Background: an optimization exercise with open tools, aiming at small area and a short achievable clock period. Do not read the settings as production practice. RTL that was checked went through simulation tests only; none was proved equivalent to the original. Some runs may be left out. An edit can pass the tests and still lose a function that they never use. For runs 1, 2, 6, 7 and 14, only the layout was checked, not whether the RTL still works. Power figures rest on the tool's default switching activity, not on a simulated workload.

[flow/config.mk]
export PLATFORM = sky130hd
export DESIGN_NAME = float_ops
export DESIGN_NICKNAME = float_ops
export VERILOG_FILES = /design/flow/design.v
export SDC_FILE = /design/flow/constraint.sdc
export NUM_CORES = 4
export LEC_CHECK = 0
export CAP_MARGIN = 20
export CORE_MARGIN = 2
export CORE_UTILIZATION = 40
export CTS_BUF_LIST = sky130_fd_sc_hd__clkbuf_4 sky130_fd_sc_hd__clkbuf_8
export CTS_CLUSTER_SIZE = 20
export SETUP_SLACK_MARGIN = 5
export SLEW_MARGIN = 20
export SYNTH_HIERARCHICAL = 1
export SYNTH_MINIMUM_KEEP_SIZE = 0
[flow/constraint.sdc]
create_clock -name core_clock -period 10.0 [get_ports {clk}]
set_input_delay 2.0000 -clock core_clock [delete_from_list [all_inputs] [get_ports {clk}]]
set_output_delay 2.0000 -clock core_clock [all_outputs]
set_load 0.01 [all_outputs]
[flow/design.v]
module float_adder(clk,rst_n,add_a,add_b,adder_out);
input wire [31:0] add_a,add_b;
output wire [31:0] adder_out;
input rst_n,clk;
wire [7:0] ea = add_a[30:23];
wire [7:0] eb = add_b[30:23];
wire [8:0] dab = {1'b0, ea} - {1'b0, eb};
wire [8:0] dba = {1'b0, eb} - {1'b0, ea};
wire e_lt  = dab[8];                       
wire a_lt_b = add_a[30:0] < add_b[30:0];
wire [7:0] d    = e_lt ? dba[7:0] : dab[7:0];
wire       sat  = e_lt ? (dba[7:0] > 8'd27) : (dab[7:0] > 8'd27);
wire       near = e_lt ? (dba[7:0] <= 8'd46) : (dab[7:0] <= 8'd46);
wire [22:0] fam = add_a[22:0] & {23{near}};
wire [22:0] fbm = add_b[22:0] & {23{near}};
reg        s0, sub0, bz0, hb0;
reg [7:0]  e0;
reg [4:0]  d0;
reg [22:0] fa0, fb0;
always @(posedge clk) begin
	s0   <= a_lt_b ? add_b[31] : add_a[31];
	sub0 <= add_a[31] ^ add_b[31];
	bz0  <= ~|{add_a, add_b};
	e0   <= e_lt ? eb : ea;
	d0   <= sat ? 5'd31 : d[4:0];
	fa0  <= a_lt_b ? add_b[22:0] : add_a[22:0];
	hb0  <= near;
	fb0  <= a_lt_b ? fam : fbm;
end
wire [23:0] bm = {hb0, fb0};
wire [26:0] ar = {2'b01, fa0, 2'b00};
wire [26:0] br = {1'b0, bm, 2'b00} >> d0;
reg st;
integer k;
always @(*) begin
	st = 1'b0;
	for (k = 0; k < 24; k = k + 1)
		if ((k + 3 <= d0) && (k + 23 >= d0)) st = st | bm[k];
end
wire [26:0] r = ar + (br ^ {27{sub0}}) + {26'd0, sub0 & ~st};
reg [26:0] r1;
reg        s1, bz1, nan1;
reg [7:0]  e1;
always @(posedge clk) begin
	r1   <= r;
	s1   <= s0;
	bz1  <= bz0;
	nan1 <= &e0;
	e1   <= e0;
end
reg [4:0] ss;
integer i;
always @(*) begin
	ss = 5'd24;
	for (i = 3; i <= 26; i = i + 1)
		if (r1[i]) ss = 26 - i;
end
wire [23:0] q    = r1[26] ? r1[25:2] : (r1[25] ? r1[24:1] : r1[23:0]);
wire [22:0] fr   = q[23:1] + {22'd0, q[0]};
wire [26:0] n    = r1 << ss;
wire [22:0] frac = (r1[26] | r1[25] | r1[24]) ? fr : n[25:3];
wire        zero = bz1 | ~|r1;
reg        s2;
reg [7:0]  e2;
reg [22:0] f2;
always @(posedge clk) begin
	if (nan1) begin
		s2 <= s1;
		e2 <= 8'hff;
		f2 <= 23'd1;
	end else if (zero) begin
		s2 <= 1'b0;
		e2 <= 8'd0;
		f2 <= 23'd0;
	end else begin
		s2 <= s1;
		e2 <= e1 + 8'd1 - {3'd0, ss};
		f2 <= frac;
	end
end
assign adder_out = {s2, e2, f2};
endmodule
module float_mult(clk,rst_n,mul_a,mul_b,out_a);
input wire [31:0] mul_a,mul_b;
output wire [31:0] out_a;
input rst_n,clk;
wire [8:0] esum = {1'b0, mul_a[30:23]} + {1'b0, mul_b[30:23]};
wire nan_in = (&mul_a[30:23]) | (&mul_b[30:23]);
wire [25:0] y = {2'b01, mul_b[22:0], 1'b0};    
reg [22:0] fa0;
reg [11:0] neg, one, two;
reg        s0, ovf0, unf0;
reg [7:0]  e0;
integer k;
always @(posedge clk) begin
	fa0  <= mul_a[22:0];
	for (k = 0; k < 12; k = k + 1) begin
		neg[k] <= y[2*k+2];
		one[k] <= y[2*k+1] ^ y[2*k];
		two[k] <= (y[2*k+2] & ~y[2*k+1] & ~y[2*k]) | (~y[2*k+2] & y[2*k+1] & y[2*k]);
	end
	s0   <= mul_a[31] ^ mul_b[31];
	ovf0 <= nan_in | (esum >= 9'd381);
	unf0 <= ~nan_in & (esum <= 9'd127);
	e0   <= esum[7:0] - 8'd127;
end
wire [23:0] x = {1'b1, fa0};
wire [25:0] xe = {1'b0, x, 1'b0};    
wire [24:0] pp0, pp1, pp2, pp3, pp4, pp5, pp6, pp7, pp8, pp9, pp10, pp11;
genvar gi, gj;
generate for (gj = 0; gj < 25; gj = gj + 1) begin : g_pp
	assign pp0[gj]  = ((one[0]  & xe[gj+1]) | (two[0]  & xe[gj])) ^ neg[0];
	assign pp1[gj]  = ((one[1]  & xe[gj+1]) | (two[1]  & xe[gj])) ^ neg[1];
	assign pp2[gj]  = ((one[2]  & xe[gj+1]) | (two[2]  & xe[gj])) ^ neg[2];
	assign pp3[gj]  = ((one[3]  & xe[gj+1]) | (two[3]  & xe[gj])) ^ neg[3];
	assign pp4[gj]  = ((one[4]  & xe[gj+1]) | (two[4]  & xe[gj])) ^ neg[4];
	assign pp5[gj]  = ((one[5]  & xe[gj+1]) | (two[5]  & xe[gj])) ^ neg[5];
	assign pp6[gj]  = ((one[6]  & xe[gj+1]) | (two[6]  & xe[gj])) ^ neg[6];
	assign pp7[gj]  = ((one[7]  & xe[gj+1]) | (two[7]  & xe[gj])) ^ neg[7];
	assign pp8[gj]  = ((one[8]  & xe[gj+1]) | (two[8]  & xe[gj])) ^ neg[8];
	assign pp9[gj]  = ((one[9]  & xe[gj+1]) | (two[9]  & xe[gj])) ^ neg[9];
	assign pp10[gj] = ((one[10] & xe[gj+1]) | (two[10] & xe[gj])) ^ neg[10];
	assign pp11[gj] = ((one[11] & xe[gj+1]) | (two[11] & xe[gj])) ^ neg[11];
end endgenerate
wire hs1, hc1, hs2, hc2, fs1, fc1, hs3, hc3, fs2, fc2, fs3, fc3, hs4, hc4, fs4, fc4, hs5, hc5, fs5, fc5, fs6, fc6, hs6, hc6, fs7, fc7, fs8, fc8, hs7, hc7, fs9, fc9, fs10, fc10, fs11, fc11, hs8, hc8, fs12, fc12, fs13, fc13, fs14, fc14, hs9, hc9, fs15, fc15, fs16, fc16, fs17, fc17, fs18, fc18, hs10, hc10, fs19, fc19, fs20, fc20, fs21, fc21, fs22, fc22, hs11, hc11, fs23, fc23, fs24, fc24, fs25, fc25, fs26, fc26, fs27, fc27, hs12, hc12, fs28, fc28, fs29, fc29, fs30, fc30, fs31, fc31, fs32, fc32, hs13, hc13, fs33, fc33, fs34, fc34, fs35, fc35, fs36, fc36, fs37, fc37, fs38, fc38, hs14, hc14, fs39, fc39, fs40, fc40, fs41, fc41, fs42, fc42, fs43, fc43, fs44, fc44, hs15, hc15, fs45, fc45, fs46, fc46, fs47, fc47, fs48, fc48, fs49, fc49, fs50, fc50, fs51, fc51, hs16, hc16, fs52, fc52, fs53, fc53, fs54, fc54, fs55, fc55, fs56, fc56, fs57, fc57, fs58, fc58, hs17, hc17, fs59, fc59, fs60, fc60, fs61, fc61, fs62, fc62, fs63, fc63, fs64, fc64, fs65, fc65, fs66, fc66, hs18, hc18, fs67, fc67, fs68, fc68, fs69, fc69, fs70, fc70, fs71, fc71, fs72, fc72, fs73, fc73, fs74, fc74, hs19, hc19, fs75, fc75, fs76, fc76, fs77, fc77, fs78, fc78, fs79, fc79, fs80, fc80, fs81, fc81, fs82, fc82, fs83, fc83, hs20, hc20, fs84, fc84, fs85, fc85, fs86, fc86, fs87, fc87, fs88, fc88, fs89, fc89, fs90, fc90, fs91, fc91, fs92, fc92, hs21, hc21, fs93, fc93, fs94, fc94, fs95, fc95, fs96, fc96, fs97, fc97, fs98, fc98, fs99, fc99, fs100, fc100, fs101, fc101, fs102, fc102, fs103, fc103, fs104, fc104, fs105, fc105, fs106, fc106, fs107, fc107, fs108, fc108, fs109, fc109, fs110, fc110, fs111, fc111, fs112, fc112, fs113, fc113, hs22, hc22, fs114, fc114, fs115, fc115, fs116, fc116, fs117, fc117, fs118, fc118, fs119, fc119, fs120, fc120, fs121, fc121, fs122, fc122, fs123, fc123, fs124, fc124, fs125, fc125, fs126, fc126, fs127, fc127, fs128, fc128, fs129, fc129, fs130, fc130, fs131, fc131, fs132, fc132, fs133, fc133, fs134, fc134, fs135, fc135, hs23, hc23, fs136, fc136, fs137, fc137, fs138, fc138, fs139, fc139, fs140, fc140, fs141, fc141, fs142, fc142, fs143, fc143, fs144, fc144, fs145, fc145, fs146, fc146, hs24, hc24, fs147, fc147, fs148, fc148, fs149, fc149, fs150, fc150, fs151, fc151, fs152, fc152, fs153, fc153, fs154, fc154, fs155, fc155, fs156, fc156, fs157, fc157, fs158, fc158, fs159, fc159, fs160, fc160, fs161, fc161, fs162, fc162, fs163, fc163, fs164, fc164, fs165, fc165, fs166, fc166, fs167, fc167, hs25, hc25, fs168, fc168, fs169, fc169, fs170, fc170, fs171, fc171, fs172, fc172, fs173, fc173, fs174, fc174, fs175, fc175, fs176, fc176, fs177, fc177, fs178, fc178, fs179, fc179, fs180, fc180, fs181, fc181, fs182, fc182, fs183, fc183, fs184, fc184, fs185, fc185, fs186, fc186, hs26, hc26, fs187, fc187, fs188, fc188, fs189, fc189, fs190, fc190, fs191, fc191, fs192, fc192, fs193, fc193, fs194, fc194, fs195, fc195, fs196, fc196, fs197, fc197, fs198, fc198, fs199, fc199, fs200, fc200, fs201, fc201, fs202, fc202, fs203, fc203, hs27, hc27, fs204, fc204, fs205, fc205, fs206, fc206, fs207, fc207, fs208, fc208, fs209, fc209, fs210, fc210, fs211, fc211, fs212, fc212, fs213, fc213, fs214, fc214, fs215, fc215, fs216, fc216, fs217, fc217, fs218, fc218, hs28, hc28, fs219, fc219, fs220, fc220, fs221, fc221, fs222, fc222, fs223, fc223, fs224, fc224, fs225, fc225, fs226, fc226, fs227, fc227, fs228, fc228, fs229, fc229, fs230, fc230, fs231, fc231, hs29, hc29, fs232, fc232, fs233, fc233, fs234, fc234, fs235, fc235, fs236, fc236, fs237, fc237, fs238, fc238, fs239, fc239, fs240, fc240, fs241, fc241, fs242, fc242, hs30, hc30, fs243, fc243, fs244, fc244, fs245, fc245, fs246, fc246, fs247, fc247, fs248, fc248, fs249, fc249, fs250, fc250, fs251, fc251, hs31, hc31, fs252, fc252, fs253, fc253, fs254, fc254, fs255, fc255, fs256, fc256, fs257, fc257, fs258, fc258, hs32, hc32, fs259, fc259, fs260, fc260, fs261, fc261, fs262, fc262, fs263, fc263, hs33, hc33, fs264, fc264, fs265, fc265, fs266, fc266, hs34, hc34, fs267, fc267;
mul_ha u_ha1(.a(neg[0]), .b(pp0[0]), .s(hs1), .co(hc1));
mul_ha u_ha2(.a(pp0[1]), .b(hc1), .s(hs2), .co(hc2));
mul_fa u_fa1(.a(neg[1]), .b(pp0[2]), .ci(pp1[0]), .s(fs1), .co(fc1));
mul_ha u_ha3(.a(hc2), .b(fs1), .s(hs3), .co(hc3));
mul_fa u_fa2(.a(pp0[3]), .b(pp1[1]), .ci(fc1), .s(fs2), .co(fc2));
mul_fa u_fa3(.a(neg[2]), .b(pp0[4]), .ci(pp1[2]), .s(fs3), .co(fc3));
mul_ha u_ha4(.a(pp2[0]), .b(fs3), .s(hs4), .co(hc4));
mul_fa u_fa4(.a(pp0[5]), .b(pp1[3]), .ci(pp2[1]), .s(fs4), .co(fc4));
mul_ha u_ha5(.a(fc3), .b(fs4), .s(hs5), .co(hc5));
mul_fa u_fa5(.a(neg[3]), .b(pp0[6]), .ci(pp1[4]), .s(fs5), .co(fc5));
mul_fa u_fa6(.a(pp2[2]), .b(pp3[0]), .ci(fc4), .s(fs6), .co(fc6));
mul_ha u_ha6(.a(fs5), .b(fs6), .s(hs6), .co(hc6));
mul_fa u_fa7(.a(pp0[7]), .b(pp1[5]), .ci(pp2[3]), .s(fs7), .co(fc7));
mul_fa u_fa8(.a(pp3[1]), .b(fc5), .ci(fs7), .s(fs8), .co(fc8));
mul_ha u_ha7(.a(hc6), .b(fc6), .s(hs7), .co(hc7));
mul_fa u_fa9(.a(neg[4]), .b(pp0[8]), .ci(pp1[6]), .s(fs9), .co(fc9));
mul_fa u_fa10(.a(pp2[4]), .b(pp3[2]), .ci(pp4[0]), .s(fs10), .co(fc10));
mul_fa u_fa11(.a(fc7), .b(fs9), .ci(fs10), .s(fs11), .co(fc11));
mul_ha u_ha8(.a(fc8), .b(fs11), .s(hs8), .co(hc8));
mul_fa u_fa12(.a(pp0[9]), .b(pp1[7]), .ci(pp2[5]), .s(fs12), .co(fc12));
mul_fa u_fa13(.a(pp3[3]), .b(pp4[1]), .ci(fc9), .s(fs13), .co(fc13));
mul_fa u_fa14(.a(fc10), .b(fs12), .ci(fs13), .s(fs14), .co(fc14));
mul_ha u_ha9(.a(fc11), .b(fs14), .s(hs9), .co(hc9));
mul_fa u_fa15(.a(neg[5]), .b(pp0[10]), .ci(pp1[8]), .s(fs15), .co(fc15));
mul_fa u_fa16(.a(pp2[6]), .b(pp3[4]), .ci(pp4[2]), .s(fs16), .co(fc16));
mul_fa u_fa17(.a(pp5[0]), .b(fc12), .ci(fs15), .s(fs17), .co(fc17));
mul_fa u_fa18(.a(fs16), .b(fc13), .ci(fc14), .s(fs18), .co(fc18));
mul_ha u_ha10(.a(fs17), .b(hc9), .s(hs10), .co(hc10));
mul_fa u_fa19(.a(pp0[11]), .b(pp1[9]), .ci(pp2[7]), .s(fs19), .co(fc19));
mul_fa u_fa20(.a(pp3[5]), .b(pp4[3]), .ci(pp5[1]), .s(fs20), .co(fc20));
mul_fa u_fa21(.a(fc15), .b(fc16), .ci(fs19), .s(fs21), .co(fc21));
mul_fa u_fa22(.a(fs20), .b(fc17), .ci(fs21), .s(fs22), .co(fc22));
mul_ha u_ha11(.a(fc18), .b(fs22), .s(hs11), .co(hc11));
mul_fa u_fa23(.a(neg[6]), .b(pp0[12]), .ci(pp1[10]), .s(fs23), .co(fc23));
mul_fa u_fa24(.a(pp2[8]), .b(pp3[6]), .ci(pp4[4]), .s(fs24), .co(fc24));
mul_fa u_fa25(.a(pp5[2]), .b(pp6[0]), .ci(fc19), .s(fs25), .co(fc25));
mul_fa u_fa26(.a(fc20), .b(fs23), .ci(fs24), .s(fs26), .co(fc26));
mul_fa u_fa27(.a(fs25), .b(fc21), .ci(fs26), .s(fs27), .co(fc27));
mul_ha u_ha12(.a(fc22), .b(fs27), .s(hs12), .co(hc12));
mul_fa u_fa28(.a(pp0[13]), .b(pp1[11]), .ci(pp2[9]), .s(fs28), .co(fc28));
mul_fa u_fa29(.a(pp3[7]), .b(pp4[5]), .ci(pp5[3]), .s(fs29), .co(fc29));
mul_fa u_fa30(.a(pp6[1]), .b(fc23), .ci(fc24), .s(fs30), .co(fc30));
mul_fa u_fa31(.a(fs28), .b(fs29), .ci(fc25), .s(fs31), .co(fc31));
mul_fa u_fa32(.a(fc26), .b(fs30), .ci(fs31), .s(fs32), .co(fc32));
mul_ha u_ha13(.a(fc27), .b(fs32), .s(hs13), .co(hc13));
mul_fa u_fa33(.a(neg[7]), .b(pp0[14]), .ci(pp1[12]), .s(fs33), .co(fc33));
mul_fa u_fa34(.a(pp2[10]), .b(pp3[8]), .ci(pp4[6]), .s(fs34), .co(fc34));
mul_fa u_fa35(.a(pp5[4]), .b(pp6[2]), .ci(pp7[0]), .s(fs35), .co(fc35));
mul_fa u_fa36(.a(fc28), .b(fc29), .ci(fs33), .s(fs36), .co(fc36));
mul_fa u_fa37(.a(fs34), .b(fs35), .ci(fc30), .s(fs37), .co(fc37));
mul_fa u_fa38(.a(fs36), .b(fs37), .ci(fc31), .s(fs38), .co(fc38));
mul_ha u_ha14(.a(fc32), .b(fs38), .s(hs14), .co(hc14));
mul_fa u_fa39(.a(pp0[15]), .b(pp1[13]), .ci(pp2[11]), .s(fs39), .co(fc39));
mul_fa u_fa40(.a(pp3[9]), .b(pp4[7]), .ci(pp5[5]), .s(fs40), .co(fc40));
mul_fa u_fa41(.a(pp6[3]), .b(pp7[1]), .ci(fc33), .s(fs41), .co(fc41));
mul_fa u_fa42(.a(fc34), .b(fc35), .ci(fs39), .s(fs42), .co(fc42));
mul_fa u_fa43(.a(fs40), .b(fs41), .ci(fc36), .s(fs43), .co(fc43));
mul_fa u_fa44(.a(fs42), .b(fs43), .ci(fc37), .s(fs44), .co(fc44));
mul_ha u_ha15(.a(fs44), .b(fc38), .s(hs15), .co(hc15));
mul_fa u_fa45(.a(neg[8]), .b(pp0[16]), .ci(pp1[14]), .s(fs45), .co(fc45));
mul_fa u_fa46(.a(pp2[12]), .b(pp3[10]), .ci(pp4[8]), .s(fs46), .co(fc46));
mul_fa u_fa47(.a(pp5[6]), .b(pp6[4]), .ci(pp7[2]), .s(fs47), .co(fc47));
mul_fa u_fa48(.a(pp8[0]), .b(fc39), .ci(fc40), .s(fs48), .co(fc48));
mul_fa u_fa49(.a(fs45), .b(fs46), .ci(fs47), .s(fs49), .co(fc49));
mul_fa u_fa50(.a(fc41), .b(fc42), .ci(fs48), .s(fs50), .co(fc50));
mul_fa u_fa51(.a(fs49), .b(fc43), .ci(fs50), .s(fs51), .co(fc51));
mul_ha u_ha16(.a(fc44), .b(fs51), .s(hs16), .co(hc16));
mul_fa u_fa52(.a(pp0[17]), .b(pp1[15]), .ci(pp2[13]), .s(fs52), .co(fc52));
mul_fa u_fa53(.a(pp3[11]), .b(pp4[9]), .ci(pp5[7]), .s(fs53), .co(fc53));
mul_fa u_fa54(.a(pp6[5]), .b(pp7[3]), .ci(pp8[1]), .s(fs54), .co(fc54));
mul_fa u_fa55(.a(fc45), .b(fc46), .ci(fc47), .s(fs55), .co(fc55));
mul_fa u_fa56(.a(fs52), .b(fs53), .ci(fs54), .s(fs56), .co(fc56));
mul_fa u_fa57(.a(fc48), .b(fc49), .ci(fs55), .s(fs57), .co(fc57));
mul_fa u_fa58(.a(fs56), .b(fc50), .ci(fs57), .s(fs58), .co(fc58));
mul_ha u_ha17(.a(fc51), .b(fs58), .s(hs17), .co(hc17));
mul_fa u_fa59(.a(neg[9]), .b(pp0[18]), .ci(pp1[16]), .s(fs59), .co(fc59));
mul_fa u_fa60(.a(pp2[14]), .b(pp3[12]), .ci(pp4[10]), .s(fs60), .co(fc60));
mul_fa u_fa61(.a(pp5[8]), .b(pp6[6]), .ci(pp7[4]), .s(fs61), .co(fc61));
mul_fa u_fa62(.a(pp8[2]), .b(pp9[0]), .ci(fc52), .s(fs62), .co(fc62));
mul_fa u_fa63(.a(fc53), .b(fc54), .ci(fs59), .s(fs63), .co(fc63));
mul_fa u_fa64(.a(fs60), .b(fs61), .ci(fs62), .s(fs64), .co(fc64));
mul_fa u_fa65(.a(fc55), .b(fc56), .ci(fs63), .s(fs65), .co(fc65));
mul_fa u_fa66(.a(fs64), .b(fc57), .ci(fs65), .s(fs66), .co(fc66));
mul_ha u_ha18(.a(fc58), .b(fs66), .s(hs18), .co(hc18));
mul_fa u_fa67(.a(pp0[19]), .b(pp1[17]), .ci(pp2[15]), .s(fs67), .co(fc67));
mul_fa u_fa68(.a(pp3[13]), .b(pp4[11]), .ci(pp5[9]), .s(fs68), .co(fc68));
mul_fa u_fa69(.a(pp6[7]), .b(pp7[5]), .ci(pp8[3]), .s(fs69), .co(fc69));
mul_fa u_fa70(.a(pp9[1]), .b(fc59), .ci(fc60), .s(fs70), .co(fc70));
mul_fa u_fa71(.a(fc61), .b(fs67), .ci(fs68), .s(fs71), .co(fc71));
mul_fa u_fa72(.a(fs69), .b(fc62), .ci(fc63), .s(fs72), .co(fc72));
mul_fa u_fa73(.a(fc64), .b(fs70), .ci(fs71), .s(fs73), .co(fc73));
mul_fa u_fa74(.a(fs72), .b(fc65), .ci(fs73), .s(fs74), .co(fc74));
mul_ha u_ha19(.a(fc66), .b(fs74), .s(hs19), .co(hc19));
mul_fa u_fa75(.a(neg[10]), .b(pp0[20]), .ci(pp1[18]), .s(fs75), .co(fc75));
mul_fa u_fa76(.a(pp2[16]), .b(pp3[14]), .ci(pp4[12]), .s(fs76), .co(fc76));
mul_fa u_fa77(.a(pp5[10]), .b(pp6[8]), .ci(pp7[6]), .s(fs77), .co(fc77));
mul_fa u_fa78(.a(pp8[4]), .b(pp9[2]), .ci(pp10[0]), .s(fs78), .co(fc78));
mul_fa u_fa79(.a(fc67), .b(fc68), .ci(fc69), .s(fs79), .co(fc79));
mul_fa u_fa80(.a(fs75), .b(fs76), .ci(fs77), .s(fs80), .co(fc80));
mul_fa u_fa81(.a(fs78), .b(fc70), .ci(fc71), .s(fs81), .co(fc81));
mul_fa u_fa82(.a(fs79), .b(fs80), .ci(fs81), .s(fs82), .co(fc82));
mul_fa u_fa83(.a(fc72), .b(fc73), .ci(fs82), .s(fs83), .co(fc83));
mul_ha u_ha20(.a(fc74), .b(fs83), .s(hs20), .co(hc20));
mul_fa u_fa84(.a(pp0[21]), .b(pp1[19]), .ci(pp2[17]), .s(fs84), .co(fc84));
mul_fa u_fa85(.a(pp3[15]), .b(pp4[13]), .ci(pp5[11]), .s(fs85), .co(fc85));
mul_fa u_fa86(.a(pp6[9]), .b(pp7[7]), .ci(pp8[5]), .s(fs86), .co(fc86));
mul_fa u_fa87(.a(pp9[3]), .b(pp10[1]), .ci(fc75), .s(fs87), .co(fc87));
mul_fa u_fa88(.a(fc76), .b(fc77), .ci(fc78), .s(fs88), .co(fc88));
mul_fa u_fa89(.a(fs84), .b(fs85), .ci(fs86), .s(fs89), .co(fc89));
mul_fa u_fa90(.a(fs87), .b(fc79), .ci(fc80), .s(fs90), .co(fc90));
mul_fa u_fa91(.a(fs88), .b(fs89), .ci(fs90), .s(fs91), .co(fc91));
mul_fa u_fa92(.a(fc81), .b(fs91), .ci(fc82), .s(fs92), .co(fc92));
mul_ha u_ha21(.a(fc83), .b(fs92), .s(hs21), .co(hc21));
assign fs93 = ~(neg[11] ^ pp0[22]);
assign fc93 = neg[11] | pp0[22];
mul_fa u_fa94(.a(fs93), .b(pp1[20]), .ci(pp2[18]), .s(fs94), .co(fc94));
mul_fa u_fa95(.a(pp3[16]), .b(pp4[14]), .ci(pp5[12]), .s(fs95), .co(fc95));
mul_fa u_fa96(.a(pp6[10]), .b(pp7[8]), .ci(pp8[6]), .s(fs96), .co(fc96));
mul_fa u_fa97(.a(pp9[4]), .b(pp10[2]), .ci(pp11[0]), .s(fs97), .co(fc97));
mul_fa u_fa98(.a(fc84), .b(fc85), .ci(fc86), .s(fs98), .co(fc98));
mul_fa u_fa99(.a(fs94), .b(fs95), .ci(fs96), .s(fs99), .co(fc99));
mul_fa u_fa100(.a(fs97), .b(fc87), .ci(fc88), .s(fs100), .co(fc100));
mul_fa u_fa101(.a(fc89), .b(fs98), .ci(fs99), .s(fs101), .co(fc101));
mul_fa u_fa102(.a(fs100), .b(fc90), .ci(fs101), .s(fs102), .co(fc102));
mul_fa u_fa103(.a(fc91), .b(fs102), .ci(fc92), .s(fs103), .co(fc103));
mul_fa u_fa104(.a(pp0[23]), .b(pp1[21]), .ci(pp2[19]), .s(fs104), .co(fc104));
mul_fa u_fa105(.a(pp3[17]), .b(pp4[15]), .ci(pp5[13]), .s(fs105), .co(fc105));
mul_fa u_fa106(.a(pp6[11]), .b(pp7[9]), .ci(pp8[7]), .s(fs106), .co(fc106));
mul_fa u_fa107(.a(pp9[5]), .b(pp10[3]), .ci(pp11[1]), .s(fs107), .co(fc107));
mul_fa u_fa108(.a(fc93), .b(fc94), .ci(fc95), .s(fs108), .co(fc108));
mul_fa u_fa109(.a(fc96), .b(fc97), .ci(fs104), .s(fs109), .co(fc109));
mul_fa u_fa110(.a(fs105), .b(fs106), .ci(fs107), .s(fs110), .co(fc110));
mul_fa u_fa111(.a(fc98), .b(fc99), .ci(fs108), .s(fs111), .co(fc111));
mul_fa u_fa112(.a(fs109), .b(fs110), .ci(fc100), .s(fs112), .co(fc112));
mul_fa u_fa113(.a(fc101), .b(fs111), .ci(fs112), .s(fs113), .co(fc113));
mul_ha u_ha22(.a(fc102), .b(fs113), .s(hs22), .co(hc22));
mul_fa u_fa114(.a(x[0]), .b(pp0[24]), .ci(pp1[22]), .s(fs114), .co(fc114));
mul_fa u_fa115(.a(pp2[20]), .b(pp3[18]), .ci(pp4[16]), .s(fs115), .co(fc115));
mul_fa u_fa116(.a(pp5[14]), .b(pp6[12]), .ci(pp7[10]), .s(fs116), .co(fc116));
mul_fa u_fa117(.a(pp8[8]), .b(pp9[6]), .ci(pp10[4]), .s(fs117), .co(fc117));
mul_fa u_fa118(.a(pp11[2]), .b(fc104), .ci(fc105), .s(fs118), .co(fc118));
mul_fa u_fa119(.a(fc106), .b(fc107), .ci(fs114), .s(fs119), .co(fc119));
mul_fa u_fa120(.a(fs115), .b(fs116), .ci(fs117), .s(fs120), .co(fc120));
mul_fa u_fa121(.a(fc108), .b(fc109), .ci(fc110), .s(fs121), .co(fc121));
mul_fa u_fa122(.a(fs118), .b(fs119), .ci(fs120), .s(fs122), .co(fc122));
mul_fa u_fa123(.a(fc111), .b(fs121), .ci(fs122), .s(fs123), .co(fc123));
mul_fa u_fa124(.a(fc112), .b(fc113), .ci(fs123), .s(fs124), .co(fc124));
assign fs125 = ~(x[1] ^ ~neg[0]);
assign fc125 = x[1] | ~neg[0];
mul_fa u_fa126(.a(fs125), .b(pp1[23]), .ci(pp2[21]), .s(fs126), .co(fc126));
mul_fa u_fa127(.a(pp3[19]), .b(pp4[17]), .ci(pp5[15]), .s(fs127), .co(fc127));
mul_fa u_fa128(.a(pp6[13]), .b(pp7[11]), .ci(pp8[9]), .s(fs128), .co(fc128));
mul_fa u_fa129(.a(pp9[7]), .b(pp10[5]), .ci(pp11[3]), .s(fs129), .co(fc129));
mul_fa u_fa130(.a(fc114), .b(fc115), .ci(fc116), .s(fs130), .co(fc130));
mul_fa u_fa131(.a(fc117), .b(fs126), .ci(fs127), .s(fs131), .co(fc131));
mul_fa u_fa132(.a(fs128), .b(fs129), .ci(fc118), .s(fs132), .co(fc132));
mul_fa u_fa133(.a(fc119), .b(fc120), .ci(fs130), .s(fs133), .co(fc133));
mul_fa u_fa134(.a(fs131), .b(fs132), .ci(fc121), .s(fs134), .co(fc134));
mul_fa u_fa135(.a(fc122), .b(fs133), .ci(fs134), .s(fs135), .co(fc135));
mul_ha u_ha23(.a(fc123), .b(fs135), .s(hs23), .co(hc23));
assign fs136 = ~(x[2] ^ fc125);
assign fc136 = x[2] | fc125;
mul_fa u_fa137(.a(fs136), .b(pp1[24]), .ci(pp2[22]), .s(fs137), .co(fc137));
mul_fa u_fa138(.a(pp3[20]), .b(pp4[18]), .ci(pp5[16]), .s(fs138), .co(fc138));
mul_fa u_fa139(.a(pp6[14]), .b(pp7[12]), .ci(pp8[10]), .s(fs139), .co(fc139));
mul_fa u_fa140(.a(pp9[8]), .b(pp10[6]), .ci(pp11[4]), .s(fs140), .co(fc140));
mul_fa u_fa141(.a(fc126), .b(fc127), .ci(fc128), .s(fs141), .co(fc141));
mul_fa u_fa142(.a(fc129), .b(fs137), .ci(fs138), .s(fs142), .co(fc142));
mul_fa u_fa143(.a(fs139), .b(fs140), .ci(fc130), .s(fs143), .co(fc143));
mul_fa u_fa144(.a(fc131), .b(fs141), .ci(fs142), .s(fs144), .co(fc144));
mul_fa u_fa145(.a(fs143), .b(fc132), .ci(fc133), .s(fs145), .co(fc145));
mul_fa u_fa146(.a(fs144), .b(fc134), .ci(fs145), .s(fs146), .co(fc146));
mul_ha u_ha24(.a(fc135), .b(hc23), .s(hs24), .co(hc24));
mul_fa u_fa147(.a(x[3]), .b(~neg[1]), .ci(pp2[23]), .s(fs147), .co(fc147));
mul_fa u_fa148(.a(pp3[21]), .b(pp4[19]), .ci(pp5[17]), .s(fs148), .co(fc148));
mul_fa u_fa149(.a(pp6[15]), .b(pp7[13]), .ci(pp8[11]), .s(fs149), .co(fc149));
mul_fa u_fa150(.a(pp9[9]), .b(pp10[7]), .ci(pp11[5]), .s(fs150), .co(fc150));
mul_fa u_fa151(.a(fs147), .b(fc136), .ci(fc137), .s(fs151), .co(fc151));
mul_fa u_fa152(.a(fc138), .b(fc139), .ci(fc140), .s(fs152), .co(fc152));
mul_fa u_fa153(.a(fs148), .b(fs149), .ci(fs150), .s(fs153), .co(fc153));
mul_fa u_fa154(.a(fc141), .b(fs151), .ci(fc142), .s(fs154), .co(fc154));
mul_fa u_fa155(.a(fs152), .b(fs153), .ci(fc143), .s(fs155), .co(fc155));
mul_fa u_fa156(.a(fs154), .b(fc144), .ci(fs155), .s(fs156), .co(fc156));
mul_fa u_fa157(.a(fc145), .b(fs156), .ci(fc146), .s(fs157), .co(fc157));
assign fs158 = ~(x[4] ^ pp2[24]);
assign fc158 = x[4] | pp2[24];
mul_fa u_fa159(.a(fs158), .b(pp3[22]), .ci(pp4[20]), .s(fs159), .co(fc159));
mul_fa u_fa160(.a(pp5[18]), .b(pp6[16]), .ci(pp7[14]), .s(fs160), .co(fc160));
mul_fa u_fa161(.a(pp8[12]), .b(pp9[10]), .ci(pp10[8]), .s(fs161), .co(fc161));
mul_fa u_fa162(.a(pp11[6]), .b(fc147), .ci(fc148), .s(fs162), .co(fc162));
mul_fa u_fa163(.a(fc149), .b(fc150), .ci(fs159), .s(fs163), .co(fc163));
mul_fa u_fa164(.a(fs160), .b(fs161), .ci(fc151), .s(fs164), .co(fc164));
mul_fa u_fa165(.a(fc152), .b(fc153), .ci(fs162), .s(fs165), .co(fc165));
mul_fa u_fa166(.a(fs163), .b(fs164), .ci(fc154), .s(fs166), .co(fc166));
mul_fa u_fa167(.a(fs165), .b(fs166), .ci(fc155), .s(fs167), .co(fc167));
mul_ha u_ha25(.a(fc156), .b(fs167), .s(hs25), .co(hc25));
mul_fa u_fa168(.a(x[5]), .b(~neg[2]), .ci(pp3[23]), .s(fs168), .co(fc168));
mul_fa u_fa169(.a(pp4[21]), .b(pp5[19]), .ci(pp6[17]), .s(fs169), .co(fc169));
mul_fa u_fa170(.a(pp7[15]), .b(pp8[13]), .ci(pp9[11]), .s(fs170), .co(fc170));
mul_fa u_fa171(.a(pp10[9]), .b(pp11[7]), .ci(fs168), .s(fs171), .co(fc171));
mul_fa u_fa172(.a(fc158), .b(fc159), .ci(fc160), .s(fs172), .co(fc172));
mul_fa u_fa173(.a(fc161), .b(fs169), .ci(fs170), .s(fs173), .co(fc173));
mul_fa u_fa174(.a(fs171), .b(fc162), .ci(fc163), .s(fs174), .co(fc174));
mul_fa u_fa175(.a(fs172), .b(fs173), .ci(fc164), .s(fs175), .co(fc175));
mul_fa u_fa176(.a(fs174), .b(fc165), .ci(fs175), .s(fs176), .co(fc176));
mul_fa u_fa177(.a(fc166), .b(fs176), .ci(fc167), .s(fs177), .co(fc177));
assign fs178 = ~(x[6] ^ pp3[24]);
assign fc178 = x[6] | pp3[24];
mul_fa u_fa179(.a(fs178), .b(pp4[22]), .ci(pp5[20]), .s(fs179), .co(fc179));
mul_fa u_fa180(.a(pp6[18]), .b(pp7[16]), .ci(pp8[14]), .s(fs180), .co(fc180));
mul_fa u_fa181(.a(pp9[12]), .b(pp10[10]), .ci(pp11[8]), .s(fs181), .co(fc181));
mul_fa u_fa182(.a(fc168), .b(fc169), .ci(fc170), .s(fs182), .co(fc182));
mul_fa u_fa183(.a(fc171), .b(fs179), .ci(fs180), .s(fs183), .co(fc183));
mul_fa u_fa184(.a(fs181), .b(fc172), .ci(fc173), .s(fs184), .co(fc184));
mul_fa u_fa185(.a(fs182), .b(fs183), .ci(fs184), .s(fs185), .co(fc185));
mul_fa u_fa186(.a(fc174), .b(fs185), .ci(fc175), .s(fs186), .co(fc186));
mul_ha u_ha26(.a(fc176), .b(fs186), .s(hs26), .co(hc26));
mul_fa u_fa187(.a(x[7]), .b(~neg[3]), .ci(pp4[23]), .s(fs187), .co(fc187));
mul_fa u_fa188(.a(pp5[21]), .b(pp6[19]), .ci(pp7[17]), .s(fs188), .co(fc188));
mul_fa u_fa189(.a(pp8[15]), .b(pp9[13]), .ci(pp10[11]), .s(fs189), .co(fc189));
mul_fa u_fa190(.a(pp11[9]), .b(fs187), .ci(fc178), .s(fs190), .co(fc190));
mul_fa u_fa191(.a(fc179), .b(fc180), .ci(fc181), .s(fs191), .co(fc191));
mul_fa u_fa192(.a(fs188), .b(fs189), .ci(fs190), .s(fs192), .co(fc192));
mul_fa u_fa193(.a(fc182), .b(fc183), .ci(fs191), .s(fs193), .co(fc193));
mul_fa u_fa194(.a(fs192), .b(fc184), .ci(fs193), .s(fs194), .co(fc194));
mul_fa u_fa195(.a(fc185), .b(fs194), .ci(fc186), .s(fs195), .co(fc195));
assign fs196 = ~(x[8] ^ pp4[24]);
assign fc196 = x[8] | pp4[24];
mul_fa u_fa197(.a(fs196), .b(pp5[22]), .ci(pp6[20]), .s(fs197), .co(fc197));
mul_fa u_fa198(.a(pp7[18]), .b(pp8[16]), .ci(pp9[14]), .s(fs198), .co(fc198));
mul_fa u_fa199(.a(pp10[12]), .b(pp11[10]), .ci(fc187), .s(fs199), .co(fc199));
mul_fa u_fa200(.a(fc188), .b(fc189), .ci(fs197), .s(fs200), .co(fc200));
mul_fa u_fa201(.a(fs198), .b(fs199), .ci(fc190), .s(fs201), .co(fc201));
mul_fa u_fa202(.a(fc191), .b(fc192), .ci(fs200), .s(fs202), .co(fc202));
mul_fa u_fa203(.a(fs201), .b(fc193), .ci(fs202), .s(fs203), .co(fc203));
mul_ha u_ha27(.a(fc194), .b(fs203), .s(hs27), .co(hc27));
mul_fa u_fa204(.a(x[9]), .b(~neg[4]), .ci(pp5[23]), .s(fs204), .co(fc204));
mul_fa u_fa205(.a(pp6[21]), .b(pp7[19]), .ci(pp8[17]), .s(fs205), .co(fc205));
mul_fa u_fa206(.a(pp9[15]), .b(pp10[13]), .ci(pp11[11]), .s(fs206), .co(fc206));
mul_fa u_fa207(.a(fs204), .b(fc196), .ci(fc197), .s(fs207), .co(fc207));
mul_fa u_fa208(.a(fc198), .b(fs205), .ci(fs206), .s(fs208), .co(fc208));
mul_fa u_fa209(.a(fc199), .b(fc200), .ci(fs207), .s(fs209), .co(fc209));
mul_fa u_fa210(.a(fs208), .b(fc201), .ci(fc202), .s(fs210), .co(fc210));
mul_fa u_fa211(.a(fs209), .b(fs210), .ci(fc203), .s(fs211), .co(fc211));
assign fs212 = ~(x[10] ^ pp5[24]);
assign fc212 = x[10] | pp5[24];
mul_fa u_fa213(.a(fs212), .b(pp6[22]), .ci(pp7[20]), .s(fs213), .co(fc213));
mul_fa u_fa214(.a(pp8[18]), .b(pp9[16]), .ci(pp10[14]), .s(fs214), .co(fc214));
mul_fa u_fa215(.a(pp11[12]), .b(fc204), .ci(fc205), .s(fs215), .co(fc215));
mul_fa u_fa216(.a(fc206), .b(fs213), .ci(fs214), .s(fs216), .co(fc216));
mul_fa u_fa217(.a(fc207), .b(fc208), .ci(fs215), .s(fs217), .co(fc217));
mul_fa u_fa218(.a(fs216), .b(fc209), .ci(fs217), .s(fs218), .co(fc218));
mul_ha u_ha28(.a(fc210), .b(fs218), .s(hs28), .co(hc28));
mul_fa u_fa219(.a(x[11]), .b(~neg[5]), .ci(pp6[23]), .s(fs219), .co(fc219));
mul_fa u_fa220(.a(pp7[21]), .b(pp8[19]), .ci(pp9[17]), .s(fs220), .co(fc220));
mul_fa u_fa221(.a(pp10[15]), .b(pp11[13]), .ci(fs219), .s(fs221), .co(fc221));
mul_fa u_fa222(.a(fc212), .b(fc213), .ci(fc214), .s(fs222), .co(fc222));
mul_fa u_fa223(.a(fs220), .b(fs221), .ci(fc215), .s(fs223), .co(fc223));
mul_fa u_fa224(.a(fc216), .b(fs222), .ci(fs223), .s(fs224), .co(fc224));
mul_fa u_fa225(.a(fc217), .b(fs224), .ci(fc218), .s(fs225), .co(fc225));
assign fs226 = ~(x[12] ^ pp6[24]);
assign fc226 = x[12] | pp6[24];
mul_fa u_fa227(.a(fs226), .b(pp7[22]), .ci(pp8[20]), .s(fs227), .co(fc227));
mul_fa u_fa228(.a(pp9[18]), .b(pp10[16]), .ci(pp11[14]), .s(fs228), .co(fc228));
mul_fa u_fa229(.a(fc219), .b(fc220), .ci(fc221), .s(fs229), .co(fc229));
mul_fa u_fa230(.a(fs227), .b(fs228), .ci(fc222), .s(fs230), .co(fc230));
mul_fa u_fa231(.a(fs229), .b(fs230), .ci(fc223), .s(fs231), .co(fc231));
mul_ha u_ha29(.a(fc224), .b(fs231), .s(hs29), .co(hc29));
mul_fa u_fa232(.a(x[13]), .b(~neg[6]), .ci(pp7[23]), .s(fs232), .co(fc232));
mul_fa u_fa233(.a(pp8[21]), .b(pp9[19]), .ci(pp10[17]), .s(fs233), .co(fc233));
mul_fa u_fa234(.a(pp11[15]), .b(fs232), .ci(fc226), .s(fs234), .co(fc234));
mul_fa u_fa235(.a(fc227), .b(fc228), .ci(fs233), .s(fs235), .co(fc235));
mul_fa u_fa236(.a(fs234), .b(fc229), .ci(fs235), .s(fs236), .co(fc236));
mul_fa u_fa237(.a(fc230), .b(fs236), .ci(fc231), .s(fs237), .co(fc237));
assign fs238 = ~(x[14] ^ pp7[24]);
assign fc238 = x[14] | pp7[24];
mul_fa u_fa239(.a(fs238), .b(pp8[22]), .ci(pp9[20]), .s(fs239), .co(fc239));
mul_fa u_fa240(.a(pp10[18]), .b(pp11[16]), .ci(fc232), .s(fs240), .co(fc240));
mul_fa u_fa241(.a(fc233), .b(fs239), .ci(fs240), .s(fs241), .co(fc241));
mul_fa u_fa242(.a(fc234), .b(fc235), .ci(fs241), .s(fs242), .co(fc242));
mul_ha u_ha30(.a(fc236), .b(fs242), .s(hs30), .co(hc30));
mul_fa u_fa243(.a(x[15]), .b(~neg[7]), .ci(pp8[23]), .s(fs243), .co(fc243));
mul_fa u_fa244(.a(pp9[21]), .b(pp10[19]), .ci(pp11[17]), .s(fs244), .co(fc244));
mul_fa u_fa245(.a(fs243), .b(fc238), .ci(fc239), .s(fs245), .co(fc245));
mul_fa u_fa246(.a(fs244), .b(fc240), .ci(fc241), .s(fs246), .co(fc246));
mul_fa u_fa247(.a(fs245), .b(fs246), .ci(fc242), .s(fs247), .co(fc247));
assign fs248 = ~(x[16] ^ pp8[24]);
assign fc248 = x[16] | pp8[24];
mul_fa u_fa249(.a(fs248), .b(pp9[22]), .ci(pp10[20]), .s(fs249), .co(fc249));
mul_fa u_fa250(.a(pp11[18]), .b(fc243), .ci(fc244), .s(fs250), .co(fc250));
mul_fa u_fa251(.a(fs249), .b(fc245), .ci(fs250), .s(fs251), .co(fc251));
mul_ha u_ha31(.a(fs251), .b(fc246), .s(hs31), .co(hc31));
mul_fa u_fa252(.a(x[17]), .b(~neg[8]), .ci(pp9[23]), .s(fs252), .co(fc252));
mul_fa u_fa253(.a(pp10[21]), .b(pp11[19]), .ci(fs252), .s(fs253), .co(fc253));
mul_fa u_fa254(.a(fc248), .b(fc249), .ci(fs253), .s(fs254), .co(fc254));
mul_fa u_fa255(.a(fc250), .b(fs254), .ci(fc251), .s(fs255), .co(fc255));
assign fs256 = ~(x[18] ^ pp9[24]);
assign fc256 = x[18] | pp9[24];
mul_fa u_fa257(.a(fs256), .b(pp10[22]), .ci(pp11[20]), .s(fs257), .co(fc257));
mul_fa u_fa258(.a(fc252), .b(fc253), .ci(fs257), .s(fs258), .co(fc258));
mul_ha u_ha32(.a(fc254), .b(fs258), .s(hs32), .co(hc32));
mul_fa u_fa259(.a(x[19]), .b(~neg[9]), .ci(pp10[23]), .s(fs259), .co(fc259));
mul_fa u_fa260(.a(pp11[21]), .b(fs259), .ci(fc256), .s(fs260), .co(fc260));
mul_fa u_fa261(.a(fc257), .b(fs260), .ci(fc258), .s(fs261), .co(fc261));
assign fs262 = ~(x[20] ^ pp10[24]);
assign fc262 = x[20] | pp10[24];
mul_fa u_fa263(.a(fs262), .b(pp11[22]), .ci(fc259), .s(fs263), .co(fc263));
mul_ha u_ha33(.a(fs263), .b(fc260), .s(hs33), .co(hc33));
mul_fa u_fa264(.a(x[21]), .b(~neg[10]), .ci(pp11[23]), .s(fs264), .co(fc264));
mul_fa u_fa265(.a(fs264), .b(fc262), .ci(fc263), .s(fs265), .co(fc265));
assign fs266 = ~(x[22] ^ pp11[24]);
assign fc266 = x[22] | pp11[24];
mul_ha u_ha34(.a(fs266), .b(fc264), .s(hs34), .co(hc34));
mul_fa u_fa267(.a(x[23]), .b(~neg[11]), .ci(fc266), .s(fs267), .co(fc267));
wire [24:0] rowa = {hc34, fc265, hc33, fc261, hc32, fc255, hc31, fc247, hc30, fc237, hc29, fc225, hc28, fc211, hc27, fc195, hc26, fc177, hc25, fc157, hc24, fs146, fc124, hc22, fc103};
wire [24:0] rowb = {fs267, hs34, fs265, hs33, fs261, hs32, fs255, hs31, fs247, hs30, fs237, hs29, fs225, hs28, fs211, hs27, fs195, hs26, fs177, hs25, fs157, hs24, hs23, fs124, hs22};
wire [19:0] lowa = {hc21, hc20, hc19, hc18, hc17, hc16, hc15, hc14, hc13, hc12, hc11, hc10, fs18, hc8, hc7, fs8, hc5, hc4, fc2, hc3};
wire [19:0] lowb = {fs103, hs21, hs20, hs19, hs18, hs17, hs16, hs15, hs14, hs13, hs12, hs11, hs10, hs9, hs8, hs7, hs6, hs5, hs4, fs2};
wire [19:0] lg0 = lowa & lowb;
wire [19:0] lp0 = lowa ^ lowb;
wire lg1_ = lg0[1] | (lp0[1] & lg0[0]);
wire lp1_ = lp0[1] & lp0[0];
wire lg2_ = lg0[3] | (lp0[3] & lg0[2]);
wire lp2_ = lp0[3] & lp0[2];
wire lg3_ = lg0[5] | (lp0[5] & lg0[4]);
wire lp3_ = lp0[5] & lp0[4];
wire lg4_ = lg0[7] | (lp0[7] & lg0[6]);
wire lp4_ = lp0[7] & lp0[6];
wire lg5_ = lg0[9] | (lp0[9] & lg0[8]);
wire lp5_ = lp0[9] & lp0[8];
wire lg6_ = lg0[11] | (lp0[11] & lg0[10]);
wire lp6_ = lp0[11] & lp0[10];
wire lg7_ = lg0[13] | (lp0[13] & lg0[12]);
wire lp7_ = lp0[13] & lp0[12];
wire lg8_ = lg0[15] | (lp0[15] & lg0[14]);
wire lp8_ = lp0[15] & lp0[14];
wire lg9_ = lg0[17] | (lp0[17] & lg0[16]);
wire lp9_ = lp0[17] & lp0[16];
wire lg10_ = lg0[19] | (lp0[19] & lg0[18]);
wire lp10_ = lp0[19] & lp0[18];
wire lg11_ = lg2_ | (lp2_ & lg1_);
wire lp11_ = lp2_ & lp1_;
wire lg12_ = lg4_ | (lp4_ & lg3_);
wire lp12_ = lp4_ & lp3_;
wire lg13_ = lg6_ | (lp6_ & lg5_);
wire lp13_ = lp6_ & lp5_;
wire lg14_ = lg8_ | (lp8_ & lg7_);
wire lp14_ = lp8_ & lp7_;
wire lg15_ = lg10_ | (lp10_ & lg9_);
wire lp15_ = lp10_ & lp9_;
wire lg16_ = lg12_ | (lp12_ & lg11_);
wire lp16_ = lp12_ & lp11_;
wire lg17_ = lg14_ | (lp14_ & lg13_);
wire lp17_ = lp14_ & lp13_;
wire lg18_ = lg17_ | (lp17_ & lg16_);
wire lp18_ = lp17_ & lp16_;
wire lg19_ = lg15_ | (lp15_ & lg18_);
wire lp19_ = lp15_ & lp18_;
wire lcarry = lg19_;
reg [24:0] ra1, rb1;
reg        cl1;
reg        s1, ovf1, unf1;
reg [7:0]  e1;
always @(posedge clk) begin
	ra1  <= rowa;
	rb1  <= rowb;
	cl1  <= lcarry;
	s1   <= s0;
	ovf1 <= ovf0;
	unf1 <= unf0;
	e1   <= e0;
end
wire [25:0] bk_g0, bk_p0;
assign bk_g0 = {ra1, cl1} & {rb1, cl1};
assign bk_p0 = {ra1, cl1} ^ {rb1, cl1};
wire bk_g1 = bk_g0[1] | (bk_p0[1] & bk_g0[0]);
wire bk_p1 = bk_p0[1] & bk_p0[0];
wire bk_g2 = bk_g0[3] | (bk_p0[3] & bk_g0[2]);
wire bk_p2 = bk_p0[3] & bk_p0[2];
wire bk_g3 = bk_g0[5] | (bk_p0[5] & bk_g0[4]);
wire bk_p3 = bk_p0[5] & bk_p0[4];
wire bk_g4 = bk_g0[7] | (bk_p0[7] & bk_g0[6]);
wire bk_p4 = bk_p0[7] & bk_p0[6];
wire bk_g5 = bk_g0[9] | (bk_p0[9] & bk_g0[8]);
wire bk_p5 = bk_p0[9] & bk_p0[8];
wire bk_g6 = bk_g0[11] | (bk_p0[11] & bk_g0[10]);
wire bk_p6 = bk_p0[11] & bk_p0[10];
wire bk_g7 = bk_g0[13] | (bk_p0[13] & bk_g0[12]);
wire bk_p7 = bk_p0[13] & bk_p0[12];
wire bk_g8 = bk_g0[15] | (bk_p0[15] & bk_g0[14]);
wire bk_p8 = bk_p0[15] & bk_p0[14];
wire bk_g9 = bk_g0[17] | (bk_p0[17] & bk_g0[16]);
wire bk_p9 = bk_p0[17] & bk_p0[16];
wire bk_g10 = bk_g0[19] | (bk_p0[19] & bk_g0[18]);
wire bk_p10 = bk_p0[19] & bk_p0[18];
wire bk_g11 = bk_g0[21] | (bk_p0[21] & bk_g0[20]);
wire bk_p11 = bk_p0[21] & bk_p0[20];
wire bk_g12 = bk_g0[23] | (bk_p0[23] & bk_g0[22]);
wire bk_p12 = bk_p0[23] & bk_p0[22];
wire bk_g13 = bk_g0[25] | (bk_p0[25] & bk_g0[24]);
wire bk_p13 = bk_p0[25] & bk_p0[24];
wire bk_g14 = bk_g2 | (bk_p2 & bk_g1);
wire bk_p14 = bk_p2 & bk_p1;
wire bk_g15 = bk_g4 | (bk_p4 & bk_g3);
wire bk_p15 = bk_p4 & bk_p3;
wire bk_g16 = bk_g6 | (bk_p6 & bk_g5);
wire bk_p16 = bk_p6 & bk_p5;
wire bk_g17 = bk_g8 | (bk_p8 & bk_g7);
wire bk_p17 = bk_p8 & bk_p7;
wire bk_g18 = bk_g10 | (bk_p10 & bk_g9);
wire bk_p18 = bk_p10 & bk_p9;
wire bk_g19 = bk_g12 | (bk_p12 & bk_g11);
wire bk_p19 = bk_p12 & bk_p11;
wire bk_g20 = bk_g15 | (bk_p15 & bk_g14);
wire bk_p20 = bk_p15 & bk_p14;
wire bk_g21 = bk_g17 | (bk_p17 & bk_g16);
wire bk_p21 = bk_p17 & bk_p16;
wire bk_g22 = bk_g19 | (bk_p19 & bk_g18);
wire bk_p22 = bk_p19 & bk_p18;
wire bk_g23 = bk_g21 | (bk_p21 & bk_g20);
wire bk_p23 = bk_p21 & bk_p20;
wire bk_g24 = bk_g22 | (bk_p22 & bk_g23);
wire bk_p24 = bk_p22 & bk_p23;
wire bk_g25 = bk_g16 | (bk_p16 & bk_g20);
wire bk_p25 = bk_p16 & bk_p20;
wire bk_g26 = bk_g18 | (bk_p18 & bk_g23);
wire bk_p26 = bk_p18 & bk_p23;
wire bk_g27 = bk_g3 | (bk_p3 & bk_g14);
wire bk_p27 = bk_p3 & bk_p14;
wire bk_g28 = bk_g5 | (bk_p5 & bk_g20);
wire bk_p28 = bk_p5 & bk_p20;
wire bk_g29 = bk_g7 | (bk_p7 & bk_g25);
wire bk_p29 = bk_p7 & bk_p25;
wire bk_g30 = bk_g9 | (bk_p9 & bk_g23);
wire bk_p30 = bk_p9 & bk_p23;
wire bk_g31 = bk_g11 | (bk_p11 & bk_g26);
wire bk_p31 = bk_p11 & bk_p26;
wire bk_g32 = bk_g13 | (bk_p13 & bk_g24);
wire bk_p32 = bk_p13 & bk_p24;
wire bk_g33 = bk_g0[2] | (bk_p0[2] & bk_g1);
wire bk_p33 = bk_p0[2] & bk_p1;
wire bk_g34 = bk_g0[4] | (bk_p0[4] & bk_g14);
wire bk_p34 = bk_p0[4] & bk_p14;
wire bk_g35 = bk_g0[6] | (bk_p0[6] & bk_g27);
wire bk_p35 = bk_p0[6] & bk_p27;
wire bk_g36 = bk_g0[8] | (bk_p0[8] & bk_g20);
wire bk_p36 = bk_p0[8] & bk_p20;
wire bk_g37 = bk_g0[10] | (bk_p0[10] & bk_g28);
wire bk_p37 = bk_p0[10] & bk_p28;
wire bk_g38 = bk_g0[12] | (bk_p0[12] & bk_g25);
wire bk_p38 = bk_p0[12] & bk_p25;
wire bk_g39 = bk_g0[14] | (bk_p0[14] & bk_g29);
wire bk_p39 = bk_p0[14] & bk_p29;
wire bk_g40 = bk_g0[16] | (bk_p0[16] & bk_g23);
wire bk_p40 = bk_p0[16] & bk_p23;
wire bk_g41 = bk_g0[18] | (bk_p0[18] & bk_g30);
wire bk_p41 = bk_p0[18] & bk_p30;
wire bk_g42 = bk_g0[20] | (bk_p0[20] & bk_g26);
wire bk_p42 = bk_p0[20] & bk_p26;
wire bk_g43 = bk_g0[22] | (bk_p0[22] & bk_g31);
wire bk_p43 = bk_p0[22] & bk_p31;
wire bk_g44 = bk_g0[24] | (bk_p0[24] & bk_g24);
wire bk_p44 = bk_p0[24] & bk_p24;
wire [24:0] bk_sum = {bk_p0[25] ^ bk_g44, bk_p0[24] ^ bk_g24, bk_p0[23] ^ bk_g43, bk_p0[22] ^ bk_g31, bk_p0[21] ^ bk_g42, bk_p0[20] ^ bk_g26, bk_p0[19] ^ bk_g41, bk_p0[18] ^ bk_g30, bk_p0[17] ^ bk_g40, bk_p0[16] ^ bk_g23, bk_p0[15] ^ bk_g39, bk_p0[14] ^ bk_g29, bk_p0[13] ^ bk_g38, bk_p0[12] ^ bk_g25, bk_p0[11] ^ bk_g37, bk_p0[10] ^ bk_g28, bk_p0[9] ^ bk_g36, bk_p0[8] ^ bk_g20, bk_p0[7] ^ bk_g35, bk_p0[6] ^ bk_g27, bk_p0[5] ^ bk_g34, bk_p0[4] ^ bk_g14, bk_p0[3] ^ bk_g33, bk_p0[2] ^ bk_g1, bk_p0[1] ^ bk_g0[0]};
wire [24:0] p1 = bk_sum;
reg        s2;
reg [7:0]  e2;
reg [22:0] f2;
always @(posedge clk) begin
	s2 <= s1;
	if (ovf1) begin
		e2 <= 8'hff;
		f2 <= 23'd1;
	end else if (unf1) begin
		e2 <= 8'd0;
		f2 <= 23'd0;
	end else if (p1[24]) begin
		e2 <= e1 + 8'd1;
		f2 <= p1[23:1];
	end else begin
		e2 <= e1;
		f2 <= p1[22:0];
	end
end
assign out_a = {s2, e2, f2};
endmodule
module mul_fa(a, b, ci, s, co);
input  wire a, b, ci;
output wire s, co;
assign s  = a ^ b ^ ci;
assign co = (a & b) | (a & ci) | (b & ci);
endmodule
module mul_ha(a, b, s, co);
input  wire a, b;
output wire s, co;
assign s  = a ^ b;
assign co = a & b;
endmodule
module float_comp(rst_n,clk,float_a,float_b,gt,eq,lt);
input clk,rst_n;
input [31:0] float_a,float_b;
output wire gt,eq,lt;
reg gt_r, eq_r;
wire mag_gt = float_a[30:0] > float_b[30:0];
wire mag_lt = float_a[30:0] < float_b[30:0];
wire gt_d = (float_a[31] ^ float_b[31]) ? ~float_a[31] :
            (float_a[31] ? mag_lt : mag_gt);
always @(posedge clk) begin
	gt_r <= gt_d;
	eq_r <= (float_a == float_b);
end
assign gt = gt_r;
assign eq = eq_r;
assign lt = ~(gt_r | eq_r);
endmodule
module float2int(clk,rst_n,float_in,int_out);
input wire clk,rst_n;
input wire [31:0] float_in;
output wire [31:0] int_out;
wire [7:0]  e   = float_in[30:23];
wire [86:0] w   = {63'd0, 1'b1, float_in[22:0]} << e[5:0];
wire        mid = (e[7:6] == 2'b10) && (e[5:0] <= 6'd53);
wire [31:0] mag = mid ? w[53:22] : {31'd0, e == 8'd127};
reg        s_r;
reg [31:0] m_r;
reg [2:0]  any_r;
always @(posedge clk) begin
	s_r   <= float_in[31];
	m_r   <= mag;
	any_r <= {|mag[23:16], |mag[15:8], |mag[7:0]};
end
wire [31:0] below;
genvar i;
generate for (i = 0; i < 32; i = i + 1) begin : g_below
	if (i % 8 == 0) begin : g_first
		if (i == 0) begin : g_zero
			assign below[i] = 1'b0;
		end else begin : g_lower
			assign below[i] = |any_r[i/8-1:0];
		end
	end else begin : g_rest
		if (i < 8) begin : g_byte0
			assign below[i] = |m_r[i-1:0];
		end else begin : g_upper
			assign below[i] = (|m_r[i-1:(i/8)*8]) | (|any_r[i/8-1:0]);
		end
	end
end endgenerate
assign int_out = m_r ^ ({32{s_r}} & below);
endmodule
module int2float(clk,rst_n,int_in,float_out);
input wire clk,rst_n;
input wire [31:0] int_in;
output wire [31:0] float_out;
wire        s   = int_in[31];
wire [31:0] y   = int_in ^ {32{s}};
wire [31:0] mag = s ? (~int_in + 32'd1) : int_in;
reg  [5:0]  c;
integer i;
always @(*) begin
	c = 6'd32;
	for (i = 0; i < 32; i = i + 1)
		if (y[i]) c = 31 - i;
end
wire [31:0] m8 = mag << {c[5:3], 3'b000};
reg        s_r;
reg [5:0]  c_r;
reg [31:0] m_r;
always @(posedge clk) begin
	s_r <= s;
	c_r <= c;
	m_r <= m8;
end
wire [31:0] n = m_r << c_r[2:0];
assign float_out = {s_r, n[31] ? (8'd158 - {2'd0, c_r}) : (8'd159 - {2'd0, c_r}), n[30:8]};
endmodule
module float_ops(
	input         clk,
	input         rst_n,
	input  [31:0] add_a,
	input  [31:0] add_b,
	output [31:0] add_out,
	input  [31:0] mul_a,
	input  [31:0] mul_b,
	output [31:0] mul_out,
	input  [31:0] cmp_a,
	input  [31:0] cmp_b,
	output        cmp_gt,
	output        cmp_eq,
	output        cmp_lt,
	input  [31:0] f2i_in,
	output [31:0] f2i_out,
	input  [31:0] i2f_in,
	output [31:0] i2f_out
);
	float_adder u_add(.clk(clk), .rst_n(rst_n), .add_a(add_a), .add_b(add_b), .adder_out(add_out));
	float_mult  u_mul(.clk(clk), .rst_n(rst_n), .mul_a(mul_a), .mul_b(mul_b), .out_a(mul_out));
	float_comp  u_cmp(.rst_n(rst_n), .clk(clk), .float_a(cmp_a), .float_b(cmp_b), .gt(cmp_gt), .eq(cmp_eq), .lt(cmp_lt));
	float2int   u_f2i(.clk(clk), .rst_n(rst_n), .float_in(f2i_in), .int_out(f2i_out));
	int2float   u_i2f(.clk(clk), .rst_n(rst_n), .int_in(i2f_in), .float_out(i2f_out));
endmodule
[flow/flow/run.sh]
#!/bin/bash
# Own layout flow: the standard flow (standard synthesis unchanged), with
# the ports buffered by the smallest plain buffer instead of the default
# delay-cell buffer; timing repair upsizes it where a path needs it.
set -euo pipefail
export BUFFER_PORTS_ARGS="-buffer_cell sky130_fd_sc_hd__buf_1"
bash standard.sh finish > standard_flow.log 2>&1
[flow/standard.sh]
#!/bin/bash
# synth_recipe.tcl (not shown) runs the flow's synth.tcl, then flattens the netlist and writes it again
# the make line also repeats each setting of config.mk as NAME=value (left out here)
make -C /OpenROAD-flow-scripts/flow DESIGN_CONFIG=/design/flow/config.mk WORK_HOME=/design/flow/orfs CLKGATE_MAP_FILE= SYNTH_SCRIPT=/design/flow/synth_recipe.tcl "${@:-finish}"
run_1/pins.png
Scale bar: 100 um. Pins as bars across the die edge, other pins in gray.
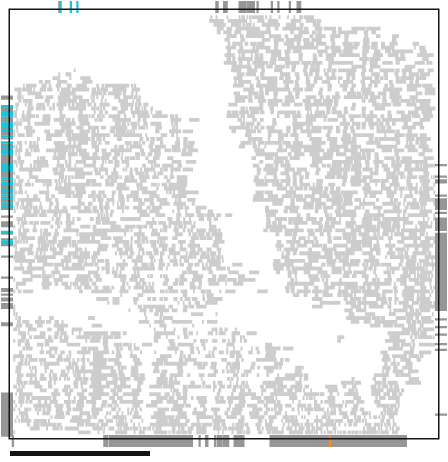
Key: `add_a` = cyan [pins 32, direction input, edge 29 left, 3 top]; `cmp_eq` = orange [pins 1, direction output, edge bottom]
All pins by edge: 195 bottom, 101 left, 66 right, 27 top.
count of input and output buffers: 387
y dimension of the die: 306 um

run_1/zoom.png
Region (66, 66) to (86, 86) um. Cells in gray, sequential cells in the stronger gray; small squares are vias.
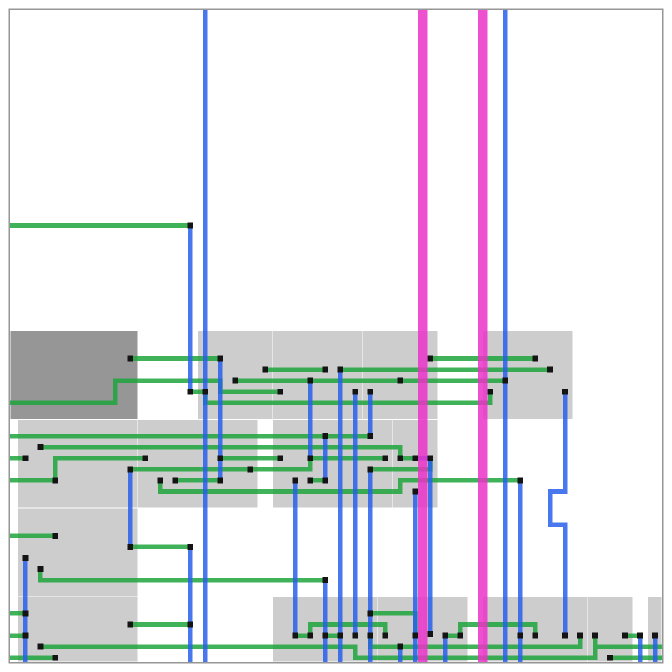
Key: met1 = green; met4 = magenta; met2 = blue
16 logic cells have their middle in the window. Most frequent: mux2i_1 (5), nand2_1 (4). Sequential cells in the window: 1. Netlist names of flops here include `u_i2f.m_r` (1).

run_1/port_nets.png
Scale bar: 100 um.
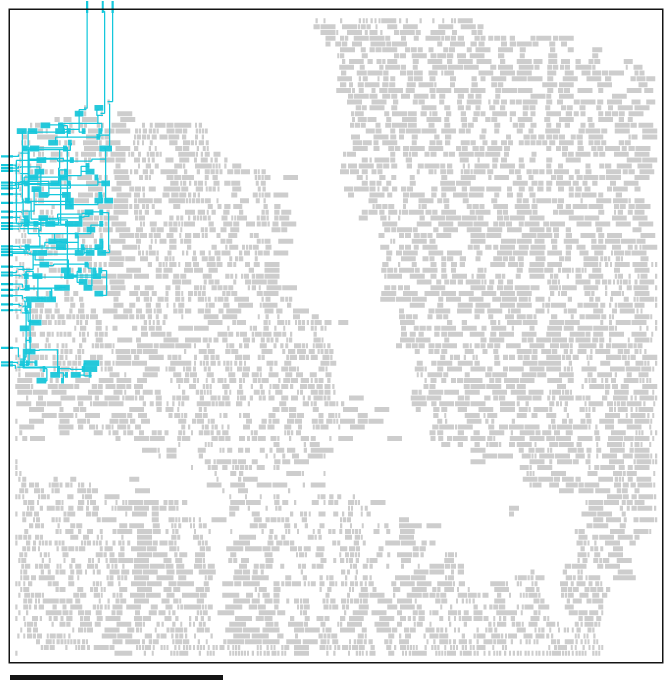
Key: `add_a` = cyan [bits 32, direction input, edge 29 left, 3 top, end cells 109, buffers 32, wire 1890 um]
count of boundary I/O pins: 389

==> impl_table.tex, run 1 <==
\begin{tabular}{lr}
\hline
Metric & Value \\
\hline
\multicolumn{2}{l}{\textbf{Logic synthesis}} \\
Post-synthesis share of cell area spent on and, or, nand and nor gates & 12.1\% \\
Multiplexer fraction of the synthesized cell area & 8.54\% \\
Combinational family with the most area after synthesis & adder cells \\
Post-synthesis sequential area ratio & 20.5\% \\
\multicolumn{2}{l}{\textbf{Cells and area}} \\
Share of the final layout cell area in multi-input gates & 66.7\% \\
Count of filler cells inserted in the layout & 8881 \\
Registers with the most flip-flops & u\_f2i.m\_r x32, u\_i2f.m\_r x31, u\_add.r1 x27 \\
Area delta synth->final & 10.7\% \\
Total of clock buffers placed in the layout & 96 \\
Share of layout cells above drive strength 1 & 9.19\% \\
Largest register FFs & 32 \\
\multicolumn{2}{l}{\textbf{Setup path}} \\
Launching element of the worst setup path & u\_mul.two[6] \\
Critical register-to-register path startpoint & u\_mul.two[6] \\
Required time worst endpoint & 10.54 ns \\
Reg-to-reg setup timing slack & 5.18 ns \\
\multicolumn{2}{l}{\textbf{Pwr}} \\
Areal power density over the cells & 274 nW/um2 \\
Pwr top & combinational logic \\
Cell Int Power & 5.99 mW \\
Power Clock & 1.64 mW \\
Overall Power & 11.0 mW \\
Switching Share & 45.6\% \\
Leakage power total & 15.9 nW \\
\multicolumn{2}{l}{\textbf{Clocking}} \\
Post-CTS Setup Bufs & 0 \\
Cts bufs inserted & 68 \\
\multicolumn{2}{l}{\textbf{GRT}} \\
Via count of the first global-routing pass & 30500 \\
\multicolumn{2}{l}{\textbf{Routing}} \\
Number of remaining DRC errors & 0 \\
Highest routed metal layer & met5 \\
\multicolumn{2}{l}{\textbf{STA}} \\
Total setup violations reported at the end of the flow & 0 \\
Post-layout worst setup margin & 5.18 ns \\
Hold Slack & 0.312 ns \\
\multicolumn{2}{l}{\textbf{Die}} \\
Die width & 306 um \\
Starting utilization of the core area & 40.4\% \\
\multicolumn{2}{l}{\textbf{Placement}} \\
Number of instances in the placed design & 5337 \\
\multicolumn{2}{l}{\textbf{Worst hold path}} \\
Classification of the worst-slack hold path & reg2reg \\
\multicolumn{2}{l}{\textbf{Outcome}} \\
Result of the run & complete, no violations \\
\hline
\end{tabular}
[run 1: routing by layer]
| metal | up-vias | global-route usage [%] |
|---|---|---|
| li1 | 14700 | - |
| met1 | 15100 | 31.5 |
| met2 | 1202 | 38.2 |
| met3 | 170 | 3.71 |
| met4 | 2 | 8.37 |
| met5 | - | 0 |
[run 1: cells in the mapped netlist (17+ instances only)]
cell type and instances:
a21oi_1 195, clkbuf_1 230, ha_1 208, mux2_2 55
mux2_1 30, buf_2 31, o21a_1 17, mux2i_1 131
and3_1 22, nor2_1 243, xor2_1 72, a31oi_1 30
nand3_1 83, o21bai_1 22, o21ai_0 175, o21ai_1 17
nand4_1 37, o211ai_1 21, or3_1 23, xnor2_1 389
buf_1 37, nand2_1 212, a22oi_1 289, o22ai_1 27
nor2b_1 33, nor3_1 48, nand2b_1 43, fa_1 271
mux4_2 34, inv_1 187, nor4_1 27, a211oi_1 48
dfxtp_1 372, a21o_1 61, o31ai_1 19
[run 1: through the flow]
stage | util (%) | area, um2
final | 44.7 | 40300
after global routing | 44.7 | 40300
after CTS | 44.5 | 40200
after detailed placement | 42.8 | 38600
after floorplan | - | 36400
after global placement | 42.8 | 38600
run_1/clock_map.png
Scale bar: 100 um.
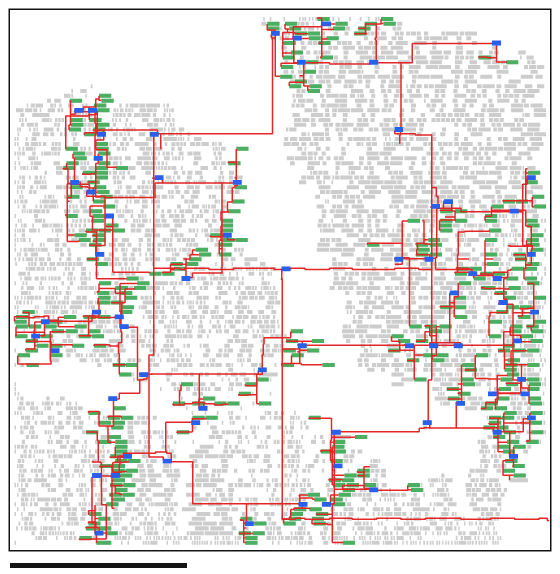

--- run 2 (diff from run 1) ---
==> flow/flow/run.sh (replaced) <==
#!/bin/bash
set -euo pipefail
export BUFFER_PORTS_ARGS="-buffer_cell sky130_fd_sc_hd__buf_1"
export SETUP_SLACK_MARGIN=5.5
bash standard.sh finish > standard_flow.log 2>&1
--- a/flow/config.mk
+++ b/flow/config.mk
@@ -8,9 +8,6 @@
 export CAP_MARGIN = 20
 export CORE_MARGIN = 2
 export CORE_UTILIZATION = 40
-export CTS_BUF_LIST = sky130_fd_sc_hd__clkbuf_4 sky130_fd_sc_hd__clkbuf_8
-export CTS_CLUSTER_SIZE = 20
-export SETUP_SLACK_MARGIN = 5
 export SLEW_MARGIN = 20
 export SYNTH_HIERARCHICAL = 1
 export SYNTH_MINIMUM_KEEP_SIZE = 0
run_2/clock_map.png
Scale bar: 100 um.
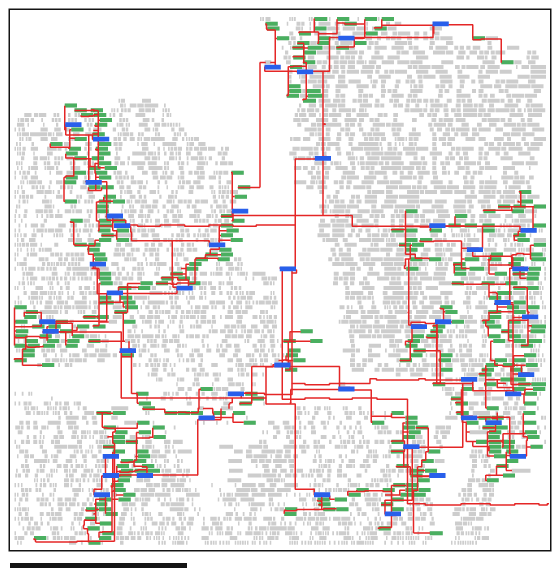
Key: cells driving clock nets = blue [count 45]; flip-flops = green [count 372]; clock wires = red [length 5640 um]
There are 46 routed clock nets. Position of the flops: all over the die.
proportion of power drawn by the clock network: 15.5%
Max Clock Skew: 0.0386 ns
clock latency on the worst-skew pair: 0.63 ns

==> impl_table.tex, run 2 <==
\begin{tabular}{lr}
\hline
Metric & Value \\
\hline
\multicolumn{2}{l}{\textbf{Logic synthesis}} \\
Cell with the most instances after synthesis & xnor2\_1 \\
Post-synthesis share of cell area spent on and, or, nand and nor gates & 12.1\% (unchanged) \\
Post-synthesis sequential area ratio & 20.5\% (unchanged) \\
Mean area per synthesized cell & 9.07 um2 \\
List of most frequent post-synthesis cells & xnor2\_1, dfxtp\_1, a22oi\_1 \\
Multiplexer fraction of the synthesized cell area & 8.54\% (unchanged) \\
Combinational family with the most area after synthesis & adder cells \\
\multicolumn{2}{l}{\textbf{Cells and area}} \\
Share of layout cells above drive strength 1 & 10.9\% (+1.7 points) \\
Final Util & 46.4\% (+1.7 points) \\
Post-route standard cell area excluding fillers & 41800 um2 (+3.8\%) \\
Area of the multi-input gates & 27300 um2 \\
Count of filler cells inserted in the layout & 8632 (-2.8\%) \\
Largest register FFs & 32 (unchanged) \\
Area delta synth->final & 14.9\% \\
Sequential cell area & 7520 um2 \\
\multicolumn{2}{l}{\textbf{Routing}} \\
Number of remaining DRC errors & 0 (unchanged) \\
First drt pass iteration count & 6 \\
Average detailed-routed wire length per instance & 21.4 um \\
\multicolumn{2}{l}{\textbf{Placement}} \\
Count of input and output buffers & 387 (unchanged) \\
Number of instances in the placed design & 5333 (-0.075\%) \\
Cell area after placement & 38600 um2 (about the same) \\
\multicolumn{2}{l}{\textbf{Pwr}} \\
Comb group & 7.41 mW \\
Power Clock & 1.78 mW (+9\%) \\
Pwr top & combinational logic \\
Leakage power total & 16.5 nW (+3.8\%) \\
Areal power density over the cells & 275 nW/um2 (+0.37\%) \\
Overall Power & 11.5 mW (+4.2\%) \\
Switching Share & 45.1\% (-0.53 points) \\
Cell Int Power & 6.31 mW (+5.2\%) \\
\multicolumn{2}{l}{\textbf{Setup path}} \\
Critical register-to-register path startpoint & u\_mul.neg[4] \\
Launching element of the worst setup path & u\_mul.neg[4] \\
Most repeated library cell on the critical path & fa\_1 \\
Required time worst endpoint & 10.47 ns (-0.07 ns) \\
\multicolumn{2}{l}{\textbf{GRT}} \\
Via count of the first global-routing pass & 30900 (+1.3\%) \\
GR Util All Layers & 24.1\% \\
\multicolumn{2}{l}{\textbf{STA}} \\
Fin. Hold Viols & 0 \\
Max-slew headroom at the worst pin & 38.7\% \\
Post-layout worst setup margin & 5.44 ns (+0.262 ns) \\
Total setup violations reported at the end of the flow & 0 (unchanged) \\
Unrepaired setup endpoints after global routing & true \\
Final count of pins violating max slew & 0 \\
Hold Slack & 0.318 ns (+0.00585 ns) \\
\multicolumn{2}{l}{\textbf{Outcome}} \\
Result of the run & complete, no violations \\
\multicolumn{2}{l}{\textbf{Flow run}} \\
Max Cap Violations & 0 \\
\multicolumn{2}{l}{\textbf{Clocking}} \\
Cts bufs inserted & 45 (-34\%) \\
Post-CTS Setup Bufs & 10 (+10) \\
\multicolumn{2}{l}{\textbf{Worst hold path}} \\
Classification of the worst-slack hold path & reg2reg \\
\multicolumn{2}{l}{\textbf{Die}} \\
Count of boundary I/O pins & 389 (unchanged) \\
Starting utilization of the core area & 40.4\% (unchanged) \\
\hline
\end{tabular}
run_2/pins.png
Scale bar: 100 um. Pins as bars across the die edge, other pins in gray.
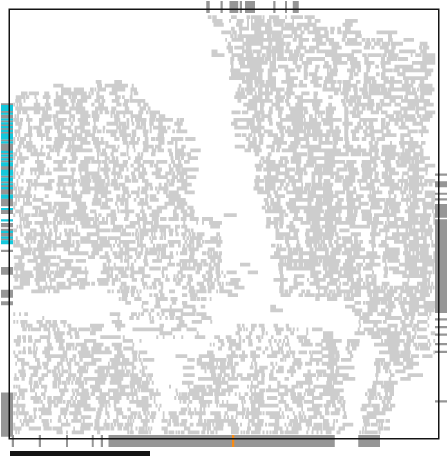
Key: `add_a` = cyan [pins 32, direction input, edge left]; `cmp_eq` = orange [pins 1, direction output, edge bottom]
die width: 306 um

run 2: metal layers:
metal | global-route usage [%] | wire length [um] | up-vias | part of all wire (%)
li1 | - | - | 14700 | -
met1 | 32.9 | 50900 | 15500 | 44
met2 | 39.3 | 54200 | 1282 | 46
met3 | 4.01 | 8480 | 197 | 7.3
met4 | 6.86 | 3040 | 0 | 2.6
met5 | 0 | 0 | - | 0
run 2: layout make-up:
type	instances	share of cell area [%]
Multi-Input combinational cell	3127	65.2
Sequential cell	372	18.0
Clock inverter	28	0.948
Tap cell	1176	3.52
Inverter	194	1.79
Timing Repair Buffer	493	7.56
Clock buffer	56	2.98
run 2: modules after synthesis (local to each module, per instance), a selection:
module / cells / times used / cell area, um2
float_mult: 1285 / 1 / 11400
float_adder: 1419 / 1 / 11400
int2float: 514 / 1 / 3830
float2int: 389 / 1 / 3400
float_comp: 117 / 1 / 898
mul_fa: 1 / 254 / 20.0
mul_ha: 1 / 34 / 12.5
run 2: path summary, 6_finish.rpt:
path / endpoint / slack [ns] / cells after the start
max: u_mul.cl1 / 5.44 / 13
min: u_add.bz1 / 0.32 / 0
max reg2reg: u_mul.cl1 / 5.44 / 13
min reg2reg: u_add.bz1 / 0.32 / 0
run_2/port_nets.png
Scale bar: 100 um.
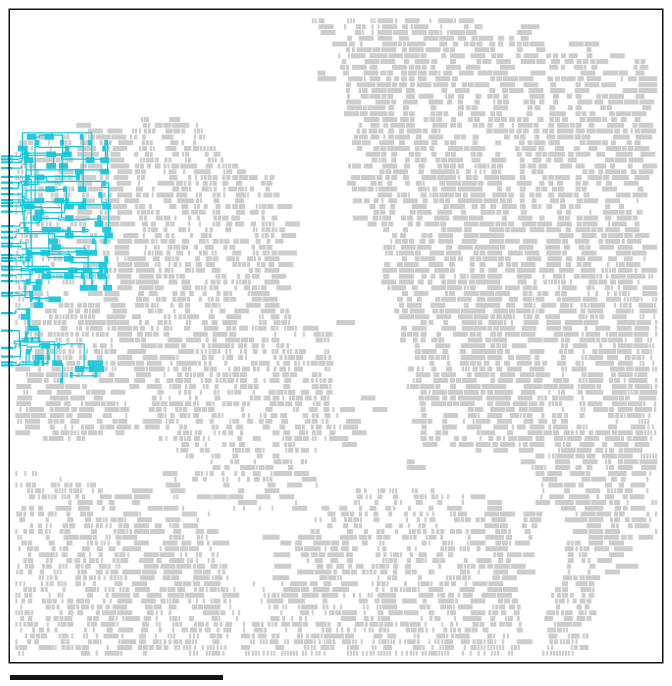

--- run 3 (diff from run 2) ---
--- a/flow/design.v
+++ b/flow/design.v
@@ -55,10 +55,8 @@
 	for (i = 3; i <= 26; i = i + 1)
 		if (r1[i]) ss = 26 - i;
 end
-wire [23:0] q    = r1[26] ? r1[25:2] : (r1[25] ? r1[24:1] : r1[23:0]);
-wire [22:0] fr   = q[23:1] + {22'd0, q[0]};
 wire [26:0] n    = r1 << ss;
-wire [22:0] frac = (r1[26] | r1[25] | r1[24]) ? fr : n[25:3];
+wire [22:0] frac = n[25:3] + {22'd0, n[2]};
 wire        zero = bz1 | ~|r1;
 reg        s2;
 reg [7:0]  e2;
@@ -687,7 +685,7 @@
 	for (i = 0; i < 32; i = i + 1)
 		if (y[i]) c = 31 - i;
 end
-wire [31:0] m8 = mag << {c[5:3], 3'b000};
+wire [31:0] m8 = mag << {c[5:2], 2'b00};
 reg        s_r;
 reg [5:0]  c_r;
 reg [31:0] m_r;
@@ -696,7 +694,7 @@
 	c_r <= c;
 	m_r <= m8;
 end
-wire [31:0] n = m_r << c_r[2:0];
+wire [31:0] n = m_r << c_r[1:0];
 assign float_out = {s_r, n[31] ? (8'd158 - {2'd0, c_r}) : (8'd159 - {2'd0, c_r}), n[30:8]};
 endmodule
 module float_ops(
==> flow/flow/run.sh (replaced) <==
#!/bin/bash
set -euo pipefail
export BUFFER_PORTS_ARGS="-buffer_cell sky130_fd_sc_hd__buf_1"
export SETUP_SLACK_MARGIN=6
bash standard.sh finish > standard_flow.log 2>&1
run_3/port_nets.png
Scale bar: 100 um.
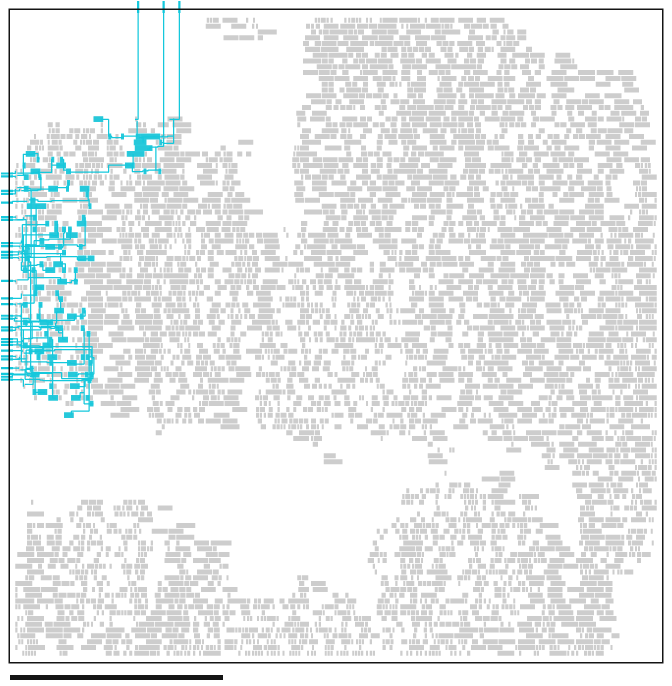

run_3/pins.png
Scale bar: 100 um. Pins as bars across the die edge, other pins in gray.
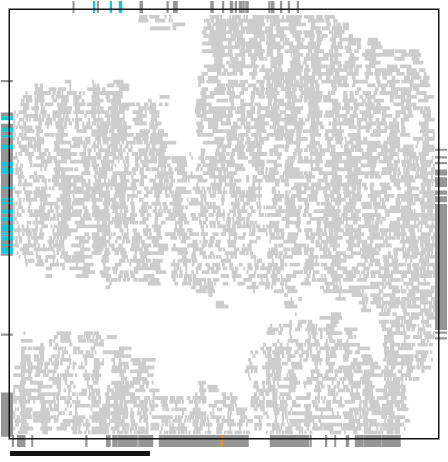
Key: `add_a` = cyan [pins 32, direction input, edge 29 left, 3 top]; `cmp_eq` = orange [pins 1, direction output, edge bottom]
die width: 305 um
y dimension of the die: 305 um

==> impl_table.tex, run 3 <==
\begin{tabular}{lr}
\hline
Metric & Value \\
\hline
\multicolumn{2}{l}{\textbf{GRT}} \\
Via count of the first global-routing pass & 32000 (+3.6\%) \\
GR Util All Layers & 25.0\% (+0.93 points) \\
Met3 Resource Use GR & 5.11\% (+1.1 points) \\
Met2 capacity usage during global routing & 39.7\% (+0.44 points) \\
\multicolumn{2}{l}{\textbf{Cells and area}} \\
Sequential cell area & 7490 um2 (-0.33\%) \\
Multi-input gates & 3179 (+1.7\%) \\
Seq\_cells & 368 (-1.1\%) \\
Fraction of area in registers & 16.9\% (-1.1 points) \\
Post-route standard cell area excluding fillers & 44300 um2 (+5.9\%) \\
Non-clk buf share & 10.1\% (+2.5 points) \\
Area delta synth->final & 22.0\% \\
Total of clock buffers placed in the layout & 57 (+1.8\%) \\
Buffers outside the clock class & 598 (+21\%) \\
Share of layout cells above drive strength 1 & 18.8\% (+7.9 points) \\
Number of logic inverters in the finished layout & 198 (+2.1\%) \\
Area of the multi-input gates & 28600 um2 (+4.6\%) \\
Share of the final layout cell area in multi-input gates & 64.4\% (-0.80 points) \\
\multicolumn{2}{l}{\textbf{Setup path}} \\
Required time worst endpoint & 10.47 ns (about the same) \\
Reg-to-reg setup timing slack & 5.49 ns (+0.05 ns) \\
Last element of the critical path & u\_mul.cl1 \\
Endpoint of the worst register-to-register path & u\_mul.cl1 \\
Critical register-to-register path startpoint & u\_mul.two[2] \\
Launching element of the worst setup path & u\_mul.two[2] \\
\multicolumn{2}{l}{\textbf{Placement}} \\
Count of input and output buffers & 387 (unchanged) \\
Number of instances in the placed design & 5376 (+0.81\%) \\
\multicolumn{2}{l}{\textbf{Pwr}} \\
Areal power density over the cells & 278 nW/um2 (+1.4\%) \\
Overall Power & 12.3 mW (+7.4\%) \\
Cell Int Power & 6.62 mW (+4.9\%) \\
Pwr top & combinational logic \\
Proportion of power drawn by the clock network & 13.3\% (-2.2 points) \\
Comb group & 8.38 mW (+13\%) \\
Leakage power total & 17.2 nW (+4.3\%) \\
\multicolumn{2}{l}{\textbf{STA}} \\
Max Clock Skew & 0.0175 ns (-0.0212 ns) \\
Post-layout worst setup margin & 5.49 ns (+0.0522 ns) \\
Total setup violations reported at the end of the flow & 0 (unchanged) \\
Final count of pins violating max slew & 0 (unchanged) \\
Fin. Hold Viols & 0 (unchanged) \\
\multicolumn{2}{l}{\textbf{Outcome}} \\
Result of the run & complete, no violations \\
\multicolumn{2}{l}{\textbf{Worst hold path}} \\
Hold Path End & u\_mul.e1[3] \\
Classification of the worst-slack hold path & reg2reg \\
\multicolumn{2}{l}{\textbf{Routing}} \\
Highest routed metal layer & met5 \\
Average detailed-routed wire length per instance & 22.2 um (+3.6\%) \\
Number of remaining DRC errors & 0 (unchanged) \\
Met3 wire len & 12.1 mm (+43\%) \\
\multicolumn{2}{l}{\textbf{Flow run}} \\
Max Cap Violations & 0 (unchanged) \\
\multicolumn{2}{l}{\textbf{Logic synthesis}} \\
Post-synthesis sequential area ratio & 20.3\% (-0.19 points) \\
Cell with the most instances after synthesis & xnor2\_1 \\
Mean area per synthesized cell & 8.97 um2 (-1.1\%) \\
List of most frequent post-synthesis cells & xnor2\_1, dfxtp\_1, a22oi\_1 \\
Post-synthesis share of cell area spent on and, or, nand and nor gates & 12.7\% (+0.54 points) \\
Combinational family with the most area after synthesis & adder cells \\
\multicolumn{2}{l}{\textbf{Clocking}} \\
Clock latency on the worst-skew pair & 0.60 ns (-0.03 ns) \\
\hline
\end{tabular}
[run 3: cell count changes in the layout (fill, tap and decap cells not counted), moves of 19 or more]
| cell | before | now |
|---|---|---|
| buf_4 | 35 | 98 |
| fa_1 | 261 | 234 |
| mux2_2 | 55 | 34 |
| nor3_1 | 47 | 69 |
| buf_1 | 380 | 334 |
| mux2i_1 | 128 | 69 |
| a22oi_2 | 17 | 36 |
| fa_2 | 10 | 37 |
| a21oi_2 | 4 | 38 |
| o21ai_1 | 19 | 96 |
| a22oi_1 | 273 | 245 |
| o21ai_0 | 170 | 117 |
| mux2_1 | 30 | 7 |
| buf_2 | 4 | 25 |
[run 3: critical path, stage by stage, from the launching register on]
cell and delay (ns):
dfxtp_4 0.37, buf_12 0.16, a22oi_2 0.22, xnor2_2 0.17, fa_2 0.49, fa_2 0.40, fa_1 0.47, fa_1 0.53
fa_1 0.46, ha_4 0.30, ha_4 0.19, a21o_1 0.16, a21o_1 0.17, a21oi_2 0.18, o21ai_4 0.10
[run 3: timing repair]
action / 4_1_cts / 5_1_grt
hold buffers: 0 / 0
pin swaps: 97 / 116
resized for setup: 348 / 262
setup endpoints to repair: 205 / 144
gates cloned: 17 / 13
setup buffers: 74 / 39
run_3/clock_map.png
Scale bar: 100 um.
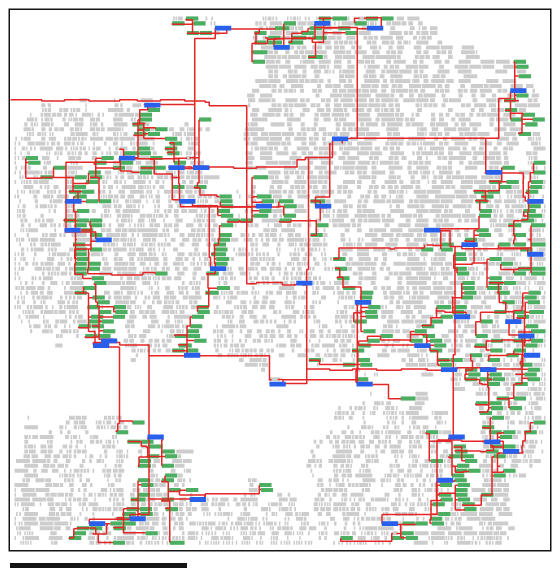

--- run 4 (diff from run 3) ---
==> flow/flow/run.sh (replaced) <==
#!/bin/bash
set -euo pipefail
export BUFFER_PORTS_ARGS="-buffer_cell sky130_fd_sc_hd__buf_1"
export SETUP_SLACK_MARGIN=5.5
bash standard.sh finish > standard_flow.log 2>&1
run_4/clock_map.png
Scale bar: 100 um.
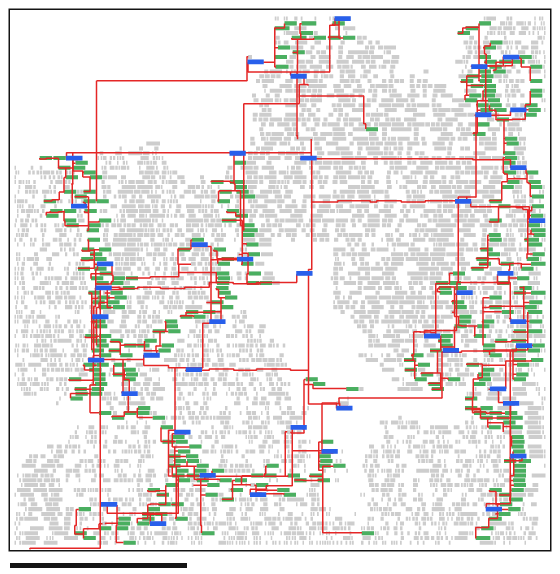
clock latency on the worst-skew pair: 0.61 ns
proportion of power drawn by the clock network: 14.1%
Max Clock Skew: 0.0274 ns
Power Clock: 1.65 mW

run_4/zoom.png
Region (66, 66) to (86, 86) um. Cells in gray, sequential cells in the stronger gray; small squares are vias.
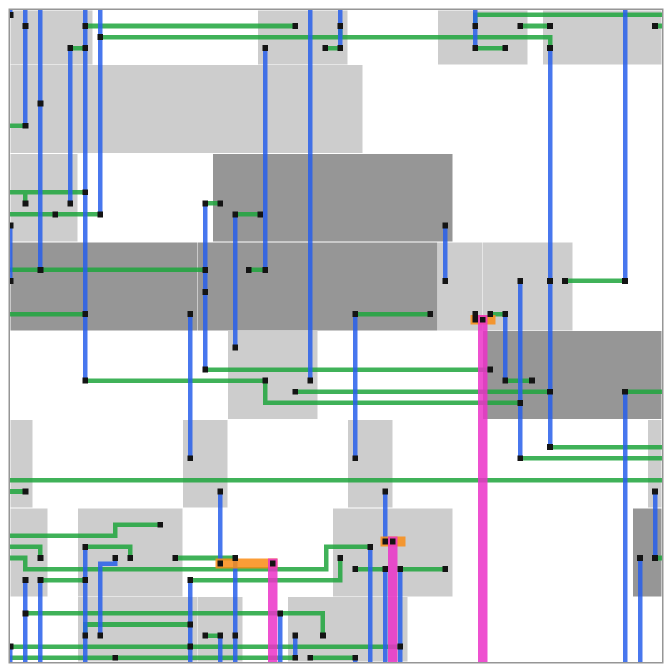

==> impl_table.tex, run 4 <==
\begin{tabular}{lr}
\hline
Metric & Value \\
\hline
\multicolumn{2}{l}{\textbf{Setup path}} \\
Largest stage delay on the critical path & 0.55 ns (+0.02 ns) \\
Launching element of the worst setup path & u\_add.r1[10] \\
Reg-to-reg setup timing slack & 5.56 ns (+0.06 ns) \\
Required time worst endpoint & 10.50 ns (+0.03 ns) \\
Count of buffering cells on the critical path with inverters included & 2 (+1) \\
Critical register-to-register path startpoint & u\_add.r1[10] \\
Type of origin of the critical path & flip-flop \\
Cell-by-cell trace of the critical path & nor2\_1 -> o311a\_1 -> and4\_1 -> nor2\_4 -> inv\_4 -> mux2\_2 -> mux2i\_1 -> buf\_4 -> nor2\_1 -> ha\_1 -> ha\_1 -> o2111ai\_1 -> nor3\_2 -> nand2\_1 -> nor4\_1 -> mux2\_1 \\
Cell with the largest stage delay on the worst path & dfxtp\_1 \\
CP delay by family, top & simple AND/OR/NAND/NOR gates \\
\multicolumn{2}{l}{\textbf{Routing}} \\
Highest routed metal layer & met5 \\
Average detailed-routed wire length per instance & 21.4 um (-3.6\%) \\
Number of remaining DRC errors & 0 (unchanged) \\
Final antenna-violating net count & 0 \\
\multicolumn{2}{l}{\textbf{STA}} \\
Total setup violations reported at the end of the flow & 0 (unchanged) \\
Final count of pins violating max slew & 0 (unchanged) \\
Fin. Hold Viols & 0 (unchanged) \\
\multicolumn{2}{l}{\textbf{Logic synthesis}} \\
Synth Register Bits & 368 \\
Post-synthesis sequential area ratio & 20.3\% (unchanged) \\
Mean area per synthesized cell & 8.97 um2 (unchanged) \\
Combinational family with the most area after synthesis & adder cells \\
Post-synthesis share of cell area spent on and, or, nand and nor gates & 12.7\% (unchanged) \\
List of most frequent post-synthesis cells & xnor2\_1, dfxtp\_1, a22oi\_1 \\
\multicolumn{2}{l}{\textbf{Pwr}} \\
Areal power density over the cells & 276 nW/um2 (-0.96\%) \\
Overall Power & 11.7 mW (-5.4\%) \\
\multicolumn{2}{l}{\textbf{Die}} \\
Die width & 305 um (unchanged) \\
Y dimension of the die & 305 um (unchanged) \\
\multicolumn{2}{l}{\textbf{Clocking}} \\
Cts repair resizes & 167 (-52\%) \\
Hold\_buf cts & 0 (unchanged) \\
\multicolumn{2}{l}{\textbf{Cells and area}} \\
Area of the multi-input gates & 27500 um2 (-3.5\%) \\
Share of layout cells above drive strength 1 & 12.3\% (-6.4 points) \\
Area delta synth->final & 16.4\% \\
\multicolumn{2}{l}{\textbf{Placement}} \\
Count of input and output buffers & 387 (unchanged) \\
\multicolumn{2}{l}{\textbf{GRT}} \\
Met3 Resource Use GR & 4.92\% (-0.19 points) \\
Met2 capacity usage during global routing & 38.1\% (-1.6 points) \\
Gr busiest metal & met2 \\
Via count of the first global-routing pass & 31300 (-2.4\%) \\
\multicolumn{2}{l}{\textbf{Flow run}} \\
Max Cap Violations & 0 (unchanged) \\
\multicolumn{2}{l}{\textbf{Worst hold path}} \\
Classification of the worst-slack hold path & reg2reg \\
\multicolumn{2}{l}{\textbf{Outcome}} \\
Result of the run & complete, no violations \\
\hline
\end{tabular}
[run 4: through the flow]
step | area (um2) | utilization, % | worst slack (ns) | cells
global route | 42300 | 47.0 | 5.33 | 5528
CTS | 41000 | 45.6 | 5.49 | 5483
global placement | 38500 | 42.8 | 4.43 | 5382
floorplan | 36400 | - | 5.50 | 4052
finish | 42300 | 47.0 | 5.56 | 5529
detailed placement | 38500 | 42.8 | 4.41 | 5383
[run 4: path summary, 6_finish.rpt]
kind | to | cells past startpoint
hold reg to reg | u_add.s1 | 0
setup / recovery | u_add.f2[22] | 16
setup reg to reg | u_add.f2[22] | 16
hold / removal | u_add.s1 | 0
[run 4: cell type report]
| cell class | instances | share of cell area, % |
|---|---|---|
| timing repair inverter | 2 | 0.0296 |
| sequential | 368 | 17.6 |
| timing repair buffer | 532 | 8.49 |
| clock inverter | 27 | 0.798 |
| inverter | 195 | 1.79 |
| antenna | 1 | 0.00591 |
| clock buffer | 51 | 2.71 |
| multi-input combinational | 3177 | 65.1 |
| tap | 1176 | 3.48 |
[run 4: report_power, final]
group / internal, mW / switching, mW
clock network: 0.945 / 0.702
logic: 3.43 / 4.34
registers: 1.94 / 0.317
total: 6.31 / 5.36
run_4/pins.png
Scale bar: 100 um. Pins as bars across the die edge, other pins in gray.
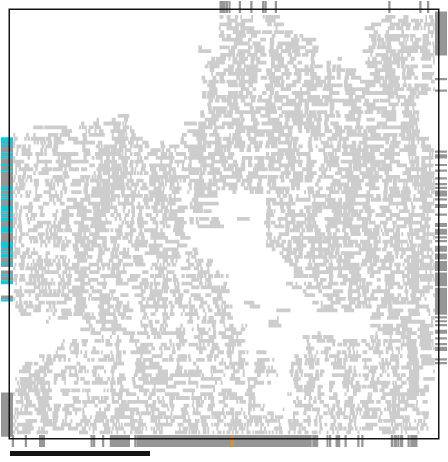

--- run 5 (diff from run 4) ---
--- a/flow/config.mk
+++ b/flow/config.mk
@@ -8,6 +8,8 @@
 export CAP_MARGIN = 20
 export CORE_MARGIN = 2
 export CORE_UTILIZATION = 40
+export CTS_CLUSTER_DIAMETER = 150
+export CTS_CLUSTER_SIZE = 24
 export SLEW_MARGIN = 20
 export SYNTH_HIERARCHICAL = 1
 export SYNTH_MINIMUM_KEEP_SIZE = 0
run_5/pins.png
Scale bar: 100 um. Pins as bars across the die edge, other pins in gray.
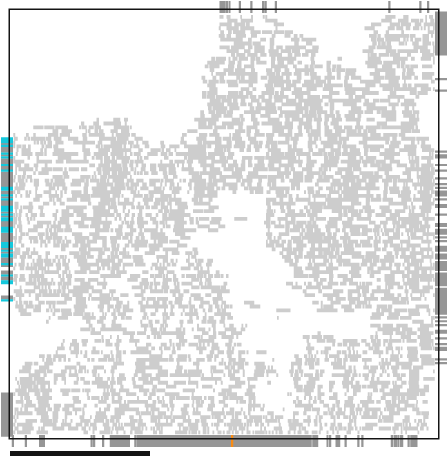
Key: `add_a` = cyan [pins 32, direction input, edge left]; `cmp_eq` = orange [pins 1, direction output, edge bottom]
All pins by edge: 184 bottom, 101 left, 90 right, 14 top.

run_5/zoom.png
Region (66, 66) to (86, 86) um. Cells in gray, sequential cells in the stronger gray; small squares are vias.
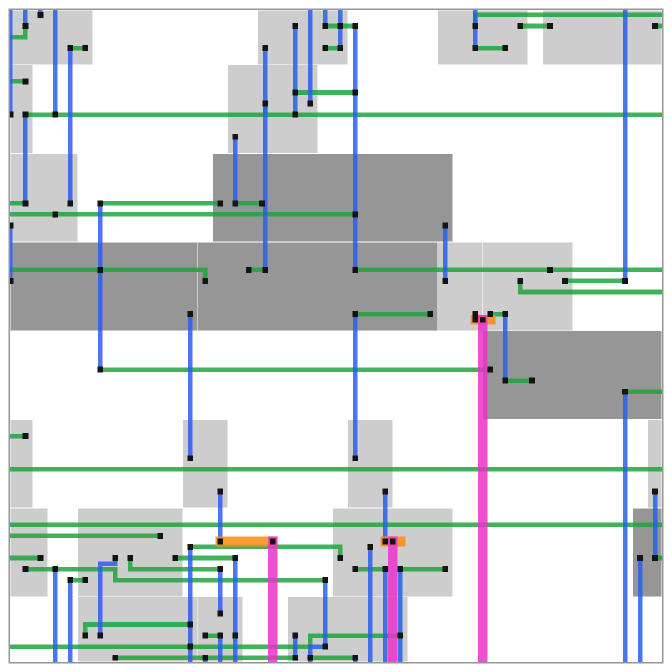
Key: met1 = green; met3 = orange; met2 = blue; met4 = magenta
Most frequent: a21o_1 (5), buf_1 (4), dfxtp_1 (4). Netlist names of flops here include `u_add.e2` (4). 21 logic cells have their middle in the window. Sequential cells in the window: 4.

==> impl_table.tex, run 5 <==
\begin{tabular}{lr}
\hline
Metric & Value \\
\hline
\multicolumn{2}{l}{\textbf{Outcome}} \\
Result of the run & complete, no violations \\
\multicolumn{2}{l}{\textbf{Placement}} \\
Cell area after placement & 38500 um2 (unchanged) \\
Count of input and output buffers & 387 (unchanged) \\
Worst Setup Slack post-DPL & 4.41 ns (unchanged) \\
\multicolumn{2}{l}{\textbf{Setup path}} \\
Launching element of the worst setup path & u\_mul.fa0[16] \\
Last element of the critical path & u\_mul.cl1 \\
Reg-to-reg setup timing slack & 5.54 ns (-0.02 ns) \\
Type of origin of the critical path & flip-flop \\
Endpoint of the worst register-to-register path & u\_mul.cl1 \\
\multicolumn{2}{l}{\textbf{Routing}} \\
Highest routed metal layer & met5 \\
Average detailed-routed wire length per instance & 21.6 um (+1.2\%) \\
Number of remaining DRC errors & 0 (unchanged) \\
\multicolumn{2}{l}{\textbf{Logic synthesis}} \\
List of most frequent post-synthesis cells & xnor2\_1, dfxtp\_1, a22oi\_1 \\
Combinational family with the most area after synthesis & adder cells \\
Synth Register Bits & 368 (unchanged) \\
Mean area per synthesized cell & 8.97 um2 (unchanged) \\
\multicolumn{2}{l}{\textbf{GRT}} \\
Met3 Resource Use GR & 4.14\% (-0.78 points) \\
Met2 capacity usage during global routing & 37.7\% (-0.44 points) \\
Gr busiest metal & met2 \\
\multicolumn{2}{l}{\textbf{Pwr}} \\
Part of the power in combinational logic & 71.5\% (+4.9 points) \\
Comb group & 7.78 mW (about the same) \\
Seq. pwr & 2.25 mW (about the same) \\
Pwr top & combinational logic \\
Power Clock & 0.848 mW (-49\%) \\
Switching pwr & 5.15 mW (-3.8\%) \\
Share of power burned in registers & 20.7\% (+1.4 points) \\
Overall Power & 10.9 mW (-6.8\%) \\
Proportion of power drawn by the clock network & 7.8\% (-6.3 points) \\
Cell Int Power & 5.73 mW (-9.2\%) \\
\multicolumn{2}{l}{\textbf{Worst hold path}} \\
Classification of the worst-slack hold path & reg2reg \\
Hold Path End & u\_add.s1 \\
\multicolumn{2}{l}{\textbf{Clocking}} \\
Clock latency on the worst-skew pair & 0.58 ns (-0.03 ns) \\
Hold\_buf cts & 0 (unchanged) \\
\multicolumn{2}{l}{\textbf{Cells and area}} \\
Post-route standard cell area excluding fillers & 41600 um2 (-1.7\%) \\
Share of layout cells above drive strength 1 & 11.7\% (-0.62 points) \\
Post-Layout Cell Count & 5486 (-0.78\%) \\
Final Util & 46.2\% (-0.82 points) \\
\multicolumn{2}{l}{\textbf{STA}} \\
Post-layout worst setup margin & 5.54 ns (-0.0186 ns) \\
Final count of pins violating max slew & 0 (unchanged) \\
Fin. Hold Viols & 0 (unchanged) \\
\multicolumn{2}{l}{\textbf{Flow run}} \\
Max Cap Violations & 0 (unchanged) \\
\multicolumn{2}{l}{\textbf{Die}} \\
Die width & 305 um (unchanged) \\
\hline
\end{tabular}
==> run 5: cell count changes in the layout (fill, tap and decap cells not counted), sizes merged <==
cell | before | now
clkinv | 10 | 2
clkbuf | 72 | 56
bufinv | 4 | 0
inv | 198 | 190
o21a | 26 | 27
diode | 1 | 2
buf | 503 | 504
clkinvlp | 12 | 7
bufbuf | 8 | 3
==> run 5: critical path: stages, from the launching register on <==
cell     delay [ns]
dfxtp_1        0.38
buf_12         0.22
a22oi_2        0.10
xnor2_2        0.15
fa_1           0.55
fa_2           0.37
fa_1           0.48
fa_1           0.52
fa_1           0.58
ha_4           0.22
ha_4           0.21
a21o_1         0.16
a21o_1         0.19
a21oi_2        0.15
o21ai_2        0.09
==> run 5: layout make-up <==
cell class / count / area, um2
fillers: 8760 / 48400
repair inverters: 2 / 12.5
clock inverters: 2 / 25.0
repair buffers: 541 / 3780
inverters: 195 / 763
well taps: 1176 / 1470
multi-input cells: 3178 / 27500
clock buffers: 22 / 507
diodes: 2 / 5.00
flip-flops and latches: 368 / 7480
==> run 5: timing repair <==
item / CTS / global route
pin swaps: 10 / 41
buffers inserted: 11 / 31
endpoints found under the setup margin: 96 / 58
gates resized for setup: 145 / 222
gates cloned: 7 / 28
run_5/port_nets.png
Scale bar: 100 um.
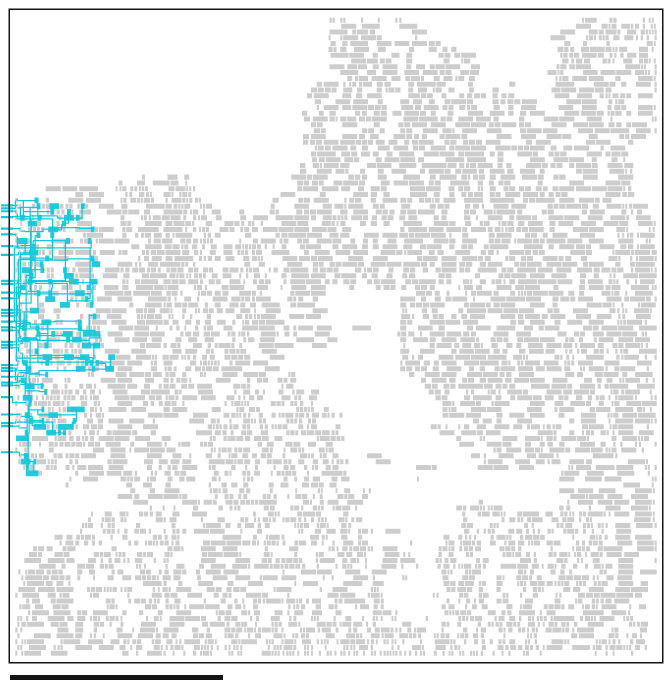

--- run 6 (diff from run 5) ---
--- a/flow/design.v
+++ b/flow/design.v
@@ -685,7 +685,7 @@
 	for (i = 0; i < 32; i = i + 1)
 		if (y[i]) c = 31 - i;
 end
-wire [31:0] m8 = mag << {c[5:2], 2'b00};
+wire [31:0] m8 = mag << {c[5:3], 3'b000};
 reg        s_r;
 reg [5:0]  c_r;
 reg [31:0] m_r;
@@ -694,7 +694,7 @@
 	c_r <= c;
 	m_r <= m8;
 end
-wire [31:0] n = m_r << c_r[1:0];
+wire [31:0] n = m_r << c_r[2:0];
 assign float_out = {s_r, n[31] ? (8'd158 - {2'd0, c_r}) : (8'd159 - {2'd0, c_r}), n[30:8]};
 endmodule
 module float_ops(
==> flow/flow/run.sh (replaced) <==
#!/bin/bash
# Own layout flow: the standard flow (standard synthesis unchanged), with
# the ports buffered by the smallest plain buffer instead of the default
# delay-cell buffer; timing repair upsizes it where a path needs it.
set -euo pipefail
export BUFFER_PORTS_ARGS="-buffer_cell sky130_fd_sc_hd__buf_1"
bash standard.sh finish > standard_flow.log 2>&1
--- a/flow/config.mk
+++ b/flow/config.mk
@@ -7,9 +7,8 @@
 export LEC_CHECK = 0
 export CAP_MARGIN = 20
 export CORE_MARGIN = 2
-export CORE_UTILIZATION = 40
-export CTS_CLUSTER_DIAMETER = 150
-export CTS_CLUSTER_SIZE = 24
+export CORE_UTILIZATION = 55
+export SETUP_SLACK_MARGIN = 5
 export SLEW_MARGIN = 20
 export SYNTH_HIERARCHICAL = 1
 export SYNTH_MINIMUM_KEEP_SIZE = 0
run_6/port_nets.png
Scale bar: 100 um.
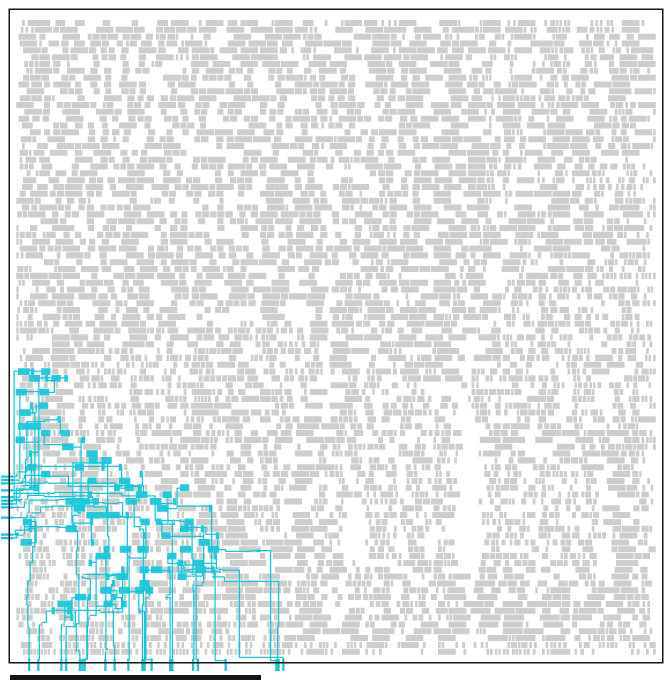

==> impl_table.tex, run 6 <==
\begin{tabular}{lr}
\hline
Metric & Value \\
\hline
\multicolumn{2}{l}{\textbf{Outcome}} \\
Result of the run & complete, no violations \\
\multicolumn{2}{l}{\textbf{Pwr}} \\
Proportion of power drawn by the clock network & 14.4\% (+6.6 points) \\
Seq. pwr & 2.25 mW (about the same) \\
Part of the power in combinational logic & 65.6\% (-5.9 points) \\
Comb group & 7.38 mW (-5.1\%) \\
Cell Int Power & 6.07 mW (+5.9\%) \\
Overall Power & 11.2 mW (+3.4\%) \\
Pwr top & combinational logic \\
Power Clock & 1.62 mW (+91\%) \\
\multicolumn{2}{l}{\textbf{Setup path}} \\
Cell with the largest stage delay on the worst path & o21ai\_0 \\
Largest stage delay on the critical path & 0.63 ns (+0.05 ns) \\
Cell-by-cell trace of the critical path & buf\_1 -> inv\_1 -> ha\_1 -> a21o\_1 -> a21o\_1 -> a21o\_1 -> a21o\_1 -> a21o\_1 -> a21o\_1 -> a221o\_1 -> a41oi\_1 -> o31ai\_4 -> buf\_4 -> o21ai\_0 \\
Count of buffering cells on the critical path with inverters included & 3 (+2) \\
Type of origin of the critical path & input port \\
Most repeated library cell on the critical path & a21o\_1 \\
CP delay by family, top & compound AO/OA/AOI/OAI gates \\
\multicolumn{2}{l}{\textbf{Clocking}} \\
Post-CTS Setup Bufs & 0 (-11) \\
Clock latency on the worst-skew pair & 0.60 ns (+0.02 ns) \\
Hold\_buf cts & 0 (unchanged) \\
\multicolumn{2}{l}{\textbf{Cells and area}} \\
Number of antenna diodes & 4 (+2) \\
Share of the final layout cell area in multi-input gates & 67.1\% (+0.91 points) \\
Count of filler cells inserted in the layout & 5893 (-33\%) \\
Multi-input gates & 3119 (-1.9\%) \\
Sequential cell area & 7460 um2 (-0.30\%) \\
Post-Layout Cell Count & 5093 (-7.2\%) \\
Largest cell class by area & multi-input gates \\
Number of logic inverters in the finished layout & 194 (-1.5\%) \\
Final Util & 61.3\% (+15 points) \\
Share of layout cells above drive strength 1 & 8.08\% (-3.6 points) \\
Post-route standard cell area excluding fillers & 39500 um2 (-5.0\%) \\
Fraction of area in registers & 18.9\% (+0.89 points) \\
Total of clock buffers placed in the layout & 58 (+160\%) \\
Buffers outside the clock class & 470 (-13\%) \\
Clock network contribution to total cell area & 3.72\% (+2.4 points) \\
Non-clk buf share & 5.66\% (-3.4 points) \\
\multicolumn{2}{l}{\textbf{Die}} \\
Die width & 259 um (-15\%) \\
\multicolumn{2}{l}{\textbf{Placement}} \\
Cell area after placement & 37800 um2 (-2.0\%) \\
Worst Setup Slack post-DPL & 4.58 ns (+0.177 ns) \\
Count of input and output buffers & 387 (unchanged) \\
\multicolumn{2}{l}{\textbf{STA}} \\
Fin. Hold Viols & 0 (unchanged) \\
Final count of pins violating max slew & 0 (unchanged) \\
\multicolumn{2}{l}{\textbf{Logic synthesis}} \\
Mean area per synthesized cell & 9.00 um2 (+0.36\%) \\
Combinational family with the most area after synthesis & adder cells \\
\multicolumn{2}{l}{\textbf{Flow run}} \\
Max Cap Violations & 0 (unchanged) \\
\multicolumn{2}{l}{\textbf{Worst hold path}} \\
Classification of the worst-slack hold path & reg2reg \\
\multicolumn{2}{l}{\textbf{Routing}} \\
Number of remaining DRC errors & 0 (unchanged) \\
\hline
\end{tabular}
run_6/zoom.png
Region (55, 55) to (75, 75) um. Cells in gray, sequential cells in the stronger gray; small squares are vias.
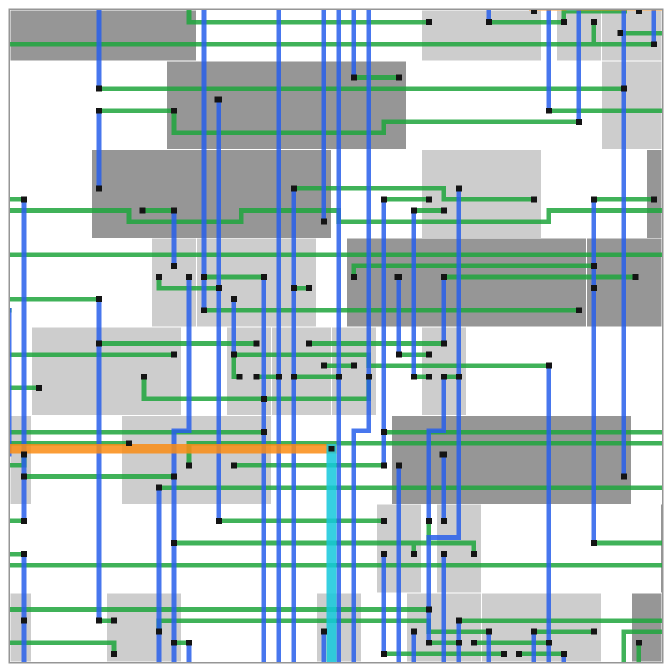
Key: met2 = blue; met1 = green; met4 = cyan; met3 = orange
23 logic cells have their middle in the window. Netlist names of flops here include `u_add.fb0` (5). Sequential cells in the window: 5. Most frequent: dfxtp_1 (5), mux2i_1 (4), nor2_1 (4).

[run 6: cell types whose count changed after synthesis, sizes merged, moves of 8 or more]
cell    change
mux4       -18
mux2       +13
a21oi      -58
a211oi     +16
o21ai      -40
mux2i      +10
nand3      -32
and3        -9
xor2        +8
nor2       +19
nand2      +23
[run 6: worst paths after layout]
kind,slack [ns],from,depth (start not counted),endpoint
worst max-delay path,5.07,add_b[16],14,u_add.fa0[6]
worst min-delay path,0.32,u_add.bz0,0,u_add.bz1
worst max register to register,5.21,u_mul.one[4],15,u_mul.cl1
worst min register to register,0.32,u_add.bz0,0,u_add.bz1
[run 6: per-layer routing]
metal	up-vias	routed length, um	global-route usage [%]
li1	14600	-	-
met1	15100	47200	43.3
met2	1346	48500	49.2
met3	223	8810	6.21
met4	0	2790	9.20
met5	-	0	0
[run 6: per-module statistics from Yosys (local to each module, per instance), a selection]
module       cells  flip-flops and latches  cell area [um2]  copies in the design
float_mult    1283                     163            11300                     1
mul_ha           1                       0             12.5                    34
int2float      514                      38             3830                     1
mul_fa           1                       0             20.0                   254
float_adder   1397                     133            10900                     1
float_comp     117                       2              898                     1
float2int      389                      36             3400                     1
run_6/clock_map.png
Scale bar: 100 um.
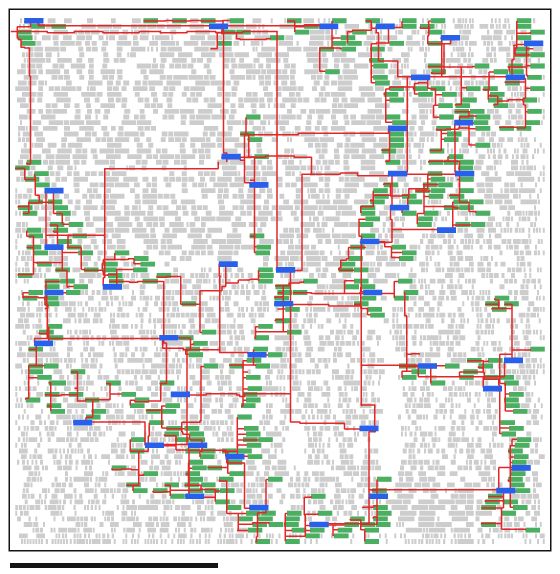

--- run 7 (diff from run 6) ---
--- a/flow/design.v
+++ b/flow/design.v
@@ -435,12 +435,12 @@
 assign fc266 = x[22] | pp11[24];
 mul_ha u_ha34(.a(fs266), .b(fc264), .s(hs34), .co(hc34));
 mul_fa u_fa267(.a(x[23]), .b(~neg[11]), .ci(fc266), .s(fs267), .co(fc267));
-wire [24:0] rowa = {hc34, fc265, hc33, fc261, hc32, fc255, hc31, fc247, hc30, fc237, hc29, fc225, hc28, fc211, hc27, fc195, hc26, fc177, hc25, fc157, hc24, fs146, fc124, hc22, fc103};
-wire [24:0] rowb = {fs267, hs34, fs265, hs33, fs261, hs32, fs255, hs31, fs247, hs30, fs237, hs29, fs225, hs28, fs211, hs27, fs195, hs26, fs177, hs25, fs157, hs24, hs23, fs124, hs22};
-wire [19:0] lowa = {hc21, hc20, hc19, hc18, hc17, hc16, hc15, hc14, hc13, hc12, hc11, hc10, fs18, hc8, hc7, fs8, hc5, hc4, fc2, hc3};
-wire [19:0] lowb = {fs103, hs21, hs20, hs19, hs18, hs17, hs16, hs15, hs14, hs13, hs12, hs11, hs10, hs9, hs8, hs7, hs6, hs5, hs4, fs2};
-wire [19:0] lg0 = lowa & lowb;
-wire [19:0] lp0 = lowa ^ lowb;
+wire [28:0] rowa = {hc34, fc265, hc33, fc261, hc32, fc255, hc31, fc247, hc30, fc237, hc29, fc225, hc28, fc211, hc27, fc195, hc26, fc177, hc25, fc157, hc24, fs146, fc124, hc22, fc103, hc21, hc20, hc19, hc18};
+wire [28:0] rowb = {fs267, hs34, fs265, hs33, fs261, hs32, fs255, hs31, fs247, hs30, fs237, hs29, fs225, hs28, fs211, hs27, fs195, hs26, fs177, hs25, fs157, hs24, hs23, fs124, hs22, fs103, hs21, hs20, hs19};
+wire [15:0] lowa = {hc17, hc16, hc15, hc14, hc13, hc12, hc11, hc10, fs18, hc8, hc7, fs8, hc5, hc4, fc2, hc3};
+wire [15:0] lowb = {hs18, hs17, hs16, hs15, hs14, hs13, hs12, hs11, hs10, hs9, hs8, hs7, hs6, hs5, hs4, fs2};
+wire [15:0] lg0 = lowa & lowb;
+wire [15:0] lp0 = lowa ^ lowb;
 wire lg1_ = lg0[1] | (lp0[1] & lg0[0]);
 wire lp1_ = lp0[1] & lp0[0];
 wire lg2_ = lg0[3] | (lp0[3] & lg0[2]);
@@ -457,30 +457,22 @@
 wire lp7_ = lp0[13] & lp0[12];
 wire lg8_ = lg0[15] | (lp0[15] & lg0[14]);
 wire lp8_ = lp0[15] & lp0[14];
-wire lg9_ = lg0[17] | (lp0[17] & lg0[16]);
-wire lp9_ = lp0[17] & lp0[16];
-wire lg10_ = lg0[19] | (lp0[19] & lg0[18]);
-wire lp10_ = lp0[19] & lp0[18];
-wire lg11_ = lg2_ | (lp2_ & lg1_);
-wire lp11_ = lp2_ & lp1_;
-wire lg12_ = lg4_ | (lp4_ & lg3_);
-wire lp12_ = lp4_ & lp3_;
-wire lg13_ = lg6_ | (lp6_ & lg5_);
-wire lp13_ = lp6_ & lp5_;
-wire lg14_ = lg8_ | (lp8_ & lg7_);
-wire lp14_ = lp8_ & lp7_;
-wire lg15_ = lg10_ | (lp10_ & lg9_);
-wire lp15_ = lp10_ & lp9_;
-wire lg16_ = lg12_ | (lp12_ & lg11_);
-wire lp16_ = lp12_ & lp11_;
-wire lg17_ = lg14_ | (lp14_ & lg13_);
-wire lp17_ = lp14_ & lp13_;
-wire lg18_ = lg17_ | (lp17_ & lg16_);
-wire lp18_ = lp17_ & lp16_;
-wire lg19_ = lg15_ | (lp15_ & lg18_);
-wire lp19_ = lp15_ & lp18_;
-wire lcarry = lg19_;
-reg [24:0] ra1, rb1;
+wire lg9_ = lg2_ | (lp2_ & lg1_);
+wire lp9_ = lp2_ & lp1_;
+wire lg10_ = lg4_ | (lp4_ & lg3_);
+wire lp10_ = lp4_ & lp3_;
+wire lg11_ = lg6_ | (lp6_ & lg5_);
+wire lp11_ = lp6_ & lp5_;
+wire lg12_ = lg8_ | (lp8_ & lg7_);
+wire lp12_ = lp8_ & lp7_;
+wire lg13_ = lg10_ | (lp10_ & lg9_);
+wire lp13_ = lp10_ & lp9_;
+wire lg14_ = lg12_ | (lp12_ & lg11_);
+wire lp14_ = lp12_ & lp11_;
+wire lg15_ = lg14_ | (lp14_ & lg13_);
+wire lp15_ = lp14_ & lp13_;
+wire lcarry = lg15_;
+reg [28:0] ra1, rb1;
 reg        cl1;
 reg        s1, ovf1, unf1;
 reg [7:0]  e1;
@@ -493,7 +485,7 @@
 	unf1 <= unf0;
 	e1   <= e0;
 end
-wire [25:0] bk_g0, bk_p0;
+wire [29:0] bk_g0, bk_p0;
 assign bk_g0 = {ra1, cl1} & {rb1, cl1};
 assign bk_p0 = {ra1, cl1} ^ {rb1, cl1};
 wire bk_g1 = bk_g0[1] | (bk_p0[1] & bk_g0[0]);
@@ -522,69 +514,83 @@
 wire bk_p12 = bk_p0[23] & bk_p0[22];
 wire bk_g13 = bk_g0[25] | (bk_p0[25] & bk_g0[24]);
 wire bk_p13 = bk_p0[25] & bk_p0[24];
-wire bk_g14 = bk_g2 | (bk_p2 & bk_g1);
-wire bk_p14 = bk_p2 & bk_p1;
-wire bk_g15 = bk_g4 | (bk_p4 & bk_g3);
-wire bk_p15 = bk_p4 & bk_p3;
-wire bk_g16 = bk_g6 | (bk_p6 & bk_g5);
-wire bk_p16 = bk_p6 & bk_p5;
-wire bk_g17 = bk_g8 | (bk_p8 & bk_g7);
-wire bk_p17 = bk_p8 & bk_p7;
-wire bk_g18 = bk_g10 | (bk_p10 & bk_g9);
-wire bk_p18 = bk_p10 & bk_p9;
-wire bk_g19 = bk_g12 | (bk_p12 & bk_g11);
-wire bk_p19 = bk_p12 & bk_p11;
-wire bk_g20 = bk_g15 | (bk_p15 & bk_g14);
-wire bk_p20 = bk_p15 & bk_p14;
-wire bk_g21 = bk_g17 | (bk_p17 & bk_g16);
-wire bk_p21 = bk_p17 & bk_p16;
-wire bk_g22 = bk_g19 | (bk_p19 & bk_g18);
-wire bk_p22 = bk_p19 & bk_p18;
-wire bk_g23 = bk_g21 | (bk_p21 & bk_g20);
-wire bk_p23 = bk_p21 & bk_p20;
-wire bk_g24 = bk_g22 | (bk_p22 & bk_g23);
-wire bk_p24 = bk_p22 & bk_p23;
-wire bk_g25 = bk_g16 | (bk_p16 & bk_g20);
-wire bk_p25 = bk_p16 & bk_p20;
-wire bk_g26 = bk_g18 | (bk_p18 & bk_g23);
-wire bk_p26 = bk_p18 & bk_p23;
-wire bk_g27 = bk_g3 | (bk_p3 & bk_g14);
-wire bk_p27 = bk_p3 & bk_p14;
-wire bk_g28 = bk_g5 | (bk_p5 & bk_g20);
-wire bk_p28 = bk_p5 & bk_p20;
-wire bk_g29 = bk_g7 | (bk_p7 & bk_g25);
-wire bk_p29 = bk_p7 & bk_p25;
-wire bk_g30 = bk_g9 | (bk_p9 & bk_g23);
-wire bk_p30 = bk_p9 & bk_p23;
-wire bk_g31 = bk_g11 | (bk_p11 & bk_g26);
-wire bk_p31 = bk_p11 & bk_p26;
-wire bk_g32 = bk_g13 | (bk_p13 & bk_g24);
-wire bk_p32 = bk_p13 & bk_p24;
-wire bk_g33 = bk_g0[2] | (bk_p0[2] & bk_g1);
-wire bk_p33 = bk_p0[2] & bk_p1;
-wire bk_g34 = bk_g0[4] | (bk_p0[4] & bk_g14);
-wire bk_p34 = bk_p0[4] & bk_p14;
-wire bk_g35 = bk_g0[6] | (bk_p0[6] & bk_g27);
-wire bk_p35 = bk_p0[6] & bk_p27;
-wire bk_g36 = bk_g0[8] | (bk_p0[8] & bk_g20);
-wire bk_p36 = bk_p0[8] & bk_p20;
-wire bk_g37 = bk_g0[10] | (bk_p0[10] & bk_g28);
-wire bk_p37 = bk_p0[10] & bk_p28;
-wire bk_g38 = bk_g0[12] | (bk_p0[12] & bk_g25);
-wire bk_p38 = bk_p0[12] & bk_p25;
-wire bk_g39 = bk_g0[14] | (bk_p0[14] & bk_g29);
-wire bk_p39 = bk_p0[14] & bk_p29;
-wire bk_g40 = bk_g0[16] | (bk_p0[16] & bk_g23);
-wire bk_p40 = bk_p0[16] & bk_p23;
-wire bk_g41 = bk_g0[18] | (bk_p0[18] & bk_g30);
-wire bk_p41 = bk_p0[18] & bk_p30;
-wire bk_g42 = bk_g0[20] | (bk_p0[20] & bk_g26);
-wire bk_p42 = bk_p0[20] & bk_p26;
-wire bk_g43 = bk_g0[22] | (bk_p0[22] & bk_g31);
-wire bk_p43 = bk_p0[22] & bk_p31;
-wire bk_g44 = bk_g0[24] | (bk_p0[24] & bk_g24);
-wire bk_p44 = bk_p0[24] & bk_p24;
-wire [24:0] bk_sum = {bk_p0[25] ^ bk_g44, bk_p0[24] ^ bk_g24, bk_p0[23] ^ bk_g43, bk_p0[22] ^ bk_g31, bk_p0[21] ^ bk_g42, bk_p0[20] ^ bk_g26, bk_p0[19] ^ bk_g41, bk_p0[18] ^ bk_g30, bk_p0[17] ^ bk_g40, bk_p0[16] ^ bk_g23, bk_p0[15] ^ bk_g39, bk_p0[14] ^ bk_g29, bk_p0[13] ^ bk_g38, bk_p0[12] ^ bk_g25, bk_p0[11] ^ bk_g37, bk_p0[10] ^ bk_g28, bk_p0[9] ^ bk_g36, bk_p0[8] ^ bk_g20, bk_p0[7] ^ bk_g35, bk_p0[6] ^ bk_g27, bk_p0[5] ^ bk_g34, bk_p0[4] ^ bk_g14, bk_p0[3] ^ bk_g33, bk_p0[2] ^ bk_g1, bk_p0[1] ^ bk_g0[0]};
+wire bk_g14 = bk_g0[27] | (bk_p0[27] & bk_g0[26]);
+wire bk_p14 = bk_p0[27] & bk_p0[26];
+wire bk_g15 = bk_g0[29] | (bk_p0[29] & bk_g0[28]);
+wire bk_p15 = bk_p0[29] & bk_p0[28];
+wire bk_g16 = bk_g2 | (bk_p2 & bk_g1);
+wire bk_p16 = bk_p2 & bk_p1;
+wire bk_g17 = bk_g4 | (bk_p4 & bk_g3);
+wire bk_p17 = bk_p4 & bk_p3;
+wire bk_g18 = bk_g6 | (bk_p6 & bk_g5);
+wire bk_p18 = bk_p6 & bk_p5;
+wire bk_g19 = bk_g8 | (bk_p8 & bk_g7);
+wire bk_p19 = bk_p8 & bk_p7;
+wire bk_g20 = bk_g10 | (bk_p10 & bk_g9);
+wire bk_p20 = bk_p10 & bk_p9;
+wire bk_g21 = bk_g12 | (bk_p12 & bk_g11);
+wire bk_p21 = bk_p12 & bk_p11;
+wire bk_g22 = bk_g14 | (bk_p14 & bk_g13);
+wire bk_p22 = bk_p14 & bk_p13;
+wire bk_g23 = bk_g17 | (bk_p17 & bk_g16);
+wire bk_p23 = bk_p17 & bk_p16;
+wire bk_g24 = bk_g19 | (bk_p19 & bk_g18);
+wire bk_p24 = bk_p19 & bk_p18;
+wire bk_g25 = bk_g21 | (bk_p21 & bk_g20);
+wire bk_p25 = bk_p21 & bk_p20;
+wire bk_g26 = bk_g24 | (bk_p24 & bk_g23);
+wire bk_p26 = bk_p24 & bk_p23;
+wire bk_g27 = bk_g25 | (bk_p25 & bk_g26);
+wire bk_p27 = bk_p25 & bk_p26;
+wire bk_g28 = bk_g18 | (bk_p18 & bk_g23);
+wire bk_p28 = bk_p18 & bk_p23;
+wire bk_g29 = bk_g20 | (bk_p20 & bk_g26);
+wire bk_p29 = bk_p20 & bk_p26;
+wire bk_g30 = bk_g22 | (bk_p22 & bk_g27);
+wire bk_p30 = bk_p22 & bk_p27;
+wire bk_g31 = bk_g3 | (bk_p3 & bk_g16);
+wire bk_p31 = bk_p3 & bk_p16;
+wire bk_g32 = bk_g5 | (bk_p5 & bk_g23);
+wire bk_p32 = bk_p5 & bk_p23;
+wire bk_g33 = bk_g7 | (bk_p7 & bk_g28);
+wire bk_p33 = bk_p7 & bk_p28;
+wire bk_g34 = bk_g9 | (bk_p9 & bk_g26);
+wire bk_p34 = bk_p9 & bk_p26;
+wire bk_g35 = bk_g11 | (bk_p11 & bk_g29);
+wire bk_p35 = bk_p11 & bk_p29;
+wire bk_g36 = bk_g13 | (bk_p13 & bk_g27);
+wire bk_p36 = bk_p13 & bk_p27;
+wire bk_g37 = bk_g15 | (bk_p15 & bk_g30);
+wire bk_p37 = bk_p15 & bk_p30;
+wire bk_g38 = bk_g0[2] | (bk_p0[2] & bk_g1);
+wire bk_p38 = bk_p0[2] & bk_p1;
+wire bk_g39 = bk_g0[4] | (bk_p0[4] & bk_g16);
+wire bk_p39 = bk_p0[4] & bk_p16;
+wire bk_g40 = bk_g0[6] | (bk_p0[6] & bk_g31);
+wire bk_p40 = bk_p0[6] & bk_p31;
+wire bk_g41 = bk_g0[8] | (bk_p0[8] & bk_g23);
+wire bk_p41 = bk_p0[8] & bk_p23;
+wire bk_g42 = bk_g0[10] | (bk_p0[10] & bk_g32);
+wire bk_p42 = bk_p0[10] & bk_p32;
+wire bk_g43 = bk_g0[12] | (bk_p0[12] & bk_g28);
+wire bk_p43 = bk_p0[12] & bk_p28;
+wire bk_g44 = bk_g0[14] | (bk_p0[14] & bk_g33);
+wire bk_p44 = bk_p0[14] & bk_p33;
+wire bk_g45 = bk_g0[16] | (bk_p0[16] & bk_g26);
+wire bk_p45 = bk_p0[16] & bk_p26;
+wire bk_g46 = bk_g0[18] | (bk_p0[18] & bk_g34);
+wire bk_p46 = bk_p0[18] & bk_p34;
+wire bk_g47 = bk_g0[20] | (bk_p0[20] & bk_g29);
+wire bk_p47 = bk_p0[20] & bk_p29;
+wire bk_g48 = bk_g0[22] | (bk_p0[22] & bk_g35);
+wire bk_p48 = bk_p0[22] & bk_p35;
+wire bk_g49 = bk_g0[24] | (bk_p0[24] & bk_g27);
+wire bk_p49 = bk_p0[24] & bk_p27;
+wire bk_g50 = bk_g0[26] | (bk_p0[26] & bk_g36);
+wire bk_p50 = bk_p0[26] & bk_p36;
+wire bk_g51 = bk_g0[28] | (bk_p0[28] & bk_g30);
+wire bk_p51 = bk_p0[28] & bk_p30;
+wire [24:0] bk_sum = {bk_p0[29] ^ bk_g51, bk_p0[28] ^ bk_g30, bk_p0[27] ^ bk_g50, bk_p0[26] ^ bk_g36, bk_p0[25] ^ bk_g49, bk_p0[24] ^ bk_g27, bk_p0[23] ^ bk_g48, bk_p0[22] ^ bk_g35, bk_p0[21] ^ bk_g47, bk_p0[20] ^ bk_g29, bk_p0[19] ^ bk_g46, bk_p0[18] ^ bk_g34, bk_p0[17] ^ bk_g45, bk_p0[16] ^ bk_g26, bk_p0[15] ^ bk_g44, bk_p0[14] ^ bk_g33, bk_p0[13] ^ bk_g43, bk_p0[12] ^ bk_g28, bk_p0[11] ^ bk_g42, bk_p0[10] ^ bk_g32, bk_p0[9] ^ bk_g41, bk_p0[8] ^ bk_g23, bk_p0[7] ^ bk_g40, bk_p0[6] ^ bk_g31, bk_p0[5] ^ bk_g39};
 wire [24:0] p1 = bk_sum;
 reg        s2;
 reg [7:0]  e2;
@@ -685,7 +691,7 @@
 	for (i = 0; i < 32; i = i + 1)
 		if (y[i]) c = 31 - i;
 end
-wire [31:0] m8 = mag << {c[5:3], 3'b000};
+wire [31:0] m8 = mag << {c[5:2], 2'b00};
 reg        s_r;
 reg [5:0]  c_r;
 reg [31:0] m_r;
@@ -694,7 +700,7 @@
 	c_r <= c;
 	m_r <= m8;
 end
-wire [31:0] n = m_r << c_r[2:0];
+wire [31:0] n = m_r << c_r[1:0];
 assign float_out = {s_r, n[31] ? (8'd158 - {2'd0, c_r}) : (8'd159 - {2'd0, c_r}), n[30:8]};
 endmodule
 module float_ops(
==> flow/flow/run.sh (replaced) <==
#!/bin/bash
set -euo pipefail
export BUFFER_PORTS_ARGS="-buffer_cell sky130_fd_sc_hd__buf_1"
export SETUP_SLACK_MARGIN=5.5
bash standard.sh finish > standard_flow.log 2>&1
--- a/flow/config.mk
+++ b/flow/config.mk
@@ -7,8 +7,9 @@
 export LEC_CHECK = 0
 export CAP_MARGIN = 20
 export CORE_MARGIN = 2
-export CORE_UTILIZATION = 55
-export SETUP_SLACK_MARGIN = 5
+export CORE_UTILIZATION = 40
+export CTS_CLUSTER_DIAMETER = 150
+export CTS_CLUSTER_SIZE = 24
 export SLEW_MARGIN = 20
 export SYNTH_HIERARCHICAL = 1
 export SYNTH_MINIMUM_KEEP_SIZE = 0
run_7/clock_map.png
Scale bar: 100 um.
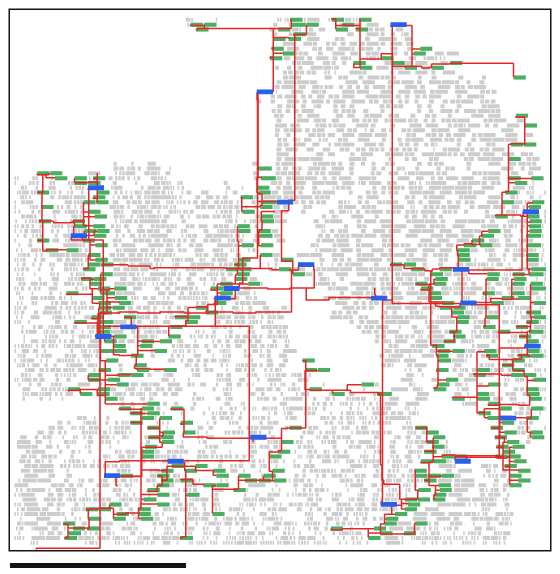
Max Clock Skew: 0.0241 ns
Power Clock: 0.946 mW
clock latency on the worst-skew pair: 0.59 ns

run_7/zoom.png
Region (67, 67) to (87, 87) um. Cells in gray, sequential cells in the stronger gray; small squares are vias.
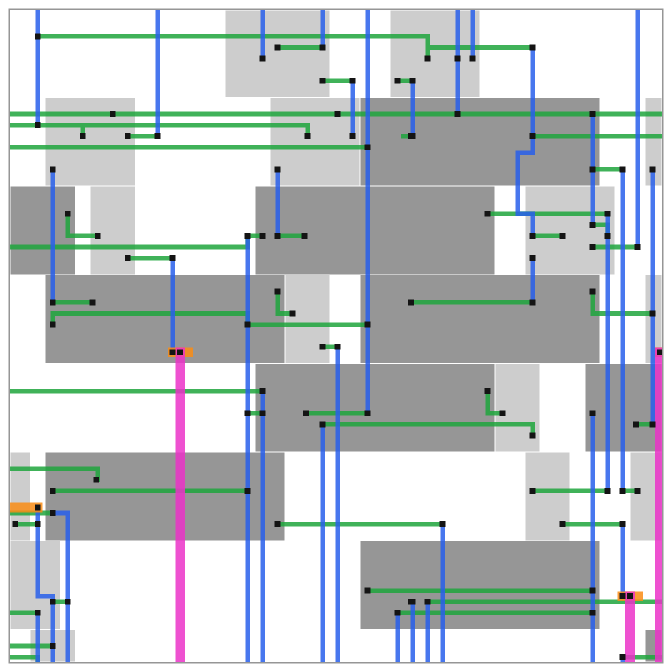
Key: met2 = blue; met4 = magenta; met1 = green; met3 = orange
Most frequent: dfxtp_1 (7), buf_1 (5), a21o_1 (4). Sequential cells in the window: 7. 17 logic cells have their middle in the window. Netlist names of flops here include `u_add.e2` (5).

==> impl_table.tex, run 7 <==
\begin{tabular}{lr}
\hline
Metric & Value \\
\hline
\multicolumn{2}{l}{\textbf{Cells and area}} \\
Final Util & 45.5\% (-16 points) \\
Count of filler cells inserted in the layout & 8867 (+50\%) \\
Clock network contribution to total cell area & 1.48\% (-2.2 points) \\
Share of layout cells above drive strength 1 & 10.4\% (+2.3 points) \\
Post-route standard cell area excluding fillers & 41100 um2 (+4.1\%) \\
Multi-input gates & 3167 (+1.5\%) \\
Fraction of area in registers & 18.5\% (-0.42 points) \\
Number of logic inverters in the finished layout & 200 (+3.1\%) \\
Share of the final layout cell area in multi-input gates & 66.5\% (-0.60 points) \\
Non-clk buf share & 8.01\% (+2.3 points) \\
Buffers outside the clock class & 526 (+12\%) \\
Total of clock buffers placed in the layout & 22 (-62\%) \\
Post-Layout Cell Count & 5483 (+7.7\%) \\
\multicolumn{2}{l}{\textbf{Logic synthesis}} \\
Combinational family with the most area after synthesis & adder cells \\
\multicolumn{2}{l}{\textbf{Pwr}} \\
Proportion of power drawn by the clock network & 9.1\% (-5.3 points) \\
Pwr top & combinational logic \\
Seq. pwr & 2.31 mW (+3\%) \\
Cell Int Power & 5.53 mW (-8.8\%) \\
Overall Power & 10.4 mW (-7.1\%) \\
\multicolumn{2}{l}{\textbf{GRT}} \\
Gr busiest metal & met2 \\
Met3 Resource Use GR & 3.89\% (-2.3 points) \\
Global routing usage on met1 & 31.6\% (-12 points) \\
Met2 capacity usage during global routing & 37.2\% (-12 points) \\
\multicolumn{2}{l}{\textbf{STA}} \\
Final count of pins violating max slew & 0 (unchanged) \\
Fin. Hold Viols & 0 (unchanged) \\
\multicolumn{2}{l}{\textbf{Setup path}} \\
Reg-to-reg setup timing slack & 5.51 ns (+0.30 ns) \\
Critical register-to-register path startpoint & u\_add.d0[1] \\
Type of origin of the critical path & flip-flop \\
Last element of the critical path & u\_add.r1[24] \\
Count of cells along the worst register-to-register path & 25 (+10) \\
Launching element of the worst setup path & u\_add.d0[1] \\
Endpoint of the worst register-to-register path & u\_add.r1[24] \\
\multicolumn{2}{l}{\textbf{Placement}} \\
Cell area after placement & 38700 um2 (+2.5\%) \\
Count of input and output buffers & 387 (unchanged) \\
Worst Setup Slack post-DPL & 4.38 ns (-0.207 ns) \\
\multicolumn{2}{l}{\textbf{Worst hold path}} \\
Classification of the worst-slack hold path & reg2reg \\
Hold Path End & u\_mul.e1[7] \\
Launch point of the worst hold path & u\_mul.e0[7] \\
\multicolumn{2}{l}{\textbf{Outcome}} \\
Result of the run & complete, no violations \\
\multicolumn{2}{l}{\textbf{Routing}} \\
Met2 layer wire length in the routed design & 53.7 mm (+11\%) \\
Wire length on met1 & 49.7 mm (+5.2\%) \\
Number of remaining DRC errors & 0 (unchanged) \\
Highest routed metal layer & met5 \\
\multicolumn{2}{l}{\textbf{Die}} \\
Die width & 306 um (+18\%) \\
\multicolumn{2}{l}{\textbf{Flow run}} \\
Max Cap Violations & 0 (unchanged) \\
\hline
\end{tabular}
[run 7: changes by cell type in the layout (fill, tap and decap cells not counted), sizes merged, moves of 11 or more]
| cell | change |
|---|---|
| clkbuf | -19 |
| a21oi | +51 |
| clkinv | -11 |
| o21ai | +30 |
| nand2 | -24 |
| nand3 | +30 |
| buf | +37 |
| a211oi | -21 |
| mux4 | +16 |
[run 7: repair_timing]
action                     CTS  global route
buffers inserted            14            30
gates resized for setup     73           189
hold endpoints to repair     0             0
cloned                       3            13
pin swaps                    9            41
setup endpoints to repair   65            93
[run 7: worst max-delay path, stage by stage (launching register included)]
cell and delay [ns]:
dfxtp_4 0.39, buf_12 0.12, buf_4 0.12, buf_4 0.11, nand2_2 0.07, o21bai_1 0.21
a21oi_1 0.11, o311ai_2 0.36, o21ai_1 0.11, nand4_1 0.12, a21oi_2 0.07, ha_2 0.25
ha_4 0.17, a21oi_2 0.14, nor2_1 0.05, nor2_1 0.16, o21bai_1 0.12, a31oi_2 0.24
o21ai_2 0.12, a221oi_4 0.30, o21ai_4 0.11, o211ai_1 0.30, a31oi_2 0.19, a21o_1 0.20
a21oi_2 0.12, xnor2_1 0.13
run_7/pins.png
Scale bar: 100 um. Pins as bars across the die edge, other pins in gray.
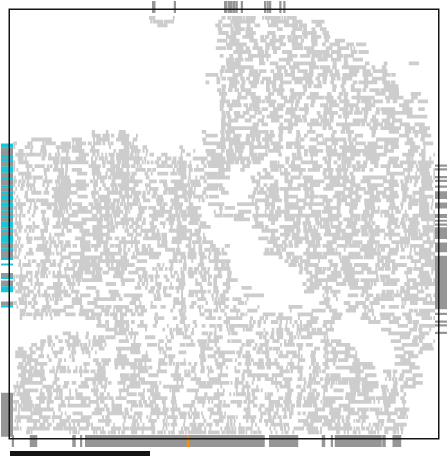

--- run 8 (diff from run 7) ---
--- a/flow/design.v
+++ b/flow/design.v
@@ -2,30 +2,25 @@
 input wire [31:0] add_a,add_b;
 output wire [31:0] adder_out;
 input rst_n,clk;
-wire [7:0] ea = add_a[30:23];
-wire [7:0] eb = add_b[30:23];
-wire [8:0] dab = {1'b0, ea} - {1'b0, eb};
-wire [8:0] dba = {1'b0, eb} - {1'b0, ea};
-wire e_lt  = dab[8];                       
-wire a_lt_b = add_a[30:0] < add_b[30:0];
-wire [7:0] d    = e_lt ? dba[7:0] : dab[7:0];
-wire       sat  = e_lt ? (dba[7:0] > 8'd27) : (dab[7:0] > 8'd27);
-wire       near = e_lt ? (dba[7:0] <= 8'd46) : (dab[7:0] <= 8'd46);
-wire [22:0] fam = add_a[22:0] & {23{near}};
-wire [22:0] fbm = add_b[22:0] & {23{near}};
+wire        s_d, sub_d, bz_d, hb_d;
+wire [7:0]  e_d;
+wire [4:0]  d_d;
+wire [22:0] fa_d, fb_d;
+add_order u_ord(.a(add_a), .b(add_b), .s(s_d), .sub(sub_d), .bz(bz_d), .hb(hb_d),
+	.e(e_d), .d(d_d), .fa(fa_d), .fb(fb_d));
 reg        s0, sub0, bz0, hb0;
 reg [7:0]  e0;
 reg [4:0]  d0;
 reg [22:0] fa0, fb0;
 always @(posedge clk) begin
-	s0   <= a_lt_b ? add_b[31] : add_a[31];
-	sub0 <= add_a[31] ^ add_b[31];
-	bz0  <= ~|{add_a, add_b};
-	e0   <= e_lt ? eb : ea;
-	d0   <= sat ? 5'd31 : d[4:0];
-	fa0  <= a_lt_b ? add_b[22:0] : add_a[22:0];
-	hb0  <= near;
-	fb0  <= a_lt_b ? fam : fbm;
+	s0   <= s_d;
+	sub0 <= sub_d;
+	bz0  <= bz_d;
+	e0   <= e_d;
+	d0   <= d_d;
+	fa0  <= fa_d;
+	hb0  <= hb_d;
+	fb0  <= fb_d;
 end
 wire [23:0] bm = {hb0, fb0};
 wire [26:0] ar = {2'b01, fa0, 2'b00};
@@ -37,7 +32,8 @@
 	for (k = 0; k < 24; k = k + 1)
 		if ((k + 3 <= d0) && (k + 23 >= d0)) st = st | bm[k];
 end
-wire [26:0] r = ar + (br ^ {27{sub0}}) + {26'd0, sub0 & ~st};
+wire [26:0] r;
+add_sum27 u_sum(.a(ar), .b(br ^ {27{sub0}}), .ci(sub0 & ~st), .s(r));
 reg [26:0] r1;
 reg        s1, bz1, nan1;
 reg [7:0]  e1;
@@ -78,6 +74,38 @@
 end
 assign adder_out = {s2, e2, f2};
 endmodule
+module add_sum27(a, b, ci, s);
+input  wire [26:0] a, b;
+input  wire        ci;
+output wire [26:0] s;
+assign s = a + b + {26'd0, ci};
+endmodule
+module add_order(a, b, s, sub, bz, hb, e, d, fa, fb);
+input  wire [31:0] a, b;
+output wire        s, sub, bz, hb;
+output wire [7:0]  e;
+output wire [4:0]  d;
+output wire [22:0] fa, fb;
+wire [7:0] ea = a[30:23];
+wire [7:0] eb = b[30:23];
+wire [8:0] dab = {1'b0, ea} - {1'b0, eb};
+wire [8:0] dba = {1'b0, eb} - {1'b0, ea};
+wire e_lt  = dab[8];                       
+wire a_lt_b = a[30:0] < b[30:0];
+wire [7:0] dd   = e_lt ? dba[7:0] : dab[7:0];
+wire       sat  = e_lt ? (dba[7:0] > 8'd27) : (dab[7:0] > 8'd27);
+wire       near = e_lt ? (dba[7:0] <= 8'd46) : (dab[7:0] <= 8'd46);
+wire [22:0] fam = a[22:0] & {23{near}};
+wire [22:0] fbm = b[22:0] & {23{near}};
+assign s   = a_lt_b ? b[31] : a[31];
+assign sub = a[31] ^ b[31];
+assign bz  = ~|{a, b};
+assign e   = e_lt ? b[30:23] : a[30:23];
+assign d   = sat ? 5'd31 : dd[4:0];
+assign fa  = a_lt_b ? b[22:0] : a[22:0];
+assign hb  = near;
+assign fb  = a_lt_b ? fam : fbm;
+endmodule
 module float_mult(clk,rst_n,mul_a,mul_b,out_a);
 input wire [31:0] mul_a,mul_b;
 output wire [31:0] out_a;
@@ -439,39 +467,8 @@
 wire [28:0] rowb = {fs267, hs34, fs265, hs33, fs261, hs32, fs255, hs31, fs247, hs30, fs237, hs29, fs225, hs28, fs211, hs27, fs195, hs26, fs177, hs25, fs157, hs24, hs23, fs124, hs22, fs103, hs21, hs20, hs19};
 wire [15:0] lowa = {hc17, hc16, hc15, hc14, hc13, hc12, hc11, hc10, fs18, hc8, hc7, fs8, hc5, hc4, fc2, hc3};
 wire [15:0] lowb = {hs18, hs17, hs16, hs15, hs14, hs13, hs12, hs11, hs10, hs9, hs8, hs7, hs6, hs5, hs4, fs2};
-wire [15:0] lg0 = lowa & lowb;
-wire [15:0] lp0 = lowa ^ lowb;
-wire lg1_ = lg0[1] | (lp0[1] & lg0[0]);
-wire lp1_ = lp0[1] & lp0[0];
-wire lg2_ = lg0[3] | (lp0[3] & lg0[2]);
-wire lp2_ = lp0[3] & lp0[2];
-wire lg3_ = lg0[5] | (lp0[5] & lg0[4]);
-wire lp3_ = lp0[5] & lp0[4];
-wire lg4_ = lg0[7] | (lp0[7] & lg0[6]);
-wire lp4_ = lp0[7] & lp0[6];
-wire lg5_ = lg0[9] | (lp0[9] & lg0[8]);
-wire lp5_ = lp0[9] & lp0[8];
-wire lg6_ = lg0[11] | (lp0[11] & lg0[10]);
-wire lp6_ = lp0[11] & lp0[10];
-wire lg7_ = lg0[13] | (lp0[13] & lg0[12]);
-wire lp7_ = lp0[13] & lp0[12];
-wire lg8_ = lg0[15] | (lp0[15] & lg0[14]);
-wire lp8_ = lp0[15] & lp0[14];
-wire lg9_ = lg2_ | (lp2_ & lg1_);
-wire lp9_ = lp2_ & lp1_;
-wire lg10_ = lg4_ | (lp4_ & lg3_);
-wire lp10_ = lp4_ & lp3_;
-wire lg11_ = lg6_ | (lp6_ & lg5_);
-wire lp11_ = lp6_ & lp5_;
-wire lg12_ = lg8_ | (lp8_ & lg7_);
-wire lp12_ = lp8_ & lp7_;
-wire lg13_ = lg10_ | (lp10_ & lg9_);
-wire lp13_ = lp10_ & lp9_;
-wire lg14_ = lg12_ | (lp12_ & lg11_);
-wire lp14_ = lp12_ & lp11_;
-wire lg15_ = lg14_ | (lp14_ & lg13_);
-wire lp15_ = lp14_ & lp13_;
-wire lcarry = lg15_;
+wire lcarry;
+mul_lowc u_lowc(.lowa(lowa), .lowb(lowb), .c(lcarry));
 reg [28:0] ra1, rb1;
 reg        cl1;
 reg        s1, ovf1, unf1;
@@ -613,6 +610,44 @@
 end
 assign out_a = {s2, e2, f2};
 endmodule
+module mul_lowc(lowa, lowb, c);
+input  wire [15:0] lowa, lowb;
+output wire c;
+wire [15:0] lg0 = lowa & lowb;
+wire [15:0] lp0 = lowa ^ lowb;
+wire lg1_ = lg0[1] | (lp0[1] & lg0[0]);
+wire lp1_ = lp0[1] & lp0[0];
+wire lg2_ = lg0[3] | (lp0[3] & lg0[2]);
+wire lp2_ = lp0[3] & lp0[2];
+wire lg3_ = lg0[5] | (lp0[5] & lg0[4]);
+wire lp3_ = lp0[5] & lp0[4];
+wire lg4_ = lg0[7] | (lp0[7] & lg0[6]);
+wire lp4_ = lp0[7] & lp0[6];
+wire lg5_ = lg0[9] | (lp0[9] & lg0[8]);
+wire lp5_ = lp0[9] & lp0[8];
+wire lg6_ = lg0[11] | (lp0[11] & lg0[10]);
+wire lp6_ = lp0[11] & lp0[10];
+wire lg7_ = lg0[13] | (lp0[13] & lg0[12]);
+wire lp7_ = lp0[13] & lp0[12];
+wire lg8_ = lg0[15] | (lp0[15] & lg0[14]);
+wire lp8_ = lp0[15] & lp0[14];
+wire lg9_ = lg2_ | (lp2_ & lg1_);
+wire lp9_ = lp2_ & lp1_;
+wire lg10_ = lg4_ | (lp4_ & lg3_);
+wire lp10_ = lp4_ & lp3_;
+wire lg11_ = lg6_ | (lp6_ & lg5_);
+wire lp11_ = lp6_ & lp5_;
+wire lg12_ = lg8_ | (lp8_ & lg7_);
+wire lp12_ = lp8_ & lp7_;
+wire lg13_ = lg10_ | (lp10_ & lg9_);
+wire lp13_ = lp10_ & lp9_;
+wire lg14_ = lg12_ | (lp12_ & lg11_);
+wire lp14_ = lp12_ & lp11_;
+wire lg15_ = lg14_ | (lp14_ & lg13_);
+wire lp15_ = lp14_ & lp13_;
+wire lcarry = lg15_;
+assign c = lcarry;
+endmodule
 module mul_fa(a, b, ci, s, co);
 input  wire a, b, ci;
 output wire s, co;
@@ -658,6 +693,13 @@
 	m_r   <= mag;
 	any_r <= {|mag[23:16], |mag[15:8], |mag[7:0]};
 end
+f2i_neg u_neg(.m(m_r), .any(any_r), .s(s_r), .y(int_out));
+endmodule
+module f2i_neg(m, any, s, y);
+input  wire [31:0] m;
+input  wire [2:0]  any;
+input  wire        s;
+output wire [31:0] y;
 wire [31:0] below;
 genvar i;
 generate for (i = 0; i < 32; i = i + 1) begin : g_below
@@ -665,17 +707,17 @@
 		if (i == 0) begin : g_zero
 			assign below[i] = 1'b0;
 		end else begin : g_lower
-			assign below[i] = |any_r[i/8-1:0];
+			assign below[i] = |any[i/8-1:0];
 		end
 	end else begin : g_rest
 		if (i < 8) begin : g_byte0
-			assign below[i] = |m_r[i-1:0];
+			assign below[i] = |m[i-1:0];
 		end else begin : g_upper
-			assign below[i] = (|m_r[i-1:(i/8)*8]) | (|any_r[i/8-1:0]);
+			assign below[i] = (|m[i-1:(i/8)*8]) | (|any[i/8-1:0]);
 		end
 	end
 end endgenerate
-assign int_out = m_r ^ ({32{s_r}} & below);
+assign y = m ^ ({32{s}} & below);
 endmodule
 module int2float(clk,rst_n,int_in,float_out);
 input wire clk,rst_n;
@@ -683,7 +725,8 @@
 output wire [31:0] float_out;
 wire        s   = int_in[31];
 wire [31:0] y   = int_in ^ {32{s}};
-wire [31:0] mag = s ? (~int_in + 32'd1) : int_in;
+wire [31:0] mag;
+i2f_mag u_mag(.x(int_in), .m(mag));
 reg  [5:0]  c;
 integer i;
 always @(*) begin
@@ -703,6 +746,11 @@
 wire [31:0] n = m_r << c_r[1:0];
 assign float_out = {s_r, n[31] ? (8'd158 - {2'd0, c_r}) : (8'd159 - {2'd0, c_r}), n[30:8]};
 endmodule
+module i2f_mag(x, m);
+input  wire [31:0] x;
+output wire [31:0] m;
+assign m = x[31] ? (~x + 32'd1) : x;
+endmodule
 module float_ops(
 	input         clk,
 	input         rst_n,
==> flow/flow/run.sh (replaced) <==
#!/bin/bash
set -euo pipefail
export BUFFER_PORTS_ARGS="-buffer_cell sky130_fd_sc_hd__buf_1"
export SETUP_SLACK_MARGIN=5.75
bash standard.sh finish > standard_flow.log 2>&1
run_8/pins.png
Scale bar: 100 um. Pins as bars across the die edge, other pins in gray.
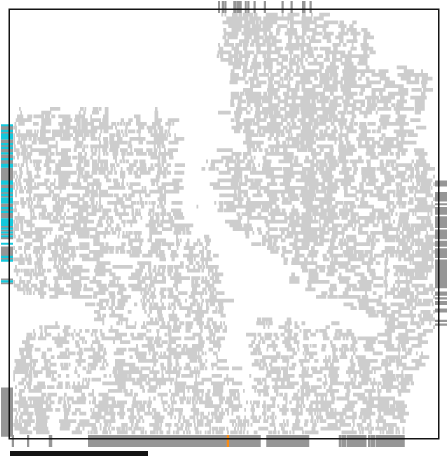
Key: `add_a` = cyan [pins 32, direction input, edge left]; `cmp_eq` = orange [pins 1, direction output, edge bottom]
All pins by edge: 217 bottom, 99 left, 56 right, 17 top.
y dimension of the die: 309 um
die width: 309 um

run_8/clock_map.png
Scale bar: 100 um.
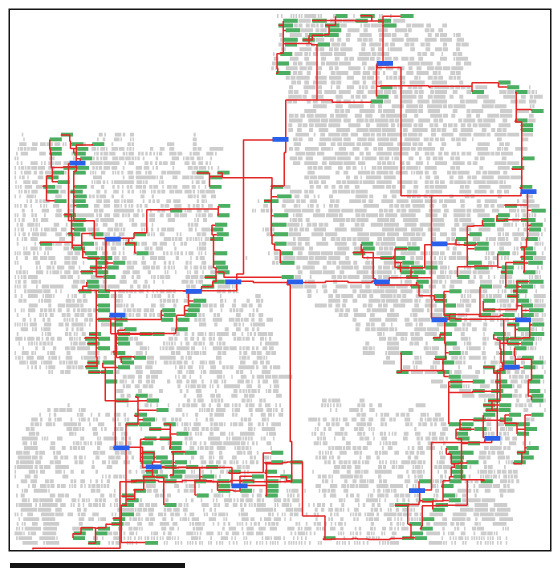
Key: clock wires = red [length 4800 um]; cells driving clock nets = blue [count 19]; flip-flops = green [count 376]
There are 20 routed clock nets.
clock latency on the worst-skew pair: 0.57 ns
proportion of power drawn by the clock network: 7.8%
Max Clock Skew: 0.0327 ns
Power Clock: 0.843 mW

==> impl_table.tex, run 8 <==
\begin{tabular}{lr}
\hline
Metric & Value \\
\hline
\multicolumn{2}{l}{\textbf{Cells and area}} \\
Post-Layout Cell Count & 5635 (+2.8\%) \\
Number of logic inverters in the finished layout & 196 (-2.0\%) \\
Clock network contribution to total cell area & 1.13\% (-0.35 points) \\
Share of the final layout cell area in multi-input gates & 66.2\% (-0.38 points) \\
Fraction of area in registers & 17.8\% (-0.68 points) \\
Final Util & 46.3\% (+0.80 points) \\
Count of filler cells inserted in the layout & 8993 (+1.4\%) \\
Share of layout cells above drive strength 1 & 13.2\% (+2.8 points) \\
\multicolumn{2}{l}{\textbf{Pwr}} \\
Seq. pwr & 2.37 mW (+3\%) \\
Cell Int Power & 5.69 mW (+2.8\%) \\
Overall Power & 10.8 mW (+3.2\%) \\
Pwr top & combinational logic \\
\multicolumn{2}{l}{\textbf{Worst hold path}} \\
Launch point of the worst hold path & u\_mul.s1 \\
Hold Path End & u\_mul.s2 \\
\multicolumn{2}{l}{\textbf{Setup path}} \\
Reg-to-reg setup timing slack & 5.82 ns (+0.31 ns) \\
Largest stage delay on the critical path & 0.55 ns (+0.16 ns) \\
Launching element of the worst setup path & f2i\_in[24] \\
Cell-by-cell trace of the critical path & clkbuf\_8 -> mux2\_2 -> mux4\_2 -> and2\_1 -> o21ai\_0 -> or3b\_2 -> or4\_1 \\
Critical register-to-register path startpoint & u\_mul.fa0[18] \\
CP delay by family, top & simple AND/OR/NAND/NOR gates \\
Count of cells along the worst register-to-register path & 12 (-52\%) \\
\multicolumn{2}{l}{\textbf{Outcome}} \\
Result of the run & complete, no violations \\
\multicolumn{2}{l}{\textbf{Placement}} \\
Cell area after placement & 39800 um2 (+2.8\%) \\
Count of input and output buffers & 387 (unchanged) \\
Worst Setup Slack post-DPL & 4.65 ns (+0.275 ns) \\
\hline
\end{tabular}
==> run 8: per-module statistics from Yosys (local to each module, per instance), a selection <==
module       area [um2]  flops+latches  cells inside
float_adder        7830            133           915
float2int          2980             36           319
add_sum27          1540              0           222
i2f_mag             777              0           102
f2i_neg             576              0            75
mul_lowc            313              0            36
==> run 8: cell families (layout without fill, tap and decap cells) <==
family	after synthesis	in the layout	share of synthesized area, %
buffers and inverters	489	790	5.41
other	4	10	0.0402
adders and majority gates	484	484	21.7
DFF	376	376	20.2
muxes	235	235	8.28
AOI/OAI and AO/OA	1070	1071	20.7
and+or+nand+nor	958	958	13.0
xor gates and xnor gates	456	457	10.7
==> run 8: routing by layer <==
layer | up-vias | routed length [um]
met2 | 1515 | 57800
met3 | 283 | 10300
met5 | - | 83
met4 | 14 | 4260
met1 | 16100 | 52100
li1 | 15300 | -
==> run 8: how the worst max path moves through the flow <==
stage                           to  slack (ns)  depth (start not counted)
global placement    u_f2i.any_r[0]        4.67                          7
detailed placement  u_f2i.any_r[0]        4.65                          6
finish              u_f2i.any_r[1]        5.80                          7
CTS                      u_mul.cl1        5.67                         12
global route          u_add.r1[26]        5.65                         17
floorplan                u_mul.cl1        5.54                         12
run_8/zoom.png
Region (67, 67) to (87, 87) um. Cells in gray, sequential cells in the stronger gray; small squares are vias.
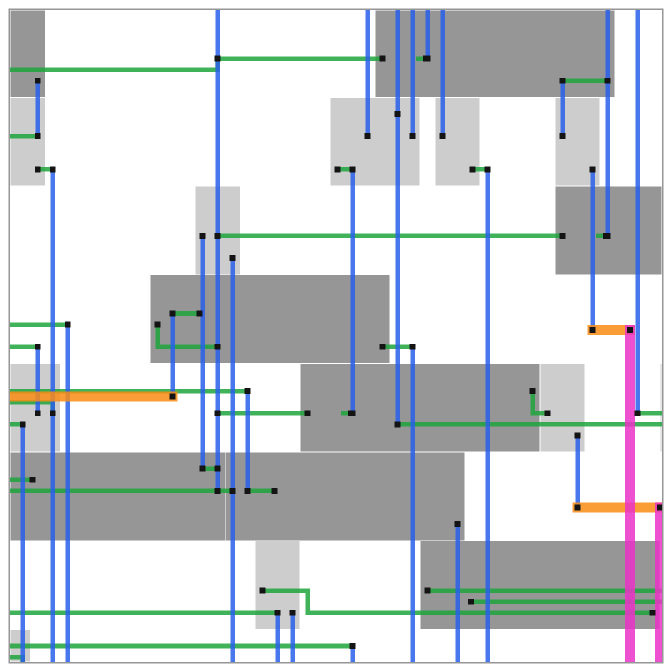

--- run 9 (diff from run 8) ---
==> flow/flow/run.sh (replaced) <==
#!/bin/bash
set -euo pipefail
export BUFFER_PORTS_ARGS="-buffer_cell sky130_fd_sc_hd__buf_1"
export SETUP_SLACK_MARGIN=5.5
bash standard.sh finish > standard_flow.log 2>&1
--- a/flow/config.mk
+++ b/flow/config.mk
@@ -10,6 +10,7 @@
 export CORE_UTILIZATION = 40
 export CTS_CLUSTER_DIAMETER = 150
 export CTS_CLUSTER_SIZE = 24
+export GPL_ROUTABILITY_DRIVEN = 0
 export SLEW_MARGIN = 20
 export SYNTH_HIERARCHICAL = 1
 export SYNTH_MINIMUM_KEEP_SIZE = 0
run_9/zoom.png
Region (67, 67) to (87, 87) um. Cells in gray, sequential cells in the stronger gray; small squares are vias.
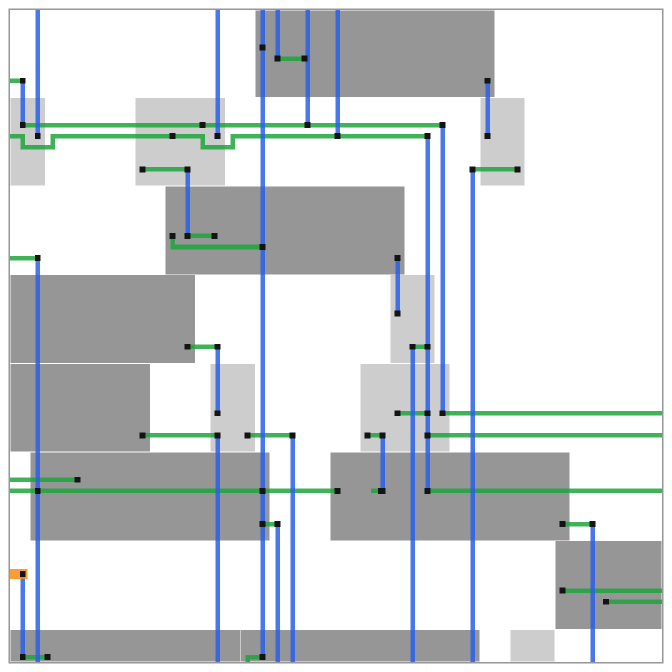
Key: met1 = green; met3 = orange; met2 = blue
Netlist names of flops here include `u_add.e2` (3), `u_f2i.m_r` (2). 11 logic cells have their middle in the window. Sequential cells in the window: 6. Most frequent: dfxtp_1 (6), buf_1 (3), a21o_1 (2).

run_9/clock_map.png
Scale bar: 100 um.
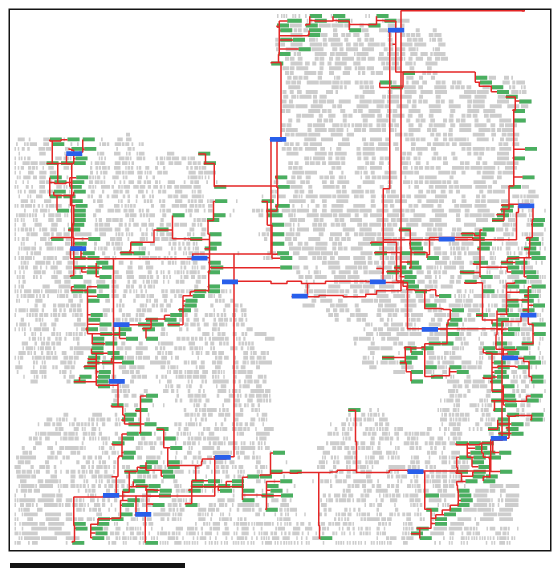
Power Clock: 0.900 mW
proportion of power drawn by the clock network: 8.7%

==> impl_table.tex, run 9 <==
\begin{tabular}{lr}
\hline
Metric & Value \\
\hline
\multicolumn{2}{l}{\textbf{Placement}} \\
Cell area after placement & 39800 um2 (about the same) \\
Worst Setup Slack post-DPL & 4.68 ns (+0.0241 ns) \\
Count of input and output buffers & 387 (unchanged) \\
\multicolumn{2}{l}{\textbf{Cells and area}} \\
Final Util & 44.4\% (-1.9 points) \\
Post-Layout Cell Count & 5563 (-1.3\%) \\
Share of layout cells above drive strength 1 & 8.67\% (-4.5 points) \\
\multicolumn{2}{l}{\textbf{Setup path}} \\
Critical register-to-register path startpoint & u\_mul.fa0[13] \\
Cell depth of the worst setup path & 7 (unchanged) \\
Launching element of the worst setup path & f2i\_in[23] \\
Last element of the critical path & u\_f2i.any\_r[0] \\
Reg-to-reg setup timing slack & 5.62 ns (-0.20 ns) \\
Cell-by-cell trace of the critical path & buf\_4 -> mux4\_1 -> mux2\_2 -> a211o\_1 -> o211a\_1 -> or4\_1 -> or4b\_1 \\
CP delay by family, top & multiplexers \\
\multicolumn{2}{l}{\textbf{STA}} \\
Max Clock Skew & 0.0186 ns (-0.0141 ns) \\
\multicolumn{2}{l}{\textbf{Logic synthesis}} \\
Combinational family with the most area after synthesis & adder cells \\
Post-synthesis compound-gate area fraction & 20.7\% (unchanged) \\
Synthesized-area fraction occupied by xor and xnor cells & 10.7\% (unchanged) \\
Post-synthesis share of cell area spent on and, or, nand and nor gates & 13.0\% (unchanged) \\
Multiplexer fraction of the synthesized cell area & 8.28\% (unchanged) \\
\multicolumn{2}{l}{\textbf{Routing}} \\
Met3 wire len & 8.56 mm (-17\%) \\
Highest routed metal layer & met5 \\
Wire length on met1 & 49.7 mm (-4.5\%) \\
\multicolumn{2}{l}{\textbf{Pwr}} \\
Overall Power & 10.3 mW (-4.2\%) \\
\multicolumn{2}{l}{\textbf{Die}} \\
Die width & 309 um (unchanged) \\
\multicolumn{2}{l}{\textbf{Outcome}} \\
Result of the run & complete, no violations \\
\multicolumn{2}{l}{\textbf{Worst hold path}} \\
Hold Path End & u\_mul.e1[4] \\
\hline
\end{tabular}
run 9: timing repair:
item	4_1_cts	5_1_grt
resized for setup	12	133
pin swaps	1	10
endpoints found under the setup margin	16	64
buffers inserted	1	15
gates cloned	0	8
hold buffers	0	0
hold endpoints to repair	0	0
run 9: worst reg2reg max path, cell delays in order, from the launching register on:
cell     delay (ns)
dfxtp_1        0.39
buf_12         0.22
a22oi_1        0.13
xnor2_1        0.22
fa_2           0.49
fa_1           0.46
fa_1           0.53
fa_1           0.42
ha_1           0.31
ha_1           0.32
a21oi_1        0.14
o21ai_0        0.12
or4_1          0.53
run 9: layout make-up:
| type | count | area (um2) |
|---|---|---|
| Fill cell | 9063 | 51700 |
| Multi-Input combinational cell | 3212 | 27900 |
| Sequential cell | 376 | 7570 |
| Timing Repair Buffer | 494 | 2860 |
| Tap cell | 1254 | 1570 |
| Inverter | 195 | 756 |
| Clock buffer | 21 | 526 |
| Clock inverter | 3 | 33.8 |
| Antenna cell | 8 | 20.0 |
run 9: power by group:
group / leakage, nW / switching, mW / total, mW / internal (mW)
clock network: 0.275 / 0.517 / 0.900 / 0.383
registers: 3.15 / 0.342 / 2.34 / 2.00
logic: 12.5 / 4.03 / 7.09 / 3.06
run_9/port_nets.png
Scale bar: 100 um.
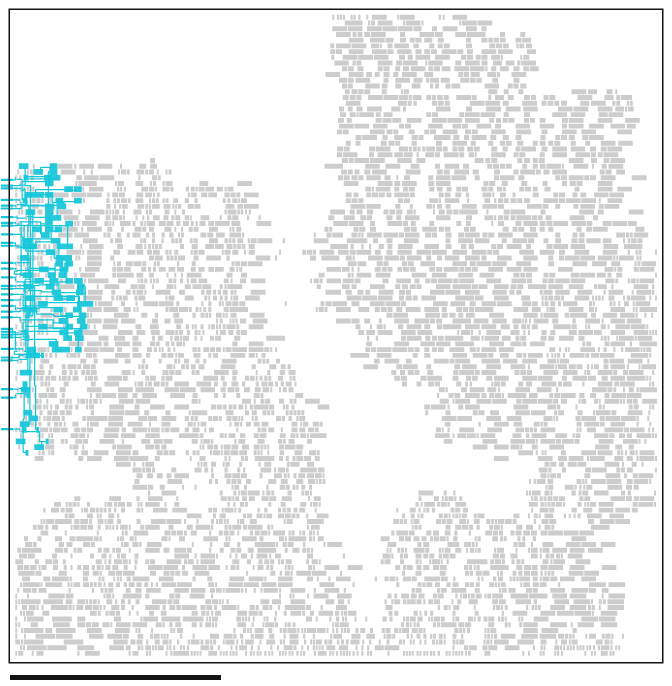

--- run 10 (diff from run 9) ---
--- a/flow/config.mk
+++ b/flow/config.mk
@@ -10,7 +10,7 @@
 export CORE_UTILIZATION = 40
 export CTS_CLUSTER_DIAMETER = 150
 export CTS_CLUSTER_SIZE = 24
-export GPL_ROUTABILITY_DRIVEN = 0
+export PLACE_DENSITY = 0.75
 export SLEW_MARGIN = 20
 export SYNTH_HIERARCHICAL = 1
 export SYNTH_MINIMUM_KEEP_SIZE = 0
run_10/port_nets.png
Scale bar: 100 um.
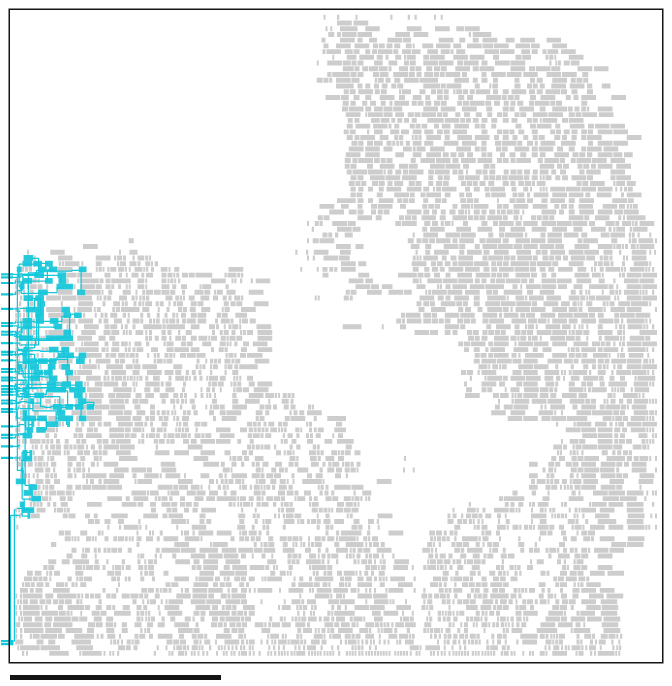

==> impl_table.tex, run 10 <==
\begin{tabular}{lr}
\hline
Metric & Value \\
\hline
\multicolumn{2}{l}{\textbf{Setup path}} \\
Cell depth of the worst setup path & 7 (unchanged) \\
Cell-by-cell trace of the critical path & clkbuf\_4 -> mux2\_2 -> a222oi\_1 -> inv\_1 -> a221o\_1 -> or3b\_2 -> or4\_1 \\
Reg-to-reg setup timing slack & 5.63 ns (about the same) \\
CP delay by family, top & compound AO/OA/AOI/OAI gates \\
Cell with the largest stage delay on the worst path & a222oi\_1 \\
Critical register-to-register path startpoint & u\_mul.fa0[15] \\
Last element of the critical path & u\_f2i.any\_r[1] \\
Launching element of the worst setup path & f2i\_in[24] \\
\multicolumn{2}{l}{\textbf{Logic synthesis}} \\
Post-synthesis share of cell area spent on and, or, nand and nor gates & 13.0\% (unchanged) \\
Multiplexer fraction of the synthesized cell area & 8.28\% (unchanged) \\
Count of distinct cell types in the synthesized netlist & 131 \\
Post-synthesis compound-gate area fraction & 20.7\% (unchanged) \\
Synthesized-area fraction occupied by xor and xnor cells & 10.7\% (unchanged) \\
Async set-or-reset flop fraction in the synthesized netlist & 0\% \\
Share of Yosys cell area claimed by the top area cell type & 20.2\% \\
Combinational family with the most area after synthesis & adder cells \\
Instance count of the mapped netlist & 4072 \\
Arithmetic-cell share of the synthesized area counting full adders, half adders and majority gates & 21.7\% \\
\multicolumn{2}{l}{\textbf{Pwr}} \\
Switching Share & 47.4\% (+0.094 points) \\
Proportion of power drawn by the clock network & 8.1\% (-0.6 points) \\
Switching pwr & 4.93 mW (+0.92\%) \\
Cell Int Power & 5.47 mW (+0.55\%) \\
Share of power burned in registers & 22.5\% (-0.2 points) \\
Seq. pwr & 2.34 mW (about the same) \\
Comb group & 7.21 mW (+2\%) \\
Pwr top & combinational logic \\
Power Clock & 0.846 mW (-6.0\%) \\
Part of the power in combinational logic & 69.3\% (+0.7 points) \\
\multicolumn{2}{l}{\textbf{Clocking}} \\
Cts bufs inserted & 19 \\
Clock tree from TritonCTS & yes \\
Clock latency on the worst-skew pair & 0.58 ns \\
Cts repair resizes & 16 (+4) \\
Hold\_buf cts & 0 (unchanged) \\
Post-CTS Setup Bufs & 0 (-1) \\
\multicolumn{2}{l}{\textbf{Cells and area}} \\
Largest register by flop count & u\_f2i.m\_r \\
Commonest non-fill, non-tap cell in the layout & xnor2\_1 \\
Count of filler cells inserted in the layout & 8867 (-2.2\%) \\
Share of layout cells above drive strength 1 & 8.85\% (+0.18 points) \\
Registers with the most flip-flops & u\_f2i.m\_r x32, u\_mul.ra1 x29, u\_mul.rb1 x29 \\
Post-Layout Cell Count & 5550 (-0.23\%) \\
Total number of nets in the final design & 5034 \\
Area delta synth->final & 10.4\% \\
\multicolumn{2}{l}{\textbf{Worst hold path}} \\
Hold Path End & u\_add.bz1 \\
\multicolumn{2}{l}{\textbf{Die}} \\
Y dimension of the die & 309 um \\
Starting utilization of the core area & 40.2\% \\
Die width & 309 um (unchanged) \\
\multicolumn{2}{l}{\textbf{Placement}} \\
Number of instances in the placed design & 5504 \\
Cell area after placement & 39700 um2 (about the same) \\
Count of input and output buffers & 387 (unchanged) \\
Placer Congestion & 0.959 \\
\multicolumn{2}{l}{\textbf{Outcome}} \\
Result of the run & complete, no violations \\
\multicolumn{2}{l}{\textbf{STA}} \\
Max Clock Skew & 0.0183 ns (-0.000310 ns) \\
\multicolumn{2}{l}{\textbf{GRT}} \\
Maximum number of pins on one net before global-route repair & 75 \\
\hline
\end{tabular}
run_10/zoom.png
Region (67, 67) to (87, 87) um. Cells in gray, sequential cells in the stronger gray; small squares are vias.
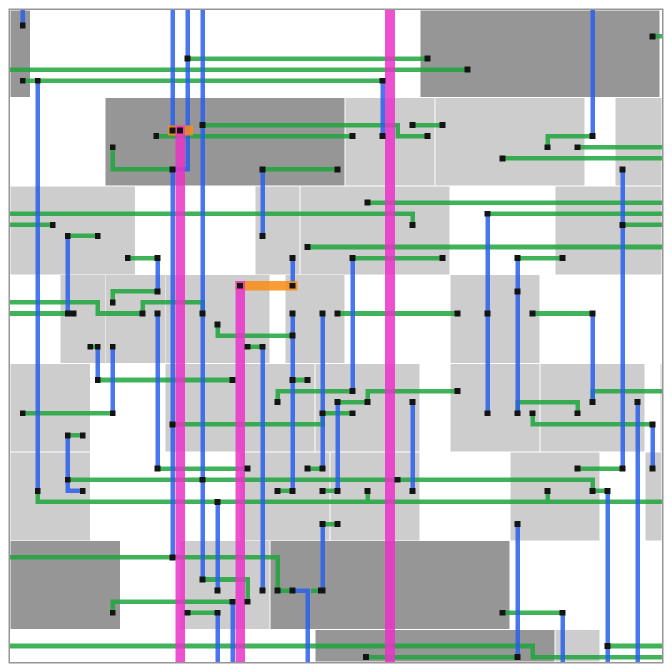
Key: met3 = orange; met1 = green; met2 = blue; met4 = magenta
Netlist names of flops here include `u_add.e2` (2), `u_add.e1` (1). Sequential cells in the window: 3. 24 logic cells have their middle in the window. Most frequent: a21o_1 (8), ha_1 (5), dfxtp_1 (3).

==> run 10: layout make-up <==
cell class | count | area, um2 | share of cell area (%)
timing repair buffer | 488 | 2770 | 6.72
clock buffer | 20 | 489 | 1.19
tap | 1254 | 1570 | 3.81
sequential | 376 | 7570 | 18.4
multi-input combinational | 3213 | 28000 | 68.0
clock inverter | 2 | 17.5 | 0.0425
inverter | 195 | 767 | 1.86
antenna | 2 | 5.00 | 0.0122
==> run 10: stage by stage <==
| step | hold slack, ns | setup slack, ns | utilization [%] | power (mW) |
|---|---|---|---|---|
| 2_1_floorplan | 0.310 | 5.50 | - | 7.36 |
| 3_3_place_gp | 0.311 | 4.69 | 42.8 | 9.09 |
| 3_5_place_dp | 0.312 | 4.66 | 42.8 | 9.29 |
| 4_1_cts | 0.324 | 5.44 | 43.4 | 10.2 |
| 5_1_grt | 0.340 | 5.40 | 44.3 | 11.4 |
| 6_report | 0.324 | 5.57 | 44.3 | 10.4 |
==> run 10: routing by layer <==
layer  GRT usage (%)  vias up  wire length [um]
li1                -    15100                 -
met1            30.5    16100             47100
met5               0        -               104
met3            4.34      272             11600
met2            36.4     1810             52600
met4            6.69       16              3470
run_10/pins.png
Scale bar: 100 um. Pins as bars across the die edge, other pins in gray.
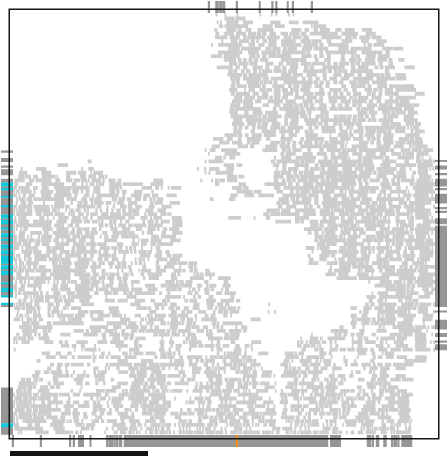

--- run 11 (diff from run 10) ---
--- a/flow/config.mk
+++ b/flow/config.mk
@@ -5,12 +5,12 @@
 export SDC_FILE = /design/flow/constraint.sdc
 export NUM_CORES = 4
 export LEC_CHECK = 0
+export ABC_AREA = 1
 export CAP_MARGIN = 20
 export CORE_MARGIN = 2
 export CORE_UTILIZATION = 40
 export CTS_CLUSTER_DIAMETER = 150
 export CTS_CLUSTER_SIZE = 24
-export PLACE_DENSITY = 0.75
 export SLEW_MARGIN = 20
 export SYNTH_HIERARCHICAL = 1
 export SYNTH_MINIMUM_KEEP_SIZE = 0
run_11/pins.png
Scale bar: 100 um. Pins as bars across the die edge, other pins in gray.
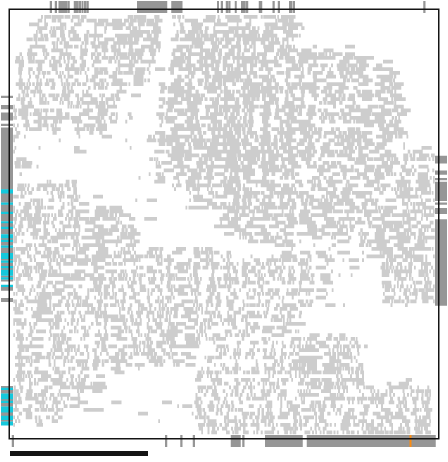
Key: `cmp_eq` = orange [pins 1, direction output, edge bottom]; `add_a` = cyan [pins 32, direction input, edge left]
All pins by edge: 142 bottom, 116 left, 67 right, 64 top.
die width: 311 um
y dimension of the die: 311 um

run_11/clock_map.png
Scale bar: 100 um.
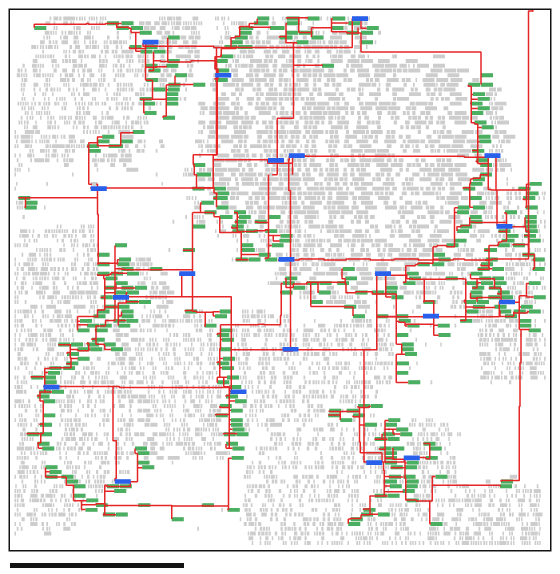
Key: clock wires = red [length 5150 um]; cells driving clock nets = blue [count 20]; flip-flops = green [count 376]
Position of the flops: all over the die. There are 21 routed clock nets.
clock latency on the worst-skew pair: 0.60 ns
proportion of power drawn by the clock network: 9.3%
Power Clock: 0.931 mW
Max Clock Skew: 0.0315 ns

==> impl_table.tex, run 11 <==
\begin{tabular}{lr}
\hline
Metric & Value \\
\hline
\multicolumn{2}{l}{\textbf{Outcome}} \\
Result of the run & complete, no violations \\
\multicolumn{2}{l}{\textbf{Placement}} \\
Worst Setup Slack post-DPL & 4.69 ns (+0.0322 ns) \\
Cell area after placement & 39900 um2 (+0.32\%) \\
Placer Congestion & 0.956 (-0.25\%) \\
Number of instances in the placed design & 6645 (+21\%) \\
Count of input and output buffers & 387 (unchanged) \\
\multicolumn{2}{l}{\textbf{Cells and area}} \\
Post-Layout Cell Count & 6758 (+22\%) \\
Registers with the most flip-flops & u\_f2i.m\_r x32, u\_mul.ra1 x29, u\_mul.rb1 x29 \\
Number of antenna diodes & 1 (-1) \\
Fraction of area in registers & 18.3\% (-0.084 points) \\
Share of layout cells above drive strength 1 & 7.83\% (-1.0 points) \\
Area of the multi-input gates & 26500 um2 (-5.2\%) \\
Non-clk buf share & 5.93\% (-0.80 points) \\
Total number of nets in the final design & 6241 (+24\%) \\
Area delta synth->final & 9.93\% \\
Count of filler cells inserted in the layout & 9711 (+9.5\%) \\
Largest cell class by area & multi-input gates \\
Share of the final layout cell area in multi-input gates & 64.1\% (-3.9 points) \\
Clock network contribution to total cell area & 1.41\% (+0.18 points) \\
Buffers outside the clock class & 504 (+3.3\%) \\
Seq\_cells & 376 (unchanged) \\
Multi-input gates & 3930 (+22\%) \\
Number of logic inverters in the finished layout & 668 (+240\%) \\
Commonest non-fill, non-tap cell in the layout & nand2\_1 \\
Largest register by flop count & u\_f2i.m\_r \\
\multicolumn{2}{l}{\textbf{GRT}} \\
Met3 Resource Use GR & 5.73\% (+1.4 points) \\
Maximum number of pins on one net before global-route repair & 71 (-5.3\%) \\
Global routing usage on met1 & 33.6\% (+3.1 points) \\
Met2 capacity usage during global routing & 37.9\% (+1.6 points) \\
Gr busiest metal & met2 \\
\multicolumn{2}{l}{\textbf{Setup path}} \\
Cell depth of the worst setup path & 11 (+4) \\
Cell-by-cell trace of the critical path & inv\_1 -> buf\_4 -> o22ai\_1 -> xor2\_1 -> fa\_1 -> fa\_1 -> fa\_1 -> fa\_1 -> fa\_1 -> ha\_1 -> ha\_1 \\
Reg-to-reg setup timing slack & 5.55 ns (-0.08 ns) \\
CP delay by family, top & adder cells \\
Critical register-to-register path startpoint & u\_mul.fa0[7] \\
Last element of the critical path & u\_mul.rb1[7] \\
Launching element of the worst setup path & u\_mul.fa0[7] \\
Critical path type & reg2reg \\
Cell with the largest stage delay on the worst path & fa\_1 \\
\multicolumn{2}{l}{\textbf{Worst hold path}} \\
Hold Path End & u\_mul.e1[0] \\
Classification of the worst-slack hold path & reg2reg \\
\multicolumn{2}{l}{\textbf{Die}} \\
Starting utilization of the core area & 40.4\% (+0.22 points) \\
\multicolumn{2}{l}{\textbf{Logic synthesis}} \\
Share of Yosys cell area claimed by the top area cell type & 20.0\% (-0.20 points) \\
Async set-or-reset flop fraction in the synthesized netlist & 0\% (unchanged) \\
Count of distinct cell types in the synthesized netlist & 76 (-42\%) \\
List of most frequent post-synthesis cells & nand2\_1, inv\_1, nand3\_1 \\
Instance count of the mapped netlist & 5209 (+28\%) \\
\multicolumn{2}{l}{\textbf{Pwr}} \\
VDD IR max & 0.233 mV \\
Overall Power & 10.0 mW (-3.4\%) \\
\multicolumn{2}{l}{\textbf{STA}} \\
Hold Slack & 0.333 ns (+0.00892 ns) \\
Post-layout worst setup margin & 5.55 ns (-0.0189 ns) \\
\multicolumn{2}{l}{\textbf{Routing}} \\
Met3 wire len & 11.2 mm (-2.9\%) \\
Wire length on met1 & 54.2 mm (+15\%) \\
Met2 layer wire length in the routed design & 53.1 mm (+0.88\%) \\
Highest routed metal layer & met5 \\
\multicolumn{2}{l}{\textbf{Clocking}} \\
Cts repair resizes & 38 (+22) \\
Cts bufs inserted & 20 (+1) \\
Clock tree from TritonCTS & yes \\
Hold\_buf cts & 0 (unchanged) \\
\hline
\end{tabular}
run 11: changes by cell type in the layout (fill, tap and decap cells not counted), sizes merged, moves of 47 or more:
cell    delta
a211oi    -53
inv      +428
nor2      +85
mux2      -51
o22ai    +243
xnor2    -324
nand2   +1017
xor2     +276
mux4      -47
a22oi    -274
nand3    +388
mux2i     -77
run 11: cells by family after synthesis:
logic type	count (synthesis)	synth area share (%)
buffers and inverters	907	9.77
and+or+nand+nor	2223	26.1
DFF	376	20.0
xor gates and xnor gates	409	9.59
adders and majority gates	483	21.5
muxes	60	1.62
other	4	0.0398
AOI/OAI and AO/OA	747	11.5
run 11: Yosys stat by module (local to each module, per instance), a selection:
module	area, um2	times used	cells	flip-flops and latches
float_comp	992	1	164	2
add_order	2600	1	511	0
float_adder	7170	1	1042	133
float_mult	11400	1	1434	171
mul_fa	20.0	254	1	0
mul_ha	12.5	34	1	0
float2int	2940	1	505	36
mul_lowc	333	1	46	0
int2float	2950	1	438	34
add_sum27	1960	1	398	0
run 11: where the power goes:
group,total (mW),switching [mW],internal (mW)
Sequential,2.25,0.259,1.99
Combinational,6.87,4.20,2.67
Clock,0.931,0.535,0.396
run_11/port_nets.png
Scale bar: 100 um.
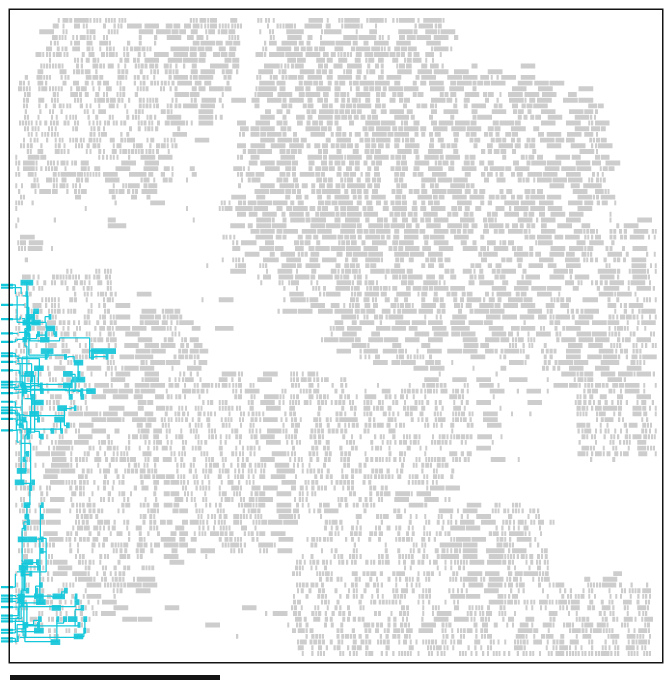

--- run 12 (diff from run 11) ---
--- a/flow/config.mk
+++ b/flow/config.mk
@@ -5,7 +5,6 @@
 export SDC_FILE = /design/flow/constraint.sdc
 export NUM_CORES = 4
 export LEC_CHECK = 0
-export ABC_AREA = 1
 export CAP_MARGIN = 20
 export CORE_MARGIN = 2
 export CORE_UTILIZATION = 40
run_12/port_nets.png
Scale bar: 100 um.
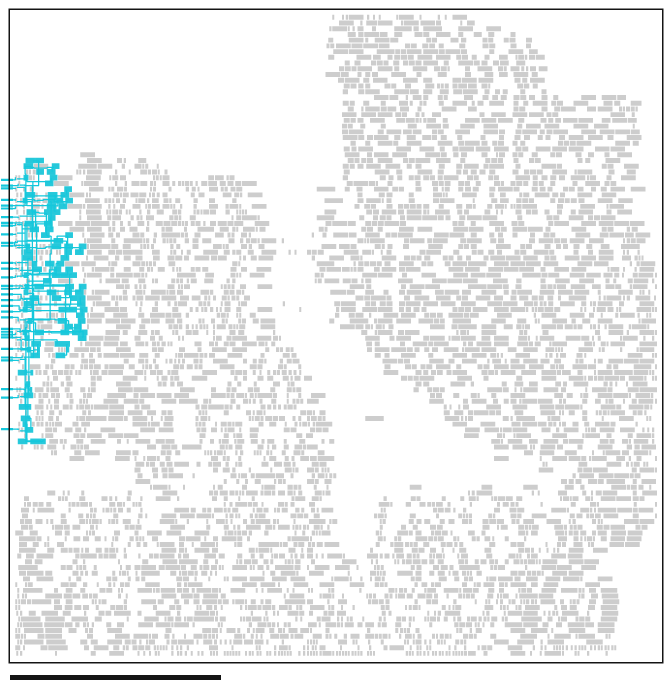
Key: `add_a` = cyan [bits 32, direction input, edge left, end cells 102, buffers 32, wire 1440 um]

run_12/zoom.png
Region (67, 67) to (87, 87) um. Cells in gray, sequential cells in the stronger gray; small squares are vias.
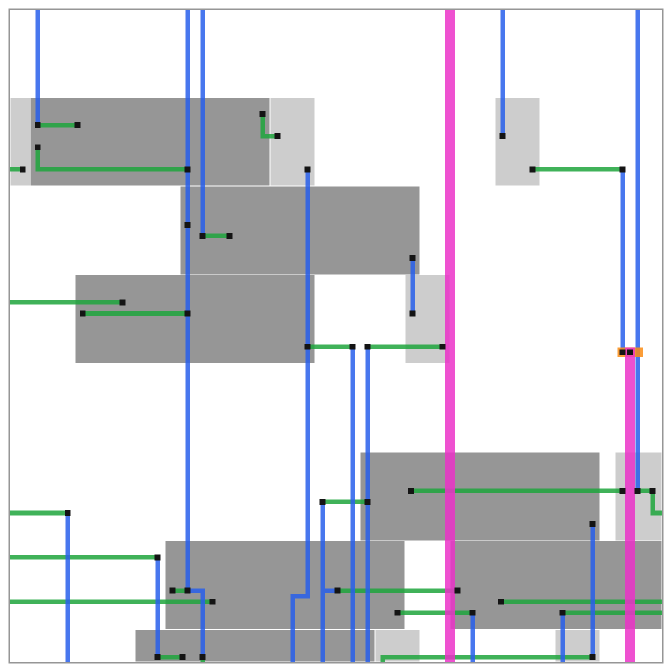
Key: met2 = blue; met4 = magenta; met3 = orange; met1 = green
10 logic cells have their middle in the window. Netlist names of flops here include `u_add.e2` (2), `u_add.f2` (2), `u_f2i.m_r` (2). Most frequent: dfxtp_1 (6), buf_1 (3), a21o_1 (1). Sequential cells in the window: 6.

==> impl_table.tex, run 12 <==
\begin{tabular}{lr}
\hline
Metric & Value \\
\hline
\multicolumn{2}{l}{\textbf{Routing}} \\
Highest routed metal layer & met5 \\
Met2 layer wire length in the routed design & 54.8 mm (+3.2\%) \\
Wire length on met1 & 50.0 mm (-7.7\%) \\
\multicolumn{2}{l}{\textbf{STA}} \\
Max Clock Skew & 0.0260 ns (-0.00554 ns) \\
Post-layout worst setup margin & 5.63 ns (+0.0786 ns) \\
\multicolumn{2}{l}{\textbf{Cells and area}} \\
Buffers outside the clock class & 484 (-4.0\%) \\
Largest register by flop count & u\_f2i.m\_r \\
Non-clk buf share & 6.45\% (+0.52 points) \\
Area of the multi-input gates & 27900 um2 (+5.2\%) \\
Count of filler cells inserted in the layout & 9225 (-5.0\%) \\
Fraction of area in registers & 18.4\% (+0.15 points) \\
Final Util & 44.2\% \\
Seq\_cells & 376 (unchanged) \\
Multi-input gates & 3212 (-18\%) \\
Number of logic inverters in the finished layout & 195 (-71\%) \\
Total number of nets in the final design & 5030 (-19\%) \\
Largest cell class by area & multi-input gates \\
Commonest non-fill, non-tap cell in the layout & xnor2\_1 \\
Number of antenna diodes & 3 (+2) \\
\multicolumn{2}{l}{\textbf{GRT}} \\
Met3 Resource Use GR & 3.73\% (-2.0 points) \\
Global routing usage on met1 & 31.3\% (-2.3 points) \\
Gr busiest metal & met2 \\
\multicolumn{2}{l}{\textbf{Clocking}} \\
Clock tree from TritonCTS & yes \\
Clock latency on the worst-skew pair & 0.58 ns (-0.02 ns) \\
Cts bufs inserted & 20 (unchanged) \\
Hold\_buf cts & 0 (unchanged) \\
\multicolumn{2}{l}{\textbf{Worst hold path}} \\
Classification of the worst-slack hold path & reg2reg \\
\multicolumn{2}{l}{\textbf{Logic synthesis}} \\
Instance count of the mapped netlist & 4072 (-22\%) \\
Synth Register Bits & 376 \\
Synthesized-area fraction occupied by xor and xnor cells & 10.7\% (+1.1 points) \\
Post-synthesis compound-gate area fraction & 20.7\% (+9.2 points) \\
Combinational family with the most area after synthesis & adder cells \\
Async set-or-reset flop fraction in the synthesized netlist & 0\% (unchanged) \\
Count of distinct cell types in the synthesized netlist & 131 (+72\%) \\
Share of Yosys cell area claimed by the top area cell type & 20.2\% (+0.20 points) \\
Post-synthesis share of cell area spent on and, or, nand and nor gates & 13.0\% (-13 points) \\
\multicolumn{2}{l}{\textbf{Setup path}} \\
Critical register-to-register path startpoint & u\_add.r1[10] \\
Critical path type & in2reg \\
Launching element of the worst setup path & f2i\_in[23] \\
\multicolumn{2}{l}{\textbf{Placement}} \\
Count of input and output buffers & 387 (unchanged) \\
Worst Setup Slack post-DPL & 4.79 ns (+0.0970 ns) \\
\multicolumn{2}{l}{\textbf{Die}} \\
Starting utilization of the core area & 40.2\% (-0.22 points) \\
Y dimension of the die & 309 um (-0.49\%) \\
\multicolumn{2}{l}{\textbf{Outcome}} \\
Result of the run & complete, no violations \\
\multicolumn{2}{l}{\textbf{Pwr}} \\
VDD IR max & 0.193 mV (-17\%) \\
\hline
\end{tabular}
-- run 12: final timing paths --
path	endpoint	slack [ns]	cells after the start
max reg2reg	u_add.f2[22]	5.64	13
max	u_f2i.any_r[0]	5.63	7
min reg2reg	u_mul.s2	0.33	0
min	u_mul.s2	0.33	0
-- run 12: report_power, final --
group / switching [mW] / internal [mW]
clock network: 0.522 / 0.371
registers: 0.356 / 2.00
logic: 4.00 / 3.05
total: 4.88 / 5.42
-- run 12: metrics by stage --
| stage | hold slack [ns] | instance area, um2 | total power, mW | std cells |
|---|---|---|---|---|
| floorplan | 0.310 | 37300 | 7.36 | 4076 |
| global placement | 0.310 | 39700 | 9.21 | 5505 |
| detailed placement | 0.312 | 39700 | 9.30 | 5505 |
| CTS | 0.334 | 40400 | 10.2 | 5531 |
| global route | 0.334 | 41000 | 11.3 | 5546 |
| finish | 0.325 | 41000 | 10.3 | 5548 |
-- run 12: timing repair --
action	in CTS	in global routing
pin swaps	1	9
setup buffers	2	7
resized for setup	17	105
gates cloned	0	7
setup endpoints to repair	18	72
-- run 12: critical path: stages --
cell	delay (ns)
clkbuf_4	0.40
mux4_1	0.65
mux2_2	0.33
a211o_1	0.30
o211a_1	0.14
or4_1	0.50
or4b_1	0.49
run_12/clock_map.png
Scale bar: 100 um.
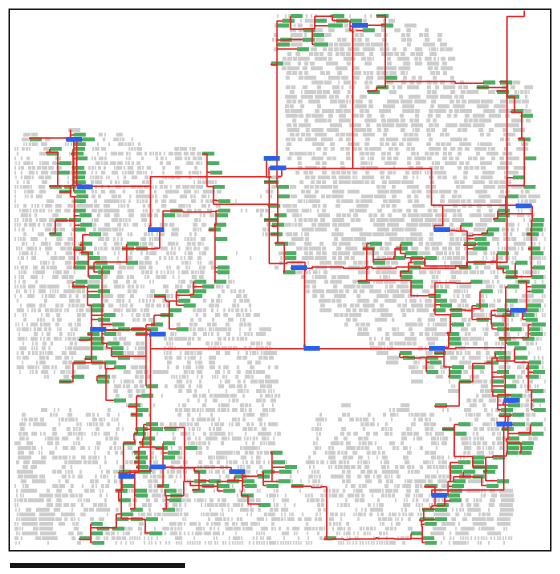

--- run 13 (diff from run 12) ---
==> flow/flow/run.sh (replaced) <==
#!/bin/bash
set -euo pipefail
export BUFFER_PORTS_ARGS="-buffer_cell sky130_fd_sc_hd__buf_1"
export SETUP_SLACK_MARGIN=5.75
bash standard.sh finish > standard_flow.log 2>&1
--- a/flow/config.mk
+++ b/flow/config.mk
@@ -5,6 +5,7 @@
 export SDC_FILE = /design/flow/constraint.sdc
 export NUM_CORES = 4
 export LEC_CHECK = 0
+export ABC_AREA = 1
 export CAP_MARGIN = 20
 export CORE_MARGIN = 2
 export CORE_UTILIZATION = 40
run_13/clock_map.png
Scale bar: 100 um.
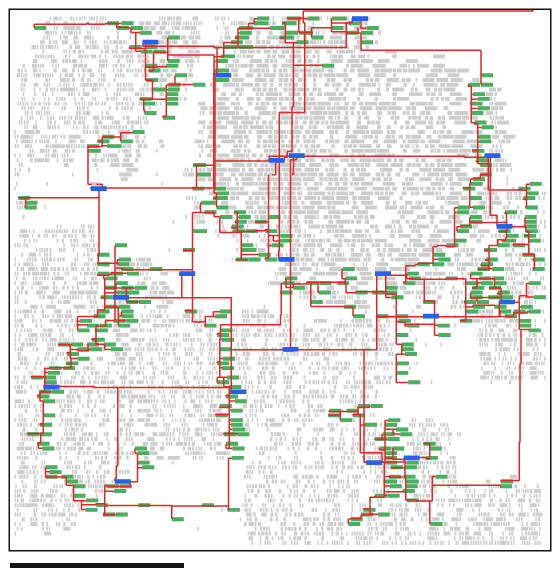
Key: flip-flops = green [count 376]; cells driving clock nets = blue [count 20]; clock wires = red [length 5140 um]
Position of the flops: all over the die.
proportion of power drawn by the clock network: 9.2%
Power Clock: 0.932 mW
Max Clock Skew: 0.0258 ns

run_13/port_nets.png
Scale bar: 100 um.
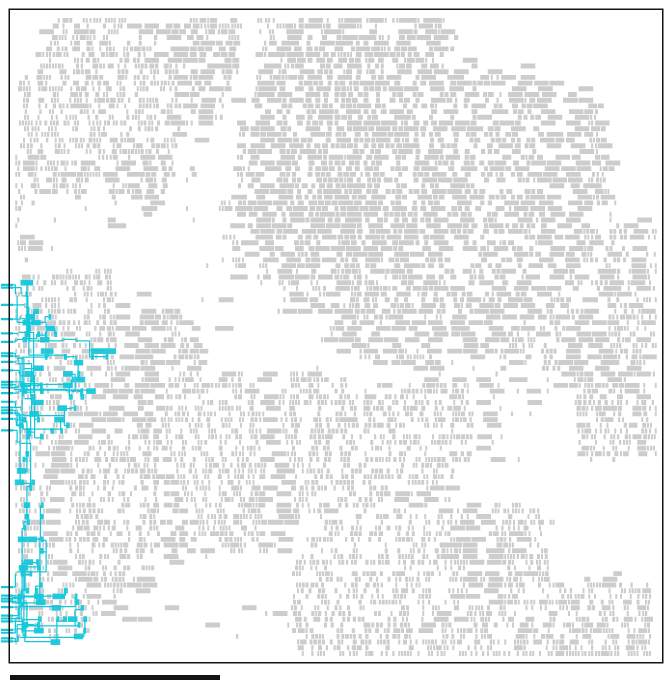

==> impl_table.tex, run 13 <==
\begin{tabular}{lr}
\hline
Metric & Value \\
\hline
\multicolumn{2}{l}{\textbf{Outcome}} \\
Result of the run & complete, no violations \\
\multicolumn{2}{l}{\textbf{Cells and area}} \\
Total number of nets in the final design & 6265 (+25\%) \\
Non-clk buf share & 6.54\% (+0.089 points) \\
Post-route standard cell area excluding fillers & 42000 um2 (+2.4\%) \\
Number of logic inverters in the finished layout & 666 (+240\%) \\
Area of the multi-input gates & 26800 um2 (-4.1\%) \\
Largest cell class by area & multi-input gates \\
Number of antenna diodes & 1 (-2) \\
Multi-input gates & 3931 (+22\%) \\
Seq\_cells & 376 (unchanged) \\
\multicolumn{2}{l}{\textbf{GRT}} \\
Gr busiest metal & met2 \\
\multicolumn{2}{l}{\textbf{Setup path}} \\
Count of buffering cells on the critical path with inverters included & 3 (+2) \\
CP delay by family, top & adder cells \\
Cell with the largest stage delay on the worst path & fa\_2 \\
\multicolumn{2}{l}{\textbf{Logic synthesis}} \\
Post-synthesis share of cell area spent on and, or, nand and nor gates & 26.1\% (+13 points) \\
Instance count of the mapped netlist & 5209 (+28\%) \\
Count of distinct cell types in the synthesized netlist & 76 (-42\%) \\
Async set-or-reset flop fraction in the synthesized netlist & 0\% (unchanged) \\
Share of Yosys cell area claimed by the top area cell type & 20.0\% (-0.20 points) \\
\multicolumn{2}{l}{\textbf{Placement}} \\
Cell area after placement & 39900 um2 (+0.30\%) \\
Number of instances in the placed design & 6645 (+21\%) \\
\multicolumn{2}{l}{\textbf{Pwr}} \\
VDD IR max & 0.212 mV (+10\%) \\
\multicolumn{2}{l}{\textbf{Clocking}} \\
Cts bufs inserted & 20 (unchanged) \\
Clock tree from TritonCTS & yes \\
Clock latency on the worst-skew pair & 0.60 ns (+0.02 ns) \\
\multicolumn{2}{l}{\textbf{Routing}} \\
Met2 layer wire length in the routed design & 53.1 mm (-3.1\%) \\
\multicolumn{2}{l}{\textbf{Die}} \\
Y dimension of the die & 311 um (+0.49\%) \\
\multicolumn{2}{l}{\textbf{STA}} \\
Hold Slack & 0.333 ns (+0.00765 ns) \\
\multicolumn{2}{l}{\textbf{Worst hold path}} \\
Classification of the worst-slack hold path & reg2reg \\
\hline
\end{tabular}
run 13: changes by cell type after synthesis, sizes merged, moves of 47 or more:
cell / change
nand2: +1017
inv: +451
nand3: +388
xnor2: -324
xor2: +277
a22oi: -274
o22ai: +243
nor2: +85
mux2i: -77
clkbuf: -69
a211oi: -53
mux2: -51
mux4: -47
run 13: timing repair:
item / 4_1_cts / 5_1_grt
hold endpoints to repair: 0 / 0
pin swaps: 7 / 17
cloned: 19 / 2
setup buffers: 66 / 24
endpoints found under the setup margin: 57 / 112
gates resized for setup: 99 / 104
run 13: path summary, 6_finish.rpt:
path | startpoint | end | slack (ns) | cells after the start
worst max-delay path | u_mul.two[1] | u_mul.cl1 | 5.73 | 15
worst min-delay path | u_mul.e0[0] | u_mul.e1[0] | 0.33 | 0
worst max register to register | u_mul.two[1] | u_mul.cl1 | 5.73 | 15
worst min register to register | u_mul.e0[0] | u_mul.e1[0] | 0.33 | 0
run 13: report_power, final:
group | switching [mW] | internal, mW | total [mW]
registers | 0.255 | 1.99 | 2.25
clock network | 0.536 | 0.396 | 0.932
logic | 4.24 | 2.73 | 6.97
run_13/zoom.png
Region (68, 68) to (88, 88) um. Cells in gray, sequential cells in the stronger gray; small squares are vias.
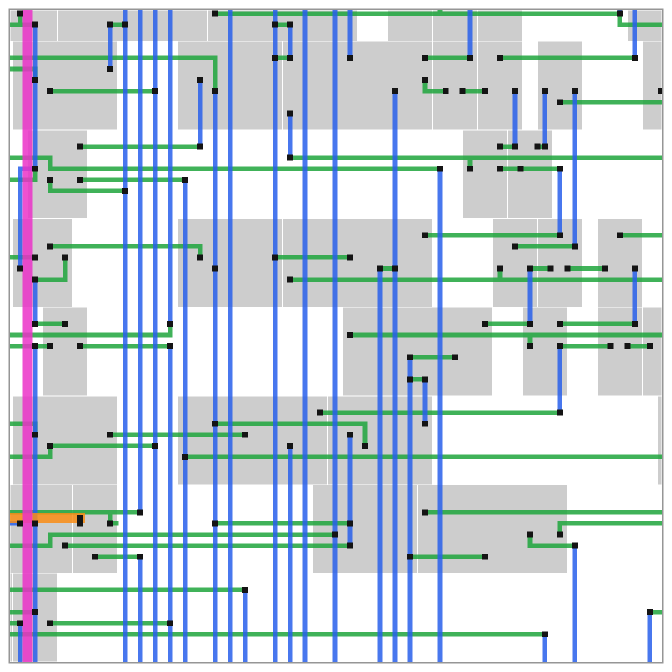

--- run 14 (diff from run 13) ---
--- a/flow/design.v
+++ b/flow/design.v
@@ -44,33 +44,17 @@
 	nan1 <= &e0;
 	e1   <= e0;
 end
-reg [4:0] ss;
-integer i;
-always @(*) begin
-	ss = 5'd24;
-	for (i = 3; i <= 26; i = i + 1)
-		if (r1[i]) ss = 26 - i;
-end
-wire [26:0] n    = r1 << ss;
-wire [22:0] frac = n[25:3] + {22'd0, n[2]};
-wire        zero = bz1 | ~|r1;
+wire        s_n;
+wire [7:0]  e_n;
+wire [22:0] f_n;
+add_norm u_nrm(.r(r1), .s(s1), .bz(bz1), .nan(nan1), .e(e1), .so(s_n), .eo(e_n), .fo(f_n));
 reg        s2;
 reg [7:0]  e2;
 reg [22:0] f2;
 always @(posedge clk) begin
-	if (nan1) begin
-		s2 <= s1;
-		e2 <= 8'hff;
-		f2 <= 23'd1;
-	end else if (zero) begin
-		s2 <= 1'b0;
-		e2 <= 8'd0;
-		f2 <= 23'd0;
-	end else begin
-		s2 <= s1;
-		e2 <= e1 + 8'd1 - {3'd0, ss};
-		f2 <= frac;
-	end
+	s2 <= s_n;
+	e2 <= e_n;
+	f2 <= f_n;
 end
 assign adder_out = {s2, e2, f2};
 endmodule
@@ -106,6 +90,39 @@
 assign hb  = near;
 assign fb  = a_lt_b ? fam : fbm;
 endmodule
+module add_norm(r, s, bz, nan, e, so, eo, fo);
+input  wire [26:0] r;
+input  wire        s, bz, nan;
+input  wire [7:0]  e;
+output reg         so;
+output reg  [7:0]  eo;
+output reg  [22:0] fo;
+reg [4:0] ss;
+integer i;
+always @(*) begin
+	ss = 5'd24;
+	for (i = 3; i <= 26; i = i + 1)
+		if (r[i]) ss = 26 - i;
+end
+wire [26:0] n    = r << ss;
+wire [22:0] frac = n[25:3] + {22'd0, n[2]};
+wire        zero = bz | ~|r;
+always @(*) begin
+	if (nan) begin
+		so = s;
+		eo = 8'hff;
+		fo = 23'd1;
+	end else if (zero) begin
+		so = 1'b0;
+		eo = 8'd0;
+		fo = 23'd0;
+	end else begin
+		so = s;
+		eo = e + 8'd1 - {3'd0, ss};
+		fo = frac;
+	end
+end
+endmodule
 module float_mult(clk,rst_n,mul_a,mul_b,out_a);
 input wire [31:0] mul_a,mul_b;
 output wire [31:0] out_a;
@@ -681,17 +698,16 @@
 input wire clk,rst_n;
 input wire [31:0] float_in;
 output wire [31:0] int_out;
-wire [7:0]  e   = float_in[30:23];
-wire [86:0] w   = {63'd0, 1'b1, float_in[22:0]} << e[5:0];
-wire        mid = (e[7:6] == 2'b10) && (e[5:0] <= 6'd53);
-wire [31:0] mag = mid ? w[53:22] : {31'd0, e == 8'd127};
+wire [31:0] mag;
+wire [2:0]  any;
+f2i_mag u_mag(.f(float_in[30:0]), .mag(mag), .any(any));
 reg        s_r;
 reg [31:0] m_r;
 reg [2:0]  any_r;
 always @(posedge clk) begin
 	s_r   <= float_in[31];
 	m_r   <= mag;
-	any_r <= {|mag[23:16], |mag[15:8], |mag[7:0]};
+	any_r <= any;
 end
 f2i_neg u_neg(.m(m_r), .any(any_r), .s(s_r), .y(int_out));
 endmodule
@@ -719,6 +735,16 @@
 end endgenerate
 assign y = m ^ ({32{s}} & below);
 endmodule
+module f2i_mag(f, mag, any);
+input  wire [30:0] f;
+output wire [31:0] mag;
+output wire [2:0]  any;
+wire [7:0]  e   = f[30:23];
+wire [86:0] w   = {63'd0, 1'b1, f[22:0]} << e[5:0];
+wire        mid = (e[7:6] == 2'b10) && (e[5:0] <= 6'd53);
+assign mag = mid ? w[53:22] : {31'd0, e == 8'd127};
+assign any = {|mag[23:16], |mag[15:8], |mag[7:0]};
+endmodule
 module int2float(clk,rst_n,int_in,float_out);
 input wire clk,rst_n;
 input wire [31:0] int_in;
==> flow/flow/run.sh (replaced) <==
#!/bin/bash
set -euo pipefail
export BUFFER_PORTS_ARGS="-buffer_cell sky130_fd_sc_hd__buf_1"
export SETUP_SLACK_MARGIN=5.5
bash standard.sh finish > standard_flow.log 2>&1
--- a/flow/config.mk
+++ b/flow/config.mk
@@ -5,7 +5,6 @@
 export SDC_FILE = /design/flow/constraint.sdc
 export NUM_CORES = 4
 export LEC_CHECK = 0
-export ABC_AREA = 1
 export CAP_MARGIN = 20
 export CORE_MARGIN = 2
 export CORE_UTILIZATION = 40
run_14/zoom.png
Region (68, 68) to (88, 88) um. Cells in gray, sequential cells in the stronger gray; small squares are vias.
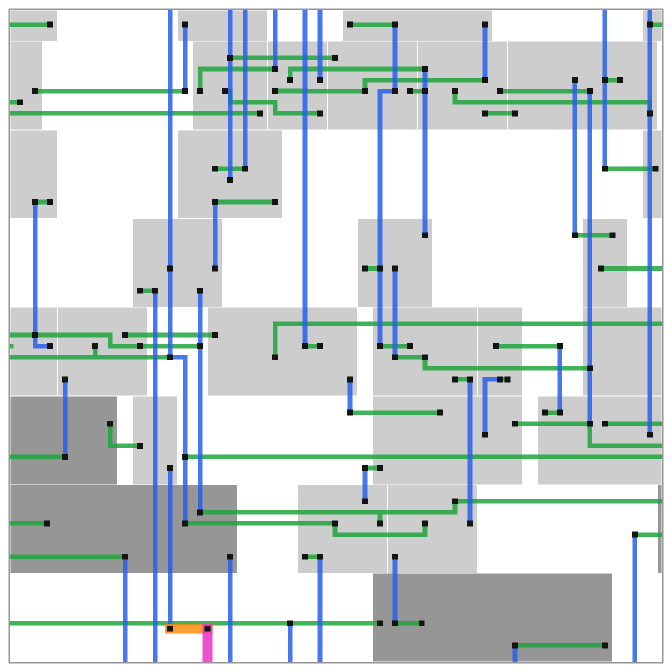
Key: met1 = green; met4 = magenta; met2 = blue; met3 = orange
Netlist names of flops here include `u_add.e2` (2). Sequential cells in the window: 2. 22 logic cells have their middle in the window. Most frequent: a21o_1 (7), ha_1 (4).

==> impl_table.tex, run 14 <==
\begin{tabular}{lr}
\hline
Metric & Value \\
\hline
\multicolumn{2}{l}{\textbf{STA}} \\
Post-route clock period utilization & 44.0\% \\
Hold Slack & 0.333 ns (-0.000192 ns) \\
Max Clock Skew & 0.0268 ns (+0.000972 ns) \\
Fin. Hold Viols & 0 \\
\multicolumn{2}{l}{\textbf{Worst hold path}} \\
Hold path depth & 0 (unchanged) \\
Classification of the worst-slack hold path & reg2reg \\
Launch point of the worst hold path & u\_mul.e0[2] \\
\multicolumn{2}{l}{\textbf{Pwr}} \\
Seq. pwr & 2.33 mW (+4\%) \\
Cell Int Power & 5.36 mW (+4.6\%) \\
Power Clock & 0.857 mW (-8.0\%) \\
Switching pwr & 4.79 mW (-4.8\%) \\
Pwr top & combinational logic \\
Part of the power in combinational logic & 68.6\% (about the same) \\
VDD IR max & 0.159 mV (-25\%) \\
Leakage power total & 15.7 nW \\
Proportion of power drawn by the clock network & 8.4\% (-0.8 points) \\
Share of power burned in registers & 23.0\% (+0.9 points) \\
\multicolumn{2}{l}{\textbf{Cells and area}} \\
Commonest non-fill, non-tap cell in the layout & xnor2\_1 \\
Largest register FFs & 32 \\
Final Util & 43.9\% \\
Post-route standard cell area excluding fillers & 41000 um2 (-2.5\%) \\
Number of logic inverters in the finished layout & 200 (-70\%) \\
Number of antenna diodes & 2 (+1) \\
Non-clk buf share & 6.16\% (-0.38 points) \\
Total number of nets in the final design & 4987 (-20\%) \\
Seq\_cells & 376 (unchanged) \\
Largest cell class by area & multi-input gates \\
Area of the multi-input gates & 28100 um2 (+4.8\%) \\
Multi-input gates & 3174 (-19\%) \\
\multicolumn{2}{l}{\textbf{Setup path}} \\
Required time worst endpoint & 10.44 ns \\
Count of cells along the worst register-to-register path & 12 (-3) \\
Count of buffering cells on the critical path with inverters included & 1 (-2) \\
Critical register-to-register path startpoint & u\_mul.fa0[17] \\
Worst Path Arrival & 4.84 ns \\
Reg-to-reg setup timing slack & 5.60 ns (-0.13 ns) \\
CP delay by family, top & adder cells \\
Cell with the largest stage delay on the worst path & fa\_1 \\
Endpoint of the worst register-to-register path & u\_mul.cl1 \\
\multicolumn{2}{l}{\textbf{Logic synthesis}} \\
Async set-or-reset flop fraction in the synthesized netlist & 0\% (unchanged) \\
Instance count of the mapped netlist & 4030 (-23\%) \\
Count of distinct cell types in the synthesized netlist & 126 (+66\%) \\
Share of Yosys cell area claimed by the top area cell type & 20.1\% (+0.091 points) \\
\multicolumn{2}{l}{\textbf{Die}} \\
Y dimension of the die & 310 um (-0.23\%) \\
Floorplan Core Area & 93200 um2 \\
\multicolumn{2}{l}{\textbf{Clocking}} \\
Post-CTS Setup Bufs & 0 (-100\%) \\
Cts repair resizes & 4 (-96\%) \\
Clock tree from TritonCTS & yes \\
Cts bufs inserted & 19 (-5.0\%) \\
Cell chosen for the clock root & clkbuf\_16 \\
Clock latency on the worst-skew pair & 0.57 ns (-0.03 ns) \\
\multicolumn{2}{l}{\textbf{Placement}} \\
Number of instances in the placed design & 5470 (-18\%) \\
Count of input and output buffers & 387 \\
Cell area after placement & 39900 um2 (about the same) \\
\multicolumn{2}{l}{\textbf{Routing}} \\
1st-iter DRT viols & 3008 \\
\multicolumn{2}{l}{\textbf{GRT}} \\
Gr busiest metal & met2 \\
Global route total overflow & 0 \\
\multicolumn{2}{l}{\textbf{Outcome}} \\
Result of the run & complete, no violations \\
\hline
\end{tabular}
run_14/port_nets.png
Scale bar: 100 um.
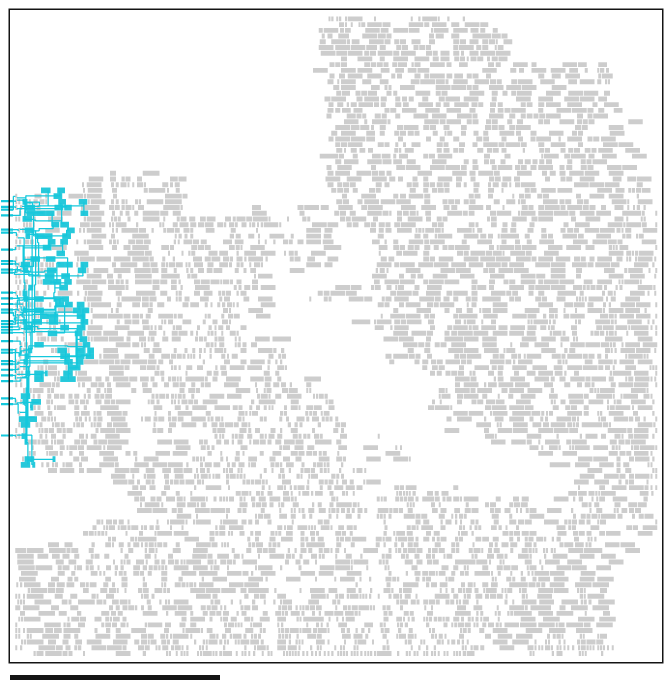
Key: `add_a` = cyan [bits 32, direction input, edge left, end cells 102, buffers 32, wire 1540 um]

==> run 14: layer usage <==
layer	vias to the layer above	routed length (um)	share of wire, %
li1	15000	-	-
met2	1278	53300	46
met3	198	8450	7.3
met4	12	2860	2.5
met5	-	78	0.068
met1	15500	50400	44
==> run 14: how the worst max path moves through the flow <==
stage                              from              to  slack [ns]  cells after the start
after global placement       f2i_in[23]  u_f2i.any_r[1]        4.98                      7
final                     u_mul.fa0[17]       u_mul.cl1        5.60                     12
after global routing      u_mul.fa0[18]       u_mul.cl1        5.48                     12
after floorplan            u_mul.neg[5]       u_mul.cl1        5.50                     12
after detailed placement     f2i_in[23]  u_f2i.any_r[1]        4.95                      7
after CTS                  u_mul.neg[5]       u_mul.cl1        5.48                     11
==> run 14: kinds of logic after synthesis <==
| group | after synthesis | share of synthesized area, % |
|---|---|---|
| AOI/OAI and AO/OA | 1038 | 20.0 |
| xor gates and xnor gates | 454 | 10.6 |
| adders and majority gates | 483 | 21.6 |
| buffers and inverters | 486 | 5.58 |
| DFF | 376 | 20.1 |
| muxes | 248 | 9.23 |
| other | 4 | 0.0400 |
| and+or+nand+nor | 941 | 13.0 |

-- separate check: timing with driven ports --
The results above use ideal ports. As a check the final layouts listed here were re-extracted and re-timed, cells and wires unchanged.
Step 1: set_driving_cell puts a clkbuf_16 on clk and a buf_2 on each other input, an assumption about the parent block.
Step 2 moves the port delays by t, midway between the first and last clock arrival at a register: inputs arrive t later, outputs are due t later. That takes back most of the time a late clock gives input paths.
Three values: ideal, step 1, step 2; two values: the first two.
run | t (ns) | setup slack, ns | hold WS [ns] | slew at the worst register clock pin (ns) | pins driven straight from the clock port
run 1 | 0.748 | 5.180 / 5.180 / 4.692 | 0.312 / 0.312 / 0.312 | 0.07 / 0.07 | 1
run 2 | 0.672 | 5.442 / 5.442 / 4.938 | 0.318 / 0.318 / 0.318 | 0.07 / 0.07 | 1
run 3 | 0.659 | 5.494 / 5.494 / 5.358 | 0.326 / 0.326 / 0.326 | 0.06 / 0.06 | 1
run 4 | 0.669 | 5.558 / 5.545 / 4.954 | 0.322 / 0.322 / 0.322 | 0.08 / 0.08 | 1
run 5 | 0.627 | 5.539 / 5.539 / 5.030 | 0.333 / 0.333 / 0.333 | 0.10 / 0.10 | 1
run 6 | 0.657 | 5.074 / 5.116 / 4.460 | 0.324 / 0.324 / 0.324 | 0.07 / 0.07 | 1
run 7 | 0.643 | 5.507 / 5.507 / 5.007 | 0.328 / 0.328 / 0.328 | 0.10 / 0.10 | 1
run 8 | 0.613 | 5.797 / 5.751 / 5.137 | 0.333 / 0.333 / 0.333 | 0.11 / 0.11 | 1
run 9 | 0.643 | 5.585 / 5.576 / 4.992 | 0.332 / 0.332 / 0.332 | 0.11 / 0.11 | 1
run 10 | 0.633 | 5.572 / 5.601 / 4.982 | 0.324 / 0.324 / 0.324 | 0.10 / 0.10 | 1
run 11 | 0.651 | 5.553 / 5.553 / 5.211 | 0.333 / 0.333 / 0.333 | 0.10 / 0.10 | 1
run 12 | 0.638 | 5.632 / 5.565 / 5.040 | 0.325 / 0.325 / 0.325 | 0.10 / 0.10 | 1
run 13 | 0.651 | 5.729 / 5.729 / 5.389 | 0.333 / 0.333 / 0.333 | 0.10 / 0.10 | 1
run 14 | 0.630 | 5.599 / 5.599 / 5.068 | 0.333 / 0.333 / 0.333 | 0.11 / 0.11 | 1
After both steps setup and hold are still met in every run listed. The setup slack of run 8, which loses most, moves by -0.046 ns with the drivers and by -0.660 ns with both steps.
